Source: an optimization exercise on an open RTL-to-GDS flow (aim: small area). Production flows keep margins and buffers that such runs may drop.
RTL that was checked went through simulation tests only; none was proved equivalent to the original.
Some runs may be left out. An edit can pass the tests and still lose a function that they never use.
For runs 1, 8 and 9, only the layout was checked, not whether the RTL still works.

$ cat flow/run.sh
#!/bin/bash
# Standard ORFS flow (standard.sh, unchanged synthesis), with the port
# buffers made from buf_2 cells and power recovery (downsizing of gates with
# positive slack) after global routing.
set -euo pipefail
export BUFFER_PORTS_ARGS="-buffer_cell sky130_fd_sc_hd__buf_2"
export RECOVER_POWER=100
bash standard.sh > standard.log 2>&1
$ cat standard.sh
#!/bin/bash
# synth_recipe.tcl (not shown) runs the flow's synth.tcl, then flattens the netlist and writes it again
# the make line also repeats each setting of config.mk as NAME=value (left out here)
make -C /OpenROAD-flow-scripts/flow DESIGN_CONFIG=/design/flow/config.mk WORK_HOME=/design/flow/orfs CLKGATE_MAP_FILE= SYNTH_SCRIPT=/design/flow/synth_recipe.tcl "${@:-finish}"
$ cat config.mk
export PLATFORM = sky130hd
export DESIGN_NAME = MulRawFN
export DESIGN_NICKNAME = MulRawFN
export VERILOG_FILES = /design/flow/design.v
export SDC_FILE = /design/flow/constraint.sdc
export NUM_CORES = 4
export LEC_CHECK = 0
export CAP_MARGIN = 20
export CORE_MARGIN = 2
export CORE_UTILIZATION = 40
export SLEW_MARGIN = 20
export SYNTH_HIERARCHICAL = 1
export SYNTH_MINIMUM_KEEP_SIZE = 0
$ cat constraint.sdc
create_clock -name core_clock -period 8.5 [get_ports {clock}]
set_input_delay 1.7000 -clock core_clock [delete_from_list [all_inputs] [get_ports {clock}]]
set_output_delay 1.7000 -clock core_clock [all_outputs]
set_load 0.01 [all_outputs]
$ cat design.v
module FA(input a, input b, input ci, output s, output co);
  assign s = a ^ b ^ ci;
  assign co = (a & b) | (a & ci) | (b & ci);
endmodule
module HA(input a, input b, output s, output co);
  assign s = a ^ b;
  assign co = a & b;
endmodule
module AO22(input a1, input b1, input a2, input b2, output y);
  assign y = (a1 & b1) | (a2 & b2);
endmodule
module XNOR2(input a, input b, output y);
  assign y = ~(a ^ b);
endmodule
module OR2(input a, input b, output y);
  assign y = a | b;
endmodule
module AOI21(input a1, input a2, input b1, output y);
  assign y = ~((a1 & a2) | b1);
endmodule
module AOI222(input a1, input b1, input a2, input b2, input a3, input b3, output y);
  assign y = ~((a1 & b1) | (a2 & b2) | (a3 & b3));
endmodule
module ADD3A(input [23:0] A, output [25:0] T);
  assign T = {2'b0, A} + {1'b0, A, 1'b0};
endmodule
module CPA(input [47:0] gen, input [47:0] prp, output [25:0] PH, output CL);
  wire [47:0] P;
  wire G793;
  wire G794;
  wire P795;
  wire G796;
  wire P797;
  wire G798;
  wire P799;
  wire G800;
  wire P801;
  wire G802;
  wire P803;
  wire G804;
  wire P805;
  wire G806;
  wire P807;
  wire G808;
  wire P809;
  wire G810;
  wire P811;
  wire G812;
  wire P813;
  wire G814;
  wire G815;
  wire G816;
  wire P817;
  wire G818;
  wire P819;
  wire G820;
  wire P821;
  wire G822;
  wire P823;
  wire G824;
  wire P825;
  wire G826;
  wire P827;
  wire G828;
  wire P829;
  wire G830;
  wire P831;
  wire G832;
  wire G833;
  wire G834;
  wire G835;
  wire G836;
  wire P837;
  wire G838;
  wire P839;
  wire G840;
  wire P841;
  wire G842;
  wire P843;
  wire G844;
  wire P845;
  wire G846;
  wire P847;
  wire G848;
  wire G849;
  wire G850;
  wire G851;
  wire G852;
  wire G853;
  wire G854;
  wire G855;
  wire G856;
  wire G857;
  wire G858;
  wire G859;
  wire G860;
  wire G861;
  wire [47:0] C;
  wire G862;
  wire G863;
  wire P864;
  wire G865;
  wire P866;
  wire G867;
  wire P868;
  wire G869;
  wire P870;
  wire G871;
  wire P872;
  wire G873;
  wire P874;
  wire G875;
  wire P876;
  wire G877;
  wire P878;
  wire G879;
  wire P880;
  wire G881;
  wire P882;
  wire G883;
  wire P884;
  wire G885;
  wire P886;
  wire G887;
  wire G888;
  wire G889;
  wire P890;
  wire G891;
  wire P892;
  wire G893;
  wire P894;
  wire G895;
  wire P896;
  wire G897;
  wire P898;
  wire G899;
  wire P900;
  wire G901;
  wire P902;
  wire G903;
  wire P904;
  wire G905;
  wire P906;
  wire G907;
  wire P908;
  wire G909;
  wire G910;
  wire G911;
  wire G912;
  wire G913;
  wire P914;
  wire G915;
  wire P916;
  wire G917;
  wire P918;
  wire G919;
  wire P920;
  wire G921;
  wire P922;
  wire G923;
  wire P924;
  wire G925;
  wire P926;
  wire G927;
  wire P928;
  wire G929;
  wire G930;
  wire G931;
  wire G932;
  wire G933;
  wire G934;
  wire G935;
  wire G936;
  wire G937;
  wire P938;
  wire G939;
  wire P940;
  wire G941;
  wire G942;
  wire G943;
  wire G944;
  wire G945;
  wire G946;
  wire G947;
  wire G948;
  wire G949;
  wire G950;
  assign G793 = gen[1] | (prp[1] & (gen[0] | prp[0]));
  assign G794 = gen[3] | (prp[3] & gen[2]);
  assign P795 = prp[3] & prp[2];
  assign G796 = gen[5] | (prp[5] & gen[4]);
  assign P797 = prp[5] & prp[4];
  assign G798 = gen[7] | (prp[7] & gen[6]);
  assign P799 = prp[7] & prp[6];
  assign G800 = gen[9] | (prp[9] & gen[8]);
  assign P801 = prp[9] & prp[8];
  assign G802 = gen[11] | (prp[11] & gen[10]);
  assign P803 = prp[11] & prp[10];
  assign G804 = gen[13] | (prp[13] & gen[12]);
  assign P805 = prp[13] & prp[12];
  assign G806 = gen[15] | (prp[15] & gen[14]);
  assign P807 = prp[15] & prp[14];
  assign G808 = gen[17] | (prp[17] & gen[16]);
  assign P809 = prp[17] & prp[16];
  assign G810 = gen[19] | (prp[19] & gen[18]);
  assign P811 = prp[19] & prp[18];
  assign G812 = gen[21] | (prp[21] & gen[20]);
  assign P813 = prp[21] & prp[20];
  assign G814 = gen[2] | (prp[2] & G793);
  assign G815 = G794 | (P795 & G793);
  assign G816 = gen[6] | (prp[6] & G796);
  assign P817 = prp[6] & P797;
  assign G818 = G798 | (P799 & G796);
  assign P819 = P799 & P797;
  assign G820 = gen[10] | (prp[10] & G800);
  assign P821 = prp[10] & P801;
  assign G822 = G802 | (P803 & G800);
  assign P823 = P803 & P801;
  assign G824 = gen[14] | (prp[14] & G804);
  assign P825 = prp[14] & P805;
  assign G826 = G806 | (P807 & G804);
  assign P827 = P807 & P805;
  assign G828 = gen[18] | (prp[18] & G808);
  assign P829 = prp[18] & P809;
  assign G830 = G810 | (P811 & G808);
  assign P831 = P811 & P809;
  assign G832 = gen[4] | (prp[4] & G815);
  assign G833 = G796 | (P797 & G815);
  assign G834 = G816 | (P817 & G815);
  assign G835 = G818 | (P819 & G815);
  assign G836 = gen[12] | (prp[12] & G822);
  assign P837 = prp[12] & P823;
  assign G838 = G804 | (P805 & G822);
  assign P839 = P805 & P823;
  assign G840 = G824 | (P825 & G822);
  assign P841 = P825 & P823;
  assign G842 = G826 | (P827 & G822);
  assign P843 = P827 & P823;
  assign G844 = gen[20] | (prp[20] & G830);
  assign P845 = prp[20] & P831;
  assign G846 = G812 | (P813 & G830);
  assign P847 = P813 & P831;
  assign G848 = gen[8] | (prp[8] & G835);
  assign G849 = G800 | (P801 & G835);
  assign G850 = G820 | (P821 & G835);
  assign G851 = G822 | (P823 & G835);
  assign G852 = G836 | (P837 & G835);
  assign G853 = G838 | (P839 & G835);
  assign G854 = G840 | (P841 & G835);
  assign G855 = G842 | (P843 & G835);
  assign G856 = gen[16] | (prp[16] & G855);
  assign G857 = G808 | (P809 & G855);
  assign G858 = G828 | (P829 & G855);
  assign G859 = G830 | (P831 & G855);
  assign G860 = G844 | (P845 & G855);
  assign G861 = G846 | (P847 & G855);
  assign P[21:0] = 22'b0;
  assign G862 = gen[23] | (prp[23] & (gen[22] | prp[22]));
  assign G863 = gen[25] | (prp[25] & gen[24]);
  assign P864 = prp[25] & prp[24];
  assign G865 = gen[27] | (prp[27] & gen[26]);
  assign P866 = prp[27] & prp[26];
  assign G867 = gen[29] | (prp[29] & gen[28]);
  assign P868 = prp[29] & prp[28];
  assign G869 = gen[31] | (prp[31] & gen[30]);
  assign P870 = prp[31] & prp[30];
  assign G871 = gen[33] | (prp[33] & gen[32]);
  assign P872 = prp[33] & prp[32];
  assign G873 = gen[35] | (prp[35] & gen[34]);
  assign P874 = prp[35] & prp[34];
  assign G875 = gen[37] | (prp[37] & gen[36]);
  assign P876 = prp[37] & prp[36];
  assign G877 = gen[39] | (prp[39] & gen[38]);
  assign P878 = prp[39] & prp[38];
  assign G879 = gen[41] | (prp[41] & gen[40]);
  assign P880 = prp[41] & prp[40];
  assign G881 = gen[43] | (prp[43] & gen[42]);
  assign P882 = prp[43] & prp[42];
  assign G883 = gen[45] | (prp[45] & gen[44]);
  assign P884 = prp[45] & prp[44];
  assign G885 = gen[47] | (prp[47] & gen[46]);
  assign P886 = prp[47] & prp[46];
  assign G887 = gen[24] | (prp[24] & G862);
  assign G888 = G863 | (P864 & G862);
  assign G889 = gen[28] | (prp[28] & G865);
  assign P890 = prp[28] & P866;
  assign G891 = G867 | (P868 & G865);
  assign P892 = P868 & P866;
  assign G893 = gen[32] | (prp[32] & G869);
  assign P894 = prp[32] & P870;
  assign G895 = G871 | (P872 & G869);
  assign P896 = P872 & P870;
  assign G897 = gen[36] | (prp[36] & G873);
  assign P898 = prp[36] & P874;
  assign G899 = G875 | (P876 & G873);
  assign P900 = P876 & P874;
  assign G901 = gen[40] | (prp[40] & G877);
  assign P902 = prp[40] & P878;
  assign G903 = G879 | (P880 & G877);
  assign P904 = P880 & P878;
  assign G905 = gen[44] | (prp[44] & G881);
  assign P906 = prp[44] & P882;
  assign G907 = G883 | (P884 & G881);
  assign P908 = P884 & P882;
  assign G909 = gen[26] | (prp[26] & G888);
  assign G910 = G865 | (P866 & G888);
  assign G911 = G889 | (P890 & G888);
  assign G912 = G891 | (P892 & G888);
  assign G913 = gen[34] | (prp[34] & G895);
  assign P914 = prp[34] & P896;
  assign G915 = G873 | (P874 & G895);
  assign P916 = P874 & P896;
  assign G917 = G897 | (P898 & G895);
  assign P918 = P898 & P896;
  assign G919 = G899 | (P900 & G895);
  assign P920 = P900 & P896;
  assign G921 = gen[42] | (prp[42] & G903);
  assign P922 = prp[42] & P904;
  assign G923 = G881 | (P882 & G903);
  assign P924 = P882 & P904;
  assign G925 = G905 | (P906 & G903);
  assign P926 = P906 & P904;
  assign G927 = G907 | (P908 & G903);
  assign P928 = P908 & P904;
  assign G929 = gen[30] | (prp[30] & G912);
  assign G930 = G869 | (P870 & G912);
  assign G931 = G893 | (P894 & G912);
  assign G932 = G895 | (P896 & G912);
  assign G933 = G913 | (P914 & G912);
  assign G934 = G915 | (P916 & G912);
  assign G935 = G917 | (P918 & G912);
  assign G936 = G919 | (P920 & G912);
  assign G937 = gen[46] | (prp[46] & G927);
  assign P938 = prp[46] & P928;
  assign G939 = G885 | (P886 & G927);
  assign P940 = P886 & P928;
  assign G941 = gen[38] | (prp[38] & G936);
  assign G942 = G877 | (P878 & G936);
  assign G943 = G901 | (P902 & G936);
  assign G944 = G903 | (P904 & G936);
  assign G945 = G921 | (P922 & G936);
  assign G946 = G923 | (P924 & G936);
  assign G947 = G925 | (P926 & G936);
  assign G948 = G927 | (P928 & G936);
  assign G949 = G937 | (P938 & G936);
  assign G950 = G939 | (P940 & G936);
  assign C[22] = 1'b1;
  assign C[23] = (gen[22] | prp[22]);
  assign C[24] = G862;
  assign C[25] = G887;
  assign C[26] = G888;
  assign C[27] = G909;
  assign C[28] = G910;
  assign C[29] = G911;
  assign C[30] = G912;
  assign C[31] = G929;
  assign C[32] = G930;
  assign C[33] = G931;
  assign C[34] = G932;
  assign C[35] = G933;
  assign C[36] = G934;
  assign C[37] = G935;
  assign C[38] = G936;
  assign C[39] = G941;
  assign C[40] = G942;
  assign C[41] = G943;
  assign C[42] = G944;
  assign C[43] = G945;
  assign C[44] = G946;
  assign C[45] = G947;
  assign C[46] = G948;
  assign C[47] = G949;
  assign CL = ~G861;
  assign P[47:22] = ~(prp[47:22] ^ C[47:22]);
  assign PH = P[47:22];
endmodule
module MulRawFN(
  input         clock,
  input         reset,
  input         io_a_isNaN,
  input         io_a_isInf,
  input         io_a_isZero,
  input  [8:0]  io_a_exp,
  input  [22:0] io_a_sig,
  input         io_b_isNaN,
  input         io_b_isInf,
  input         io_b_isZero,
  input  [8:0]  io_b_exp,
  input  [22:0] io_b_sig,
  output        io_invalidExc,
  output        io_rawOut_isNaN,
  output        io_rawOut_isInf,
  output        io_rawOut_isZero,
  output [8:0]  io_rawOut_exp,
  output [22:0] io_rawOut_sig
);
  wire [23:0] A = {1'b1, io_a_sig};
  wire [23:0] B = {1'b1, io_b_sig};
  wire [25:0] T;
  ADD3A u_add3a (.A(A), .T(T));
  wire sa0, sb0, sc0;
  wire pp1;
  wire pp2;
  wire pp3;
  wire pp4;
  wire pp5;
  wire pp6;
  wire pp7;
  wire pp8;
  wire pp9;
  wire pp10;
  wire pp11;
  wire pp12;
  wire pp13;
  wire pp14;
  wire pp15;
  wire pp16;
  wire pp17;
  wire pp18;
  wire pp19;
  wire pp20;
  wire pp21;
  wire pp22;
  wire pp23;
  wire pp24;
  wire pp25;
  wire pp26;
  wire sa1, sb1, sc1;
  wire pp27;
  wire pp28;
  wire pp29;
  wire pp30;
  wire pp31;
  wire pp32;
  wire pp33;
  wire pp34;
  wire pp35;
  wire pp36;
  wire pp37;
  wire pp38;
  wire pp39;
  wire pp40;
  wire pp41;
  wire pp42;
  wire pp43;
  wire pp44;
  wire pp45;
  wire pp46;
  wire pp47;
  wire pp48;
  wire pp49;
  wire pp50;
  wire pp51;
  wire pp52;
  wire sa2, sb2, sc2;
  wire pp53;
  wire pp54;
  wire pp55;
  wire pp56;
  wire pp57;
  wire pp58;
  wire pp59;
  wire pp60;
  wire pp61;
  wire pp62;
  wire pp63;
  wire pp64;
  wire pp65;
  wire pp66;
  wire pp67;
  wire pp68;
  wire pp69;
  wire pp70;
  wire pp71;
  wire pp72;
  wire pp73;
  wire pp74;
  wire pp75;
  wire pp76;
  wire pp77;
  wire pp78;
  wire sa3, sb3, sc3;
  wire pp79;
  wire pp80;
  wire pp81;
  wire pp82;
  wire pp83;
  wire pp84;
  wire pp85;
  wire pp86;
  wire pp87;
  wire pp88;
  wire pp89;
  wire pp90;
  wire pp91;
  wire pp92;
  wire pp93;
  wire pp94;
  wire pp95;
  wire pp96;
  wire pp97;
  wire pp98;
  wire pp99;
  wire pp100;
  wire pp101;
  wire pp102;
  wire pp103;
  wire pp104;
  wire sa4, sb4, sc4;
  wire pp105;
  wire pp106;
  wire pp107;
  wire pp108;
  wire pp109;
  wire pp110;
  wire pp111;
  wire pp112;
  wire pp113;
  wire pp114;
  wire pp115;
  wire pp116;
  wire pp117;
  wire pp118;
  wire pp119;
  wire pp120;
  wire pp121;
  wire pp122;
  wire pp123;
  wire pp124;
  wire pp125;
  wire pp126;
  wire pp127;
  wire pp128;
  wire pp129;
  wire pp130;
  wire sa5, sb5, sc5;
  wire pp131;
  wire pp132;
  wire pp133;
  wire pp134;
  wire pp135;
  wire pp136;
  wire pp137;
  wire pp138;
  wire pp139;
  wire pp140;
  wire pp141;
  wire pp142;
  wire pp143;
  wire pp144;
  wire pp145;
  wire pp146;
  wire pp147;
  wire pp148;
  wire pp149;
  wire pp150;
  wire pp151;
  wire pp152;
  wire pp153;
  wire pp154;
  wire pp155;
  wire pp156;
  wire sa6, sb6, sc6;
  wire pp157;
  wire pp158;
  wire pp159;
  wire pp160;
  wire pp161;
  wire pp162;
  wire pp163;
  wire pp164;
  wire pp165;
  wire pp166;
  wire pp167;
  wire pp168;
  wire pp169;
  wire pp170;
  wire pp171;
  wire pp172;
  wire pp173;
  wire pp174;
  wire pp175;
  wire pp176;
  wire pp177;
  wire pp178;
  wire pp179;
  wire pp180;
  wire pp181;
  wire pp182;
  wire sa7, sb7, sc7;
  wire pp183;
  wire pp184;
  wire pp185;
  wire pp186;
  wire pp187;
  wire pp188;
  wire pp189;
  wire pp190;
  wire pp191;
  wire pp192;
  wire pp193;
  wire pp194;
  wire pp195;
  wire pp196;
  wire pp197;
  wire pp198;
  wire pp199;
  wire pp200;
  wire pp201;
  wire pp202;
  wire pp203;
  wire pp204;
  wire pp205;
  wire pp206;
  wire pp207;
  wire pp208;
  wire sa8, sb8, sc8;
  wire pp209;
  wire pp210;
  wire pp211;
  wire pp212;
  wire pp213;
  wire pp214;
  wire pp215;
  wire pp216;
  wire pp217;
  wire pp218;
  wire pp219;
  wire pp220;
  wire pp221;
  wire pp222;
  wire pp223;
  wire pp224;
  wire pp225;
  wire pp226;
  wire pp227;
  wire pp228;
  wire pp229;
  wire pp230;
  wire pp231;
  wire pp232;
  wire pp233;
  wire pp234;
  wire sa9, sb9, sc9;
  wire pp235;
  wire pp236;
  wire pp237;
  wire pp238;
  wire pp239;
  wire pp240;
  wire pp241;
  wire pp242;
  wire pp243;
  wire pp244;
  wire pp245;
  wire pp246;
  wire pp247;
  wire pp248;
  wire pp249;
  wire pp250;
  wire pp251;
  wire pp252;
  wire pp253;
  wire pp254;
  wire pp255;
  wire pp256;
  wire pp257;
  wire pp258;
  wire pp259;
  wire pp260;
  wire sa10, sb10, sc10;
  wire pp261;
  wire pp262;
  wire pp263;
  wire pp264;
  wire pp265;
  wire pp266;
  wire pp267;
  wire pp268;
  wire pp269;
  wire pp270;
  wire pp271;
  wire pp272;
  wire pp273;
  wire pp274;
  wire pp275;
  wire pp276;
  wire pp277;
  wire pp278;
  wire pp279;
  wire pp280;
  wire pp281;
  wire pp282;
  wire pp283;
  wire pp284;
  wire pp285;
  wire pp286;
  wire sa11, sb11, sc11;
  wire pp287;
  wire pp288;
  wire pp289;
  wire pp290;
  wire pp291;
  wire pp292;
  wire pp293;
  wire pp294;
  wire pp295;
  wire pp296;
  wire pp297;
  wire pp298;
  wire pp299;
  wire pp300;
  wire pp301;
  wire pp302;
  wire pp303;
  wire pp304;
  wire pp305;
  wire pp306;
  wire pp307;
  wire pp308;
  wire pp309;
  wire pp310;
  wire pp311;
  wire pp312;
  wire s313;
  wire c314;
  wire s315;
  wire c316;
  wire s317;
  wire c318;
  wire s319;
  wire c320;
  wire s321;
  wire c322;
  wire s323;
  wire c324;
  wire s325;
  wire c326;
  wire s327;
  wire c328;
  wire s329;
  wire c330;
  wire s331;
  wire c332;
  wire s333;
  wire c334;
  wire s335;
  wire c336;
  wire s337;
  wire c338;
  wire s339;
  wire c340;
  wire s341;
  wire c342;
  wire s343;
  wire c344;
  wire s345;
  wire c346;
  wire s347;
  wire c348;
  wire s349;
  wire c350;
  wire s351;
  wire c352;
  wire s353;
  wire c354;
  wire s355;
  wire c356;
  wire s357;
  wire c358;
  wire s359;
  wire c360;
  wire s361;
  wire c362;
  wire s363;
  wire c364;
  wire s365;
  wire c366;
  wire s367;
  wire c368;
  wire s369;
  wire c370;
  wire s371;
  wire c372;
  wire s373;
  wire c374;
  wire s375;
  wire c376;
  wire s377;
  wire c378;
  wire s379;
  wire c380;
  wire s381;
  wire c382;
  wire s383;
  wire c384;
  wire s385;
  wire c386;
  wire s387;
  wire c388;
  wire s389;
  wire c390;
  wire s391;
  wire c392;
  wire s393;
  wire c394;
  wire s395;
  wire c396;
  wire s397;
  wire c398;
  wire s399;
  wire c400;
  wire s401;
  wire c402;
  wire s403;
  wire c404;
  wire s405;
  wire c406;
  wire s407;
  wire c408;
  wire s409;
  wire c410;
  wire s411;
  wire c412;
  wire s413;
  wire c414;
  wire s415;
  wire c416;
  wire s417;
  wire c418;
  wire s419;
  wire c420;
  wire s421;
  wire c422;
  wire s423;
  wire c424;
  wire s425;
  wire c426;
  wire s427;
  wire c428;
  wire s429;
  wire c430;
  wire s431;
  wire c432;
  wire s433;
  wire c434;
  wire s435;
  wire c436;
  wire s437;
  wire c438;
  wire s439;
  wire c440;
  wire s441;
  wire c442;
  wire s443;
  wire c444;
  wire s445;
  wire c446;
  wire s447;
  wire c448;
  wire s449;
  wire c450;
  wire s451;
  wire c452;
  wire s453;
  wire c454;
  wire s455;
  wire c456;
  wire s457;
  wire c458;
  wire s459;
  wire c460;
  wire s461;
  wire c462;
  wire s463;
  wire c464;
  wire s465;
  wire c466;
  wire s467;
  wire c468;
  wire s469;
  wire c470;
  wire s471;
  wire c472;
  wire s473;
  wire c474;
  wire s475;
  wire c476;
  wire s477;
  wire c478;
  wire s479;
  wire c480;
  wire s481;
  wire c482;
  wire s483;
  wire c484;
  wire s485;
  wire c486;
  wire s487;
  wire c488;
  wire s489;
  wire c490;
  wire s491;
  wire c492;
  wire s493;
  wire c494;
  wire s495;
  wire c496;
  wire s497;
  wire c498;
  wire s499;
  wire c500;
  wire s501;
  wire c502;
  wire s503;
  wire c504;
  wire s505;
  wire c506;
  wire s507;
  wire c508;
  wire s509;
  wire c510;
  wire s511;
  wire c512;
  wire s513;
  wire c514;
  wire s515;
  wire c516;
  wire s517;
  wire c518;
  wire s519;
  wire c520;
  wire s521;
  wire c522;
  wire s523;
  wire c524;
  wire s525;
  wire c526;
  wire s527;
  wire c528;
  wire s529;
  wire c530;
  wire s531;
  wire c532;
  wire s533;
  wire c534;
  wire s535;
  wire c536;
  wire s537;
  wire c538;
  wire s539;
  wire c540;
  wire s541;
  wire c542;
  wire s543;
  wire c544;
  wire s545;
  wire c546;
  wire s547;
  wire c548;
  wire s549;
  wire c550;
  wire s551;
  wire c552;
  wire s553;
  wire c554;
  wire s555;
  wire c556;
  wire s557;
  wire c558;
  wire s559;
  wire c560;
  wire s561;
  wire c562;
  wire s563;
  wire c564;
  wire s565;
  wire c566;
  wire s567;
  wire c568;
  wire s569;
  wire c570;
  wire s571;
  wire c572;
  wire s573;
  wire c574;
  wire s575;
  wire c576;
  wire s577;
  wire c578;
  wire s579;
  wire c580;
  wire s581;
  wire c582;
  wire s583;
  wire c584;
  wire s585;
  wire c586;
  wire s587;
  wire c588;
  wire s589;
  wire c590;
  wire s591;
  wire c592;
  wire s593;
  wire c594;
  wire s595;
  wire c596;
  wire s597;
  wire c598;
  wire s599;
  wire c600;
  wire s601;
  wire c602;
  wire s603;
  wire c604;
  wire s605;
  wire c606;
  wire s607;
  wire c608;
  wire s609;
  wire c610;
  wire s611;
  wire c612;
  wire s613;
  wire c614;
  wire s615;
  wire c616;
  wire s617;
  wire c618;
  wire s619;
  wire c620;
  wire s621;
  wire c622;
  wire s623;
  wire c624;
  wire s625;
  wire c626;
  wire s627;
  wire c628;
  wire s629;
  wire c630;
  wire s631;
  wire c632;
  wire s633;
  wire c634;
  wire s635;
  wire c636;
  wire s637;
  wire c638;
  wire s639;
  wire c640;
  wire s641;
  wire c642;
  wire s643;
  wire c644;
  wire s645;
  wire c646;
  wire s647;
  wire c648;
  wire s649;
  wire c650;
  wire s651;
  wire c652;
  wire s653;
  wire c654;
  wire s655;
  wire c656;
  wire s657;
  wire c658;
  wire s659;
  wire c660;
  wire s661;
  wire c662;
  wire s663;
  wire c664;
  wire s665;
  wire c666;
  wire s667;
  wire c668;
  wire s669;
  wire c670;
  wire s671;
  wire c672;
  wire s673;
  wire c674;
  wire s675;
  wire c676;
  wire s677;
  wire c678;
  wire s679;
  wire c680;
  wire s681;
  wire c682;
  wire s683;
  wire c684;
  wire s685;
  wire c686;
  wire s687;
  wire c688;
  wire s689;
  wire c690;
  wire s691;
  wire c692;
  wire s693;
  wire c694;
  wire s695;
  wire c696;
  wire s697;
  wire c698;
  wire s699;
  wire c700;
  wire s701;
  wire c702;
  wire s703;
  wire c704;
  wire s705;
  wire c706;
  wire s707;
  wire c708;
  wire s709;
  wire c710;
  wire s711;
  wire c712;
  wire s713;
  wire c714;
  wire s715;
  wire c716;
  wire s717;
  wire c718;
  wire s719;
  wire c720;
  wire s721;
  wire c722;
  wire s723;
  wire c724;
  wire s725;
  wire c726;
  wire s727;
  wire c728;
  wire s729;
  wire c730;
  wire s731;
  wire c732;
  wire s733;
  wire c734;
  wire s735;
  wire c736;
  wire s737;
  wire c738;
  wire s739;
  wire c740;
  wire s741;
  wire c742;
  wire s743;
  wire c744;
  wire s745;
  wire c746;
  wire s747;
  wire c748;
  wire s749;
  wire c750;
  wire s751;
  wire c752;
  wire s753;
  wire c754;
  wire s755;
  wire c756;
  wire s757;
  wire c758;
  wire s759;
  wire c760;
  wire s761;
  wire c762;
  wire s763;
  wire c764;
  wire s765;
  wire c766;
  wire s767;
  wire c768;
  wire s769;
  wire c770;
  wire s771;
  wire c772;
  wire s773;
  wire c774;
  wire s775;
  wire c776;
  wire s777;
  wire c778;
  wire s779;
  wire c780;
  wire s781;
  wire c782;
  wire s783;
  wire c784;
  wire s785;
  wire c786;
  wire s787;
  wire c788;
  wire s789;
  wire c790;
  wire s791;
  wire c792;
  wire [47:0] R0, R1;
  wire [47:0] gen, prp;
  wire [47:0] P;
  wire carryLo;
  wire [21:0] orA;
  assign sa0 = ~B[1] & B[0];
  assign sb0 = B[1] & ~B[0];
  assign sc0 = B[1] & B[0];
  assign pp1 = ~(B[0] & A[0]);
  AOI222 u_ao0_1 (.a1(sa0), .b1(A[1]), .a2(sb0), .b2(A[0]), .a3(sc0), .b3(T[1]), .y(pp2));
  AOI222 u_ao0_2 (.a1(sa0), .b1(A[2]), .a2(sb0), .b2(A[1]), .a3(sc0), .b3(T[2]), .y(pp3));
  AOI222 u_ao0_3 (.a1(sa0), .b1(A[3]), .a2(sb0), .b2(A[2]), .a3(sc0), .b3(T[3]), .y(pp4));
  AOI222 u_ao0_4 (.a1(sa0), .b1(A[4]), .a2(sb0), .b2(A[3]), .a3(sc0), .b3(T[4]), .y(pp5));
  AOI222 u_ao0_5 (.a1(sa0), .b1(A[5]), .a2(sb0), .b2(A[4]), .a3(sc0), .b3(T[5]), .y(pp6));
  AOI222 u_ao0_6 (.a1(sa0), .b1(A[6]), .a2(sb0), .b2(A[5]), .a3(sc0), .b3(T[6]), .y(pp7));
  AOI222 u_ao0_7 (.a1(sa0), .b1(A[7]), .a2(sb0), .b2(A[6]), .a3(sc0), .b3(T[7]), .y(pp8));
  AOI222 u_ao0_8 (.a1(sa0), .b1(A[8]), .a2(sb0), .b2(A[7]), .a3(sc0), .b3(T[8]), .y(pp9));
  AOI222 u_ao0_9 (.a1(sa0), .b1(A[9]), .a2(sb0), .b2(A[8]), .a3(sc0), .b3(T[9]), .y(pp10));
  AOI222 u_ao0_10 (.a1(sa0), .b1(A[10]), .a2(sb0), .b2(A[9]), .a3(sc0), .b3(T[10]), .y(pp11));
  AOI222 u_ao0_11 (.a1(sa0), .b1(A[11]), .a2(sb0), .b2(A[10]), .a3(sc0), .b3(T[11]), .y(pp12));
  AOI222 u_ao0_12 (.a1(sa0), .b1(A[12]), .a2(sb0), .b2(A[11]), .a3(sc0), .b3(T[12]), .y(pp13));
  AOI222 u_ao0_13 (.a1(sa0), .b1(A[13]), .a2(sb0), .b2(A[12]), .a3(sc0), .b3(T[13]), .y(pp14));
  AOI222 u_ao0_14 (.a1(sa0), .b1(A[14]), .a2(sb0), .b2(A[13]), .a3(sc0), .b3(T[14]), .y(pp15));
  AOI222 u_ao0_15 (.a1(sa0), .b1(A[15]), .a2(sb0), .b2(A[14]), .a3(sc0), .b3(T[15]), .y(pp16));
  AOI222 u_ao0_16 (.a1(sa0), .b1(A[16]), .a2(sb0), .b2(A[15]), .a3(sc0), .b3(T[16]), .y(pp17));
  AOI222 u_ao0_17 (.a1(sa0), .b1(A[17]), .a2(sb0), .b2(A[16]), .a3(sc0), .b3(T[17]), .y(pp18));
  AOI222 u_ao0_18 (.a1(sa0), .b1(A[18]), .a2(sb0), .b2(A[17]), .a3(sc0), .b3(T[18]), .y(pp19));
  AOI222 u_ao0_19 (.a1(sa0), .b1(A[19]), .a2(sb0), .b2(A[18]), .a3(sc0), .b3(T[19]), .y(pp20));
  AOI222 u_ao0_20 (.a1(sa0), .b1(A[20]), .a2(sb0), .b2(A[19]), .a3(sc0), .b3(T[20]), .y(pp21));
  AOI222 u_ao0_21 (.a1(sa0), .b1(A[21]), .a2(sb0), .b2(A[20]), .a3(sc0), .b3(T[21]), .y(pp22));
  AOI222 u_ao0_22 (.a1(sa0), .b1(A[22]), .a2(sb0), .b2(A[21]), .a3(sc0), .b3(T[22]), .y(pp23));
  assign pp24 = ~(sa0 | (sb0 & A[22]) | (sc0 & T[23]));
  assign pp25 = ~(sb0 | (sc0 & T[24]));
  assign pp26 = ~(sc0 & T[25]);
  assign sa1 = ~B[3] & B[2];
  assign sb1 = B[3] & ~B[2];
  assign sc1 = B[3] & B[2];
  assign pp27 = ~(B[2] & A[0]);
  AOI222 u_ao1_1 (.a1(sa1), .b1(A[1]), .a2(sb1), .b2(A[0]), .a3(sc1), .b3(T[1]), .y(pp28));
  AOI222 u_ao1_2 (.a1(sa1), .b1(A[2]), .a2(sb1), .b2(A[1]), .a3(sc1), .b3(T[2]), .y(pp29));
  AOI222 u_ao1_3 (.a1(sa1), .b1(A[3]), .a2(sb1), .b2(A[2]), .a3(sc1), .b3(T[3]), .y(pp30));
  AOI222 u_ao1_4 (.a1(sa1), .b1(A[4]), .a2(sb1), .b2(A[3]), .a3(sc1), .b3(T[4]), .y(pp31));
  AOI222 u_ao1_5 (.a1(sa1), .b1(A[5]), .a2(sb1), .b2(A[4]), .a3(sc1), .b3(T[5]), .y(pp32));
  AOI222 u_ao1_6 (.a1(sa1), .b1(A[6]), .a2(sb1), .b2(A[5]), .a3(sc1), .b3(T[6]), .y(pp33));
  AOI222 u_ao1_7 (.a1(sa1), .b1(A[7]), .a2(sb1), .b2(A[6]), .a3(sc1), .b3(T[7]), .y(pp34));
  AOI222 u_ao1_8 (.a1(sa1), .b1(A[8]), .a2(sb1), .b2(A[7]), .a3(sc1), .b3(T[8]), .y(pp35));
  AOI222 u_ao1_9 (.a1(sa1), .b1(A[9]), .a2(sb1), .b2(A[8]), .a3(sc1), .b3(T[9]), .y(pp36));
  AOI222 u_ao1_10 (.a1(sa1), .b1(A[10]), .a2(sb1), .b2(A[9]), .a3(sc1), .b3(T[10]), .y(pp37));
  AOI222 u_ao1_11 (.a1(sa1), .b1(A[11]), .a2(sb1), .b2(A[10]), .a3(sc1), .b3(T[11]), .y(pp38));
  AOI222 u_ao1_12 (.a1(sa1), .b1(A[12]), .a2(sb1), .b2(A[11]), .a3(sc1), .b3(T[12]), .y(pp39));
  AOI222 u_ao1_13 (.a1(sa1), .b1(A[13]), .a2(sb1), .b2(A[12]), .a3(sc1), .b3(T[13]), .y(pp40));
  AOI222 u_ao1_14 (.a1(sa1), .b1(A[14]), .a2(sb1), .b2(A[13]), .a3(sc1), .b3(T[14]), .y(pp41));
  AOI222 u_ao1_15 (.a1(sa1), .b1(A[15]), .a2(sb1), .b2(A[14]), .a3(sc1), .b3(T[15]), .y(pp42));
  AOI222 u_ao1_16 (.a1(sa1), .b1(A[16]), .a2(sb1), .b2(A[15]), .a3(sc1), .b3(T[16]), .y(pp43));
  AOI222 u_ao1_17 (.a1(sa1), .b1(A[17]), .a2(sb1), .b2(A[16]), .a3(sc1), .b3(T[17]), .y(pp44));
  AOI222 u_ao1_18 (.a1(sa1), .b1(A[18]), .a2(sb1), .b2(A[17]), .a3(sc1), .b3(T[18]), .y(pp45));
  AOI222 u_ao1_19 (.a1(sa1), .b1(A[19]), .a2(sb1), .b2(A[18]), .a3(sc1), .b3(T[19]), .y(pp46));
  AOI222 u_ao1_20 (.a1(sa1), .b1(A[20]), .a2(sb1), .b2(A[19]), .a3(sc1), .b3(T[20]), .y(pp47));
  AOI222 u_ao1_21 (.a1(sa1), .b1(A[21]), .a2(sb1), .b2(A[20]), .a3(sc1), .b3(T[21]), .y(pp48));
  AOI222 u_ao1_22 (.a1(sa1), .b1(A[22]), .a2(sb1), .b2(A[21]), .a3(sc1), .b3(T[22]), .y(pp49));
  assign pp50 = ~(sa1 | (sb1 & A[22]) | (sc1 & T[23]));
  assign pp51 = ~(sb1 | (sc1 & T[24]));
  assign pp52 = ~(sc1 & T[25]);
  assign sa2 = ~B[5] & B[4];
  assign sb2 = B[5] & ~B[4];
  assign sc2 = B[5] & B[4];
  assign pp53 = ~(B[4] & A[0]);
  AOI222 u_ao2_1 (.a1(sa2), .b1(A[1]), .a2(sb2), .b2(A[0]), .a3(sc2), .b3(T[1]), .y(pp54));
  AOI222 u_ao2_2 (.a1(sa2), .b1(A[2]), .a2(sb2), .b2(A[1]), .a3(sc2), .b3(T[2]), .y(pp55));
  AOI222 u_ao2_3 (.a1(sa2), .b1(A[3]), .a2(sb2), .b2(A[2]), .a3(sc2), .b3(T[3]), .y(pp56));
  AOI222 u_ao2_4 (.a1(sa2), .b1(A[4]), .a2(sb2), .b2(A[3]), .a3(sc2), .b3(T[4]), .y(pp57));
  AOI222 u_ao2_5 (.a1(sa2), .b1(A[5]), .a2(sb2), .b2(A[4]), .a3(sc2), .b3(T[5]), .y(pp58));
  AOI222 u_ao2_6 (.a1(sa2), .b1(A[6]), .a2(sb2), .b2(A[5]), .a3(sc2), .b3(T[6]), .y(pp59));
  AOI222 u_ao2_7 (.a1(sa2), .b1(A[7]), .a2(sb2), .b2(A[6]), .a3(sc2), .b3(T[7]), .y(pp60));
  AOI222 u_ao2_8 (.a1(sa2), .b1(A[8]), .a2(sb2), .b2(A[7]), .a3(sc2), .b3(T[8]), .y(pp61));
  AOI222 u_ao2_9 (.a1(sa2), .b1(A[9]), .a2(sb2), .b2(A[8]), .a3(sc2), .b3(T[9]), .y(pp62));
  AOI222 u_ao2_10 (.a1(sa2), .b1(A[10]), .a2(sb2), .b2(A[9]), .a3(sc2), .b3(T[10]), .y(pp63));
  AOI222 u_ao2_11 (.a1(sa2), .b1(A[11]), .a2(sb2), .b2(A[10]), .a3(sc2), .b3(T[11]), .y(pp64));
  AOI222 u_ao2_12 (.a1(sa2), .b1(A[12]), .a2(sb2), .b2(A[11]), .a3(sc2), .b3(T[12]), .y(pp65));
  AOI222 u_ao2_13 (.a1(sa2), .b1(A[13]), .a2(sb2), .b2(A[12]), .a3(sc2), .b3(T[13]), .y(pp66));
  AOI222 u_ao2_14 (.a1(sa2), .b1(A[14]), .a2(sb2), .b2(A[13]), .a3(sc2), .b3(T[14]), .y(pp67));
  AOI222 u_ao2_15 (.a1(sa2), .b1(A[15]), .a2(sb2), .b2(A[14]), .a3(sc2), .b3(T[15]), .y(pp68));
  AOI222 u_ao2_16 (.a1(sa2), .b1(A[16]), .a2(sb2), .b2(A[15]), .a3(sc2), .b3(T[16]), .y(pp69));
  AOI222 u_ao2_17 (.a1(sa2), .b1(A[17]), .a2(sb2), .b2(A[16]), .a3(sc2), .b3(T[17]), .y(pp70));
  AOI222 u_ao2_18 (.a1(sa2), .b1(A[18]), .a2(sb2), .b2(A[17]), .a3(sc2), .b3(T[18]), .y(pp71));
  AOI222 u_ao2_19 (.a1(sa2), .b1(A[19]), .a2(sb2), .b2(A[18]), .a3(sc2), .b3(T[19]), .y(pp72));
  AOI222 u_ao2_20 (.a1(sa2), .b1(A[20]), .a2(sb2), .b2(A[19]), .a3(sc2), .b3(T[20]), .y(pp73));
  AOI222 u_ao2_21 (.a1(sa2), .b1(A[21]), .a2(sb2), .b2(A[20]), .a3(sc2), .b3(T[21]), .y(pp74));
  AOI222 u_ao2_22 (.a1(sa2), .b1(A[22]), .a2(sb2), .b2(A[21]), .a3(sc2), .b3(T[22]), .y(pp75));
  assign pp76 = ~(sa2 | (sb2 & A[22]) | (sc2 & T[23]));
  assign pp77 = ~(sb2 | (sc2 & T[24]));
  assign pp78 = ~(sc2 & T[25]);
  assign sa3 = ~B[7] & B[6];
  assign sb3 = B[7] & ~B[6];
  assign sc3 = B[7] & B[6];
  assign pp79 = ~(B[6] & A[0]);
  AOI222 u_ao3_1 (.a1(sa3), .b1(A[1]), .a2(sb3), .b2(A[0]), .a3(sc3), .b3(T[1]), .y(pp80));
  AOI222 u_ao3_2 (.a1(sa3), .b1(A[2]), .a2(sb3), .b2(A[1]), .a3(sc3), .b3(T[2]), .y(pp81));
  AOI222 u_ao3_3 (.a1(sa3), .b1(A[3]), .a2(sb3), .b2(A[2]), .a3(sc3), .b3(T[3]), .y(pp82));
  AOI222 u_ao3_4 (.a1(sa3), .b1(A[4]), .a2(sb3), .b2(A[3]), .a3(sc3), .b3(T[4]), .y(pp83));
  AOI222 u_ao3_5 (.a1(sa3), .b1(A[5]), .a2(sb3), .b2(A[4]), .a3(sc3), .b3(T[5]), .y(pp84));
  AOI222 u_ao3_6 (.a1(sa3), .b1(A[6]), .a2(sb3), .b2(A[5]), .a3(sc3), .b3(T[6]), .y(pp85));
  AOI222 u_ao3_7 (.a1(sa3), .b1(A[7]), .a2(sb3), .b2(A[6]), .a3(sc3), .b3(T[7]), .y(pp86));
  AOI222 u_ao3_8 (.a1(sa3), .b1(A[8]), .a2(sb3), .b2(A[7]), .a3(sc3), .b3(T[8]), .y(pp87));
  AOI222 u_ao3_9 (.a1(sa3), .b1(A[9]), .a2(sb3), .b2(A[8]), .a3(sc3), .b3(T[9]), .y(pp88));
  AOI222 u_ao3_10 (.a1(sa3), .b1(A[10]), .a2(sb3), .b2(A[9]), .a3(sc3), .b3(T[10]), .y(pp89));
  AOI222 u_ao3_11 (.a1(sa3), .b1(A[11]), .a2(sb3), .b2(A[10]), .a3(sc3), .b3(T[11]), .y(pp90));
  AOI222 u_ao3_12 (.a1(sa3), .b1(A[12]), .a2(sb3), .b2(A[11]), .a3(sc3), .b3(T[12]), .y(pp91));
  AOI222 u_ao3_13 (.a1(sa3), .b1(A[13]), .a2(sb3), .b2(A[12]), .a3(sc3), .b3(T[13]), .y(pp92));
  AOI222 u_ao3_14 (.a1(sa3), .b1(A[14]), .a2(sb3), .b2(A[13]), .a3(sc3), .b3(T[14]), .y(pp93));
  AOI222 u_ao3_15 (.a1(sa3), .b1(A[15]), .a2(sb3), .b2(A[14]), .a3(sc3), .b3(T[15]), .y(pp94));
  AOI222 u_ao3_16 (.a1(sa3), .b1(A[16]), .a2(sb3), .b2(A[15]), .a3(sc3), .b3(T[16]), .y(pp95));
  AOI222 u_ao3_17 (.a1(sa3), .b1(A[17]), .a2(sb3), .b2(A[16]), .a3(sc3), .b3(T[17]), .y(pp96));
  AOI222 u_ao3_18 (.a1(sa3), .b1(A[18]), .a2(sb3), .b2(A[17]), .a3(sc3), .b3(T[18]), .y(pp97));
  AOI222 u_ao3_19 (.a1(sa3), .b1(A[19]), .a2(sb3), .b2(A[18]), .a3(sc3), .b3(T[19]), .y(pp98));
  AOI222 u_ao3_20 (.a1(sa3), .b1(A[20]), .a2(sb3), .b2(A[19]), .a3(sc3), .b3(T[20]), .y(pp99));
  AOI222 u_ao3_21 (.a1(sa3), .b1(A[21]), .a2(sb3), .b2(A[20]), .a3(sc3), .b3(T[21]), .y(pp100));
  AOI222 u_ao3_22 (.a1(sa3), .b1(A[22]), .a2(sb3), .b2(A[21]), .a3(sc3), .b3(T[22]), .y(pp101));
  assign pp102 = ~(sa3 | (sb3 & A[22]) | (sc3 & T[23]));
  assign pp103 = ~(sb3 | (sc3 & T[24]));
  assign pp104 = ~(sc3 & T[25]);
  assign sa4 = ~B[9] & B[8];
  assign sb4 = B[9] & ~B[8];
  assign sc4 = B[9] & B[8];
  assign pp105 = ~(B[8] & A[0]);
  AOI222 u_ao4_1 (.a1(sa4), .b1(A[1]), .a2(sb4), .b2(A[0]), .a3(sc4), .b3(T[1]), .y(pp106));
  AOI222 u_ao4_2 (.a1(sa4), .b1(A[2]), .a2(sb4), .b2(A[1]), .a3(sc4), .b3(T[2]), .y(pp107));
  AOI222 u_ao4_3 (.a1(sa4), .b1(A[3]), .a2(sb4), .b2(A[2]), .a3(sc4), .b3(T[3]), .y(pp108));
  AOI222 u_ao4_4 (.a1(sa4), .b1(A[4]), .a2(sb4), .b2(A[3]), .a3(sc4), .b3(T[4]), .y(pp109));
  AOI222 u_ao4_5 (.a1(sa4), .b1(A[5]), .a2(sb4), .b2(A[4]), .a3(sc4), .b3(T[5]), .y(pp110));
  AOI222 u_ao4_6 (.a1(sa4), .b1(A[6]), .a2(sb4), .b2(A[5]), .a3(sc4), .b3(T[6]), .y(pp111));
  AOI222 u_ao4_7 (.a1(sa4), .b1(A[7]), .a2(sb4), .b2(A[6]), .a3(sc4), .b3(T[7]), .y(pp112));
  AOI222 u_ao4_8 (.a1(sa4), .b1(A[8]), .a2(sb4), .b2(A[7]), .a3(sc4), .b3(T[8]), .y(pp113));
  AOI222 u_ao4_9 (.a1(sa4), .b1(A[9]), .a2(sb4), .b2(A[8]), .a3(sc4), .b3(T[9]), .y(pp114));
  AOI222 u_ao4_10 (.a1(sa4), .b1(A[10]), .a2(sb4), .b2(A[9]), .a3(sc4), .b3(T[10]), .y(pp115));
  AOI222 u_ao4_11 (.a1(sa4), .b1(A[11]), .a2(sb4), .b2(A[10]), .a3(sc4), .b3(T[11]), .y(pp116));
  AOI222 u_ao4_12 (.a1(sa4), .b1(A[12]), .a2(sb4), .b2(A[11]), .a3(sc4), .b3(T[12]), .y(pp117));
  AOI222 u_ao4_13 (.a1(sa4), .b1(A[13]), .a2(sb4), .b2(A[12]), .a3(sc4), .b3(T[13]), .y(pp118));
  AOI222 u_ao4_14 (.a1(sa4), .b1(A[14]), .a2(sb4), .b2(A[13]), .a3(sc4), .b3(T[14]), .y(pp119));
  AOI222 u_ao4_15 (.a1(sa4), .b1(A[15]), .a2(sb4), .b2(A[14]), .a3(sc4), .b3(T[15]), .y(pp120));
  AOI222 u_ao4_16 (.a1(sa4), .b1(A[16]), .a2(sb4), .b2(A[15]), .a3(sc4), .b3(T[16]), .y(pp121));
  AOI222 u_ao4_17 (.a1(sa4), .b1(A[17]), .a2(sb4), .b2(A[16]), .a3(sc4), .b3(T[17]), .y(pp122));
  AOI222 u_ao4_18 (.a1(sa4), .b1(A[18]), .a2(sb4), .b2(A[17]), .a3(sc4), .b3(T[18]), .y(pp123));
  AOI222 u_ao4_19 (.a1(sa4), .b1(A[19]), .a2(sb4), .b2(A[18]), .a3(sc4), .b3(T[19]), .y(pp124));
  AOI222 u_ao4_20 (.a1(sa4), .b1(A[20]), .a2(sb4), .b2(A[19]), .a3(sc4), .b3(T[20]), .y(pp125));
  AOI222 u_ao4_21 (.a1(sa4), .b1(A[21]), .a2(sb4), .b2(A[20]), .a3(sc4), .b3(T[21]), .y(pp126));
  AOI222 u_ao4_22 (.a1(sa4), .b1(A[22]), .a2(sb4), .b2(A[21]), .a3(sc4), .b3(T[22]), .y(pp127));
  assign pp128 = ~(sa4 | (sb4 & A[22]) | (sc4 & T[23]));
  assign pp129 = ~(sb4 | (sc4 & T[24]));
  assign pp130 = ~(sc4 & T[25]);
  assign sa5 = ~B[11] & B[10];
  assign sb5 = B[11] & ~B[10];
  assign sc5 = B[11] & B[10];
  assign pp131 = ~(B[10] & A[0]);
  AOI222 u_ao5_1 (.a1(sa5), .b1(A[1]), .a2(sb5), .b2(A[0]), .a3(sc5), .b3(T[1]), .y(pp132));
  AOI222 u_ao5_2 (.a1(sa5), .b1(A[2]), .a2(sb5), .b2(A[1]), .a3(sc5), .b3(T[2]), .y(pp133));
  AOI222 u_ao5_3 (.a1(sa5), .b1(A[3]), .a2(sb5), .b2(A[2]), .a3(sc5), .b3(T[3]), .y(pp134));
  AOI222 u_ao5_4 (.a1(sa5), .b1(A[4]), .a2(sb5), .b2(A[3]), .a3(sc5), .b3(T[4]), .y(pp135));
  AOI222 u_ao5_5 (.a1(sa5), .b1(A[5]), .a2(sb5), .b2(A[4]), .a3(sc5), .b3(T[5]), .y(pp136));
  AOI222 u_ao5_6 (.a1(sa5), .b1(A[6]), .a2(sb5), .b2(A[5]), .a3(sc5), .b3(T[6]), .y(pp137));
  AOI222 u_ao5_7 (.a1(sa5), .b1(A[7]), .a2(sb5), .b2(A[6]), .a3(sc5), .b3(T[7]), .y(pp138));
  AOI222 u_ao5_8 (.a1(sa5), .b1(A[8]), .a2(sb5), .b2(A[7]), .a3(sc5), .b3(T[8]), .y(pp139));
  AOI222 u_ao5_9 (.a1(sa5), .b1(A[9]), .a2(sb5), .b2(A[8]), .a3(sc5), .b3(T[9]), .y(pp140));
  AOI222 u_ao5_10 (.a1(sa5), .b1(A[10]), .a2(sb5), .b2(A[9]), .a3(sc5), .b3(T[10]), .y(pp141));
  AOI222 u_ao5_11 (.a1(sa5), .b1(A[11]), .a2(sb5), .b2(A[10]), .a3(sc5), .b3(T[11]), .y(pp142));
  AOI222 u_ao5_12 (.a1(sa5), .b1(A[12]), .a2(sb5), .b2(A[11]), .a3(sc5), .b3(T[12]), .y(pp143));
  AOI222 u_ao5_13 (.a1(sa5), .b1(A[13]), .a2(sb5), .b2(A[12]), .a3(sc5), .b3(T[13]), .y(pp144));
  AOI222 u_ao5_14 (.a1(sa5), .b1(A[14]), .a2(sb5), .b2(A[13]), .a3(sc5), .b3(T[14]), .y(pp145));
  AOI222 u_ao5_15 (.a1(sa5), .b1(A[15]), .a2(sb5), .b2(A[14]), .a3(sc5), .b3(T[15]), .y(pp146));
  AOI222 u_ao5_16 (.a1(sa5), .b1(A[16]), .a2(sb5), .b2(A[15]), .a3(sc5), .b3(T[16]), .y(pp147));
  AOI222 u_ao5_17 (.a1(sa5), .b1(A[17]), .a2(sb5), .b2(A[16]), .a3(sc5), .b3(T[17]), .y(pp148));
  AOI222 u_ao5_18 (.a1(sa5), .b1(A[18]), .a2(sb5), .b2(A[17]), .a3(sc5), .b3(T[18]), .y(pp149));
  AOI222 u_ao5_19 (.a1(sa5), .b1(A[19]), .a2(sb5), .b2(A[18]), .a3(sc5), .b3(T[19]), .y(pp150));
  AOI222 u_ao5_20 (.a1(sa5), .b1(A[20]), .a2(sb5), .b2(A[19]), .a3(sc5), .b3(T[20]), .y(pp151));
  AOI222 u_ao5_21 (.a1(sa5), .b1(A[21]), .a2(sb5), .b2(A[20]), .a3(sc5), .b3(T[21]), .y(pp152));
  AOI222 u_ao5_22 (.a1(sa5), .b1(A[22]), .a2(sb5), .b2(A[21]), .a3(sc5), .b3(T[22]), .y(pp153));
  assign pp154 = ~(sa5 | (sb5 & A[22]) | (sc5 & T[23]));
  assign pp155 = ~(sb5 | (sc5 & T[24]));
  assign pp156 = ~(sc5 & T[25]);
  assign sa6 = ~B[13] & B[12];
  assign sb6 = B[13] & ~B[12];
  assign sc6 = B[13] & B[12];
  assign pp157 = ~(B[12] & A[0]);
  AOI222 u_ao6_1 (.a1(sa6), .b1(A[1]), .a2(sb6), .b2(A[0]), .a3(sc6), .b3(T[1]), .y(pp158));
  AOI222 u_ao6_2 (.a1(sa6), .b1(A[2]), .a2(sb6), .b2(A[1]), .a3(sc6), .b3(T[2]), .y(pp159));
  AOI222 u_ao6_3 (.a1(sa6), .b1(A[3]), .a2(sb6), .b2(A[2]), .a3(sc6), .b3(T[3]), .y(pp160));
  AOI222 u_ao6_4 (.a1(sa6), .b1(A[4]), .a2(sb6), .b2(A[3]), .a3(sc6), .b3(T[4]), .y(pp161));
  AOI222 u_ao6_5 (.a1(sa6), .b1(A[5]), .a2(sb6), .b2(A[4]), .a3(sc6), .b3(T[5]), .y(pp162));
  AOI222 u_ao6_6 (.a1(sa6), .b1(A[6]), .a2(sb6), .b2(A[5]), .a3(sc6), .b3(T[6]), .y(pp163));
  AOI222 u_ao6_7 (.a1(sa6), .b1(A[7]), .a2(sb6), .b2(A[6]), .a3(sc6), .b3(T[7]), .y(pp164));
  AOI222 u_ao6_8 (.a1(sa6), .b1(A[8]), .a2(sb6), .b2(A[7]), .a3(sc6), .b3(T[8]), .y(pp165));
  AOI222 u_ao6_9 (.a1(sa6), .b1(A[9]), .a2(sb6), .b2(A[8]), .a3(sc6), .b3(T[9]), .y(pp166));
  AOI222 u_ao6_10 (.a1(sa6), .b1(A[10]), .a2(sb6), .b2(A[9]), .a3(sc6), .b3(T[10]), .y(pp167));
  AOI222 u_ao6_11 (.a1(sa6), .b1(A[11]), .a2(sb6), .b2(A[10]), .a3(sc6), .b3(T[11]), .y(pp168));
  AOI222 u_ao6_12 (.a1(sa6), .b1(A[12]), .a2(sb6), .b2(A[11]), .a3(sc6), .b3(T[12]), .y(pp169));
  AOI222 u_ao6_13 (.a1(sa6), .b1(A[13]), .a2(sb6), .b2(A[12]), .a3(sc6), .b3(T[13]), .y(pp170));
  AOI222 u_ao6_14 (.a1(sa6), .b1(A[14]), .a2(sb6), .b2(A[13]), .a3(sc6), .b3(T[14]), .y(pp171));
  AOI222 u_ao6_15 (.a1(sa6), .b1(A[15]), .a2(sb6), .b2(A[14]), .a3(sc6), .b3(T[15]), .y(pp172));
  AOI222 u_ao6_16 (.a1(sa6), .b1(A[16]), .a2(sb6), .b2(A[15]), .a3(sc6), .b3(T[16]), .y(pp173));
  AOI222 u_ao6_17 (.a1(sa6), .b1(A[17]), .a2(sb6), .b2(A[16]), .a3(sc6), .b3(T[17]), .y(pp174));
  AOI222 u_ao6_18 (.a1(sa6), .b1(A[18]), .a2(sb6), .b2(A[17]), .a3(sc6), .b3(T[18]), .y(pp175));
  AOI222 u_ao6_19 (.a1(sa6), .b1(A[19]), .a2(sb6), .b2(A[18]), .a3(sc6), .b3(T[19]), .y(pp176));
  AOI222 u_ao6_20 (.a1(sa6), .b1(A[20]), .a2(sb6), .b2(A[19]), .a3(sc6), .b3(T[20]), .y(pp177));
  AOI222 u_ao6_21 (.a1(sa6), .b1(A[21]), .a2(sb6), .b2(A[20]), .a3(sc6), .b3(T[21]), .y(pp178));
  AOI222 u_ao6_22 (.a1(sa6), .b1(A[22]), .a2(sb6), .b2(A[21]), .a3(sc6), .b3(T[22]), .y(pp179));
  assign pp180 = ~(sa6 | (sb6 & A[22]) | (sc6 & T[23]));
  assign pp181 = ~(sb6 | (sc6 & T[24]));
  assign pp182 = ~(sc6 & T[25]);
  assign sa7 = ~B[15] & B[14];
  assign sb7 = B[15] & ~B[14];
  assign sc7 = B[15] & B[14];
  assign pp183 = ~(B[14] & A[0]);
  AOI222 u_ao7_1 (.a1(sa7), .b1(A[1]), .a2(sb7), .b2(A[0]), .a3(sc7), .b3(T[1]), .y(pp184));
  AOI222 u_ao7_2 (.a1(sa7), .b1(A[2]), .a2(sb7), .b2(A[1]), .a3(sc7), .b3(T[2]), .y(pp185));
  AOI222 u_ao7_3 (.a1(sa7), .b1(A[3]), .a2(sb7), .b2(A[2]), .a3(sc7), .b3(T[3]), .y(pp186));
  AOI222 u_ao7_4 (.a1(sa7), .b1(A[4]), .a2(sb7), .b2(A[3]), .a3(sc7), .b3(T[4]), .y(pp187));
  AOI222 u_ao7_5 (.a1(sa7), .b1(A[5]), .a2(sb7), .b2(A[4]), .a3(sc7), .b3(T[5]), .y(pp188));
  AOI222 u_ao7_6 (.a1(sa7), .b1(A[6]), .a2(sb7), .b2(A[5]), .a3(sc7), .b3(T[6]), .y(pp189));
  AOI222 u_ao7_7 (.a1(sa7), .b1(A[7]), .a2(sb7), .b2(A[6]), .a3(sc7), .b3(T[7]), .y(pp190));
  AOI222 u_ao7_8 (.a1(sa7), .b1(A[8]), .a2(sb7), .b2(A[7]), .a3(sc7), .b3(T[8]), .y(pp191));
  AOI222 u_ao7_9 (.a1(sa7), .b1(A[9]), .a2(sb7), .b2(A[8]), .a3(sc7), .b3(T[9]), .y(pp192));
  AOI222 u_ao7_10 (.a1(sa7), .b1(A[10]), .a2(sb7), .b2(A[9]), .a3(sc7), .b3(T[10]), .y(pp193));
  AOI222 u_ao7_11 (.a1(sa7), .b1(A[11]), .a2(sb7), .b2(A[10]), .a3(sc7), .b3(T[11]), .y(pp194));
  AOI222 u_ao7_12 (.a1(sa7), .b1(A[12]), .a2(sb7), .b2(A[11]), .a3(sc7), .b3(T[12]), .y(pp195));
  AOI222 u_ao7_13 (.a1(sa7), .b1(A[13]), .a2(sb7), .b2(A[12]), .a3(sc7), .b3(T[13]), .y(pp196));
  AOI222 u_ao7_14 (.a1(sa7), .b1(A[14]), .a2(sb7), .b2(A[13]), .a3(sc7), .b3(T[14]), .y(pp197));
  AOI222 u_ao7_15 (.a1(sa7), .b1(A[15]), .a2(sb7), .b2(A[14]), .a3(sc7), .b3(T[15]), .y(pp198));
  AOI222 u_ao7_16 (.a1(sa7), .b1(A[16]), .a2(sb7), .b2(A[15]), .a3(sc7), .b3(T[16]), .y(pp199));
  AOI222 u_ao7_17 (.a1(sa7), .b1(A[17]), .a2(sb7), .b2(A[16]), .a3(sc7), .b3(T[17]), .y(pp200));
  AOI222 u_ao7_18 (.a1(sa7), .b1(A[18]), .a2(sb7), .b2(A[17]), .a3(sc7), .b3(T[18]), .y(pp201));
  AOI222 u_ao7_19 (.a1(sa7), .b1(A[19]), .a2(sb7), .b2(A[18]), .a3(sc7), .b3(T[19]), .y(pp202));
  AOI222 u_ao7_20 (.a1(sa7), .b1(A[20]), .a2(sb7), .b2(A[19]), .a3(sc7), .b3(T[20]), .y(pp203));
  AOI222 u_ao7_21 (.a1(sa7), .b1(A[21]), .a2(sb7), .b2(A[20]), .a3(sc7), .b3(T[21]), .y(pp204));
  AOI222 u_ao7_22 (.a1(sa7), .b1(A[22]), .a2(sb7), .b2(A[21]), .a3(sc7), .b3(T[22]), .y(pp205));
  assign pp206 = ~(sa7 | (sb7 & A[22]) | (sc7 & T[23]));
  assign pp207 = ~(sb7 | (sc7 & T[24]));
  assign pp208 = ~(sc7 & T[25]);
  assign sa8 = ~B[17] & B[16];
  assign sb8 = B[17] & ~B[16];
  assign sc8 = B[17] & B[16];
  assign pp209 = ~(B[16] & A[0]);
  AOI222 u_ao8_1 (.a1(sa8), .b1(A[1]), .a2(sb8), .b2(A[0]), .a3(sc8), .b3(T[1]), .y(pp210));
  AOI222 u_ao8_2 (.a1(sa8), .b1(A[2]), .a2(sb8), .b2(A[1]), .a3(sc8), .b3(T[2]), .y(pp211));
  AOI222 u_ao8_3 (.a1(sa8), .b1(A[3]), .a2(sb8), .b2(A[2]), .a3(sc8), .b3(T[3]), .y(pp212));
  AOI222 u_ao8_4 (.a1(sa8), .b1(A[4]), .a2(sb8), .b2(A[3]), .a3(sc8), .b3(T[4]), .y(pp213));
  AOI222 u_ao8_5 (.a1(sa8), .b1(A[5]), .a2(sb8), .b2(A[4]), .a3(sc8), .b3(T[5]), .y(pp214));
  AOI222 u_ao8_6 (.a1(sa8), .b1(A[6]), .a2(sb8), .b2(A[5]), .a3(sc8), .b3(T[6]), .y(pp215));
  AOI222 u_ao8_7 (.a1(sa8), .b1(A[7]), .a2(sb8), .b2(A[6]), .a3(sc8), .b3(T[7]), .y(pp216));
  AOI222 u_ao8_8 (.a1(sa8), .b1(A[8]), .a2(sb8), .b2(A[7]), .a3(sc8), .b3(T[8]), .y(pp217));
  AOI222 u_ao8_9 (.a1(sa8), .b1(A[9]), .a2(sb8), .b2(A[8]), .a3(sc8), .b3(T[9]), .y(pp218));
  AOI222 u_ao8_10 (.a1(sa8), .b1(A[10]), .a2(sb8), .b2(A[9]), .a3(sc8), .b3(T[10]), .y(pp219));
  AOI222 u_ao8_11 (.a1(sa8), .b1(A[11]), .a2(sb8), .b2(A[10]), .a3(sc8), .b3(T[11]), .y(pp220));
  AOI222 u_ao8_12 (.a1(sa8), .b1(A[12]), .a2(sb8), .b2(A[11]), .a3(sc8), .b3(T[12]), .y(pp221));
  AOI222 u_ao8_13 (.a1(sa8), .b1(A[13]), .a2(sb8), .b2(A[12]), .a3(sc8), .b3(T[13]), .y(pp222));
  AOI222 u_ao8_14 (.a1(sa8), .b1(A[14]), .a2(sb8), .b2(A[13]), .a3(sc8), .b3(T[14]), .y(pp223));
  AOI222 u_ao8_15 (.a1(sa8), .b1(A[15]), .a2(sb8), .b2(A[14]), .a3(sc8), .b3(T[15]), .y(pp224));
  AOI222 u_ao8_16 (.a1(sa8), .b1(A[16]), .a2(sb8), .b2(A[15]), .a3(sc8), .b3(T[16]), .y(pp225));
  AOI222 u_ao8_17 (.a1(sa8), .b1(A[17]), .a2(sb8), .b2(A[16]), .a3(sc8), .b3(T[17]), .y(pp226));
  AOI222 u_ao8_18 (.a1(sa8), .b1(A[18]), .a2(sb8), .b2(A[17]), .a3(sc8), .b3(T[18]), .y(pp227));
  AOI222 u_ao8_19 (.a1(sa8), .b1(A[19]), .a2(sb8), .b2(A[18]), .a3(sc8), .b3(T[19]), .y(pp228));
  AOI222 u_ao8_20 (.a1(sa8), .b1(A[20]), .a2(sb8), .b2(A[19]), .a3(sc8), .b3(T[20]), .y(pp229));
  AOI222 u_ao8_21 (.a1(sa8), .b1(A[21]), .a2(sb8), .b2(A[20]), .a3(sc8), .b3(T[21]), .y(pp230));
  AOI222 u_ao8_22 (.a1(sa8), .b1(A[22]), .a2(sb8), .b2(A[21]), .a3(sc8), .b3(T[22]), .y(pp231));
  assign pp232 = ~(sa8 | (sb8 & A[22]) | (sc8 & T[23]));
  assign pp233 = ~(sb8 | (sc8 & T[24]));
  assign pp234 = ~(sc8 & T[25]);
  assign sa9 = ~B[19] & B[18];
  assign sb9 = B[19] & ~B[18];
  assign sc9 = B[19] & B[18];
  assign pp235 = ~(B[18] & A[0]);
  AOI222 u_ao9_1 (.a1(sa9), .b1(A[1]), .a2(sb9), .b2(A[0]), .a3(sc9), .b3(T[1]), .y(pp236));
  AOI222 u_ao9_2 (.a1(sa9), .b1(A[2]), .a2(sb9), .b2(A[1]), .a3(sc9), .b3(T[2]), .y(pp237));
  AOI222 u_ao9_3 (.a1(sa9), .b1(A[3]), .a2(sb9), .b2(A[2]), .a3(sc9), .b3(T[3]), .y(pp238));
  AOI222 u_ao9_4 (.a1(sa9), .b1(A[4]), .a2(sb9), .b2(A[3]), .a3(sc9), .b3(T[4]), .y(pp239));
  AOI222 u_ao9_5 (.a1(sa9), .b1(A[5]), .a2(sb9), .b2(A[4]), .a3(sc9), .b3(T[5]), .y(pp240));
  AOI222 u_ao9_6 (.a1(sa9), .b1(A[6]), .a2(sb9), .b2(A[5]), .a3(sc9), .b3(T[6]), .y(pp241));
  AOI222 u_ao9_7 (.a1(sa9), .b1(A[7]), .a2(sb9), .b2(A[6]), .a3(sc9), .b3(T[7]), .y(pp242));
  AOI222 u_ao9_8 (.a1(sa9), .b1(A[8]), .a2(sb9), .b2(A[7]), .a3(sc9), .b3(T[8]), .y(pp243));
  AOI222 u_ao9_9 (.a1(sa9), .b1(A[9]), .a2(sb9), .b2(A[8]), .a3(sc9), .b3(T[9]), .y(pp244));
  AOI222 u_ao9_10 (.a1(sa9), .b1(A[10]), .a2(sb9), .b2(A[9]), .a3(sc9), .b3(T[10]), .y(pp245));
  AOI222 u_ao9_11 (.a1(sa9), .b1(A[11]), .a2(sb9), .b2(A[10]), .a3(sc9), .b3(T[11]), .y(pp246));
  AOI222 u_ao9_12 (.a1(sa9), .b1(A[12]), .a2(sb9), .b2(A[11]), .a3(sc9), .b3(T[12]), .y(pp247));
  AOI222 u_ao9_13 (.a1(sa9), .b1(A[13]), .a2(sb9), .b2(A[12]), .a3(sc9), .b3(T[13]), .y(pp248));
  AOI222 u_ao9_14 (.a1(sa9), .b1(A[14]), .a2(sb9), .b2(A[13]), .a3(sc9), .b3(T[14]), .y(pp249));
  AOI222 u_ao9_15 (.a1(sa9), .b1(A[15]), .a2(sb9), .b2(A[14]), .a3(sc9), .b3(T[15]), .y(pp250));
  AOI222 u_ao9_16 (.a1(sa9), .b1(A[16]), .a2(sb9), .b2(A[15]), .a3(sc9), .b3(T[16]), .y(pp251));
  AOI222 u_ao9_17 (.a1(sa9), .b1(A[17]), .a2(sb9), .b2(A[16]), .a3(sc9), .b3(T[17]), .y(pp252));
  AOI222 u_ao9_18 (.a1(sa9), .b1(A[18]), .a2(sb9), .b2(A[17]), .a3(sc9), .b3(T[18]), .y(pp253));
  AOI222 u_ao9_19 (.a1(sa9), .b1(A[19]), .a2(sb9), .b2(A[18]), .a3(sc9), .b3(T[19]), .y(pp254));
  AOI222 u_ao9_20 (.a1(sa9), .b1(A[20]), .a2(sb9), .b2(A[19]), .a3(sc9), .b3(T[20]), .y(pp255));
  AOI222 u_ao9_21 (.a1(sa9), .b1(A[21]), .a2(sb9), .b2(A[20]), .a3(sc9), .b3(T[21]), .y(pp256));
  AOI222 u_ao9_22 (.a1(sa9), .b1(A[22]), .a2(sb9), .b2(A[21]), .a3(sc9), .b3(T[22]), .y(pp257));
  assign pp258 = ~(sa9 | (sb9 & A[22]) | (sc9 & T[23]));
  assign pp259 = ~(sb9 | (sc9 & T[24]));
  assign pp260 = ~(sc9 & T[25]);
  assign sa10 = ~B[21] & B[20];
  assign sb10 = B[21] & ~B[20];
  assign sc10 = B[21] & B[20];
  assign pp261 = ~(B[20] & A[0]);
  AOI222 u_ao10_1 (.a1(sa10), .b1(A[1]), .a2(sb10), .b2(A[0]), .a3(sc10), .b3(T[1]), .y(pp262));
  AOI222 u_ao10_2 (.a1(sa10), .b1(A[2]), .a2(sb10), .b2(A[1]), .a3(sc10), .b3(T[2]), .y(pp263));
  AOI222 u_ao10_3 (.a1(sa10), .b1(A[3]), .a2(sb10), .b2(A[2]), .a3(sc10), .b3(T[3]), .y(pp264));
  AOI222 u_ao10_4 (.a1(sa10), .b1(A[4]), .a2(sb10), .b2(A[3]), .a3(sc10), .b3(T[4]), .y(pp265));
  AOI222 u_ao10_5 (.a1(sa10), .b1(A[5]), .a2(sb10), .b2(A[4]), .a3(sc10), .b3(T[5]), .y(pp266));
  AOI222 u_ao10_6 (.a1(sa10), .b1(A[6]), .a2(sb10), .b2(A[5]), .a3(sc10), .b3(T[6]), .y(pp267));
  AOI222 u_ao10_7 (.a1(sa10), .b1(A[7]), .a2(sb10), .b2(A[6]), .a3(sc10), .b3(T[7]), .y(pp268));
  AOI222 u_ao10_8 (.a1(sa10), .b1(A[8]), .a2(sb10), .b2(A[7]), .a3(sc10), .b3(T[8]), .y(pp269));
  AOI222 u_ao10_9 (.a1(sa10), .b1(A[9]), .a2(sb10), .b2(A[8]), .a3(sc10), .b3(T[9]), .y(pp270));
  AOI222 u_ao10_10 (.a1(sa10), .b1(A[10]), .a2(sb10), .b2(A[9]), .a3(sc10), .b3(T[10]), .y(pp271));
  AOI222 u_ao10_11 (.a1(sa10), .b1(A[11]), .a2(sb10), .b2(A[10]), .a3(sc10), .b3(T[11]), .y(pp272));
  AOI222 u_ao10_12 (.a1(sa10), .b1(A[12]), .a2(sb10), .b2(A[11]), .a3(sc10), .b3(T[12]), .y(pp273));
  AOI222 u_ao10_13 (.a1(sa10), .b1(A[13]), .a2(sb10), .b2(A[12]), .a3(sc10), .b3(T[13]), .y(pp274));
  AOI222 u_ao10_14 (.a1(sa10), .b1(A[14]), .a2(sb10), .b2(A[13]), .a3(sc10), .b3(T[14]), .y(pp275));
  AOI222 u_ao10_15 (.a1(sa10), .b1(A[15]), .a2(sb10), .b2(A[14]), .a3(sc10), .b3(T[15]), .y(pp276));
  AOI222 u_ao10_16 (.a1(sa10), .b1(A[16]), .a2(sb10), .b2(A[15]), .a3(sc10), .b3(T[16]), .y(pp277));
  AOI222 u_ao10_17 (.a1(sa10), .b1(A[17]), .a2(sb10), .b2(A[16]), .a3(sc10), .b3(T[17]), .y(pp278));
  AOI222 u_ao10_18 (.a1(sa10), .b1(A[18]), .a2(sb10), .b2(A[17]), .a3(sc10), .b3(T[18]), .y(pp279));
  AOI222 u_ao10_19 (.a1(sa10), .b1(A[19]), .a2(sb10), .b2(A[18]), .a3(sc10), .b3(T[19]), .y(pp280));
  AOI222 u_ao10_20 (.a1(sa10), .b1(A[20]), .a2(sb10), .b2(A[19]), .a3(sc10), .b3(T[20]), .y(pp281));
  AOI222 u_ao10_21 (.a1(sa10), .b1(A[21]), .a2(sb10), .b2(A[20]), .a3(sc10), .b3(T[21]), .y(pp282));
  AOI222 u_ao10_22 (.a1(sa10), .b1(A[22]), .a2(sb10), .b2(A[21]), .a3(sc10), .b3(T[22]), .y(pp283));
  assign pp284 = ~(sa10 | (sb10 & A[22]) | (sc10 & T[23]));
  assign pp285 = ~(sb10 | (sc10 & T[24]));
  assign pp286 = ~(sc10 & T[25]);
  assign sa11 = 1'b0;
  assign sb11 = ~B[22];
  assign sc11 = B[22];
  assign pp287 = ~(B[22] & A[0]);
  assign pp288 = ~((sb11 & A[0]) | (sc11 & T[1]));
  assign pp289 = ~((sb11 & A[1]) | (sc11 & T[2]));
  assign pp290 = ~((sb11 & A[2]) | (sc11 & T[3]));
  assign pp291 = ~((sb11 & A[3]) | (sc11 & T[4]));
  assign pp292 = ~((sb11 & A[4]) | (sc11 & T[5]));
  assign pp293 = ~((sb11 & A[5]) | (sc11 & T[6]));
  assign pp294 = ~((sb11 & A[6]) | (sc11 & T[7]));
  assign pp295 = ~((sb11 & A[7]) | (sc11 & T[8]));
  assign pp296 = ~((sb11 & A[8]) | (sc11 & T[9]));
  assign pp297 = ~((sb11 & A[9]) | (sc11 & T[10]));
  assign pp298 = ~((sb11 & A[10]) | (sc11 & T[11]));
  assign pp299 = ~((sb11 & A[11]) | (sc11 & T[12]));
  assign pp300 = ~((sb11 & A[12]) | (sc11 & T[13]));
  assign pp301 = ~((sb11 & A[13]) | (sc11 & T[14]));
  assign pp302 = ~((sb11 & A[14]) | (sc11 & T[15]));
  assign pp303 = ~((sb11 & A[15]) | (sc11 & T[16]));
  assign pp304 = ~((sb11 & A[16]) | (sc11 & T[17]));
  assign pp305 = ~((sb11 & A[17]) | (sc11 & T[18]));
  assign pp306 = ~((sb11 & A[18]) | (sc11 & T[19]));
  assign pp307 = ~((sb11 & A[19]) | (sc11 & T[20]));
  assign pp308 = ~((sb11 & A[20]) | (sc11 & T[21]));
  assign pp309 = ~((sb11 & A[21]) | (sc11 & T[22]));
  assign pp310 = ~((sb11 & A[22]) | (sc11 & T[23]));
  assign pp311 = ~(sb11 | (sc11 & T[24]));
  assign pp312 = ~(sc11 & T[25]);
  XNOR2 u_hanx1 (.a(pp5), .b(pp29), .y(s313));
  OR2 u_hano1 (.a(pp5), .b(pp29), .y(c314));
  FA u_fa1 (.a(pp6), .b(pp30), .ci(pp54), .s(s315), .co(c316));
  FA u_fa2 (.a(pp7), .b(pp31), .ci(pp55), .s(s317), .co(c318));
  XNOR2 u_hanx2 (.a(pp79), .b(c316), .y(s319));
  OR2 u_hano2 (.a(pp79), .b(c316), .y(c320));
  FA u_fa3 (.a(pp8), .b(pp32), .ci(pp56), .s(s321), .co(c322));
  FA u_fa4 (.a(pp80), .b(c318), .ci(s321), .s(s323), .co(c324));
  FA u_fa5 (.a(pp9), .b(pp33), .ci(pp57), .s(s325), .co(c326));
  FA u_fa6 (.a(pp81), .b(pp105), .ci(c322), .s(s327), .co(c328));
  XNOR2 u_hanx3 (.a(s325), .b(c324), .y(s329));
  OR2 u_hano3 (.a(s325), .b(c324), .y(c330));
  FA u_fa7 (.a(pp10), .b(pp34), .ci(pp58), .s(s331), .co(c332));
  FA u_fa8 (.a(pp82), .b(pp106), .ci(c326), .s(s333), .co(c334));
  FA u_fa9 (.a(s331), .b(c328), .ci(s333), .s(s335), .co(c336));
  FA u_fa10 (.a(pp11), .b(pp35), .ci(pp59), .s(s337), .co(c338));
  FA u_fa11 (.a(pp83), .b(pp107), .ci(pp131), .s(s339), .co(c340));
  FA u_fa12 (.a(c332), .b(s337), .ci(s339), .s(s341), .co(c342));
  XNOR2 u_hanx4 (.a(c334), .b(s341), .y(s343));
  OR2 u_hano4 (.a(c334), .b(s341), .y(c344));
  FA u_fa13 (.a(pp12), .b(pp36), .ci(pp60), .s(s345), .co(c346));
  FA u_fa14 (.a(pp84), .b(pp108), .ci(pp132), .s(s347), .co(c348));
  FA u_fa15 (.a(c338), .b(c340), .ci(s345), .s(s349), .co(c350));
  FA u_fa16 (.a(s347), .b(c342), .ci(s349), .s(s351), .co(c352));
  FA u_fa17 (.a(pp13), .b(pp37), .ci(pp61), .s(s353), .co(c354));
  FA u_fa18 (.a(pp85), .b(pp109), .ci(pp133), .s(s355), .co(c356));
  FA u_fa19 (.a(pp157), .b(c346), .ci(c348), .s(s357), .co(c358));
  FA u_fa20 (.a(s353), .b(s355), .ci(c350), .s(s359), .co(c360));
  XNOR2 u_hanx5 (.a(s357), .b(c352), .y(s361));
  OR2 u_hano5 (.a(s357), .b(c352), .y(c362));
  FA u_fa21 (.a(pp14), .b(pp38), .ci(pp62), .s(s363), .co(c364));
  FA u_fa22 (.a(pp86), .b(pp110), .ci(pp134), .s(s365), .co(c366));
  FA u_fa23 (.a(pp158), .b(c354), .ci(c356), .s(s367), .co(c368));
  FA u_fa24 (.a(s363), .b(s365), .ci(c358), .s(s369), .co(c370));
  FA u_fa25 (.a(s367), .b(c360), .ci(s369), .s(s371), .co(c372));
  FA u_fa26 (.a(pp15), .b(pp39), .ci(pp63), .s(s373), .co(c374));
  FA u_fa27 (.a(pp87), .b(pp111), .ci(pp135), .s(s375), .co(c376));
  FA u_fa28 (.a(pp159), .b(pp183), .ci(c364), .s(s377), .co(c378));
  FA u_fa29 (.a(c366), .b(s373), .ci(s375), .s(s379), .co(c380));
  FA u_fa30 (.a(c368), .b(s377), .ci(s379), .s(s381), .co(c382));
  XNOR2 u_hanx6 (.a(c370), .b(s381), .y(s383));
  OR2 u_hano6 (.a(c370), .b(s381), .y(c384));
  FA u_fa31 (.a(pp16), .b(pp40), .ci(pp64), .s(s385), .co(c386));
  FA u_fa32 (.a(pp88), .b(pp112), .ci(pp136), .s(s387), .co(c388));
  FA u_fa33 (.a(pp160), .b(pp184), .ci(c374), .s(s389), .co(c390));
  FA u_fa34 (.a(c376), .b(s385), .ci(s387), .s(s391), .co(c392));
  FA u_fa35 (.a(c378), .b(c380), .ci(s389), .s(s393), .co(c394));
  FA u_fa36 (.a(s391), .b(c382), .ci(s393), .s(s395), .co(c396));
  FA u_fa37 (.a(pp17), .b(pp41), .ci(pp65), .s(s397), .co(c398));
  FA u_fa38 (.a(pp89), .b(pp113), .ci(pp137), .s(s399), .co(c400));
  FA u_fa39 (.a(pp161), .b(pp185), .ci(pp209), .s(s401), .co(c402));
  FA u_fa40 (.a(c386), .b(c388), .ci(s397), .s(s403), .co(c404));
  FA u_fa41 (.a(s399), .b(s401), .ci(c390), .s(s405), .co(c406));
  FA u_fa42 (.a(c392), .b(s403), .ci(c394), .s(s407), .co(c408));
  XNOR2 u_hanx7 (.a(s405), .b(c396), .y(s409));
  OR2 u_hano7 (.a(s405), .b(c396), .y(c410));
  FA u_fa43 (.a(pp18), .b(pp42), .ci(pp66), .s(s411), .co(c412));
  FA u_fa44 (.a(pp90), .b(pp114), .ci(pp138), .s(s413), .co(c414));
  FA u_fa45 (.a(pp162), .b(pp186), .ci(pp210), .s(s415), .co(c416));
  FA u_fa46 (.a(c398), .b(c400), .ci(c402), .s(s417), .co(c418));
  FA u_fa47 (.a(s411), .b(s413), .ci(s415), .s(s419), .co(c420));
  FA u_fa48 (.a(c404), .b(s417), .ci(s419), .s(s421), .co(c422));
  FA u_fa49 (.a(c406), .b(s421), .ci(c408), .s(s423), .co(c424));
  FA u_fa50 (.a(pp19), .b(pp43), .ci(pp67), .s(s425), .co(c426));
  FA u_fa51 (.a(pp91), .b(pp115), .ci(pp139), .s(s427), .co(c428));
  FA u_fa52 (.a(pp163), .b(pp187), .ci(pp211), .s(s429), .co(c430));
  FA u_fa53 (.a(pp235), .b(c412), .ci(c414), .s(s431), .co(c432));
  FA u_fa54 (.a(c416), .b(s425), .ci(s427), .s(s433), .co(c434));
  FA u_fa55 (.a(s429), .b(c418), .ci(c420), .s(s435), .co(c436));
  FA u_fa56 (.a(s431), .b(s433), .ci(c422), .s(s437), .co(c438));
  XNOR2 u_hanx8 (.a(s435), .b(s437), .y(s439));
  OR2 u_hano8 (.a(s435), .b(s437), .y(c440));
  FA u_fa57 (.a(pp20), .b(pp44), .ci(pp68), .s(s441), .co(c442));
  FA u_fa58 (.a(pp92), .b(pp116), .ci(pp140), .s(s443), .co(c444));
  FA u_fa59 (.a(pp164), .b(pp188), .ci(pp212), .s(s445), .co(c446));
  FA u_fa60 (.a(pp236), .b(c426), .ci(c428), .s(s447), .co(c448));
  FA u_fa61 (.a(c430), .b(s441), .ci(s443), .s(s449), .co(c450));
  FA u_fa62 (.a(s445), .b(c432), .ci(c434), .s(s451), .co(c452));
  FA u_fa63 (.a(s447), .b(s449), .ci(c436), .s(s453), .co(c454));
  FA u_fa64 (.a(s451), .b(c438), .ci(s453), .s(s455), .co(c456));
  FA u_fa65 (.a(pp21), .b(pp45), .ci(pp69), .s(s457), .co(c458));
  FA u_fa66 (.a(pp93), .b(pp117), .ci(pp141), .s(s459), .co(c460));
  FA u_fa67 (.a(pp165), .b(pp189), .ci(pp213), .s(s461), .co(c462));
  FA u_fa68 (.a(pp237), .b(pp261), .ci(c442), .s(s463), .co(c464));
  FA u_fa69 (.a(c444), .b(c446), .ci(s457), .s(s465), .co(c466));
  FA u_fa70 (.a(s459), .b(s461), .ci(c448), .s(s467), .co(c468));
  FA u_fa71 (.a(c450), .b(s463), .ci(s465), .s(s469), .co(c470));
  FA u_fa72 (.a(c452), .b(s467), .ci(s469), .s(s471), .co(c472));
  XNOR2 u_hanx9 (.a(c454), .b(s471), .y(s473));
  OR2 u_hano9 (.a(c454), .b(s471), .y(c474));
  FA u_fa73 (.a(pp22), .b(pp46), .ci(pp70), .s(s475), .co(c476));
  FA u_fa74 (.a(pp94), .b(pp118), .ci(pp142), .s(s477), .co(c478));
  FA u_fa75 (.a(pp166), .b(pp190), .ci(pp214), .s(s479), .co(c480));
  FA u_fa76 (.a(pp238), .b(pp262), .ci(c458), .s(s481), .co(c482));
  FA u_fa77 (.a(c460), .b(c462), .ci(s475), .s(s483), .co(c484));
  FA u_fa78 (.a(s477), .b(s479), .ci(c464), .s(s485), .co(c486));
  FA u_fa79 (.a(c466), .b(s481), .ci(s483), .s(s487), .co(c488));
  FA u_fa80 (.a(c468), .b(s485), .ci(c470), .s(s489), .co(c490));
  FA u_fa81 (.a(s487), .b(c472), .ci(s489), .s(s491), .co(c492));
  FA u_fa82 (.a(pp23), .b(pp47), .ci(pp71), .s(s493), .co(c494));
  FA u_fa83 (.a(pp95), .b(pp119), .ci(pp143), .s(s495), .co(c496));
  FA u_fa84 (.a(pp167), .b(pp191), .ci(pp215), .s(s497), .co(c498));
  FA u_fa85 (.a(pp239), .b(pp263), .ci(pp287), .s(s499), .co(c500));
  FA u_fa86 (.a(c476), .b(c478), .ci(c480), .s(s501), .co(c502));
  FA u_fa87 (.a(s493), .b(s495), .ci(s497), .s(s503), .co(c504));
  FA u_fa88 (.a(s499), .b(c482), .ci(c484), .s(s505), .co(c506));
  FA u_fa89 (.a(s501), .b(s503), .ci(c486), .s(s507), .co(c508));
  FA u_fa90 (.a(c488), .b(s505), .ci(s507), .s(s509), .co(c510));
  XNOR2 u_hanx10 (.a(c490), .b(s509), .y(s511));
  OR2 u_hano10 (.a(c490), .b(s509), .y(c512));
  FA u_fa91 (.a(pp24), .b(pp48), .ci(pp72), .s(s513), .co(c514));
  FA u_fa92 (.a(pp96), .b(pp120), .ci(pp144), .s(s515), .co(c516));
  FA u_fa93 (.a(pp168), .b(pp192), .ci(pp216), .s(s517), .co(c518));
  FA u_fa94 (.a(pp240), .b(pp264), .ci(pp288), .s(s519), .co(c520));
  FA u_fa95 (.a(c494), .b(c496), .ci(c498), .s(s521), .co(c522));
  FA u_fa96 (.a(c500), .b(s513), .ci(s515), .s(s523), .co(c524));
  FA u_fa97 (.a(s517), .b(s519), .ci(c502), .s(s525), .co(c526));
  FA u_fa98 (.a(c504), .b(s521), .ci(s523), .s(s527), .co(c528));
  FA u_fa99 (.a(c506), .b(s525), .ci(s527), .s(s529), .co(c530));
  FA u_fa100 (.a(c508), .b(s529), .ci(c510), .s(s531), .co(c532));
  FA u_fa101 (.a(pp25), .b(pp49), .ci(pp73), .s(s533), .co(c534));
  FA u_fa102 (.a(pp97), .b(pp121), .ci(pp145), .s(s535), .co(c536));
  FA u_fa103 (.a(pp169), .b(pp193), .ci(pp217), .s(s537), .co(c538));
  FA u_fa104 (.a(pp241), .b(pp265), .ci(pp289), .s(s539), .co(c540));
  FA u_fa105 (.a(c514), .b(c516), .ci(c518), .s(s541), .co(c542));
  FA u_fa106 (.a(c520), .b(s533), .ci(s535), .s(s543), .co(c544));
  FA u_fa107 (.a(s537), .b(s539), .ci(c522), .s(s545), .co(c546));
  FA u_fa108 (.a(c524), .b(s541), .ci(s543), .s(s547), .co(c548));
  FA u_fa109 (.a(c526), .b(s545), .ci(c528), .s(s549), .co(c550));
  FA u_fa110 (.a(s547), .b(c530), .ci(s549), .s(s551), .co(c552));
  FA u_fa111 (.a(pp26), .b(pp50), .ci(pp74), .s(s553), .co(c554));
  FA u_fa112 (.a(pp98), .b(pp122), .ci(pp146), .s(s555), .co(c556));
  FA u_fa113 (.a(pp170), .b(pp194), .ci(pp218), .s(s557), .co(c558));
  FA u_fa114 (.a(pp242), .b(pp266), .ci(pp290), .s(s559), .co(c560));
  FA u_fa115 (.a(c534), .b(c536), .ci(c538), .s(s561), .co(c562));
  FA u_fa116 (.a(c540), .b(s553), .ci(s555), .s(s563), .co(c564));
  FA u_fa117 (.a(s557), .b(s559), .ci(c542), .s(s565), .co(c566));
  FA u_fa118 (.a(c544), .b(s561), .ci(s563), .s(s567), .co(c568));
  FA u_fa119 (.a(c546), .b(s565), .ci(c548), .s(s569), .co(c570));
  FA u_fa120 (.a(s567), .b(c550), .ci(s569), .s(s571), .co(c572));
  FA u_fa121 (.a(pp51), .b(pp75), .ci(pp99), .s(s573), .co(c574));
  FA u_fa122 (.a(pp123), .b(pp147), .ci(pp171), .s(s575), .co(c576));
  FA u_fa123 (.a(pp195), .b(pp219), .ci(pp243), .s(s577), .co(c578));
  FA u_fa124 (.a(pp267), .b(pp291), .ci(c554), .s(s579), .co(c580));
  FA u_fa125 (.a(c556), .b(c558), .ci(c560), .s(s581), .co(c582));
  FA u_fa126 (.a(s573), .b(s575), .ci(s577), .s(s583), .co(c584));
  FA u_fa127 (.a(c562), .b(c564), .ci(s579), .s(s585), .co(c586));
  FA u_fa128 (.a(s581), .b(s583), .ci(c566), .s(s587), .co(c588));
  FA u_fa129 (.a(c568), .b(s585), .ci(s587), .s(s589), .co(c590));
  XNOR2 u_hanx11 (.a(c570), .b(s589), .y(s591));
  OR2 u_hano11 (.a(c570), .b(s589), .y(c592));
  FA u_fa130 (.a(pp52), .b(pp76), .ci(pp100), .s(s593), .co(c594));
  FA u_fa131 (.a(pp124), .b(pp148), .ci(pp172), .s(s595), .co(c596));
  FA u_fa132 (.a(pp196), .b(pp220), .ci(pp244), .s(s597), .co(c598));
  FA u_fa133 (.a(pp268), .b(pp292), .ci(c574), .s(s599), .co(c600));
  FA u_fa134 (.a(c576), .b(c578), .ci(s593), .s(s601), .co(c602));
  FA u_fa135 (.a(s595), .b(s597), .ci(c580), .s(s603), .co(c604));
  FA u_fa136 (.a(c582), .b(c584), .ci(s599), .s(s605), .co(c606));
  FA u_fa137 (.a(s601), .b(c586), .ci(s603), .s(s607), .co(c608));
  FA u_fa138 (.a(s605), .b(c588), .ci(s607), .s(s609), .co(c610));
  XNOR2 u_hanx12 (.a(c590), .b(s609), .y(s611));
  OR2 u_hano12 (.a(c590), .b(s609), .y(c612));
  FA u_fa139 (.a(pp77), .b(pp101), .ci(pp125), .s(s613), .co(c614));
  FA u_fa140 (.a(pp149), .b(pp173), .ci(pp197), .s(s615), .co(c616));
  FA u_fa141 (.a(pp221), .b(pp245), .ci(pp269), .s(s617), .co(c618));
  FA u_fa142 (.a(pp293), .b(c594), .ci(c596), .s(s619), .co(c620));
  FA u_fa143 (.a(c598), .b(s613), .ci(s615), .s(s621), .co(c622));
  FA u_fa144 (.a(s617), .b(c600), .ci(c602), .s(s623), .co(c624));
  FA u_fa145 (.a(s619), .b(s621), .ci(c604), .s(s625), .co(c626));
  FA u_fa146 (.a(c606), .b(s623), .ci(c608), .s(s627), .co(c628));
  FA u_fa147 (.a(s625), .b(c610), .ci(s627), .s(s629), .co(c630));
  FA u_fa148 (.a(pp78), .b(pp102), .ci(pp126), .s(s631), .co(c632));
  FA u_fa149 (.a(pp150), .b(pp174), .ci(pp198), .s(s633), .co(c634));
  FA u_fa150 (.a(pp222), .b(pp246), .ci(pp270), .s(s635), .co(c636));
  FA u_fa151 (.a(pp294), .b(c614), .ci(c616), .s(s637), .co(c638));
  FA u_fa152 (.a(c618), .b(s631), .ci(s633), .s(s639), .co(c640));
  FA u_fa153 (.a(s635), .b(c620), .ci(c622), .s(s641), .co(c642));
  FA u_fa154 (.a(s637), .b(s639), .ci(c624), .s(s643), .co(c644));
  FA u_fa155 (.a(s641), .b(c626), .ci(s643), .s(s645), .co(c646));
  XNOR2 u_hanx13 (.a(c628), .b(s645), .y(s647));
  OR2 u_hano13 (.a(c628), .b(s645), .y(c648));
  FA u_fa156 (.a(pp103), .b(pp127), .ci(pp151), .s(s649), .co(c650));
  FA u_fa157 (.a(pp175), .b(pp199), .ci(pp223), .s(s651), .co(c652));
  FA u_fa158 (.a(pp247), .b(pp271), .ci(pp295), .s(s653), .co(c654));
  FA u_fa159 (.a(c632), .b(c634), .ci(c636), .s(s655), .co(c656));
  FA u_fa160 (.a(s649), .b(s651), .ci(s653), .s(s657), .co(c658));
  FA u_fa161 (.a(c638), .b(c640), .ci(s655), .s(s659), .co(c660));
  FA u_fa162 (.a(s657), .b(c642), .ci(s659), .s(s661), .co(c662));
  FA u_fa163 (.a(c644), .b(s661), .ci(c646), .s(s663), .co(c664));
  FA u_fa164 (.a(pp104), .b(pp128), .ci(pp152), .s(s665), .co(c666));
  FA u_fa165 (.a(pp176), .b(pp200), .ci(pp224), .s(s667), .co(c668));
  FA u_fa166 (.a(pp248), .b(pp272), .ci(pp296), .s(s669), .co(c670));
  FA u_fa167 (.a(c650), .b(c652), .ci(c654), .s(s671), .co(c672));
  FA u_fa168 (.a(s665), .b(s667), .ci(s669), .s(s673), .co(c674));
  FA u_fa169 (.a(c656), .b(c658), .ci(s671), .s(s675), .co(c676));
  FA u_fa170 (.a(s673), .b(c660), .ci(s675), .s(s677), .co(c678));
  XNOR2 u_hanx14 (.a(c662), .b(s677), .y(s679));
  OR2 u_hano14 (.a(c662), .b(s677), .y(c680));
  FA u_fa171 (.a(pp129), .b(pp153), .ci(pp177), .s(s681), .co(c682));
  FA u_fa172 (.a(pp201), .b(pp225), .ci(pp249), .s(s683), .co(c684));
  FA u_fa173 (.a(pp273), .b(pp297), .ci(c666), .s(s685), .co(c686));
  FA u_fa174 (.a(c668), .b(c670), .ci(s681), .s(s687), .co(c688));
  FA u_fa175 (.a(s683), .b(c672), .ci(c674), .s(s689), .co(c690));
  FA u_fa176 (.a(s685), .b(s687), .ci(c676), .s(s691), .co(c692));
  FA u_fa177 (.a(s689), .b(c678), .ci(s691), .s(s693), .co(c694));
  FA u_fa178 (.a(pp130), .b(pp154), .ci(pp178), .s(s695), .co(c696));
  FA u_fa179 (.a(pp202), .b(pp226), .ci(pp250), .s(s697), .co(c698));
  FA u_fa180 (.a(pp274), .b(pp298), .ci(c682), .s(s699), .co(c700));
  FA u_fa181 (.a(c684), .b(s695), .ci(s697), .s(s701), .co(c702));
  FA u_fa182 (.a(c686), .b(c688), .ci(s699), .s(s703), .co(c704));
  FA u_fa183 (.a(s701), .b(c690), .ci(s703), .s(s705), .co(c706));
  XNOR2 u_hanx15 (.a(c692), .b(s705), .y(s707));
  OR2 u_hano15 (.a(c692), .b(s705), .y(c708));
  FA u_fa184 (.a(pp155), .b(pp179), .ci(pp203), .s(s709), .co(c710));
  FA u_fa185 (.a(pp227), .b(pp251), .ci(pp275), .s(s711), .co(c712));
  FA u_fa186 (.a(pp299), .b(c696), .ci(c698), .s(s713), .co(c714));
  FA u_fa187 (.a(s709), .b(s711), .ci(c700), .s(s715), .co(c716));
  FA u_fa188 (.a(c702), .b(s713), .ci(c704), .s(s717), .co(c718));
  FA u_fa189 (.a(s715), .b(c706), .ci(s717), .s(s719), .co(c720));
  FA u_fa190 (.a(pp156), .b(pp180), .ci(pp204), .s(s721), .co(c722));
  FA u_fa191 (.a(pp228), .b(pp252), .ci(pp276), .s(s723), .co(c724));
  FA u_fa192 (.a(pp300), .b(c710), .ci(c712), .s(s725), .co(c726));
  FA u_fa193 (.a(s721), .b(s723), .ci(c714), .s(s727), .co(c728));
  FA u_fa194 (.a(s725), .b(c716), .ci(s727), .s(s729), .co(c730));
  XNOR2 u_hanx16 (.a(c718), .b(s729), .y(s731));
  OR2 u_hano16 (.a(c718), .b(s729), .y(c732));
  FA u_fa195 (.a(pp181), .b(pp205), .ci(pp229), .s(s733), .co(c734));
  FA u_fa196 (.a(pp253), .b(pp277), .ci(pp301), .s(s735), .co(c736));
  FA u_fa197 (.a(c722), .b(c724), .ci(s733), .s(s737), .co(c738));
  FA u_fa198 (.a(s735), .b(c726), .ci(s737), .s(s739), .co(c740));
  FA u_fa199 (.a(c728), .b(s739), .ci(c730), .s(s741), .co(c742));
  FA u_fa200 (.a(pp182), .b(pp206), .ci(pp230), .s(s743), .co(c744));
  FA u_fa201 (.a(pp254), .b(pp278), .ci(pp302), .s(s745), .co(c746));
  FA u_fa202 (.a(c734), .b(c736), .ci(s743), .s(s747), .co(c748));
  FA u_fa203 (.a(s745), .b(c738), .ci(s747), .s(s749), .co(c750));
  XNOR2 u_hanx17 (.a(c740), .b(s749), .y(s751));
  OR2 u_hano17 (.a(c740), .b(s749), .y(c752));
  FA u_fa204 (.a(pp207), .b(pp231), .ci(pp255), .s(s753), .co(c754));
  FA u_fa205 (.a(pp279), .b(pp303), .ci(c744), .s(s755), .co(c756));
  FA u_fa206 (.a(c746), .b(s753), .ci(c748), .s(s757), .co(c758));
  FA u_fa207 (.a(s755), .b(c750), .ci(s757), .s(s759), .co(c760));
  FA u_fa208 (.a(pp208), .b(pp232), .ci(pp256), .s(s761), .co(c762));
  FA u_fa209 (.a(pp280), .b(pp304), .ci(c754), .s(s763), .co(c764));
  FA u_fa210 (.a(s761), .b(c756), .ci(s763), .s(s765), .co(c766));
  XNOR2 u_hanx18 (.a(c758), .b(s765), .y(s767));
  OR2 u_hano18 (.a(c758), .b(s765), .y(c768));
  FA u_fa211 (.a(pp233), .b(pp257), .ci(pp281), .s(s769), .co(c770));
  FA u_fa212 (.a(pp305), .b(c762), .ci(s769), .s(s771), .co(c772));
  FA u_fa213 (.a(c764), .b(s771), .ci(c766), .s(s773), .co(c774));
  FA u_fa214 (.a(pp234), .b(pp258), .ci(pp282), .s(s775), .co(c776));
  FA u_fa215 (.a(pp306), .b(c770), .ci(s775), .s(s777), .co(c778));
  XNOR2 u_hanx19 (.a(c772), .b(s777), .y(s779));
  OR2 u_hano19 (.a(c772), .b(s777), .y(c780));
  FA u_fa216 (.a(pp259), .b(pp283), .ci(pp307), .s(s781), .co(c782));
  FA u_fa217 (.a(c776), .b(s781), .ci(c778), .s(s783), .co(c784));
  FA u_fa218 (.a(pp260), .b(pp284), .ci(pp308), .s(s785), .co(c786));
  XNOR2 u_hanx20 (.a(c782), .b(s785), .y(s787));
  OR2 u_hano20 (.a(c782), .b(s785), .y(c788));
  FA u_fa219 (.a(pp285), .b(pp309), .ci(c786), .s(s789), .co(c790));
  XNOR2 u_hanx21 (.a(pp286), .b(pp310), .y(s791));
  OR2 u_hano21 (.a(pp286), .b(pp310), .y(c792));
  assign R0 = {pp312, pp311, c790, c788, c784, c780, c774, c768, c760, c752, c742, c732, c720, c708, c694, c680, c664, c648, c630, c612, c592, c572, c552, c532, c512, c492, c474, c456, c440, c424, c410, s407, c384, c372, c362, s359, c344, c336, c330, s327, c320, s317, c314, pp53, pp4, pp3, pp2, pp1};
  assign R1 = {1'b1, c792, s791, s789, s787, s783, s779, s773, s767, s759, s751, s741, s731, s719, s707, s693, s679, s663, s647, s629, s611, s591, s571, s551, s531, s511, s491, s473, s455, s439, s423, s409, s395, s383, s371, s361, s351, s343, s335, s329, s323, s319, s315, s313, pp28, pp27, 1'b1, 1'b1};
  assign gen[0] = R0[0];
  assign prp[0] = ~R0[0];
  assign gen[1] = R0[1];
  assign prp[1] = ~R0[1];
  HA u_gp2 (.a(R0[2]), .b(R1[2]), .s(prp[2]), .co(gen[2]));
  HA u_gp3 (.a(R0[3]), .b(R1[3]), .s(prp[3]), .co(gen[3]));
  HA u_gp4 (.a(R0[4]), .b(R1[4]), .s(prp[4]), .co(gen[4]));
  HA u_gp5 (.a(R0[5]), .b(R1[5]), .s(prp[5]), .co(gen[5]));
  HA u_gp6 (.a(R0[6]), .b(R1[6]), .s(prp[6]), .co(gen[6]));
  HA u_gp7 (.a(R0[7]), .b(R1[7]), .s(prp[7]), .co(gen[7]));
  HA u_gp8 (.a(R0[8]), .b(R1[8]), .s(prp[8]), .co(gen[8]));
  HA u_gp9 (.a(R0[9]), .b(R1[9]), .s(prp[9]), .co(gen[9]));
  HA u_gp10 (.a(R0[10]), .b(R1[10]), .s(prp[10]), .co(gen[10]));
  HA u_gp11 (.a(R0[11]), .b(R1[11]), .s(prp[11]), .co(gen[11]));
  HA u_gp12 (.a(R0[12]), .b(R1[12]), .s(prp[12]), .co(gen[12]));
  HA u_gp13 (.a(R0[13]), .b(R1[13]), .s(prp[13]), .co(gen[13]));
  HA u_gp14 (.a(R0[14]), .b(R1[14]), .s(prp[14]), .co(gen[14]));
  HA u_gp15 (.a(R0[15]), .b(R1[15]), .s(prp[15]), .co(gen[15]));
  HA u_gp16 (.a(R0[16]), .b(R1[16]), .s(prp[16]), .co(gen[16]));
  HA u_gp17 (.a(R0[17]), .b(R1[17]), .s(prp[17]), .co(gen[17]));
  HA u_gp18 (.a(R0[18]), .b(R1[18]), .s(prp[18]), .co(gen[18]));
  HA u_gp19 (.a(R0[19]), .b(R1[19]), .s(prp[19]), .co(gen[19]));
  HA u_gp20 (.a(R0[20]), .b(R1[20]), .s(prp[20]), .co(gen[20]));
  HA u_gp21 (.a(R0[21]), .b(R1[21]), .s(prp[21]), .co(gen[21]));
  HA u_gp22 (.a(R0[22]), .b(R1[22]), .s(prp[22]), .co(gen[22]));
  HA u_gp23 (.a(R0[23]), .b(R1[23]), .s(prp[23]), .co(gen[23]));
  HA u_gp24 (.a(R0[24]), .b(R1[24]), .s(prp[24]), .co(gen[24]));
  HA u_gp25 (.a(R0[25]), .b(R1[25]), .s(prp[25]), .co(gen[25]));
  HA u_gp26 (.a(R0[26]), .b(R1[26]), .s(prp[26]), .co(gen[26]));
  HA u_gp27 (.a(R0[27]), .b(R1[27]), .s(prp[27]), .co(gen[27]));
  HA u_gp28 (.a(R0[28]), .b(R1[28]), .s(prp[28]), .co(gen[28]));
  HA u_gp29 (.a(R0[29]), .b(R1[29]), .s(prp[29]), .co(gen[29]));
  HA u_gp30 (.a(R0[30]), .b(R1[30]), .s(prp[30]), .co(gen[30]));
  HA u_gp31 (.a(R0[31]), .b(R1[31]), .s(prp[31]), .co(gen[31]));
  HA u_gp32 (.a(R0[32]), .b(R1[32]), .s(prp[32]), .co(gen[32]));
  HA u_gp33 (.a(R0[33]), .b(R1[33]), .s(prp[33]), .co(gen[33]));
  HA u_gp34 (.a(R0[34]), .b(R1[34]), .s(prp[34]), .co(gen[34]));
  HA u_gp35 (.a(R0[35]), .b(R1[35]), .s(prp[35]), .co(gen[35]));
  HA u_gp36 (.a(R0[36]), .b(R1[36]), .s(prp[36]), .co(gen[36]));
  HA u_gp37 (.a(R0[37]), .b(R1[37]), .s(prp[37]), .co(gen[37]));
  HA u_gp38 (.a(R0[38]), .b(R1[38]), .s(prp[38]), .co(gen[38]));
  HA u_gp39 (.a(R0[39]), .b(R1[39]), .s(prp[39]), .co(gen[39]));
  HA u_gp40 (.a(R0[40]), .b(R1[40]), .s(prp[40]), .co(gen[40]));
  HA u_gp41 (.a(R0[41]), .b(R1[41]), .s(prp[41]), .co(gen[41]));
  HA u_gp42 (.a(R0[42]), .b(R1[42]), .s(prp[42]), .co(gen[42]));
  HA u_gp43 (.a(R0[43]), .b(R1[43]), .s(prp[43]), .co(gen[43]));
  HA u_gp44 (.a(R0[44]), .b(R1[44]), .s(prp[44]), .co(gen[44]));
  HA u_gp45 (.a(R0[45]), .b(R1[45]), .s(prp[45]), .co(gen[45]));
  HA u_gp46 (.a(R0[46]), .b(R1[46]), .s(prp[46]), .co(gen[46]));
  assign gen[47] = R0[47];
  assign prp[47] = ~R0[47];
  CPA u_cpa (.gen(gen), .prp(prp), .PH(P[47:22]), .CL(carryLo));
  assign orA[0] = |A[0:0];
  assign orA[1] = |A[1:0];
  assign orA[2] = |A[2:0];
  assign orA[3] = |A[3:0];
  assign orA[4] = |A[4:0];
  assign orA[5] = |A[5:0];
  assign orA[6] = |A[6:0];
  assign orA[7] = |A[7:0];
  assign orA[8] = |A[8:0];
  assign orA[9] = |A[9:0];
  assign orA[10] = |A[10:0];
  assign orA[11] = |A[11:0];
  assign orA[12] = |A[12:0];
  assign orA[13] = |A[13:0];
  assign orA[14] = |A[14:0];
  assign orA[15] = |A[15:0];
  assign orA[16] = |A[16:0];
  assign orA[17] = |A[17:0];
  assign orA[18] = |A[18:0];
  assign orA[19] = |A[19:0];
  assign orA[20] = |A[20:0];
  assign orA[21] = |A[21:0];
  wire stickyLo = (B[0] & orA[21]) | (B[1] & orA[20]) | (B[2] & orA[19]) | (B[3] & orA[18]) | (B[4] & orA[17]) | (B[5] & orA[16]) | (B[6] & orA[15]) | (B[7] & orA[14]) | (B[8] & orA[13]) | (B[9] & orA[12]) | (B[10] & orA[11]) | (B[11] & orA[10]) | (B[12] & orA[9]) | (B[13] & orA[8]) | (B[14] & orA[7]) | (B[15] & orA[6]) | (B[16] & orA[5]) | (B[17] & orA[4]) | (B[18] & orA[3]) | (B[19] & orA[2]) | (B[20] & orA[1]) | (B[21] & orA[0]);
  wire sNaN_a = io_a_isNaN & ~io_a_isInf & ~io_a_isZero & (io_a_exp == 9'h1ff) & ~io_a_sig[22] & (io_a_sig[21:0] != 22'h0);
  wire sNaN_b = io_b_isNaN & ~io_b_isInf & ~io_b_isZero & (io_b_exp == 9'h1ff) & ~io_b_sig[22] & (io_b_sig[21:0] != 22'h0);
  wire isZero = io_a_isZero | io_b_isZero;
  reg        invalidExc_reg, isNaN_reg, isInf_reg, isZero_reg;
  reg [8:0]  exp_reg;
  reg [25:0] prodHi_reg;
  reg        stickyLo_reg;
  reg        cin_reg;
  always @(posedge clock) begin
    invalidExc_reg <= sNaN_a | sNaN_b | (io_a_isInf & io_b_isZero) | (io_a_isZero & io_b_isInf);
    isNaN_reg <= io_a_isNaN | io_b_isNaN;
    isInf_reg <= io_a_isInf | io_b_isInf;
    isZero_reg <= isZero;
    exp_reg <= isZero ? 9'h0 : io_a_exp + io_b_exp + 9'h101;
    prodHi_reg <= P[47:22];
    stickyLo_reg <= stickyLo;
    cin_reg <= carryLo;
  end
  wire [25:0] hh;
  wire [26:0] hc;
  wire hb0 = cin_reg;
  HA u_hinc0 (.a(prodHi_reg[0]), .b(hb0), .s(hh[0]), .co(hc[1]));
  HA u_hinc1 (.a(prodHi_reg[1]), .b(hc[1]), .s(hh[1]), .co(hc[2]));
  HA u_hinc2 (.a(prodHi_reg[2]), .b(hc[2]), .s(hh[2]), .co(hc[3]));
  HA u_hinc3 (.a(prodHi_reg[3]), .b(hc[3]), .s(hh[3]), .co(hc[4]));
  HA u_hinc4 (.a(prodHi_reg[4]), .b(hc[4]), .s(hh[4]), .co(hc[5]));
  HA u_hinc5 (.a(prodHi_reg[5]), .b(hc[5]), .s(hh[5]), .co(hc[6]));
  assign hh[6] = prodHi_reg[6] ^ hc[6];
  wire hao0 = prodHi_reg[0] & prodHi_reg[1] & prodHi_reg[2] & prodHi_reg[3] & prodHi_reg[4] & prodHi_reg[5] & prodHi_reg[6];
  wire hb1 = (hb0 & hao0);
  HA u_hinc7 (.a(prodHi_reg[7]), .b(hb1), .s(hh[7]), .co(hc[8]));
  HA u_hinc8 (.a(prodHi_reg[8]), .b(hc[8]), .s(hh[8]), .co(hc[9]));
  HA u_hinc9 (.a(prodHi_reg[9]), .b(hc[9]), .s(hh[9]), .co(hc[10]));
  HA u_hinc10 (.a(prodHi_reg[10]), .b(hc[10]), .s(hh[10]), .co(hc[11]));
  HA u_hinc11 (.a(prodHi_reg[11]), .b(hc[11]), .s(hh[11]), .co(hc[12]));
  HA u_hinc12 (.a(prodHi_reg[12]), .b(hc[12]), .s(hh[12]), .co(hc[13]));
  assign hh[13] = prodHi_reg[13] ^ hc[13];
  wire hao1 = prodHi_reg[7] & prodHi_reg[8] & prodHi_reg[9] & prodHi_reg[10] & prodHi_reg[11] & prodHi_reg[12] & prodHi_reg[13];
  wire hb2 = (hb1 & hao1);
  HA u_hinc14 (.a(prodHi_reg[14]), .b(hb2), .s(hh[14]), .co(hc[15]));
  HA u_hinc15 (.a(prodHi_reg[15]), .b(hc[15]), .s(hh[15]), .co(hc[16]));
  HA u_hinc16 (.a(prodHi_reg[16]), .b(hc[16]), .s(hh[16]), .co(hc[17]));
  HA u_hinc17 (.a(prodHi_reg[17]), .b(hc[17]), .s(hh[17]), .co(hc[18]));
  HA u_hinc18 (.a(prodHi_reg[18]), .b(hc[18]), .s(hh[18]), .co(hc[19]));
  assign hh[19] = prodHi_reg[19] ^ hc[19];
  wire hao2 = prodHi_reg[14] & prodHi_reg[15] & prodHi_reg[16] & prodHi_reg[17] & prodHi_reg[18] & prodHi_reg[19];
  wire hb3 = (hb2 & hao2);
  HA u_hinc20 (.a(prodHi_reg[20]), .b(hb3), .s(hh[20]), .co(hc[21]));
  HA u_hinc21 (.a(prodHi_reg[21]), .b(hc[21]), .s(hh[21]), .co(hc[22]));
  HA u_hinc22 (.a(prodHi_reg[22]), .b(hc[22]), .s(hh[22]), .co(hc[23]));
  HA u_hinc23 (.a(prodHi_reg[23]), .b(hc[23]), .s(hh[23]), .co(hc[24]));
  HA u_hinc24 (.a(prodHi_reg[24]), .b(hc[24]), .s(hh[24]), .co(hc[25]));
  assign hh[25] = prodHi_reg[25] ^ hc[25];
  wire hao3 = prodHi_reg[20] & prodHi_reg[21] & prodHi_reg[22] & prodHi_reg[23] & prodHi_reg[24] & prodHi_reg[25];
  wire top = hh[25];
  wire sT = top & ~isZero_reg;
  wire sN = ~top & ~isZero_reg;
  wire [22:0] preF;
  wire gb;
  wire [23:0] c;
  wire [22:0] F;
  AO22 u_mx0 (.a1(sT), .b1(hh[2]), .a2(sN), .b2(hh[1]), .y(preF[0]));
  AO22 u_mx1 (.a1(sT), .b1(hh[3]), .a2(sN), .b2(hh[2]), .y(preF[1]));
  AO22 u_mx2 (.a1(sT), .b1(hh[4]), .a2(sN), .b2(hh[3]), .y(preF[2]));
  AO22 u_mx3 (.a1(sT), .b1(hh[5]), .a2(sN), .b2(hh[4]), .y(preF[3]));
  AO22 u_mx4 (.a1(sT), .b1(hh[6]), .a2(sN), .b2(hh[5]), .y(preF[4]));
  AO22 u_mx5 (.a1(sT), .b1(hh[7]), .a2(sN), .b2(hh[6]), .y(preF[5]));
  AO22 u_mx6 (.a1(sT), .b1(hh[8]), .a2(sN), .b2(hh[7]), .y(preF[6]));
  AO22 u_mx7 (.a1(sT), .b1(hh[9]), .a2(sN), .b2(hh[8]), .y(preF[7]));
  AO22 u_mx8 (.a1(sT), .b1(hh[10]), .a2(sN), .b2(hh[9]), .y(preF[8]));
  AO22 u_mx9 (.a1(sT), .b1(hh[11]), .a2(sN), .b2(hh[10]), .y(preF[9]));
  AO22 u_mx10 (.a1(sT), .b1(hh[12]), .a2(sN), .b2(hh[11]), .y(preF[10]));
  AO22 u_mx11 (.a1(sT), .b1(hh[13]), .a2(sN), .b2(hh[12]), .y(preF[11]));
  AO22 u_mx12 (.a1(sT), .b1(hh[14]), .a2(sN), .b2(hh[13]), .y(preF[12]));
  AO22 u_mx13 (.a1(sT), .b1(hh[15]), .a2(sN), .b2(hh[14]), .y(preF[13]));
  AO22 u_mx14 (.a1(sT), .b1(hh[16]), .a2(sN), .b2(hh[15]), .y(preF[14]));
  AO22 u_mx15 (.a1(sT), .b1(hh[17]), .a2(sN), .b2(hh[16]), .y(preF[15]));
  AO22 u_mx16 (.a1(sT), .b1(hh[18]), .a2(sN), .b2(hh[17]), .y(preF[16]));
  AO22 u_mx17 (.a1(sT), .b1(hh[19]), .a2(sN), .b2(hh[18]), .y(preF[17]));
  AO22 u_mx18 (.a1(sT), .b1(hh[20]), .a2(sN), .b2(hh[19]), .y(preF[18]));
  AO22 u_mx19 (.a1(sT), .b1(hh[21]), .a2(sN), .b2(hh[20]), .y(preF[19]));
  AO22 u_mx20 (.a1(sT), .b1(hh[22]), .a2(sN), .b2(hh[21]), .y(preF[20]));
  AO22 u_mx21 (.a1(sT), .b1(hh[23]), .a2(sN), .b2(hh[22]), .y(preF[21]));
  AO22 u_mx22 (.a1(sT), .b1(hh[24]), .a2(sN), .b2(hh[23]), .y(preF[22]));
  AO22 u_mxg (.a1(sT), .b1(hh[1]), .a2(sN), .b2(hh[0]), .y(gb));
  wire rest = (top & hh[0]) | stickyLo_reg;
  wire roundUp = gb & (rest | preF[0]);
  wire cb0 = roundUp;
  HA u_inc0 (.a(preF[0]), .b(cb0), .s(F[0]), .co(c[1]));
  HA u_inc1 (.a(preF[1]), .b(c[1]), .s(F[1]), .co(c[2]));
  HA u_inc2 (.a(preF[2]), .b(c[2]), .s(F[2]), .co(c[3]));
  HA u_inc3 (.a(preF[3]), .b(c[3]), .s(F[3]), .co(c[4]));
  HA u_inc4 (.a(preF[4]), .b(c[4]), .s(F[4]), .co(c[5]));
  assign F[5] = preF[5] ^ c[5];
  wire ao0 = preF[0] & preF[1] & preF[2] & preF[3] & preF[4] & preF[5];
  wire cb1 = (cb0 & ao0);
  HA u_inc6 (.a(preF[6]), .b(cb1), .s(F[6]), .co(c[7]));
  HA u_inc7 (.a(preF[7]), .b(c[7]), .s(F[7]), .co(c[8]));
  HA u_inc8 (.a(preF[8]), .b(c[8]), .s(F[8]), .co(c[9]));
  HA u_inc9 (.a(preF[9]), .b(c[9]), .s(F[9]), .co(c[10]));
  HA u_inc10 (.a(preF[10]), .b(c[10]), .s(F[10]), .co(c[11]));
  assign F[11] = preF[11] ^ c[11];
  wire ao1 = preF[6] & preF[7] & preF[8] & preF[9] & preF[10] & preF[11];
  wire cb2 = (cb1 & ao1);
  HA u_inc12 (.a(preF[12]), .b(cb2), .s(F[12]), .co(c[13]));
  HA u_inc13 (.a(preF[13]), .b(c[13]), .s(F[13]), .co(c[14]));
  HA u_inc14 (.a(preF[14]), .b(c[14]), .s(F[14]), .co(c[15]));
  HA u_inc15 (.a(preF[15]), .b(c[15]), .s(F[15]), .co(c[16]));
  HA u_inc16 (.a(preF[16]), .b(c[16]), .s(F[16]), .co(c[17]));
  assign F[17] = preF[17] ^ c[17];
  wire ao2 = preF[12] & preF[13] & preF[14] & preF[15] & preF[16] & preF[17];
  wire cb3 = (cb2 & ao2);
  HA u_inc18 (.a(preF[18]), .b(cb3), .s(F[18]), .co(c[19]));
  HA u_inc19 (.a(preF[19]), .b(c[19]), .s(F[19]), .co(c[20]));
  HA u_inc20 (.a(preF[20]), .b(c[20]), .s(F[20]), .co(c[21]));
  HA u_inc21 (.a(preF[21]), .b(c[21]), .s(F[21]), .co(c[22]));
  assign F[22] = preF[22] ^ c[22];
  wire ao3 = preF[18] & preF[19] & preF[20] & preF[21] & preF[22];
  wire inc = sT | (cb3 & ao3);
  wire [9:0] ce;
  wire [8:0] E;
  assign ce[0] = inc;
  HA u_einc0 (.a(exp_reg[0]), .b(ce[0]), .s(E[0]), .co(ce[1]));
  HA u_einc1 (.a(exp_reg[1]), .b(ce[1]), .s(E[1]), .co(ce[2]));
  HA u_einc2 (.a(exp_reg[2]), .b(ce[2]), .s(E[2]), .co(ce[3]));
  HA u_einc3 (.a(exp_reg[3]), .b(ce[3]), .s(E[3]), .co(ce[4]));
  HA u_einc4 (.a(exp_reg[4]), .b(ce[4]), .s(E[4]), .co(ce[5]));
  HA u_einc5 (.a(exp_reg[5]), .b(ce[5]), .s(E[5]), .co(ce[6]));
  HA u_einc6 (.a(exp_reg[6]), .b(ce[6]), .s(E[6]), .co(ce[7]));
  HA u_einc7 (.a(exp_reg[7]), .b(ce[7]), .s(E[7]), .co(ce[8]));
  assign E[8] = exp_reg[8] ^ ce[8];
  assign io_invalidExc = invalidExc_reg;
  assign io_rawOut_isNaN = isNaN_reg;
  assign io_rawOut_isInf = isInf_reg;
  assign io_rawOut_isZero = isZero_reg;
  assign io_rawOut_exp = E;
  assign io_rawOut_sig = F;
endmodule
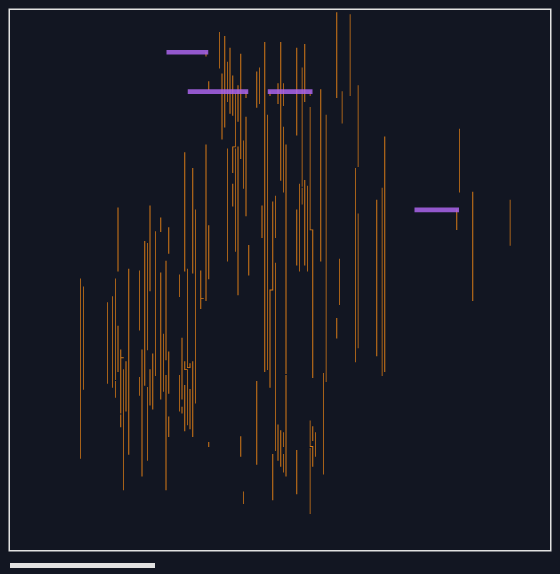
(run_1/wires.png)
The bar under the picture is 50 µm long. Two of the layers only.
legend:
  metal 5:
    colour: purple
    wire_length: 59.8 µm
  metal 4:
    colour: orange
    wire_length: 3360 µm
WL final: 56.2 mm
gr usage total: 31.8%
Routed WL per cell: 28.5 µm

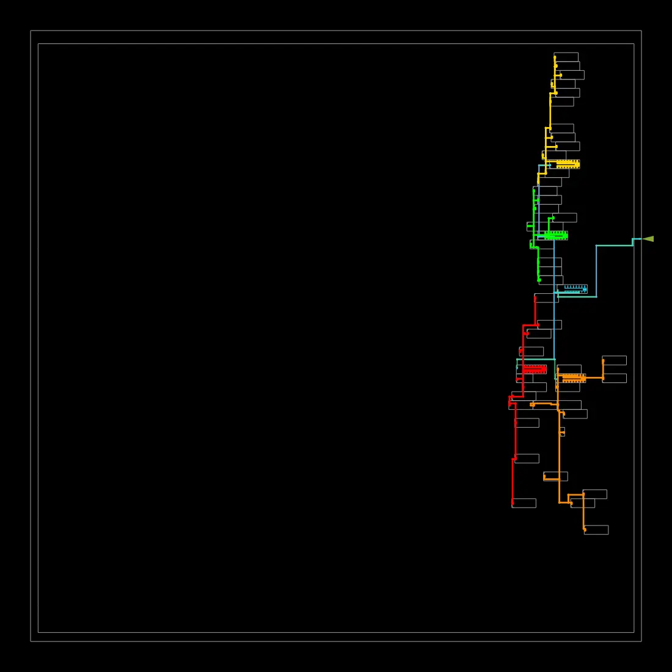
(run_1/clock_tree.png)
CTS root buffer: clkbuf_16
total CTS buffers: 5
number of H-tree levels: 2

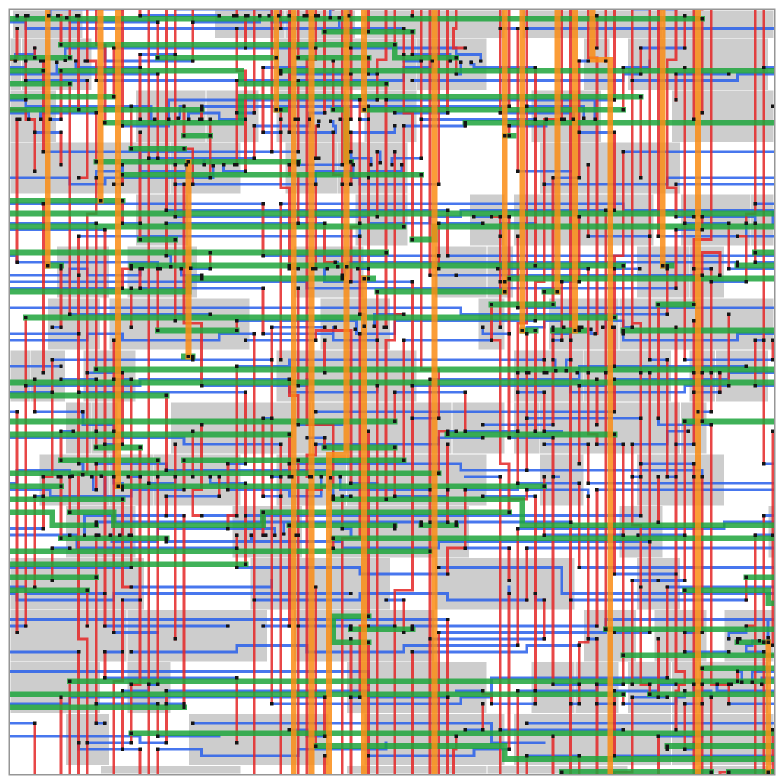
(run_1/detail.png)
Window x 73 to 113, y 73 to 113 µm. Cells in grey, sequential cells in the stronger grey; small squares are vias.
legend:
  metal 1:
    colour: blue
  metal 4:
    colour: orange
  metal 2:
    colour: red
  metal 3:
    colour: green
most frequent: fa_1 (27), a222oi_1 (22), buf_4 (15)
cells with their middle in the window: 91
sequential cells in the window: 0

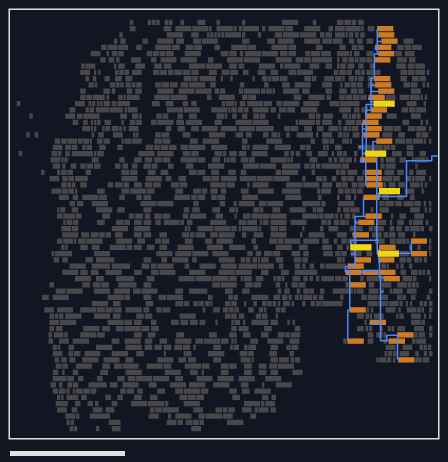
(run_1/clk_routes.png)
The bar under the picture is 50 µm long.
legend:
  flip-flops:
    colour: orange
    count: 41
  clock wires:
    colour: blue
    length: 434 µm
  clock drivers:
    colour: yellow
    count: 5
routed clock nets: 6
flops lie: a column on the right

==> results.txt, run 1 <==
global route overflow=0; largest net degree at the start of global routing=28; uppermost layer routed=met5; crit path DAT=between 8000 and 9000 ps; Rows=66; CTS Hold Bufs=0; NumNets Final=1958; clock-pin slew on the worst setup and hold paths=~60 ps; yosys warns=7; syn_area_per_cell=roughly 11 µm²; CP peak stage delay=approximately 540 ps; cells after synthesis=between 1000 and 1500; clock sink count=just over 40; GPL Wtd Cong=about 1; I/O pin count=108; slowest cell on the critical path=fa_1; RSZ-0062 raised after global routing=true; CP endpoint kind=flop; Final ANT Viol Nets=0; Iteration-0 DRC Markers=~3400; Cell Area, Synth=13300 µm²; Die Span X=around 190 µm; Max-slew headroom=roughly 8.8%; Max-Cap Viols=0; die height=186 µm; hold_ws=between 1500 and 2000 ps; max FFs per register=26; global-route wire length before repair=approximately 84 mm; number of hold violations in the final report=0; Via Count=between 10000 and 15000; Area growth, synth to finish=21.8%; routed via count divided by cell count=7.19; critical path class=in2reg; CTS tree=yes; vias in the first global route=between 10000 and 15000; Starting Density=between 40% and 50%; Final min period=8390 ps; Slew @ Worst Pin=~1400 ps; metal3 WL=8.62 mm; outcome=complete, no violations; buffers and inverters on the worst path=4; post-DP HPWL=around 41 mm; clk buf depth=2; CP most frequent cell=fa_1; share of cells above drive strength 1=between 20 and 25%; Worst path top cell family by delay=adder cells; fin crit share=between 90% and 100%; final setup violating endpoints=0; WL met2=~24 mm; Residual DRC=0; first-pass detailed-route iteration total=14; met1 wire length=just over 20 mm; core outline area=~33000 µm²; Total Neg Setup Slack=0 ps; top achievable clock speed=119 MHz; die area=about 35000 µm²; antenna violations before repair=7; Worst Path Max Fanout=4; CP Launch Type=input pin; Req. time, crit path=just under 9000 ps; port buffer count=approximately 110; final-report max-slew violation count=0; Hold Crit Class=in2reg
==> run 1: final timing paths <==
| path | from | slack, ps | depth (start not counted) | to |
|---|---|---|---|---|
| max | io_a_sig[1] | 110 | 27 | prodHi_reg[25] |
| min | io_b_isNaN | 1620 | 2 | isNaN_reg |
==> run 1: placed cells by master (no fill, tap or decap), drive strengths merged, types with 36 or more instances in the layout <==
cell type,count
buf,261
a222oi,242
fa,221
ha,138
nand2,54
xnor2,51
nor2,48
clkbuf,45
dfxtp,41
a21oi,37
inv,36
==> run 1: stage by stage <==
step	worst slack [ps]	std cells	instance area, µm²	util, %
5_1_grt	-153	1971	16200	49.6
3_5_place_dp	-539	1955	15700	48.2
2_1_floorplan	81.4	1234	13300	-
4_1_cts	22.1	1968	16100	49.2
6_report	114	1973	16200	49.6
3_3_place_gp	-498	1955	15700	48.2
==> run 1: cell type report <==
class                      instances  area, µm²
inverter                          36        135
tap                              442        553
fill                            2999      16400
multi-input combinational       1144      12500
clock buffer                       7        143
antenna                            3       7.51
sequential                        41        821
clock inverter                     1       30.0
timing repair buffer             299       1960
==> run 1: layer usage <==
layer  track usage (%)  up-vias
met5                 0        -
met4              15.9        8
met3              10.0      273
met2              49.1     1339
met1              40.3     6771
li1                  -     5796
==> run 1: timing repair <==
| item | in CTS | in global routing |
|---|---|---|
| pin swaps | 36 | 30 |
| endpoints found under the hold margin | 0 | 0 |
| resized for setup | 21 | 30 |
| setup buffers | 5 | 2 |
| endpoints found under the setup margin | 16 | 16 |
==> run_1/logic_types.png <==
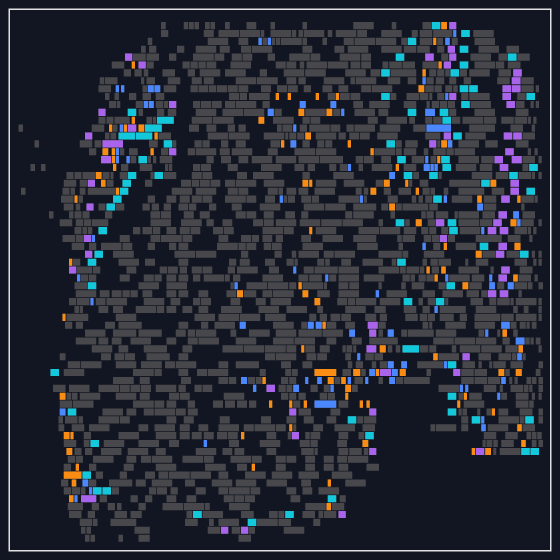

==> inputs of run 2 (changes only) <==
--- a/design.v
+++ b/design.v
@@ -23,4 +23,150 @@
 endmodule
-module ADD3A(input [23:0] A, output [25:0] T);
-  assign T = {2'b0, A} + {1'b0, A, 1'b0};
+module ADD3A(input [23:1] g3, input [23:0] p3, output [25:0] T);
+  wire [24:0] c;
+  wire G951;
+  wire G952;
+  wire P953;
+  wire G954;
+  wire P955;
+  wire G956;
+  wire P957;
+  wire G958;
+  wire P959;
+  wire G960;
+  wire P961;
+  wire G962;
+  wire P963;
+  wire G964;
+  wire P965;
+  wire G966;
+  wire P967;
+  wire G968;
+  wire P969;
+  wire G970;
+  wire P971;
+  wire G972;
+  wire P973;
+  wire G974;
+  wire G975;
+  wire P976;
+  wire G977;
+  wire P978;
+  wire G979;
+  wire P980;
+  wire G981;
+  wire P982;
+  wire G983;
+  wire P984;
+  wire G985;
+  wire G986;
+  wire P987;
+  wire G988;
+  wire P989;
+  wire G990;
+  wire G991;
+  wire G992;
+  wire G993;
+  wire G994;
+  wire G995;
+  wire G996;
+  wire G997;
+  wire G998;
+  wire G999;
+  wire G1000;
+  wire G1001;
+  wire G1002;
+  wire G1003;
+  wire G1004;
+  wire G1005;
+  wire G1006;
+  wire G1007;
+  wire G1008;
+  wire G1009;
+  assign G951 = g3[1] | (p3[1] & 1'b0);
+  assign G952 = g3[3] | (p3[3] & g3[2]);
+  assign P953 = p3[3] & p3[2];
+  assign G954 = g3[5] | (p3[5] & g3[4]);
+  assign P955 = p3[5] & p3[4];
+  assign G956 = g3[7] | (p3[7] & g3[6]);
+  assign P957 = p3[7] & p3[6];
+  assign G958 = g3[9] | (p3[9] & g3[8]);
+  assign P959 = p3[9] & p3[8];
+  assign G960 = g3[11] | (p3[11] & g3[10]);
+  assign P961 = p3[11] & p3[10];
+  assign G962 = g3[13] | (p3[13] & g3[12]);
+  assign P963 = p3[13] & p3[12];
+  assign G964 = g3[15] | (p3[15] & g3[14]);
+  assign P965 = p3[15] & p3[14];
+  assign G966 = g3[17] | (p3[17] & g3[16]);
+  assign P967 = p3[17] & p3[16];
+  assign G968 = g3[19] | (p3[19] & g3[18]);
+  assign P969 = p3[19] & p3[18];
+  assign G970 = g3[21] | (p3[21] & g3[20]);
+  assign P971 = p3[21] & p3[20];
+  assign G972 = g3[23] | (p3[23] & g3[22]);
+  assign P973 = p3[23] & p3[22];
+  assign G974 = G952 | (P953 & G951);
+  assign G975 = G956 | (P957 & G954);
+  assign P976 = P957 & P955;
+  assign G977 = G960 | (P961 & G958);
+  assign P978 = P961 & P959;
+  assign G979 = G964 | (P965 & G962);
+  assign P980 = P965 & P963;
+  assign G981 = G968 | (P969 & G966);
+  assign P982 = P969 & P967;
+  assign G983 = G972 | (P973 & G970);
+  assign P984 = P973 & P971;
+  assign G985 = G975 | (P976 & G974);
+  assign G986 = G979 | (P980 & G977);
+  assign P987 = P980 & P978;
+  assign G988 = G983 | (P984 & G981);
+  assign P989 = P984 & P982;
+  assign G990 = G986 | (P987 & G985);
+  assign G991 = G988 | (P989 & G990);
+  assign G992 = G977 | (P978 & G985);
+  assign G993 = G981 | (P982 & G990);
+  assign G994 = G954 | (P955 & G974);
+  assign G995 = G958 | (P959 & G985);
+  assign G996 = G962 | (P963 & G992);
+  assign G997 = G966 | (P967 & G990);
+  assign G998 = G970 | (P971 & G993);
+  assign G999 = g3[2] | (p3[2] & G951);
+  assign G1000 = g3[4] | (p3[4] & G974);
+  assign G1001 = g3[6] | (p3[6] & G994);
+  assign G1002 = g3[8] | (p3[8] & G985);
+  assign G1003 = g3[10] | (p3[10] & G995);
+  assign G1004 = g3[12] | (p3[12] & G992);
+  assign G1005 = g3[14] | (p3[14] & G996);
+  assign G1006 = g3[16] | (p3[16] & G990);
+  assign G1007 = g3[18] | (p3[18] & G997);
+  assign G1008 = g3[20] | (p3[20] & G993);
+  assign G1009 = g3[22] | (p3[22] & G998);
+  assign c[0] = 1'b0;
+  assign c[1] = 1'b0;
+  assign c[2] = G951;
+  assign c[3] = G999;
+  assign c[4] = G974;
+  assign c[5] = G1000;
+  assign c[6] = G994;
+  assign c[7] = G1001;
+  assign c[8] = G985;
+  assign c[9] = G1002;
+  assign c[10] = G995;
+  assign c[11] = G1003;
+  assign c[12] = G992;
+  assign c[13] = G1004;
+  assign c[14] = G996;
+  assign c[15] = G1005;
+  assign c[16] = G990;
+  assign c[17] = G1006;
+  assign c[18] = G997;
+  assign c[19] = G1007;
+  assign c[20] = G993;
+  assign c[21] = G1008;
+  assign c[22] = G998;
+  assign c[23] = G1009;
+  assign c[24] = G991;
+  assign T[23:0] = p3 ^ c[23:0];
+  assign T[24] = ~c[24];
+  assign T[25] = c[24];
 endmodule
@@ -399,3 +545,29 @@
   wire [25:0] T;
-  ADD3A u_add3a (.A(A), .T(T));
+  wire [23:1] g3;
+  wire [23:0] p3;
+  assign p3[0] = A[0];
+  HA u_g3_1 (.a(A[1]), .b(A[0]), .s(p3[1]), .co(g3[1]));
+  HA u_g3_2 (.a(A[2]), .b(A[1]), .s(p3[2]), .co(g3[2]));
+  HA u_g3_3 (.a(A[3]), .b(A[2]), .s(p3[3]), .co(g3[3]));
+  HA u_g3_4 (.a(A[4]), .b(A[3]), .s(p3[4]), .co(g3[4]));
+  HA u_g3_5 (.a(A[5]), .b(A[4]), .s(p3[5]), .co(g3[5]));
+  HA u_g3_6 (.a(A[6]), .b(A[5]), .s(p3[6]), .co(g3[6]));
+  HA u_g3_7 (.a(A[7]), .b(A[6]), .s(p3[7]), .co(g3[7]));
+  HA u_g3_8 (.a(A[8]), .b(A[7]), .s(p3[8]), .co(g3[8]));
+  HA u_g3_9 (.a(A[9]), .b(A[8]), .s(p3[9]), .co(g3[9]));
+  HA u_g3_10 (.a(A[10]), .b(A[9]), .s(p3[10]), .co(g3[10]));
+  HA u_g3_11 (.a(A[11]), .b(A[10]), .s(p3[11]), .co(g3[11]));
+  HA u_g3_12 (.a(A[12]), .b(A[11]), .s(p3[12]), .co(g3[12]));
+  HA u_g3_13 (.a(A[13]), .b(A[12]), .s(p3[13]), .co(g3[13]));
+  HA u_g3_14 (.a(A[14]), .b(A[13]), .s(p3[14]), .co(g3[14]));
+  HA u_g3_15 (.a(A[15]), .b(A[14]), .s(p3[15]), .co(g3[15]));
+  HA u_g3_16 (.a(A[16]), .b(A[15]), .s(p3[16]), .co(g3[16]));
+  HA u_g3_17 (.a(A[17]), .b(A[16]), .s(p3[17]), .co(g3[17]));
+  HA u_g3_18 (.a(A[18]), .b(A[17]), .s(p3[18]), .co(g3[18]));
+  HA u_g3_19 (.a(A[19]), .b(A[18]), .s(p3[19]), .co(g3[19]));
+  HA u_g3_20 (.a(A[20]), .b(A[19]), .s(p3[20]), .co(g3[20]));
+  HA u_g3_21 (.a(A[21]), .b(A[20]), .s(p3[21]), .co(g3[21]));
+  HA u_g3_22 (.a(A[22]), .b(A[21]), .s(p3[22]), .co(g3[22]));
+  HA u_g3_23 (.a(A[23]), .b(A[22]), .s(p3[23]), .co(g3[23]));
+  ADD3A u_add3a (.g3(g3), .p3(p3), .T(T));
   wire sa0, sb0, sc0;
--- a/config.mk
+++ b/config.mk
@@ -8,2 +8,4 @@
 export CAP_MARGIN = 20
+export CELL_PAD_IN_SITES_DETAIL_PLACEMENT = 1
+export CELL_PAD_IN_SITES_GLOBAL_PLACEMENT = 1
 export CORE_MARGIN = 2
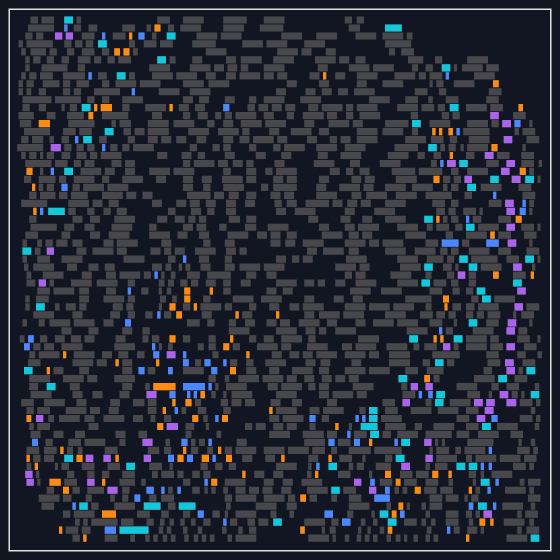
(run_2/logic_types.png)
legend:
  non-inverting ao/oa cells:
    colour: purple
    cells: 55
    where: spread over the die
  nor cells:
    colour: blue
    cells: 85
    where: spread over the die
  xor and xnor cells:
    colour: cyan
    cells: 66
    where: spread over the die
  nand cells:
    colour: orange
    cells: 96
    where: spread over the die
non-filler instance count after layout: 1933
fraction of area in multi-input gates: 76.9%
most common cell after layout, fill and taps aside: a222oi_1

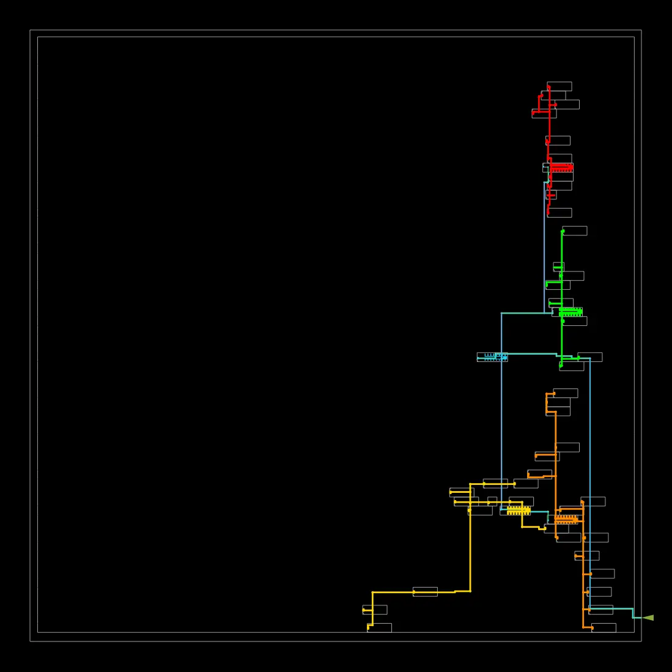
(run_2/clock_tree.png)
clock sink count: 41
FF+latch count: 41

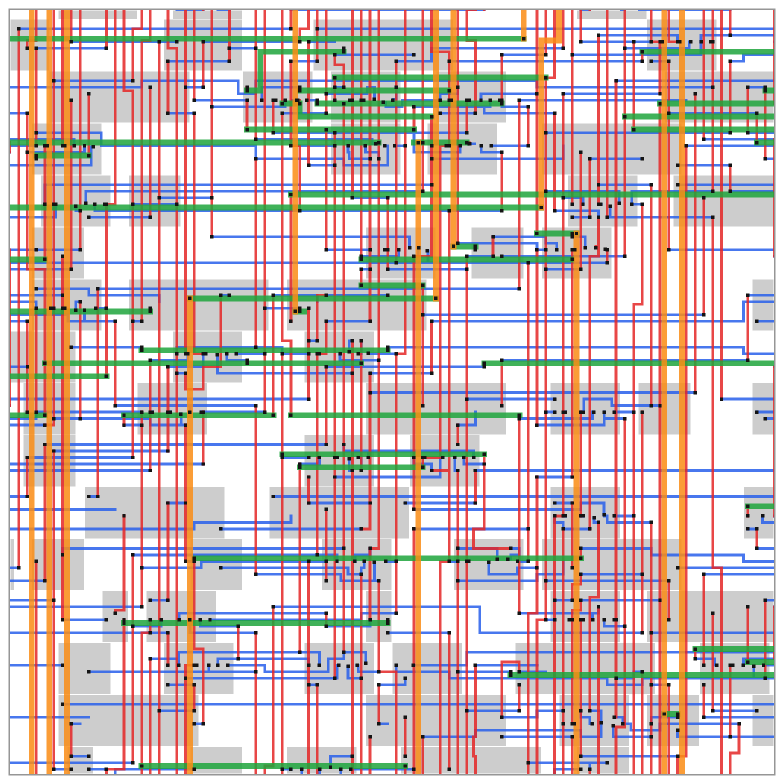
(run_2/detail.png)
Window x 72 to 112, y 72 to 112 µm. Cells in grey, sequential cells in the stronger grey; small squares are vias.
legend:
  metal 4:
    colour: orange
  metal 1:
    colour: blue
  metal 2:
    colour: red
  metal 3:
    colour: green
cells with their middle in the window: 62
sequential cells in the window: 0
most frequent: a222oi_1 (28), fa_1 (16), buf_4 (13)

==> results.txt, run 2 <==
outcome=complete, no violations; metal3 WL=5.44 mm (-37%); syn_area_per_cell=10.9 µm² (+1.4%); Setup crit start=io_a_sig[5]; Iteration-0 DRC Markers=2261 (-34%); WL final=56.1 mm (about the same); Routed WL per cell=29.0 µm (+2.0%); WL met2=25.8 mm (+8.6%); CTS Hold Bufs=0 (unchanged); number of hold violations in the final report=0 (unchanged); fin crit share=97.4% (-1.3 points); Starting Density=40.3% (-0.46 points); Via Count=13394 (-5.6%); Area growth, synth to finish=25.0%; port buffer count=106 (unchanged); die area=34000 µm² (-2.1%); CP endpoint=prodHi_reg[25]; total CTS buffers=5 (unchanged); share of cells above drive strength 1=25.7% (+3.4 points); Rows=66 (unchanged); NumNets Final=1929 (-1.5%); Final min period=8280 ps (-108 ps); antenna violations before repair=0 (-7); CTS root buffer=clkbuf_16; number of H-tree levels=2 (unchanged); worst hold stages=2 (unchanged); I/O pin count=108 (unchanged); Cells after DPL=1917 (-1.9%); Worst Path Max Fanout=4 (unchanged); Cell Area, Synth=13000 µm² (-2.1%); routed via count divided by cell count=6.93 (-3.6%); Die Span X=184 µm (-1.0%); post-DP HPWL=42.8 mm (+4.5%); hold_ws=1600 ps (-21.5 ps); CP Launch Type=input pin; clock-pin slew on the worst setup and hold paths=60 ps (about the same); Max-Cap Viols=0 (unchanged); GPL Wtd Cong=0.932 (-5.1%); Hold Crit Class=in2reg; vias in the first global route=14272 (+0.028%); commonest cells after routing, fill and taps aside=242 x a222oi_1, 209 x fa_1, 194 x buf_4; Req. time, crit path=8690 ps (about the same); first-pass detailed-route iteration total=12 (-2); final-report max-slew violation count=0 (unchanged); CTS tree=yes; global route overflow=0 (unchanged); max FFs per register=26 (unchanged); core outline area=32300 µm² (-1.0%); Slew @ Worst Pin=810 ps (-558 ps); fin util=50.3% (+0.72 points); yosys warns=7 (unchanged); crit path DAT=8470 ps (-120 ps); Sequential cell area=821 µm² (unchanged); Max-slew headroom=46.0% (+37 points); footprint of the multi-input gates=12500 µm² (-0.24%); clk buf depth=2 (unchanged); critical path class=in2reg; fill count=3558 (+19%); final setup violating endpoints=0 (unchanged)
-- run 2: final cells by class --
| class | count | share of cell area, % |
|---|---|---|
| clock buffers | 5 | 0.770 |
| clock inverters | 3 | 0.154 |
| inverters | 33 | 0.762 |
| multi-input cells | 1103 | 76.9 |
| flip-flops and latches | 41 | 5.05 |
| well taps | 442 | 3.40 |
| repair buffers | 306 | 12.9 |
-- run 2: what timing repair did --
action | 4_1_cts | 5_1_grt
endpoints found under the setup margin | 8 | 18
setup buffers | 2 | 7
pin swaps | 8 | 46
resized for setup | 12 | 95
-- run 2: metal layers --
layer  vias up  track usage [%]
li1       5641                -
met2       911             53.9
met3       167             5.43
met1      6675             40.4
met4         0             19.0
met5         -                0
-- run 2: worst min-delay path by stage --
stage	from	endpoint	slack, ps
4_1_cts	io_b_isNaN	isNaN_reg	1590
5_1_grt	io_b_isNaN	isNaN_reg	1610
3_5_place_dp	io_b_isNaN	isNaN_reg	1900
2_1_floorplan	io_b_isInf	isInf_reg	1800
6_report	io_b_isNaN	isNaN_reg	1600
3_3_place_gp	io_b_isNaN	isNaN_reg	1900
-- run 2: metrics by stage --
| step | setup WS, ps | setup TNS, ps |
|---|---|---|
| CTS | 38.7 | 0 |
| global placement | -438 | -3790 |
| floorplan | 387 | 0 |
| detailed placement | -486 | -5210 |
| finish | 222 | 0 |
| global route | -62.4 | -235 |
-- run 2: critical path, stage by stage --
cell	delay, ps
buf_2	130
ha_1	350
a21oi_2	240
o211ai_4	180
a21bo_1	250
a21boi_2	160
o21ai_1	80
ha_2	180
nor2_2	130
xnor2_2	140
buf_4	180
a222oi_1	390
fa_1	520
fa_1	520
fa_1	450
fa_1	530
fa_1	430
ha_1	300
ha_2	170
o211ai_1	120
buf_4	160
a211oi_4	280
o21ai_4	110
a21oi_4	250
o2111ai_4	180
a31oi_2	230
xnor2_1	80
==> run_2/wires.png <==
The bar under the picture is 50 µm long. Two of the layers only.
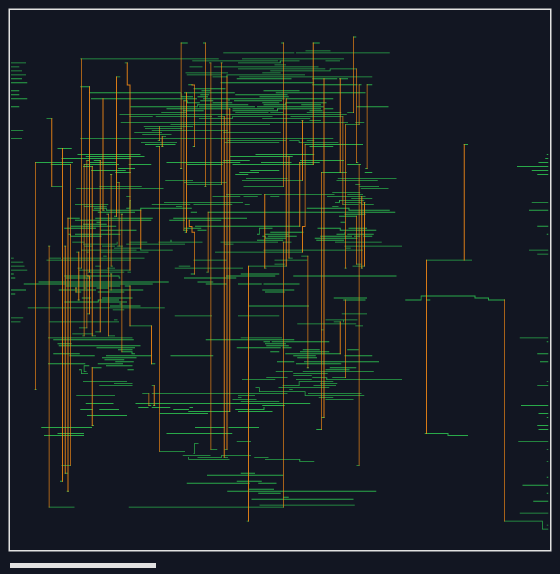

==> inputs of run 3 (changes only) <==
--- a/design.v
+++ b/design.v
@@ -2085,103 +2085,76 @@
   end
-  wire [25:0] hh;
-  wire [26:0] hc;
-  wire hb0 = cin_reg;
-  HA u_hinc0 (.a(prodHi_reg[0]), .b(hb0), .s(hh[0]), .co(hc[1]));
-  HA u_hinc1 (.a(prodHi_reg[1]), .b(hc[1]), .s(hh[1]), .co(hc[2]));
-  HA u_hinc2 (.a(prodHi_reg[2]), .b(hc[2]), .s(hh[2]), .co(hc[3]));
-  HA u_hinc3 (.a(prodHi_reg[3]), .b(hc[3]), .s(hh[3]), .co(hc[4]));
-  HA u_hinc4 (.a(prodHi_reg[4]), .b(hc[4]), .s(hh[4]), .co(hc[5]));
-  HA u_hinc5 (.a(prodHi_reg[5]), .b(hc[5]), .s(hh[5]), .co(hc[6]));
-  assign hh[6] = prodHi_reg[6] ^ hc[6];
-  wire hao0 = prodHi_reg[0] & prodHi_reg[1] & prodHi_reg[2] & prodHi_reg[3] & prodHi_reg[4] & prodHi_reg[5] & prodHi_reg[6];
-  wire hb1 = (hb0 & hao0);
-  HA u_hinc7 (.a(prodHi_reg[7]), .b(hb1), .s(hh[7]), .co(hc[8]));
-  HA u_hinc8 (.a(prodHi_reg[8]), .b(hc[8]), .s(hh[8]), .co(hc[9]));
-  HA u_hinc9 (.a(prodHi_reg[9]), .b(hc[9]), .s(hh[9]), .co(hc[10]));
-  HA u_hinc10 (.a(prodHi_reg[10]), .b(hc[10]), .s(hh[10]), .co(hc[11]));
-  HA u_hinc11 (.a(prodHi_reg[11]), .b(hc[11]), .s(hh[11]), .co(hc[12]));
-  HA u_hinc12 (.a(prodHi_reg[12]), .b(hc[12]), .s(hh[12]), .co(hc[13]));
-  assign hh[13] = prodHi_reg[13] ^ hc[13];
-  wire hao1 = prodHi_reg[7] & prodHi_reg[8] & prodHi_reg[9] & prodHi_reg[10] & prodHi_reg[11] & prodHi_reg[12] & prodHi_reg[13];
-  wire hb2 = (hb1 & hao1);
-  HA u_hinc14 (.a(prodHi_reg[14]), .b(hb2), .s(hh[14]), .co(hc[15]));
-  HA u_hinc15 (.a(prodHi_reg[15]), .b(hc[15]), .s(hh[15]), .co(hc[16]));
-  HA u_hinc16 (.a(prodHi_reg[16]), .b(hc[16]), .s(hh[16]), .co(hc[17]));
-  HA u_hinc17 (.a(prodHi_reg[17]), .b(hc[17]), .s(hh[17]), .co(hc[18]));
-  HA u_hinc18 (.a(prodHi_reg[18]), .b(hc[18]), .s(hh[18]), .co(hc[19]));
-  assign hh[19] = prodHi_reg[19] ^ hc[19];
-  wire hao2 = prodHi_reg[14] & prodHi_reg[15] & prodHi_reg[16] & prodHi_reg[17] & prodHi_reg[18] & prodHi_reg[19];
-  wire hb3 = (hb2 & hao2);
-  HA u_hinc20 (.a(prodHi_reg[20]), .b(hb3), .s(hh[20]), .co(hc[21]));
-  HA u_hinc21 (.a(prodHi_reg[21]), .b(hc[21]), .s(hh[21]), .co(hc[22]));
-  HA u_hinc22 (.a(prodHi_reg[22]), .b(hc[22]), .s(hh[22]), .co(hc[23]));
-  HA u_hinc23 (.a(prodHi_reg[23]), .b(hc[23]), .s(hh[23]), .co(hc[24]));
-  HA u_hinc24 (.a(prodHi_reg[24]), .b(hc[24]), .s(hh[24]), .co(hc[25]));
-  assign hh[25] = prodHi_reg[25] ^ hc[25];
-  wire hao3 = prodHi_reg[20] & prodHi_reg[21] & prodHi_reg[22] & prodHi_reg[23] & prodHi_reg[24] & prodHi_reg[25];
-  wire top = hh[25];
+  wire [25:0] S = prodHi_reg;
+  wire allLo = &S[24:0];
+  wire top = S[25] | (cin_reg & allLo);
+  wire v0 = S[0] ^ cin_reg;
+  wire k1 = S[0] & cin_reg;
+  wire v1 = S[1] ^ k1;
+  wire k2 = S[1] & k1;
+  wire v2 = S[2] ^ k2;
+  wire r1 = v1 & (v0 | stickyLo_reg | v2);
+  wire r0 = v0 & (stickyLo_reg | v1);
+  wire rT = top & r1;
+  wire rN = ~top & r0;
+  wire [3:0] L = {1'b0, S[2:0]} + {3'b0, cin_reg} + {2'b0, rN, 1'b0} + {1'b0, rT, 2'b0};
+  wire [25:0] Wv;
+  wire [26:0] wc;
+  assign Wv[2:0] = L[2:0];
+  wire wb0 = L[3];
+  HA u_winc3 (.a(S[3]), .b(wb0), .s(Wv[3]), .co(wc[4]));
+  HA u_winc4 (.a(S[4]), .b(wc[4]), .s(Wv[4]), .co(wc[5]));
+  HA u_winc5 (.a(S[5]), .b(wc[5]), .s(Wv[5]), .co(wc[6]));
+  HA u_winc6 (.a(S[6]), .b(wc[6]), .s(Wv[6]), .co(wc[7]));
+  HA u_winc7 (.a(S[7]), .b(wc[7]), .s(Wv[7]), .co(wc[8]));
+  assign Wv[8] = S[8] ^ wc[8];
+  wire wao0 = S[3] & S[4] & S[5] & S[6] & S[7] & S[8];
+  wire wb1 = (wb0 & wao0);
+  HA u_winc9 (.a(S[9]), .b(wb1), .s(Wv[9]), .co(wc[10]));
+  HA u_winc10 (.a(S[10]), .b(wc[10]), .s(Wv[10]), .co(wc[11]));
+  HA u_winc11 (.a(S[11]), .b(wc[11]), .s(Wv[11]), .co(wc[12]));
+  HA u_winc12 (.a(S[12]), .b(wc[12]), .s(Wv[12]), .co(wc[13]));
+  HA u_winc13 (.a(S[13]), .b(wc[13]), .s(Wv[13]), .co(wc[14]));
+  assign Wv[14] = S[14] ^ wc[14];
+  wire wao1 = S[9] & S[10] & S[11] & S[12] & S[13] & S[14];
+  wire wb2 = (wb1 & wao1);
+  HA u_winc15 (.a(S[15]), .b(wb2), .s(Wv[15]), .co(wc[16]));
+  HA u_winc16 (.a(S[16]), .b(wc[16]), .s(Wv[16]), .co(wc[17]));
+  HA u_winc17 (.a(S[17]), .b(wc[17]), .s(Wv[17]), .co(wc[18]));
+  HA u_winc18 (.a(S[18]), .b(wc[18]), .s(Wv[18]), .co(wc[19]));
+  HA u_winc19 (.a(S[19]), .b(wc[19]), .s(Wv[19]), .co(wc[20]));
+  assign Wv[20] = S[20] ^ wc[20];
+  wire wao2 = S[15] & S[16] & S[17] & S[18] & S[19] & S[20];
+  wire wb3 = (wb2 & wao2);
+  HA u_winc21 (.a(S[21]), .b(wb3), .s(Wv[21]), .co(wc[22]));
+  HA u_winc22 (.a(S[22]), .b(wc[22]), .s(Wv[22]), .co(wc[23]));
+  HA u_winc23 (.a(S[23]), .b(wc[23]), .s(Wv[23]), .co(wc[24]));
+  HA u_winc24 (.a(S[24]), .b(wc[24]), .s(Wv[24]), .co(wc[25]));
+  assign Wv[25] = S[25] ^ wc[25];
+  wire wao3 = S[21] & S[22] & S[23] & S[24] & S[25];
   wire sT = top & ~isZero_reg;
   wire sN = ~top & ~isZero_reg;
-  wire [22:0] preF;
-  wire gb;
-  wire [23:0] c;
   wire [22:0] F;
-  AO22 u_mx0 (.a1(sT), .b1(hh[2]), .a2(sN), .b2(hh[1]), .y(preF[0]));
-  AO22 u_mx1 (.a1(sT), .b1(hh[3]), .a2(sN), .b2(hh[2]), .y(preF[1]));
-  AO22 u_mx2 (.a1(sT), .b1(hh[4]), .a2(sN), .b2(hh[3]), .y(preF[2]));
-  AO22 u_mx3 (.a1(sT), .b1(hh[5]), .a2(sN), .b2(hh[4]), .y(preF[3]));
-  AO22 u_mx4 (.a1(sT), .b1(hh[6]), .a2(sN), .b2(hh[5]), .y(preF[4]));
-  AO22 u_mx5 (.a1(sT), .b1(hh[7]), .a2(sN), .b2(hh[6]), .y(preF[5]));
-  AO22 u_mx6 (.a1(sT), .b1(hh[8]), .a2(sN), .b2(hh[7]), .y(preF[6]));
-  AO22 u_mx7 (.a1(sT), .b1(hh[9]), .a2(sN), .b2(hh[8]), .y(preF[7]));
-  AO22 u_mx8 (.a1(sT), .b1(hh[10]), .a2(sN), .b2(hh[9]), .y(preF[8]));
-  AO22 u_mx9 (.a1(sT), .b1(hh[11]), .a2(sN), .b2(hh[10]), .y(preF[9]));
-  AO22 u_mx10 (.a1(sT), .b1(hh[12]), .a2(sN), .b2(hh[11]), .y(preF[10]));
-  AO22 u_mx11 (.a1(sT), .b1(hh[13]), .a2(sN), .b2(hh[12]), .y(preF[11]));
-  AO22 u_mx12 (.a1(sT), .b1(hh[14]), .a2(sN), .b2(hh[13]), .y(preF[12]));
-  AO22 u_mx13 (.a1(sT), .b1(hh[15]), .a2(sN), .b2(hh[14]), .y(preF[13]));
-  AO22 u_mx14 (.a1(sT), .b1(hh[16]), .a2(sN), .b2(hh[15]), .y(preF[14]));
-  AO22 u_mx15 (.a1(sT), .b1(hh[17]), .a2(sN), .b2(hh[16]), .y(preF[15]));
-  AO22 u_mx16 (.a1(sT), .b1(hh[18]), .a2(sN), .b2(hh[17]), .y(preF[16]));
-  AO22 u_mx17 (.a1(sT), .b1(hh[19]), .a2(sN), .b2(hh[18]), .y(preF[17]));
-  AO22 u_mx18 (.a1(sT), .b1(hh[20]), .a2(sN), .b2(hh[19]), .y(preF[18]));
-  AO22 u_mx19 (.a1(sT), .b1(hh[21]), .a2(sN), .b2(hh[20]), .y(preF[19]));
-  AO22 u_mx20 (.a1(sT), .b1(hh[22]), .a2(sN), .b2(hh[21]), .y(preF[20]));
-  AO22 u_mx21 (.a1(sT), .b1(hh[23]), .a2(sN), .b2(hh[22]), .y(preF[21]));
-  AO22 u_mx22 (.a1(sT), .b1(hh[24]), .a2(sN), .b2(hh[23]), .y(preF[22]));
-  AO22 u_mxg (.a1(sT), .b1(hh[1]), .a2(sN), .b2(hh[0]), .y(gb));
-  wire rest = (top & hh[0]) | stickyLo_reg;
-  wire roundUp = gb & (rest | preF[0]);
-  wire cb0 = roundUp;
-  HA u_inc0 (.a(preF[0]), .b(cb0), .s(F[0]), .co(c[1]));
-  HA u_inc1 (.a(preF[1]), .b(c[1]), .s(F[1]), .co(c[2]));
-  HA u_inc2 (.a(preF[2]), .b(c[2]), .s(F[2]), .co(c[3]));
-  HA u_inc3 (.a(preF[3]), .b(c[3]), .s(F[3]), .co(c[4]));
-  HA u_inc4 (.a(preF[4]), .b(c[4]), .s(F[4]), .co(c[5]));
-  assign F[5] = preF[5] ^ c[5];
-  wire ao0 = preF[0] & preF[1] & preF[2] & preF[3] & preF[4] & preF[5];
-  wire cb1 = (cb0 & ao0);
-  HA u_inc6 (.a(preF[6]), .b(cb1), .s(F[6]), .co(c[7]));
-  HA u_inc7 (.a(preF[7]), .b(c[7]), .s(F[7]), .co(c[8]));
-  HA u_inc8 (.a(preF[8]), .b(c[8]), .s(F[8]), .co(c[9]));
-  HA u_inc9 (.a(preF[9]), .b(c[9]), .s(F[9]), .co(c[10]));
-  HA u_inc10 (.a(preF[10]), .b(c[10]), .s(F[10]), .co(c[11]));
-  assign F[11] = preF[11] ^ c[11];
-  wire ao1 = preF[6] & preF[7] & preF[8] & preF[9] & preF[10] & preF[11];
-  wire cb2 = (cb1 & ao1);
-  HA u_inc12 (.a(preF[12]), .b(cb2), .s(F[12]), .co(c[13]));
-  HA u_inc13 (.a(preF[13]), .b(c[13]), .s(F[13]), .co(c[14]));
-  HA u_inc14 (.a(preF[14]), .b(c[14]), .s(F[14]), .co(c[15]));
-  HA u_inc15 (.a(preF[15]), .b(c[15]), .s(F[15]), .co(c[16]));
-  HA u_inc16 (.a(preF[16]), .b(c[16]), .s(F[16]), .co(c[17]));
-  assign F[17] = preF[17] ^ c[17];
-  wire ao2 = preF[12] & preF[13] & preF[14] & preF[15] & preF[16] & preF[17];
-  wire cb3 = (cb2 & ao2);
-  HA u_inc18 (.a(preF[18]), .b(cb3), .s(F[18]), .co(c[19]));
-  HA u_inc19 (.a(preF[19]), .b(c[19]), .s(F[19]), .co(c[20]));
-  HA u_inc20 (.a(preF[20]), .b(c[20]), .s(F[20]), .co(c[21]));
-  HA u_inc21 (.a(preF[21]), .b(c[21]), .s(F[21]), .co(c[22]));
-  assign F[22] = preF[22] ^ c[22];
-  wire ao3 = preF[18] & preF[19] & preF[20] & preF[21] & preF[22];
-  wire inc = sT | (cb3 & ao3);
+  AO22 u_mx0 (.a1(sT), .b1(Wv[2]), .a2(sN), .b2(Wv[1]), .y(F[0]));
+  AO22 u_mx1 (.a1(sT), .b1(Wv[3]), .a2(sN), .b2(Wv[2]), .y(F[1]));
+  AO22 u_mx2 (.a1(sT), .b1(Wv[4]), .a2(sN), .b2(Wv[3]), .y(F[2]));
+  AO22 u_mx3 (.a1(sT), .b1(Wv[5]), .a2(sN), .b2(Wv[4]), .y(F[3]));
+  AO22 u_mx4 (.a1(sT), .b1(Wv[6]), .a2(sN), .b2(Wv[5]), .y(F[4]));
+  AO22 u_mx5 (.a1(sT), .b1(Wv[7]), .a2(sN), .b2(Wv[6]), .y(F[5]));
+  AO22 u_mx6 (.a1(sT), .b1(Wv[8]), .a2(sN), .b2(Wv[7]), .y(F[6]));
+  AO22 u_mx7 (.a1(sT), .b1(Wv[9]), .a2(sN), .b2(Wv[8]), .y(F[7]));
+  AO22 u_mx8 (.a1(sT), .b1(Wv[10]), .a2(sN), .b2(Wv[9]), .y(F[8]));
+  AO22 u_mx9 (.a1(sT), .b1(Wv[11]), .a2(sN), .b2(Wv[10]), .y(F[9]));
+  AO22 u_mx10 (.a1(sT), .b1(Wv[12]), .a2(sN), .b2(Wv[11]), .y(F[10]));
+  AO22 u_mx11 (.a1(sT), .b1(Wv[13]), .a2(sN), .b2(Wv[12]), .y(F[11]));
+  AO22 u_mx12 (.a1(sT), .b1(Wv[14]), .a2(sN), .b2(Wv[13]), .y(F[12]));
+  AO22 u_mx13 (.a1(sT), .b1(Wv[15]), .a2(sN), .b2(Wv[14]), .y(F[13]));
+  AO22 u_mx14 (.a1(sT), .b1(Wv[16]), .a2(sN), .b2(Wv[15]), .y(F[14]));
+  AO22 u_mx15 (.a1(sT), .b1(Wv[17]), .a2(sN), .b2(Wv[16]), .y(F[15]));
+  AO22 u_mx16 (.a1(sT), .b1(Wv[18]), .a2(sN), .b2(Wv[17]), .y(F[16]));
+  AO22 u_mx17 (.a1(sT), .b1(Wv[19]), .a2(sN), .b2(Wv[18]), .y(F[17]));
+  AO22 u_mx18 (.a1(sT), .b1(Wv[20]), .a2(sN), .b2(Wv[19]), .y(F[18]));
+  AO22 u_mx19 (.a1(sT), .b1(Wv[21]), .a2(sN), .b2(Wv[20]), .y(F[19]));
+  AO22 u_mx20 (.a1(sT), .b1(Wv[22]), .a2(sN), .b2(Wv[21]), .y(F[20]));
+  AO22 u_mx21 (.a1(sT), .b1(Wv[23]), .a2(sN), .b2(Wv[22]), .y(F[21]));
+  AO22 u_mx22 (.a1(sT), .b1(Wv[24]), .a2(sN), .b2(Wv[23]), .y(F[22]));
+  wire inc = (top | Wv[25]) & ~isZero_reg;
   wire [9:0] ce;
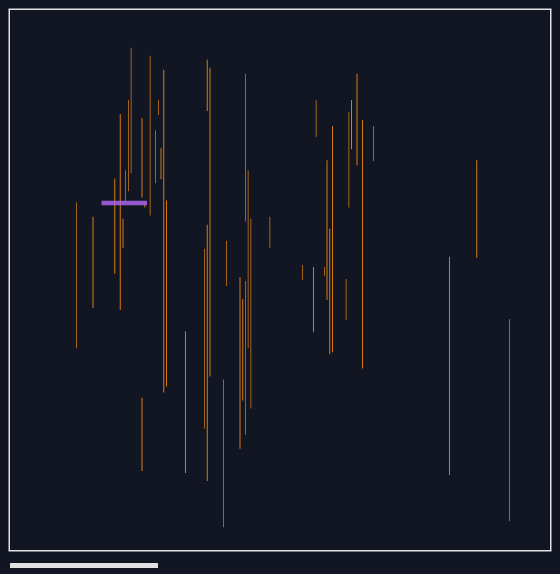
(run_3/wires.png)
The bar under the picture is 50 µm long. Two of the layers only.
legend:
  metal 4:
    colour: orange
    wire_length: 1860 µm
  metal 5:
    colour: purple
    wire_length: 13.8 µm
WL final: 55.5 mm
Via Count: 13363
gr usage total: 33.0%
Routed WL per cell: 29.3 µm

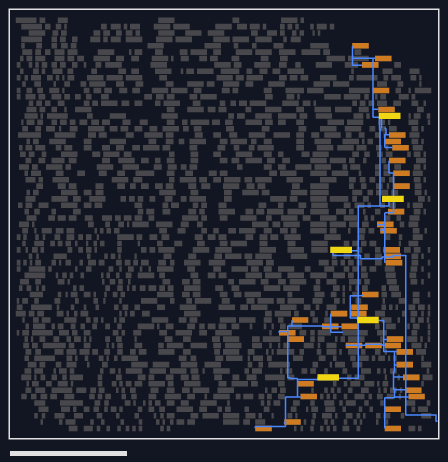
(run_3/clk_routes.png)
The bar under the picture is 50 µm long.
legend:
  flip-flops:
    colour: orange
    count: 41
  clock wires:
    colour: blue
    length: 653 µm
  clock drivers:
    colour: yellow
    count: 5
flops lie: a column on the right
routed clock nets: 6

==> results.txt, run 3 <==
share of cells above drive strength 1=24.7% (-1.0 points); clock-pin slew on the worst setup and hold paths=60 ps (about the same); Final ANT Viol Nets=0; CTS tree=yes; total number of cells along the worst setup path=30 (+11%); final-report max-slew violation count=22 (+22); final instance area=~16000 µm²; CP endpoint kind=flop; top achievable clock speed=about 120 MHz; final setup violating endpoints=0 (unchanged); NumNets Final=1909 (-1.0%); routed via count divided by cell count=7.07 (+2.0%); CTS root buffer=clkbuf_16; Final min period=8410 ps (+133 ps); fin crit share=99.0% (+1.6 points); CP Launch Type=input pin; Residual DRC=0; slowest cell on the critical path=fa_2; cells after synthesis=approximately 1200; Max-Cap Viols=1 (+1); buffers and inverters on the worst path=6 (+3); total CTS buffers=5 (unchanged); die area=33300 µm² (-1.9%); Rows=65 (-1.5%); number of hold violations in the final report=0 (unchanged); Hold Crit Class=in2reg; core outline area=31500 µm² (-2.5%); critical path class=in2reg; CTS Hold Bufs=0 (unchanged); vias in the first global route=13829 (-3.1%); Iteration-0 DRC Markers=2495 (+10%); port buffer count=106 (unchanged); post-DP HPWL=43.1 mm (+0.64%); Max-slew headroom=-5.48% (-51 points); commonest cells after routing, fill and taps aside=243 x a222oi_1, 208 x fa_1, 199 x buf_4; SO Viols=capacitance limit, slew limit; Worst path top cell family by delay=adder cells; syn_area_per_cell=10.8 µm² (-1.1%); global-route wire length before repair=84.8 mm; Cells after DPL=1869 (-2.5%); antenna violations before repair=2 (+2); die height=approximately 180 µm; non-filler instance count after layout=1891 (-2.2%); clock sink count=41 (unchanged); Area growth, synth to finish=25.0% (about the same); GPL Wtd Cong=0.904 (-3.0%); first-pass detailed-route iteration total=13 (+1); number of H-tree levels=2 (unchanged); Slew @ Worst Pin=1580 ps (+772 ps); clk buf depth=2 (unchanged); yosys warns=7 (unchanged); RSZ-0062 raised after global routing=true; placed inst area=approximately 15000 µm²; global route overflow=0 (unchanged); max FFs per register=26 (unchanged); Die Span X=183 µm (-0.96%); largest net degree at the start of global routing=28; crit path DAT=8600 ps (+130 ps); Cell Area, Synth=12800 µm² (-1.9%); CP peak stage delay=610 ps (+80 ps); Worst Path Max Fanout=4 (unchanged); outcome=complete, but fails checks; Req. time, crit path=8690 ps (about the same); most common cell after layout, fill and taps aside=a222oi_1; Starting Density=40.5% (+0.24 points); worst hold stages=2 (unchanged); I/O pin count=108 (unchanged)
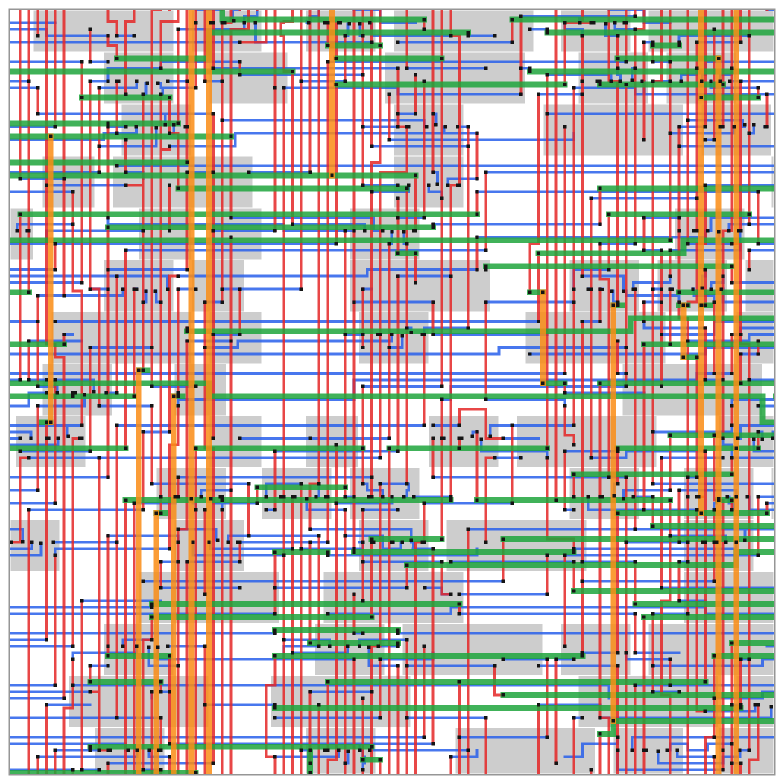
(run_3/detail.png)
Window x 71 to 111, y 71 to 111 µm. Cells in grey, sequential cells in the stronger grey; small squares are vias.
legend:
  metal 4:
    colour: orange
  metal 3:
    colour: green
  metal 1:
    colour: blue
  metal 2:
    colour: red
cells with their middle in the window: 68
sequential cells in the window: 0
most frequent: a222oi_1 (35), fa_1 (21), buf_4 (9)

==> run 3: cell count changes in the layout (fill, tap and decap cells not counted), sizes merged, moves of 4 or more <==
cell	previous run	this run
nor2	50	55
inv	34	38
xor2	18	14
a21oi	32	36
buf	283	276
clkbuf	28	43
ha	147	129
==> run 3: area by class of cell <==
type	count	area [µm²]
Clock inverter	3	46.3
Inverter	38	143
Multi-Input combinational cell	1087	12200
Timing Repair Buffer	314	2110
Sequential cell	41	821
Fill cell	3471	15500
Clock buffer	5	125
Tap cell	402	503
Antenna cell	1	2.50
==> run 3: metrics by stage <==
stage          utilization, %  setup WS [ps]  setup TNS (ps)  hold slack [ps]
4_1_cts                  49.7           2.43               0             1610
5_1_grt                  50.6           -120            -743             1630
2_1_floorplan               -            387               0             1800
3_3_place_gp             48.3           -428           -4770             1930
3_5_place_dp             48.3           -544           -6110             1920
6_report                 50.7           88.9               0             1620
==> run 3: layer usage <==
metal | up-vias | global-route usage [%] | wire length, µm
li1 | 5589 | - | -
met1 | 6701 | 43.7 | 21500
met2 | 963 | 53.7 | 25600
met3 | 108 | 6.86 | 6490
met4 | 2 | 11.4 | 1860
met5 | - | 0 | 13
==> run 3: final timing paths <==
kind	start	slack (ps)	end
min	io_b_isInf	1620	isInf_reg
max	io_a_sig[11]	90	prodHi_reg[24]
==> run 3: timing repair <==
action,CTS,global route
endpoints found under the setup margin,12,16
pin swaps,23,60
buffers inserted,7,9
resized for setup,38,58
==> run_3/logic_types.png <==
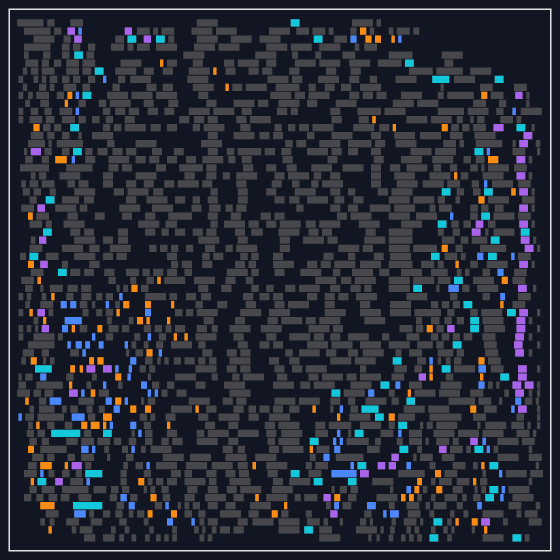

==> inputs of run 4 (changes only) <==
==> flow/run.sh (replaced) <==
#!/bin/bash
# Standard ORFS flow (standard.sh, unchanged synthesis), with the port
# buffers made from buf_2 cells, timing-driven global placement that does not keep
# the resizer's buffering from its virtual repair passes (GPL_KEEP_OVERFLOW=0; the
# later repair steps of the standard flow still fix slew, capacitance and timing),
# and power recovery (downsizing of gates with positive slack) after global routing.
set -euo pipefail
export BUFFER_PORTS_ARGS="-buffer_cell sky130_fd_sc_hd__buf_2"
export GPL_KEEP_OVERFLOW=0
export RECOVER_POWER=100
bash standard.sh > standard.log 2>&1
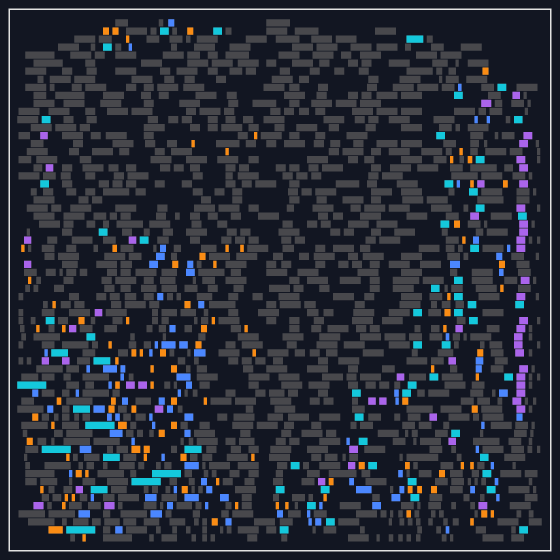
(run_4/logic_types.png)
legend:
  nand cells:
    colour: orange
    cells: 99
    where: spread over the die
  nor cells:
    colour: blue
    cells: 91
  non-inverting ao/oa cells:
    colour: purple
    cells: 53
  xor and xnor cells:
    colour: cyan
    cells: 64
    where: spread over the die
fraction of area in multi-input gates: 80.4%
non-filler instance count after layout: 1733

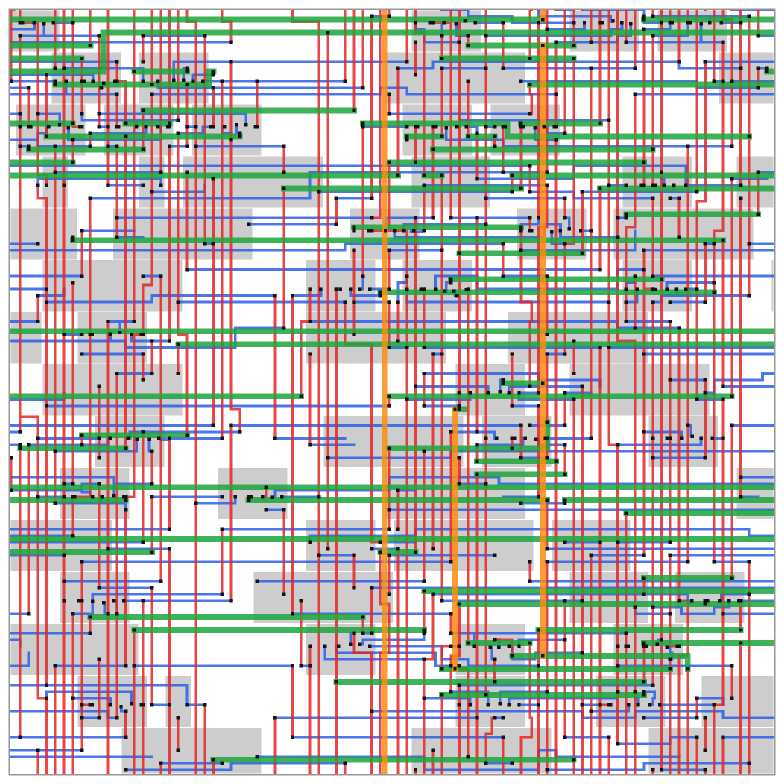
(run_4/detail.png)
Window x 71 to 111, y 71 to 111 µm. Cells in grey, sequential cells in the stronger grey; small squares are vias.
legend:
  metal 3:
    colour: green
  metal 4:
    colour: orange
  metal 2:
    colour: red
  metal 1:
    colour: blue
most frequent: a222oi_1 (32), fa_1 (18)
sequential cells in the window: 0
cells with their middle in the window: 59

==> results.txt, run 4 <==
Slew @ Worst Pin=1260 ps (-325 ps); WL final=56.8 mm (+2.4%); Setup WS pre-CTS=-1020 ps (-481 ps); Max-slew headroom=16.2% (+22 points); commonest cells after routing, fill and taps aside=243 x a222oi_1, 214 x fa_1, 104 x ha_1; largest net degree at the start of global routing=30 (+7.1%); core outline area=31500 µm² (unchanged); outcome=complete, no violations; NumNets Final=1751 (-8.3%); fin util=49.0% (-1.6 points); syn_area_per_cell=10.8 µm² (unchanged); Max-Cap Viols=0 (-1); CP endpoint=prodHi_reg[25]; Residual DRC=0 (unchanged); hold_ws=1640 ps (+12.4 ps); yosys warns=7 (unchanged); Hold Crit Class=in2reg; Setup crit start=io_a_sig[6]; CP Launch Type=input pin; CP peak stage delay=570 ps (-40 ps); max FFs per register=26 (unchanged); Starting Density=40.5% (unchanged); Routed WL per cell=32.8 µm (+12%); final-report max-slew violation count=0 (-100%); port buffer count=106 (unchanged); Cell Area, Synth=12800 µm² (unchanged); Area growth, synth to finish=21.0%; post-DP HPWL=39.7 mm (-7.8%); Worst Path Max Fanout=14 (+10); number of H-tree levels=2 (unchanged); global-route wire length before repair=83.2 mm (-1.8%); Req. time, crit path=8680 ps (about the same); die height=183 µm (unchanged); clk buf depth=2 (unchanged); most common cell after layout, fill and taps aside=a222oi_1; cells after synthesis=1178 (unchanged); die area=33300 µm² (unchanged); vias in the first global route=13556 (-2.0%); Die Span X=183 µm (unchanged); Final ANT Viol Nets=0 (unchanged); setup ws final=164 ps (+74.7 ps); number of hold violations in the final report=0 (unchanged); critical path class=in2reg; GPL Wtd Cong=0.878 (-2.9%); CTS root buffer=clkbuf_16; slowest cell on the critical path=a222oi_1; crit path DAT=8520 ps (-80 ps); CP most frequent cell=fa_1; clock sink count=41 (unchanged); fin crit share=98.1% (-0.88 points); Final min period=8340 ps (-74.7 ps); Iteration-0 DRC Markers=3117 (+25%); I/O pin count=108 (unchanged); global route overflow=0 (unchanged); final setup violating endpoints=0 (unchanged); share of cells above drive strength 1=18.6% (-6.0 points); total CTS buffers=5 (unchanged); Cells after DPL=1697 (-9.2%); top achievable clock speed=120 MHz (+0.90%); antenna violations before repair=0 (-2); fill count=3391 (-2.3%); gr usage total=32.6% (-0.47 points); Via Count=12970 (-2.9%); routed via count divided by cell count=7.48 (+5.9%); CP endpoint kind=flop; CTS tree=yes; first-pass detailed-route iteration total=14 (+1); clock-pin slew on the worst setup and hold paths=60 ps (about the same); RSZ-0062 raised after global routing=true; Rows=65 (unchanged)
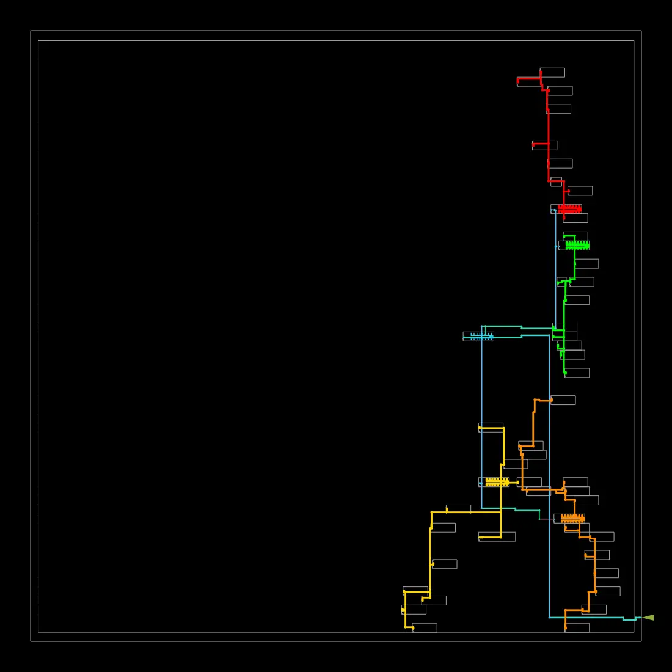
(run_4/clock_tree.png)

run 4: metal layers:
| layer | routed length, µm | vias up | global-route usage [%] |
|---|---|---|---|
| li1 | - | 5279 | - |
| met1 | 21300 | 6462 | 42.1 |
| met2 | 25900 | 1064 | 51.9 |
| met3 | 7240 | 165 | 7.64 |
| met4 | 2370 | 0 | 14.6 |
| met5 | 0 | - | 0 |
run 4: cell type report:
| type | instances | area (µm²) | share of cell area, % |
|---|---|---|---|
| Multi-Input combinational cell | 1088 | 12400 | 80.4 |
| Timing Repair Buffer | 155 | 1380 | 8.92 |
| Sequential cell | 41 | 821 | 5.32 |
| Tap cell | 402 | 503 | 3.26 |
| Inverter | 38 | 143 | 0.924 |
| Clock buffer | 5 | 125 | 0.811 |
| Clock inverter | 3 | 46.3 | 0.300 |
| Antenna cell | 1 | 2.50 | 0.0162 |
run 4: timing repair:
item	in CTS	in global routing
setup buffers	4	20
pin swaps	15	65
resized for setup	86	86
cloned	0	5
hold buffers	0	0
setup endpoints to repair	23	15
run 4: worst max-delay path, delay by kind of cell:
family | cells | cell delay (ps)
buf+inv | 3 | 460
fa+ha+maj | 8 | 2850
simple gates | 2 | 400
compound gates | 12 | 2670
xor+xnor | 3 | 400
run 4: worst min-delay path by stage:
| stage | from | to | slack [ps] | cells past startpoint |
|---|---|---|---|---|
| 2_1_floorplan | io_b_isInf | isInf_reg | 1800 | 1 |
| 3_3_place_gp | io_b_isInf | isInf_reg | 1930 | 2 |
| 3_5_place_dp | io_b_isNaN | isNaN_reg | 1930 | 2 |
| 4_1_cts | io_a_isInf | isInf_reg | 1620 | 2 |
| 5_1_grt | io_b_isNaN | isNaN_reg | 1640 | 2 |
| 6_report | io_b_isInf | isInf_reg | 1640 | 2 |
run 4: stage by stage:
step	instance area, µm²	setup TNS (ps)
after CTS	14800	0
after floorplan	12800	0
final	15400	0
after global routing	15400	-369
after detailed placement	14200	-17190
after global placement	13700	-32690
==> run_4/clk_routes.png <==
The bar under the picture is 50 µm long.
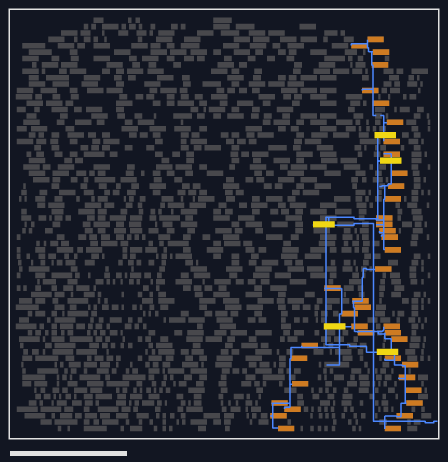

==> inputs of run 5 (changes only) <==
--- a/config.mk
+++ b/config.mk
@@ -11,3 +11,3 @@
 export CORE_MARGIN = 2
-export CORE_UTILIZATION = 40
+export CORE_UTILIZATION = 50
 export SLEW_MARGIN = 20
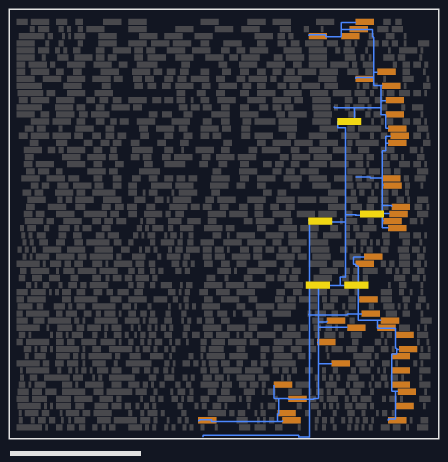
(run_5/clk_routes.png)
The bar under the picture is 50 µm long.
legend:
  clock wires:
    colour: blue
    length: 638 µm
  flip-flops:
    colour: orange
    count: 41
  clock drivers:
    colour: yellow
    count: 5
flops lie: a column on the right

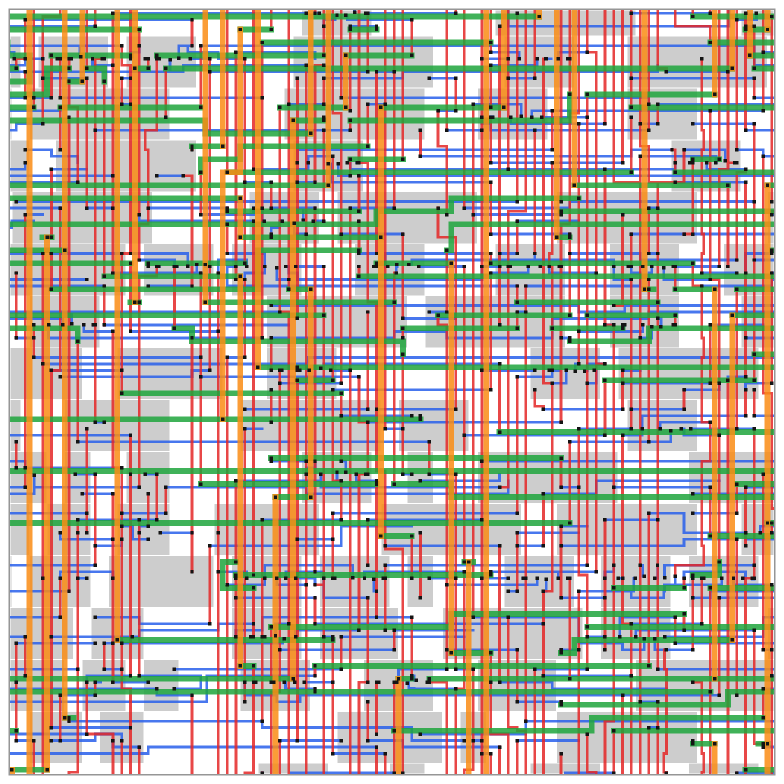
(run_5/detail.png)
Window x 62 to 102, y 62 to 102 µm. Cells in grey, sequential cells in the stronger grey; small squares are vias.
legend:
  metal 4:
    colour: orange
  metal 2:
    colour: red
  metal 3:
    colour: green
  metal 1:
    colour: blue
most frequent: a222oi_1 (27), fa_1 (20), buf_8 (7)
sequential cells in the window: 0
cells with their middle in the window: 75

==> results.txt, run 5 <==
outcome=complete, but fails checks; SO Viols=capacitance limit, slew limit; total CTS buffers=5 (unchanged); clk buf depth=2 (unchanged); syn_area_per_cell=10.8 µm² (unchanged); Hold Crit Class=in2reg; Starting Density=50.8% (+10 points); setup ws final=106 ps (-57.3 ps); top achievable clock speed=119 MHz (-0.68%); placed inst area=14100 µm² (-0.37%); fill count=2648 (-22%); largest net degree at the start of global routing=30 (unchanged); clock-pin slew on the worst setup and hold paths=70 ps (about the same); vias in the first global route=13679 (+0.91%); first-pass detailed-route iteration total=16 (+2); Worst Path Max Fanout=27 (+13); antenna violations before repair=0 (unchanged); WL final=55.7 mm (-2.0%); final-report max-slew violation count=28 (+28); Routed WL per cell=33.4 µm (+1.9%); gr usage total=39.5% (+6.9 points); I/O pin count=108 (unchanged); Residual DRC=0 (unchanged); CTS root buffer=clkbuf_16; Total Neg Setup Slack=0 ps (unchanged); share of cells above drive strength 1=18.9% (+0.22 points); hold_ws=1630 ps (-9.99 ps); CP most frequent cell=fa_1; cells after synthesis=1178 (unchanged); Rows=58 (-11%); CTS tree=yes; worst hold stages=2 (unchanged); Cell Area, Synth=12800 µm² (unchanged); max FFs per register=26 (unchanged); total number of cells along the worst setup path=24 (-14%); slowest cell on the critical path=ha_1; Max-slew headroom=-40.0% (-56 points); fin util=61.1% (+12 points); number of H-tree levels=2 (unchanged); port buffer count=106 (unchanged); Iteration-0 DRC Markers=3536 (+13%); most common cell after layout, fill and taps aside=a222oi_1; die area=26800 µm² (-20%); GPL Wtd Cong=0.916 (+4.3%); fin crit share=98.7% (+0.67 points); Final min period=8390 ps (+57.3 ps); CTS Hold Bufs=0 (unchanged); yosys warns=7 (unchanged); Via Count=13295 (+2.5%); CP Launch Type=input pin; post-DP HPWL=38.2 mm (-3.7%); Req. time, crit path=8670 ps (about the same); crit path cell chain=buf_12, ha_4, a21oi_2, o21ai_0, a21oi_2, nand2_1, ha_1, a222oi_1, fa_1, fa_1, fa_1, fa_1, fa_1, ha_1, or2_2, ha_2, o211ai_1, a211oi_2, buf_4, nor3_4, o21bai_2, a21o_1, buf_4, xnor2_1; global route overflow=0 (unchanged); NumNets Final=1757 (+0.34%); Worst path top cell family by delay=adder cells; commonest cells after routing, fill and taps aside=243 x a222oi_1, 215 x fa_1, 103 x ha_1; Final ANT Viol Nets=0 (unchanged); routed via count divided by cell count=7.98 (+6.6%); CP endpoint kind=flop; buffers and inverters on the worst path=3 (unchanged); Max-Cap Viols=1 (+1); core outline area=25100 µm² (-20%); Setup WS pre-CTS=-944 ps (+80.3 ps); number of hold violations in the final report=0 (unchanged); Area growth, synth to finish=20.2%; final setup violating endpoints=0 (unchanged); critical path class=in2reg; die height=164 µm (-10%); Slew @ Worst Pin=2100 ps (+843 ps); crit path DAT=8560 ps (+40 ps); clock sink count=41 (unchanged); Die Span X=164 µm (-10%); CP peak stage delay=870 ps (+300 ps); global-route wire length before repair=80.8 mm (-2.9%); final instance area=15300 µm² (-0.65%)
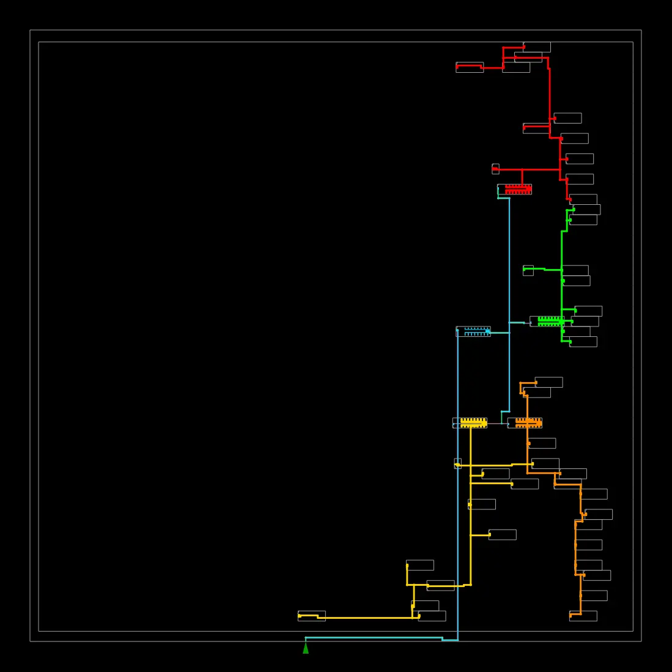
(run_5/clock_tree.png)

run 5: changes by cell type in the layout (fill, tap and decap cells not counted), sizes merged:
cell and change:
buf +3, clkbuf +3, clkinv +1, bufinv -1
run 5: per-stage QoR:
step	cells
after floorplan	1178
after global placement	1602
after detailed placement	1630
after CTS	1642
after global routing	1666
final	1667
run 5: final timing paths:
check | startpoint | end | slack [ps]
worst max-delay path | io_a_sig[13] | prodHi_reg[12] | 110
worst min-delay path | io_b_isInf | isInf_reg | 1630
run 5: area by class of cell:
type | instances | area, µm² | area share (%)
Tap cell | 330 | 413 | 2.69
Timing Repair Buffer | 161 | 1440 | 9.42
Multi-Input combinational cell | 1088 | 12400 | 80.7
Clock buffer | 5 | 125 | 0.816
Clock inverter | 3 | 17.5 | 0.114
Inverter | 38 | 143 | 0.930
Sequential cell | 41 | 821 | 5.35
Antenna cell | 1 | 2.50 | 0.0163
run 5: routing by layer:
layer | GRT usage, % | vias to the layer above | share of wire, %
li1 | - | 5292 | -
met1 | 48.9 | 6520 | 35
met2 | 63.8 | 1199 | 46
met3 | 10.4 | 284 | 13
met4 | 19.9 | 0 | 5.7
met5 | 0 | - | 0
run 5: timing repair:
action                                  CTS  global route
endpoints found under the setup margin   22            16
gates cloned                              0             6
buffers inserted                          4            18
gates resized for setup                  72            98
pin swaps                                11            54
==> run_5/logic_types.png <==
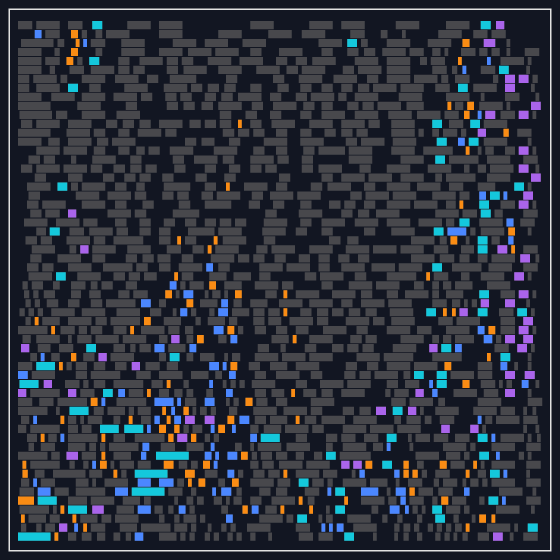

==> inputs of run 6 (changes only) <==
--- a/config.mk
+++ b/config.mk
@@ -9,5 +9,5 @@
 export CELL_PAD_IN_SITES_DETAIL_PLACEMENT = 1
-export CELL_PAD_IN_SITES_GLOBAL_PLACEMENT = 1
+export CELL_PAD_IN_SITES_GLOBAL_PLACEMENT = 2
 export CORE_MARGIN = 2
-export CORE_UTILIZATION = 50
+export CORE_UTILIZATION = 40
 export SLEW_MARGIN = 20
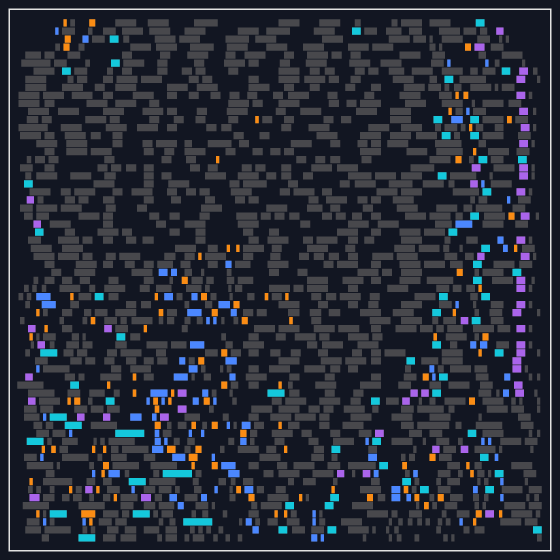
(run_6/logic_types.png)
legend:
  nand cells:
    colour: orange
    cells: 99
    where: spread over the die
  xor and xnor cells:
    colour: cyan
    cells: 64
    where: spread over the die
  nor cells:
    colour: blue
    cells: 91
  non-inverting ao/oa cells:
    colour: purple
    cells: 53
    where: spread over the die
fraction of area in multi-input gates: 81.8%
non-filler instance count after layout: 1720

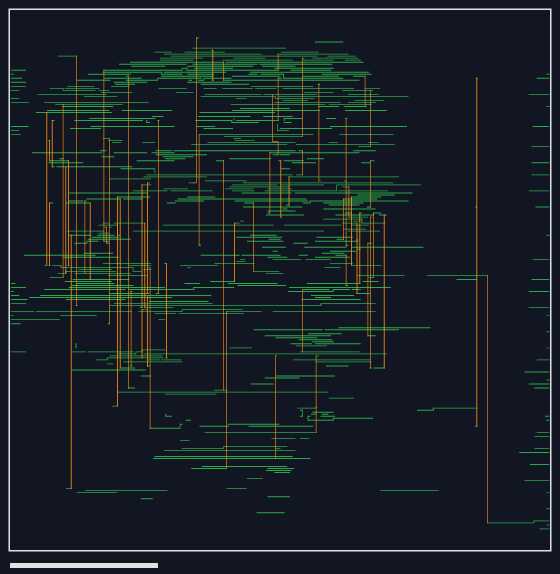
(run_6/wires.png)
The bar under the picture is 50 µm long. Two of the layers only.
legend:
  metal 3:
    colour: green
    wire_length: 6070 µm
  metal 4:
    colour: orange
    wire_length: 2190 µm
Via Count: 12742
gr usage total: 32.6%
Routed WL per cell: 32.0 µm

==> results.txt, run 6 <==
share of cells above drive strength 1=17.0% (-1.9 points); CTS Hold Bufs=0 (unchanged); CP Launch Type=input pin; fin util=48.0% (-13 points); Final min period=8280 ps (-117 ps); Worst Path Max Fanout=27 (unchanged); slowest cell on the critical path=fa_1; global route overflow=0 (unchanged); clock-pin slew on the worst setup and hold paths=60 ps (about the same); CTS tree=yes; core outline area=31500 µm² (+25%); CTS root buffer=clkbuf_16; CP peak stage delay=570 ps (-300 ps); clock sink count=41 (unchanged); routed via count divided by cell count=7.41 (-7.1%); first-pass detailed-route iteration total=15 (-1); Worst path top cell family by delay=adder cells; NumNets Final=1738 (-1.1%); Slew @ Worst Pin=2130 ps (+26.7 ps); footprint of the multi-input gates=12400 µm² (unchanged); number of H-tree levels=2 (unchanged); fill count=3392 (+28%); Sequential cell area=821 µm² (unchanged); Max-slew headroom=-41.8% (-1.8 points); Max-Cap Viols=1 (unchanged); GPL Wtd Cong=0.851 (-7.1%); critical path class=in2reg; crit path DAT=8500 ps (-60 ps); Rows=65 (+12%); Residual DRC=0 (unchanged); syn_area_per_cell=10.8 µm² (unchanged); Cell Area, Synth=12800 µm² (unchanged); vias in the first global route=13478 (-1.5%); port buffer count=106 (unchanged); die area=33300 µm² (+24%); buffers and inverters on the worst path=1 (-2); post-DP HPWL=39.3 mm (+2.8%); yosys warns=7 (unchanged); Total Neg Setup Slack=0 ps (unchanged); Final ANT Viol Nets=0 (unchanged); I/O pin count=108 (unchanged); commonest cells after routing, fill and taps aside=243 x a222oi_1, 212 x fa_1, 104 x ha_1; largest net degree at the start of global routing=30 (unchanged); antenna violations before repair=0 (unchanged); Hold Crit Class=in2reg; hold_ws=1630 ps (+1.03 ps); WL final=55.1 mm (-1.1%); top achievable clock speed=121 MHz (+1.4%); fin crit share=97.4% (-1.4 points); die height=183 µm (+12%); final-report max-slew violation count=28 (unchanged); CP most frequent cell=fa_1; Die Span X=183 µm (+12%); global-route wire length before repair=83.1 mm (+2.8%); SO Viols=capacitance limit, slew limit; Iteration-0 DRC Markers=2738 (-23%); Req. time, crit path=8720 ps (+50 ps); outcome=complete, but fails checks; CP endpoint kind=flop
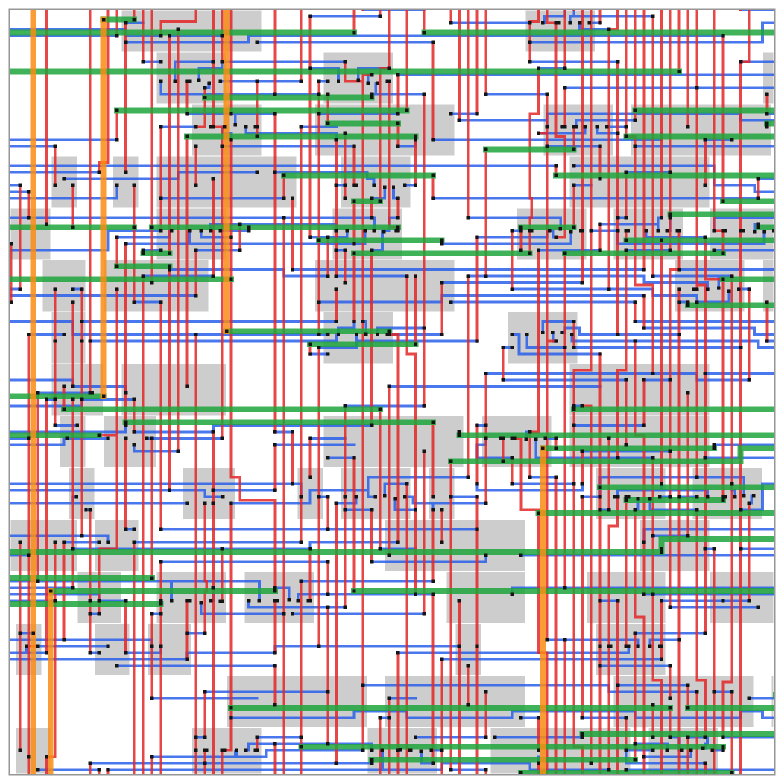
(run_6/detail.png)
Window x 71 to 111, y 71 to 111 µm. Cells in grey, sequential cells in the stronger grey; small squares are vias.
legend:
  metal 2:
    colour: red
  metal 4:
    colour: orange
  metal 3:
    colour: green
  metal 1:
    colour: blue
cells with their middle in the window: 63
most frequent: a222oi_1 (24), fa_1 (14), nand2_1 (5)
sequential cells in the window: 0

==> run 6: cell count changes in the layout (fill, tap and decap cells not counted), moves of 6 or more <==
cell	previous run	this run
nor2_2	17	11
buf_6	17	23
a21oi_2	11	5
buf_8	18	12
nor2b_2	11	5
buf_4	21	13
nor2b_4	0	6
==> run 6: final timing paths <==
kind | start | to | slack (ps) | cells after the start
setup / recovery | io_a_sig[13] | prodHi_reg[9] | 220 | 27
hold / removal | io_b_isNaN | isNaN_reg | 1630 | 2
==> run 6: what timing repair did <==
item                       4_1_cts  5_1_grt
pin swaps                       19       42
setup buffers                    4        9
hold endpoints to repair         0        0
resized for setup               88       53
cloned                           0        2
setup endpoints to repair       21       17
==> run 6: layer usage <==
metal | wire (µm) | global-route usage (%)
met4 | 2190 | 12.3
met3 | 6070 | 6.55
met2 | 25500 | 53.9
met5 | 0 | 0
met1 | 21400 | 42.1
==> run 6: layout make-up <==
cell class | count | area share, %
sequential | 41 | 5.43
tap | 402 | 3.33
multi-input combinational | 1088 | 81.8
inverter | 38 | 0.944
clock buffer | 5 | 0.828
antenna | 1 | 0.0166
clock inverter | 3 | 0.306
timing repair buffer | 142 | 7.34
==> run 6: through the flow <==
| step | instance area, µm² | setup WS (ps) | std cells |
|---|---|---|---|
| finish | 15100 | 224 | 1720 |
| global placement | 13700 | -1520 | 1674 |
| detailed placement | 14200 | -1010 | 1695 |
| global route | 15100 | -72.0 | 1719 |
| CTS | 14800 | -4.12 | 1707 |
| floorplan | 12800 | 387 | 1178 |
==> run_6/clock_tree.png <==
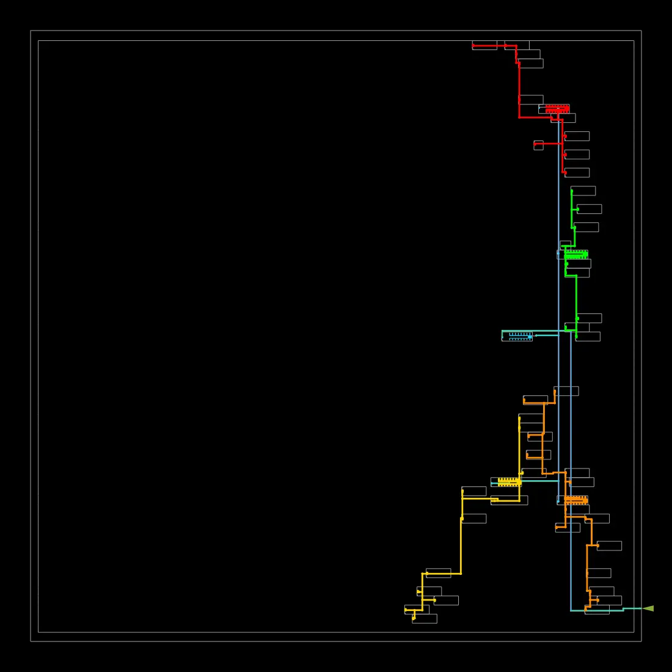

==> inputs of run 7 (changes only) <==
==> flow/run.sh (replaced) <==
#!/bin/bash
# Standard ORFS flow (standard.sh, unchanged synthesis), with the port
# buffers made from buf_2 cells and timing-driven global placement that does not
# keep the resizer's buffering from its virtual repair passes (GPL_KEEP_OVERFLOW=0;
# the later repair steps of the standard flow still fix slew, capacitance and timing).
set -euo pipefail
export BUFFER_PORTS_ARGS="-buffer_cell sky130_fd_sc_hd__buf_2"
export GPL_KEEP_OVERFLOW=0
bash standard.sh > standard.log 2>&1
--- a/config.mk
+++ b/config.mk
@@ -9,3 +9,3 @@
 export CELL_PAD_IN_SITES_DETAIL_PLACEMENT = 1
-export CELL_PAD_IN_SITES_GLOBAL_PLACEMENT = 2
+export CELL_PAD_IN_SITES_GLOBAL_PLACEMENT = 1
 export CORE_MARGIN = 2
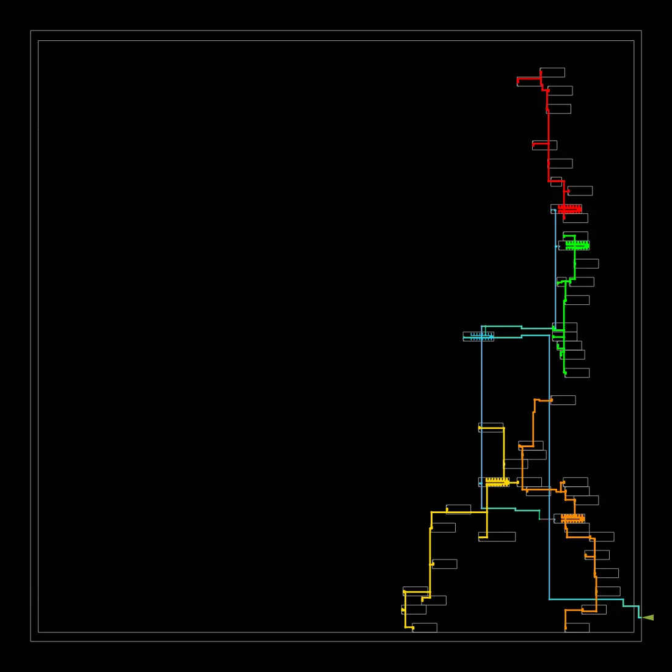
(run_7/clock_tree.png)

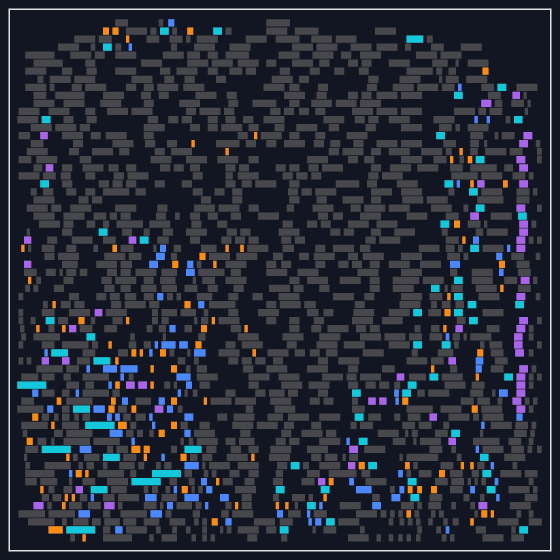
(run_7/logic_types.png)
legend:
  non-inverting ao/oa cells:
    colour: purple
    cells: 53
  nor cells:
    colour: blue
    cells: 91
  xor and xnor cells:
    colour: cyan
    cells: 64
    where: spread over the die
  nand cells:
    colour: orange
    cells: 99
    where: spread over the die
non-filler instance count after layout: 1732
fraction of area in multi-input gates: 80.2%

==> results.txt, run 7 <==
Residual DRC=0 (unchanged); Die Span X=183 µm (unchanged); Rows=65 (unchanged); RSZ-0062 raised after global routing=true; Slew @ Worst Pin=1280 ps (-851 ps); commonest cells after routing, fill and taps aside=243 x a222oi_1, 214 x fa_1, 104 x ha_1; CP peak stage delay=920 ps (+350 ps); share of cells above drive strength 1=21.6% (+4.6 points); antenna violations before repair=0 (unchanged); die area=33300 µm² (unchanged); setup ws final=173 ps (-50.6 ps); CTS root buffer=clkbuf_16; vias in the first global route=13556 (+0.58%); number of hold violations in the final report=0; top achievable clock speed=120 MHz (-0.61%); clock-pin slew on the worst setup and hold paths=60 ps (about the same); clock sink count=41 (unchanged); Ant. Diodes=0 (-1); total number of cells along the worst setup path=22 (-19%); most common cell after layout, fill and taps aside=a222oi_1; Max-slew headroom=14.9% (+57 points); die height=183 µm (unchanged); post-DP HPWL=39.7 mm (+1.0%); routed via count divided by cell count=7.50 (+1.3%); first-pass detailed-route iteration total=15 (unchanged); CP Launch Type=input pin; fill count=3391 (-0.029%); metal3 WL=7.15 mm (+18%); max FFs per register=26; crit path DAT=8550 ps (+50 ps); Worst Path Max Fanout=14 (-48%); Area growth, synth to finish=21.5%; WL met2=25.7 mm (+0.88%); syn_area_per_cell=10.8 µm² (unchanged); uppermost layer routed=met4; final-report max-slew violation count=0 (-100%); GPL Wtd Cong=0.878 (+3.2%); core outline area=31500 µm² (unchanged); cells after synthesis=between 1000 and 1500; buffers and inverters on the worst path=2 (+1); Final ANT Viol Nets=0 (unchanged); I/O pin count=108 (unchanged); NumNets Final=1751 (+0.75%); Req. time, crit path=8720 ps (about the same); Total Neg Setup Slack=0 ps (unchanged); Max-Cap Viols=0 (-1); CP most frequent cell=fa_1; slowest cell on the critical path=ha_1; met1 wire length=21.4 mm (+0.29%); CTS tree=yes; clk buf depth=2; CP endpoint kind=flop; Setup WS pre-CTS=-1020 ps (-10.2 ps); total CTS buffers=5; Iteration-0 DRC Markers=3232 (+18%); Worst path top cell family by delay=adder cells; port buffer count=106 (unchanged); largest net degree at the start of global routing=30 (unchanged); number of H-tree levels=2 (unchanged); critical path class=in2reg; outcome=complete, no violations; hold_ws=1630 ps (+5.78 ps); worst hold stages=2 (unchanged); fin crit share=98.0% (+0.60 points); crit path cell chain=buf_16, ha_4, buf_4, a21oi_4, o211ai_2, a21bo_1, ha_1, a222oi_1, fa_1, fa_1, fa_1, fa_1, fa_1, fa_1, ha_4, nand4_1, a211oi_2, o21ai_2, a21oi_4, o2111ai_4, a31oi_2, xnor2_1; Cell Area, Synth=12800 µm² (unchanged); Final min period=8330 ps (+50.6 ps); Starting Density=around two fifths; Hold Crit Class=in2reg; global-route wire length before repair=83.2 mm (+0.17%); final setup violating endpoints=0; global route overflow=0 (unchanged); yosys warns=7 (unchanged); fin util=49.2% (+1.2 points); Cells after DPL=1697 (+0.12%)
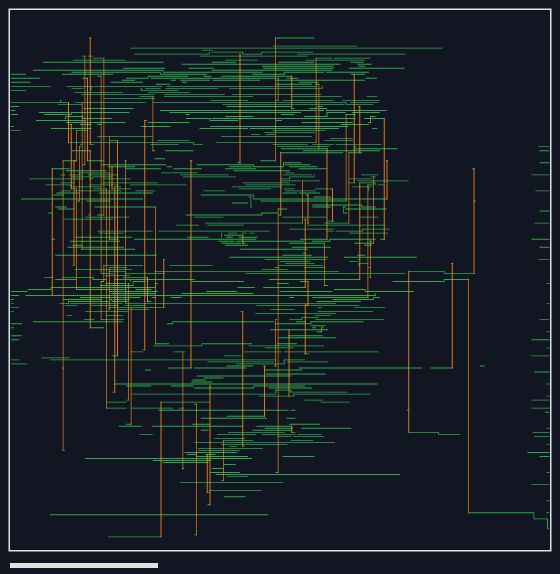
(run_7/wires.png)
The bar under the picture is 50 µm long. Two of the layers only.
legend:
  metal 4:
    colour: orange
    wire_length: 2420 µm
  metal 3:
    colour: green
    wire_length: 7150 µm
Routed WL per cell: 32.7 µm
Via Count: 12992
gr usage total: 32.6%
WL final: 56.7 mm

-- run 7: path summary, 6_finish.rpt --
kind | startpoint | end | slack [ps]
min | io_a_isInf | isInf_reg | 1630
max | io_a_sig[6] | prodHi_reg[25] | 170
-- run 7: routing by layer --
| metal | GRT usage [%] | vias to the layer above |
|---|---|---|
| met3 | 7.64 | 171 |
| met1 | 42.1 | 6470 |
| li1 | - | 5275 |
| met2 | 51.9 | 1076 |
| met5 | 0 | - |
| met4 | 14.6 | 0 |
-- run 7: what timing repair did --
item                       in CTS  in global routing
gates resized for setup        86                 86
buffers inserted                4                 20
pin swaps                      15                 65
hold buffers                    0                  0
setup endpoints to repair      23                 15
gates cloned                    0                  5
-- run 7: area by class of cell --
cell class              count  area [µm²]  area share (%)
clock buffers               5         125           0.808
clock inverters             3        46.3           0.299
inverters                  38         143           0.921
multi-input cells        1088       12400            80.2
flip-flops and latches     41         821            5.30
well taps                 402         503            3.25
repair buffers            155        1420            9.19
-- run 7: through the flow --
step | area [µm²]
after floorplan | 12800
after global placement | 13700
after detailed placement | 14200
after CTS | 14800
after global routing | 15500
final | 15500
==> run_7/detail.png <==
Window x 71 to 111, y 71 to 111 µm. Cells in grey, sequential cells in the stronger grey; small squares are vias.
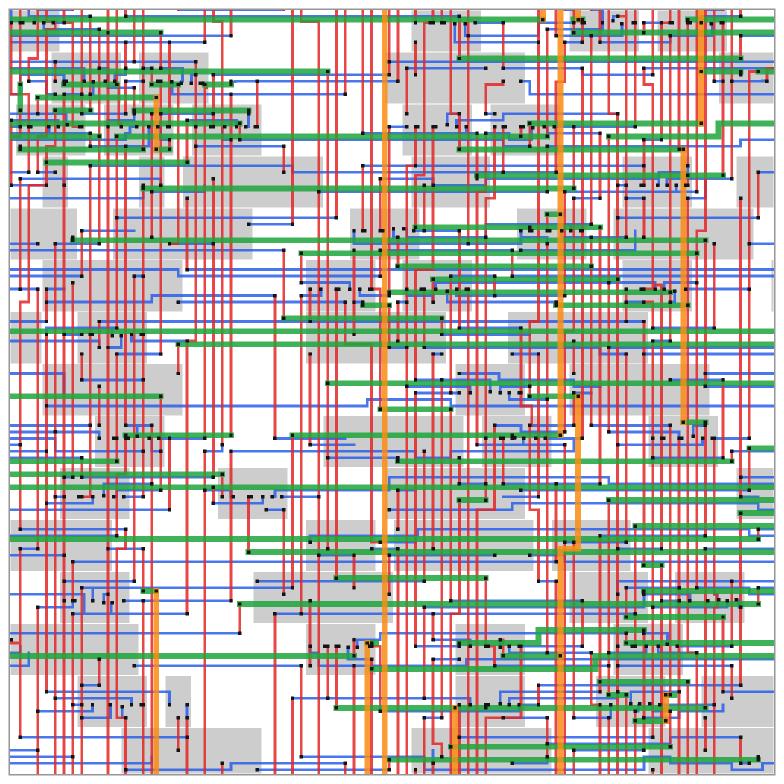

==> run 8: too many edits to list; what changed since run 7 <==
design.v: 2178 -> 1947 lines; modules unchanged: 2
  BPP: new, 3 lines
  MulRawFN: edited, 1656 -> 1936 lines
  removed: AO22, XNOR2, OR2, AOI21, AOI222, ADD3A, CPA
==> module BPP as of run 8 <==
module BPP(input one, input two, input neg, input a1, input a0, output pp);
  assign pp = ((one & a1) | (two & a0)) ^ neg;
endmodule
==> run.sh (new file) <==
#!/bin/bash
# synth_recipe.tcl (not shown) runs the flow's synth.tcl, then flattens the netlist and writes it again
# the make line also repeats each setting of config.mk as NAME=value (left out here)
make -C /OpenROAD-flow-scripts/flow DESIGN_CONFIG=/design/flow/config.mk WORK_HOME=/design/flow/orfs CLKGATE_MAP_FILE= SYNTH_SCRIPT=/design/flow/synth_recipe.tcl finish
--- a/config.mk
+++ b/config.mk
@@ -7,6 +7,4 @@
 export LEC_CHECK = 0
 export CAP_MARGIN = 20
-export CELL_PAD_IN_SITES_DETAIL_PLACEMENT = 1
-export CELL_PAD_IN_SITES_GLOBAL_PLACEMENT = 1
 export CORE_MARGIN = 2
 export CORE_UTILIZATION = 40
removed: flow/run.sh
removed: standard.sh
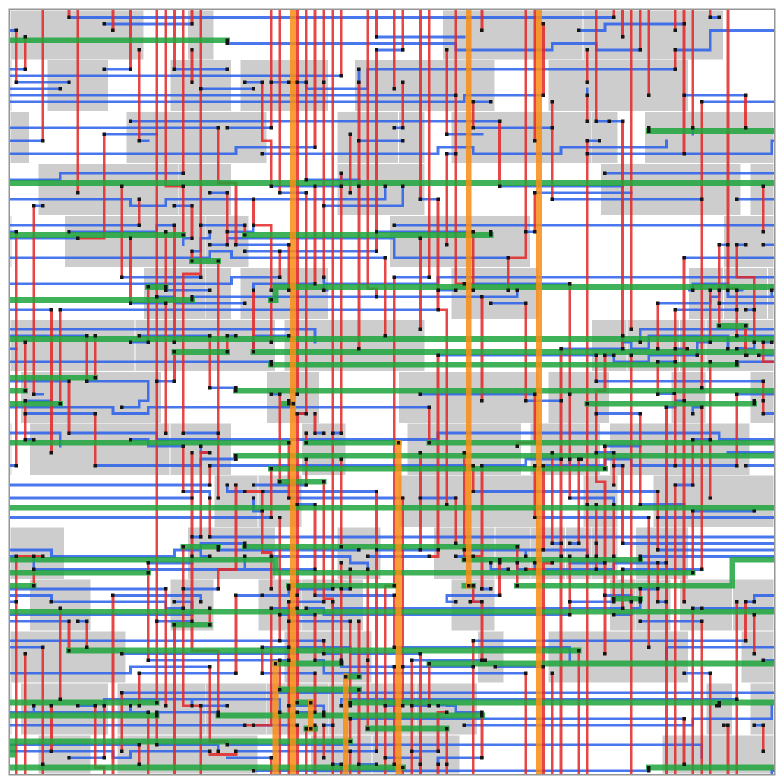
(run_8/detail.png)
Window x 85 to 125, y 85 to 125 µm. Cells in grey, sequential cells in the stronger grey; small squares are vias.
legend:
  metal 2:
    colour: red
  metal 1:
    colour: blue
  metal 4:
    colour: orange
  metal 3:
    colour: green
cells with their middle in the window: 87
most frequent: fa_1 (23), xnor2_1 (12), a22oi_2 (11)
sequential cells in the window: 0

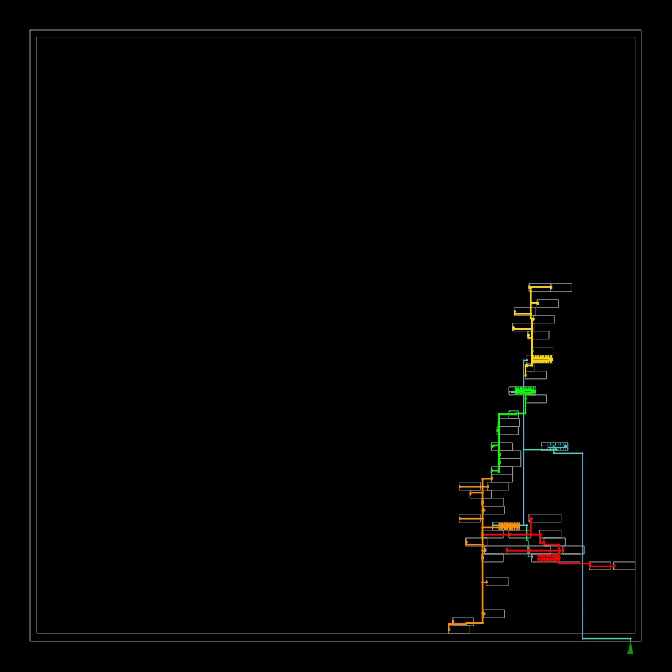
(run_8/clock_tree.png)
FF+latch count: 40
clock sink count: 40

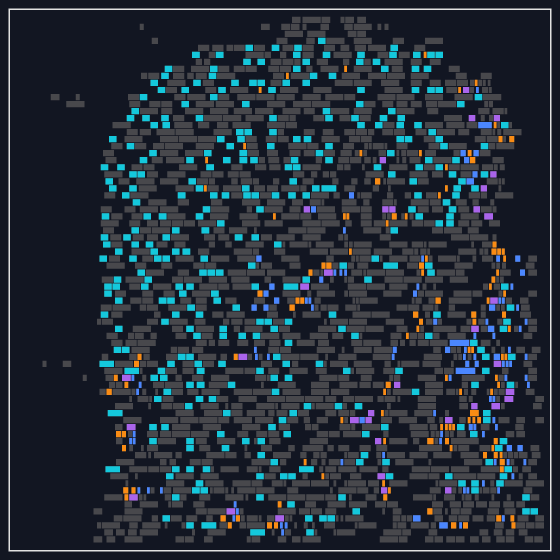
(run_8/logic_types.png)
legend:
  nand cells:
    colour: orange
    cells: 117
  non-inverting ao/oa cells:
    colour: purple
    cells: 35
  xor and xnor cells:
    colour: cyan
    cells: 337
  nor cells:
    colour: blue
    cells: 106
non-filler instance count after layout: 2350
most common cell after layout, fill and taps aside: xnor2_1
fraction of area in multi-input gates: 78.4%

==> results.txt, run 8 <==
gr usage total=25.0% (-7.6 points); largest net degree at the start of global routing=46 (+53%); Req. time, crit path=8710 ps (about the same); die area=43700 µm² (+31%); CP endpoint kind=flop; sequential share of the synthesized area=4.76%; Hold Crit Class=in2reg; Total Neg Setup Slack=0 ps (unchanged); total CTS buffers=5 (unchanged); Via Count=13653 (+5.1%); crit path cell chain=clkdlybuf4s50_1, nand2b_1, o21ai_2, buf_12, a22oi_2, xnor2_1, fa_1, fa_1, fa_1, fa_1, fa_1, fa_1, ha_1, nand4_1, nor3_1, a221oi_1, nand2_1, a32oi_1, buf_4, a31oi_1, a211o_1, fa_1, xnor2_1, xnor2_1; Final ANT Viol Nets=0 (unchanged); Routed WL per cell=22.9 µm (-30%); Worst path top cell family by delay=adder cells; post-DP HPWL=42.6 mm (+7.2%); Starting Density=40.3% (-0.20 points); yosys warns=7 (unchanged); Iteration-0 DRC Markers=1003 (-69%); critical path class=in2reg; global-route wire length before repair=84.7 mm (+1.8%); NumNets Final=2266 (+29%); Die Span X=209 µm (+15%); first-pass detailed-route iteration total=5 (-10); Synth cell types=just under 60; outcome=complete, no violations; Max-Cap Viols=0 (unchanged); syn_area_per_cell=10.7 µm² (-1.1%); max FFs per register=26 (unchanged); fin crit share=96.1% (-1.8 points); die height=209 µm (+15%); port buffer count=106 (unchanged); CTS tree=yes; global route overflow=0 (unchanged); CTS root buffer=clkbuf_16; I/O pin count=108 (unchanged); Residual DRC=0 (unchanged); number of hold violations in the final report=0 (unchanged); CP most frequent cell=fa_1; GPL Wtd Cong=0.918 (+4.6%); number of H-tree levels=2 (unchanged); antenna violations before repair=5 (+5); CP Launch Type=input pin; core outline area=41800 µm² (+33%); buffers and inverters on the worst path=3 (+1); Max-slew headroom=28.2% (+13 points); Rows=75 (+15%); share of cells above drive strength 1=25.1% (+3.5 points); Final min period=8170 ps (-154 ps); commonest cells after routing, fill and taps aside=299 x xnor2_1, 277 x fa_1, 264 x a22oi_2; Worst Path Max Fanout=14 (unchanged); # Post-CTS Setup Buffers=0 (-4); Area growth, synth to finish=19.9%; synth top area cells=fa_1 33%, a22oi_2 20%, xnor2_1 16%; final setup violating endpoints=0 (unchanged); clock-pin slew on the worst setup and hold paths=60 ps (about the same); WL final=53.9 mm (-5.0%); Cell Area, Synth=16800 µm² (+32%); cells after synthesis=1572 (+33%); RSZ-0062 raised after global routing=false; crit path DAT=8380 ps (-170 ps); slowest cell on the critical path=clkdlybuf4s50_1; Post-synth top flop=dfxtp_1; Slew @ Worst Pin=1070 ps (-209 ps); CP peak stage delay=580 ps (-340 ps); routed via count divided by cell count=5.81 (-23%); vias in the first global route=14270 (+5.3%); top cell type's share of synthesized area=approximately a third; area leader, netlist=fa_1; clk buf depth=2 (unchanged); top achievable clock speed=122 MHz (+1.9%); top cells by count, synth=299 x xnor2_1, 277 x fa_1, 264 x a22oi_2; final-report max-slew violation count=0 (unchanged)
## run 8: cell count changes in the layout (fill, tap and decap cells not counted), sizes merged, moves of 24 or more
cell	delta
xor2	+24
fa	+56
o21ai	+25
inv	+44
clkdlybuf4s50	+92
a222oi	-243
a22oi	+251
xnor2	+249
## run 8: final cells by class
type / instances / area, µm²
clock inverter: 3 / 46.3
antenna: 2 / 5.00
sequential: 40 / 802
timing repair buffer: 235 / 2390
tap: 539 / 674
inverter: 81 / 304
fill: 3828 / 21600
multi-input combinational: 1445 / 15800
clock buffer: 5 / 125
## run 8: per-module statistics from Yosys (local to each module, per instance)
module	cells	flops+latches
FA	1	0
BPP	2	0
MulRawFN	759	40
HA	1	0
## run 8: cell families after synthesis
| logic type | after synthesis | synth area share, % |
|---|---|---|
| compound gates | 439 | 26.1 |
| fa+ha+maj | 386 | 41.0 |
| xor+xnor | 337 | 17.5 |
| simple gates | 250 | 7.43 |
| buf+inv | 109 | 2.50 |
| flops | 40 | 4.76 |
| mux | 10 | 0.624 |
| other cells | 1 | 0.0223 |
## run 8: path summary, 6_finish.rpt
check  slack (ps)        endpoint  depth (start not counted)         start
min          2010       isNaN_reg                          2    io_a_isNaN
max           330  prodHi_reg[25]                         24  io_b_sig[14]
## run 8: per-stage QoR
| step | area, µm² | hold slack [ps] | cells | util (%) | setup slack [ps] |
|---|---|---|---|---|---|
| after floorplan | 17000 | 1800 | 1594 | - | 9.24 |
| after global placement | 20000 | 2300 | 2340 | 47.9 | 27.4 |
| after detailed placement | 20000 | 2300 | 2340 | 47.9 | 19.6 |
| after CTS | 20200 | 2000 | 2348 | 48.3 | 293 |
| after global routing | 20200 | 2020 | 2349 | 48.3 | 3.96 |
| final | 20200 | 2010 | 2350 | 48.3 | 327 |
## run 8: what timing repair did
| action | in CTS | in global routing |
|---|---|---|
| setup endpoints to repair | 0 | 2 |
| resized for setup | 0 | 4 |
| hold buffers | 0 | 0 |
## run 8: layer usage
metal	GRT usage, %	share of wire, %	up-vias	wire length, µm
met3	2.96	7.0	60	3790
met1	35.9	45	6968	24400
met2	40.4	46	548	24600
met4	5.39	2.0	0	1100
li1	-	-	6077	-
met5	0	0	-	0
==> run_8/wires.png <==
The bar under the picture is 50 µm long. Two of the layers only.
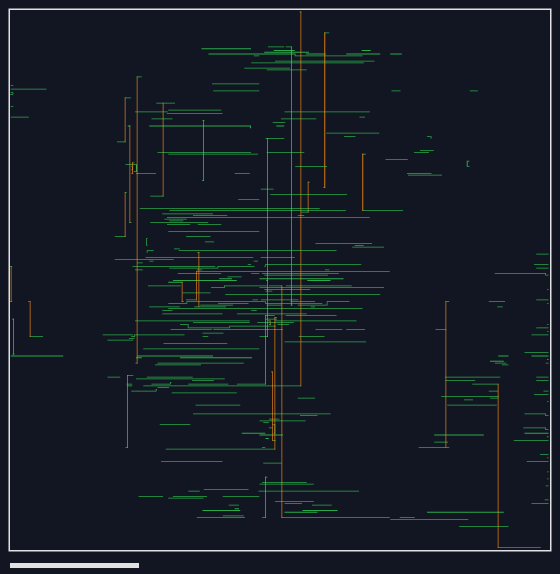

==> inputs of run 9 (changes only) <==
--- a/config.mk
+++ b/config.mk
@@ -7,6 +7,6 @@
 export LEC_CHECK = 0
-export CAP_MARGIN = 20
+export CAP_MARGIN = 0
 export CORE_MARGIN = 2
-export CORE_UTILIZATION = 40
-export SLEW_MARGIN = 20
+export CORE_UTILIZATION = 60
+export SLEW_MARGIN = 0
 export SYNTH_HIERARCHICAL = 1
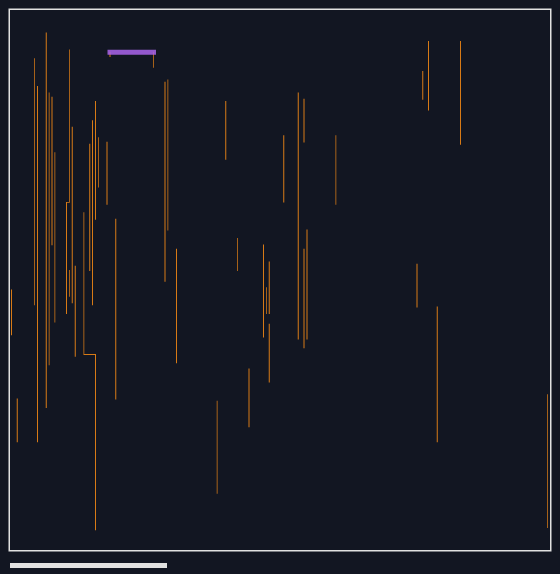
(run_9/wires.png)
The bar under the picture is 50 µm long. Two of the layers only.
legend:
  metal 4:
    colour: orange
    wire_length: 1700 µm
  metal 5:
    colour: purple
    wire_length: 13.8 µm
Via Count: 14023
gr usage total: 37.3%

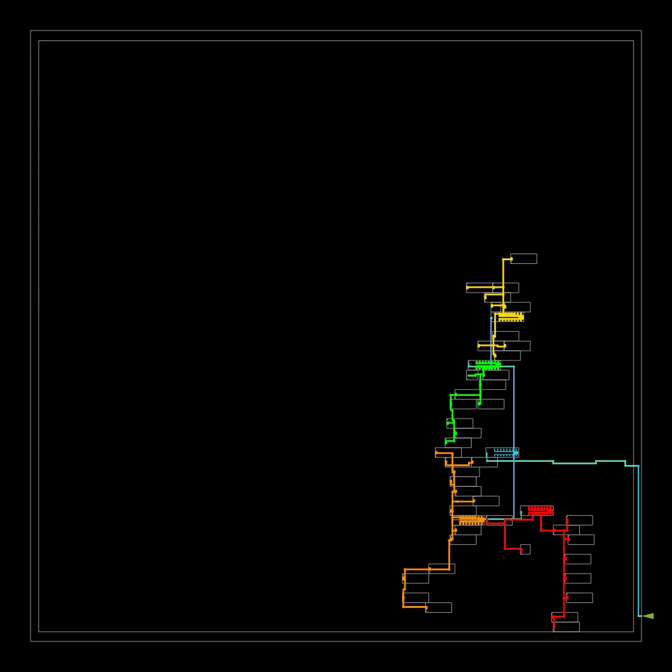
(run_9/clock_tree.png)

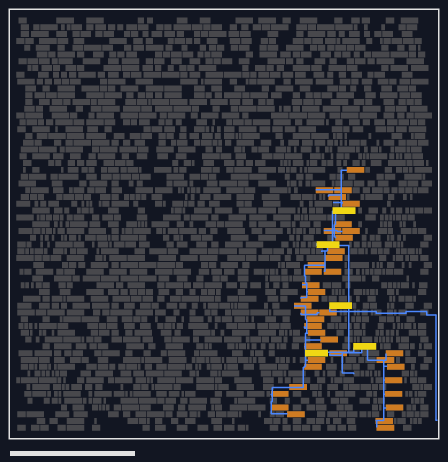
(run_9/clk_routes.png)
The bar under the picture is 50 µm long.
legend:
  flip-flops:
    colour: orange
    count: 40
  clock wires:
    colour: blue
    length: 462 µm
  clock drivers:
    colour: yellow
    count: 5
routed clock nets: 6

==> results.txt, run 9 <==
total CTS buffers=5 (unchanged); CP Launch Type=input pin; die area=29400 µm² (-33%); CTS tree=yes; clock-pin slew on the worst setup and hold paths=60 ps (about the same); CP most frequent cell=fa_1; number of flops mapped to enable cells by yosys=0; final setup violating endpoints=0 (unchanged); outcome=complete, no violations; Final ANT Viol Nets=0 (unchanged); Worst Path Max Fanout=14 (unchanged); Die Span X=172 µm (-18%); Max-slew headroom=22.1% (-6.2 points); number of hold violations in the final report=0 (unchanged); buffers and inverters on the worst path=3 (unchanged); Hold Crit Class=in2reg; Rows=61 (-19%); Req. time, crit path=8710 ps (about the same); RSZ-0062 raised after global routing=false; fill count=2110 (-45%); number of H-tree levels=2 (unchanged); worst hold stages=2 (unchanged); largest net degree at the start of global routing=46 (unchanged); Residual DRC=0 (unchanged); final instance area=20000 µm² (-0.66%); syn_area_per_cell=10.7 µm² (unchanged); Final min period=8120 ps (-54.9 ps); Routed WL per cell=24.5 µm (+7.0%); share of cells above drive strength 1=25.5% (+0.38 points); fraction of registers with async set/reset=0%; slowest cell on the critical path=fa_1; hold_ws=2000 ps (-12.5 ps); clk buf depth=2 (unchanged); GRT busiest layer=met2; global route overflow=0 (unchanged); met2 Use GR=57.4% (+17 points); cells after synthesis=1572 (unchanged); top cells by count, synth=299 x xnor2_1, 277 x fa_1, 264 x a22oi_2; Starting Density=60.8% (+20 points); crit path DAT=8320 ps (-60 ps); Setup crit start=io_b_sig[10]; Max-Cap Viols=0 (unchanged); Post-synth top flop=dfxtp_1; final-report max-slew violation count=0 (unchanged); post-DP HPWL=41.3 mm (-3.2%); CP peak stage delay=520 ps (-60 ps); die height=172 µm (-18%); WL final=53.9 mm (about the same); area leader, netlist=fa_1; GPL Wtd Cong=0.933 (+1.5%); global-route wire length before repair=82.7 mm (-2.4%); yosys warns=7 (unchanged); Cell Area, Synth=16800 µm² (unchanged); port buffer count=106 (unchanged); antenna violations before repair=5 (unchanged); commonest cells after routing, fill and taps aside=298 x xnor2_1, 275 x fa_1, 264 x a22oi_2; Iteration-0 DRC Markers=1260 (+26%); vias in the first global route=14223 (-0.33%); crit path cell chain=clkdlybuf4s50_1, nand2b_1, o21ai_2, buf_12, buf_4, a22oi_2, xnor2_1, fa_1, fa_1, fa_1, fa_1, fa_1, fa_1, ha_1, nand4_1, nor3_1, a221oi_1, nand2_1, a32oi_2, a31oi_1, a211o_1, fa_1, xnor2_1, xnor2_1; synth top area cells=fa_1 33%, a22oi_2 20%, xnor2_1 16%; CP endpoint kind=flop; first-pass detailed-route iteration total=5 (unchanged); Area growth, synth to finish=19.1%; register bit total from synthesis=40; total number of cells along the worst setup path=24 (unchanged); met1 GRT Util=52.6% (+17 points); NumNets Final=2274 (+0.35%); Slew @ Worst Pin=1170 ps (+101 ps); max FFs per register=26 (unchanged); most frequent cell after synthesis=xnor2_1; clock sink count=40 (unchanged); routed via count divided by cell count=6.38 (+9.9%); placed inst area=19800 µm² (-1.1%); Synth cell types=58 (unchanged); hold path start=io_b_isNaN; fin crit share=95.5% (-0.65 points); grt met3 use=9.16% (+6.2 points); CP endpoint=prodHi_reg[25]; most common cell after layout, fill and taps aside=xnor2_1; core outline area=27700 µm² (-34%); top cell type's share of synthesized area=32.9% (unchanged); CTS root buffer=clkbuf_16; Worst path top cell family by delay=adder cells; I/O pin count=108 (unchanged); critical path class=in2reg; sequential share of the synthesized area=4.76% (unchanged); top achievable clock speed=123 MHz (+0.68%)
## run 9: how the worst min path moves through the flow
stage	endpoint	slack, ps
finish	isNaN_reg	2000
global route	isNaN_reg	2020
CTS	isNaN_reg	1990
detailed placement	isNaN_reg	2290
global placement	isNaN_reg	2290
floorplan	isInf_reg	1800
## run 9: layer usage
| metal | routed length (µm) | vias to the layer above |
|---|---|---|
| li1 | - | 6093 |
| met1 | 22300 | 7053 |
| met2 | 24100 | 780 |
| met3 | 5760 | 95 |
| met4 | 1700 | 2 |
| met5 | 13 | - |
## run 9: repair_timing
item	CTS	global route
endpoints found under the setup margin	0	11
endpoints found under the hold margin	0	0
gates resized for setup	0	12
buffers inserted	0	5
hold buffers	0	0
## run 9: stage by stage
stage	utilization, %	std cells	worst slack, ps	setup TNS, ps
final	72.4	2197	382	0
after global routing	72.3	2196	16.1	0
after CTS	71.9	2189	39.9	0
after detailed placement	71.4	2181	-232	-426
after global placement	71.4	2181	-149	-149
after floorplan	-	1594	9.24	0
## run 9: Yosys stat by module (local to each module, per instance)
module | times used | cell area (µm²) | flip-flops and latches
BPP | 264 | 21.3 | 0
MulRawFN | 1 | 5750 | 40
FA | 253 | 20.0 | 0
HA | 32 | 12.5 | 0
## run 9: layout make-up
type                    count  area (µm²)  area share (%)
flip-flops and latches     40         801            3.99
inverters                  81         304            1.52
repair buffers            243        2450            12.2
multi-input cells        1445       15900            79.1
well taps                 378         473            2.36
diodes                      2        5.00          0.0250
clock inverters             3        23.8           0.119
clock buffers               5         125           0.624
## run 9: cells by family after synthesis
group / count (synthesis) / share of synthesized area (%)
multiplexers: 10 / 0.624
AO/OA/AOI/OAI: 439 / 26.1
buffers and inverters: 109 / 2.50
AND/OR/NAND/NOR: 250 / 7.43
flip-flops: 40 / 4.76
other: 1 / 0.0223
XOR/XNOR: 337 / 17.5
adder cells (fa/ha/maj): 386 / 41.0

-- what the ideal ports hide --
The flow's constraints put no driver on any port. The routed layouts listed below were extracted and timed again, unchanged, in two steps.
Step 1 assumes that a clkbuf_16 drives the clock port and a buf_2 every other input.
Step 2 also shifts input and output timing later by t, the mid clock arrival at the registers, as if the neighbouring blocks saw the same clock.
a / b / c = ideal ports / drivers / drivers and shift; a / b = the first two.
run	t (ns)	setup slack, ns	hold WS [ns]	worst setup path at the end	clock arrival spread, ns
run 1	0.306	0.114 / 0.104 / -0.202	1.617 / 1.611 / 1.917	input to register	0.008 / 0.008
run 2	0.335	0.222 / 0.235 / -0.100	1.596 / 1.577 / 1.912	input to register	0.010 / 0.009
run 3	0.333	0.089 / 0.082 / -0.250	1.624 / 1.605 / 1.938	input to register	0.010 / 0.009
run 4	0.335	0.164 / 0.056 / -0.279	1.636 / 1.619 / 1.954	input to register	0.008 / 0.008
run 5	0.328	0.106 / 0.039 / -0.289	1.626 / 1.607 / 1.935	input to register	0.013 / 0.012
run 6	0.335	0.224 / 0.203 / -0.132	1.627 / 1.608 / 1.942	input to register	0.007 / 0.007
run 7	0.336	0.173 / 0.066 / -0.270	1.633 / 1.611 / 1.947	input to register	0.008 / 0.008
run 8	0.320	0.327 / 0.339 / 0.020	2.009 / 2.024 / 2.343	input to register	0.007 / 0.007
run 9	0.315	0.382 / 0.365 / 0.050	1.997 / 1.993 / 2.308	input to register	0.007 / 0.007
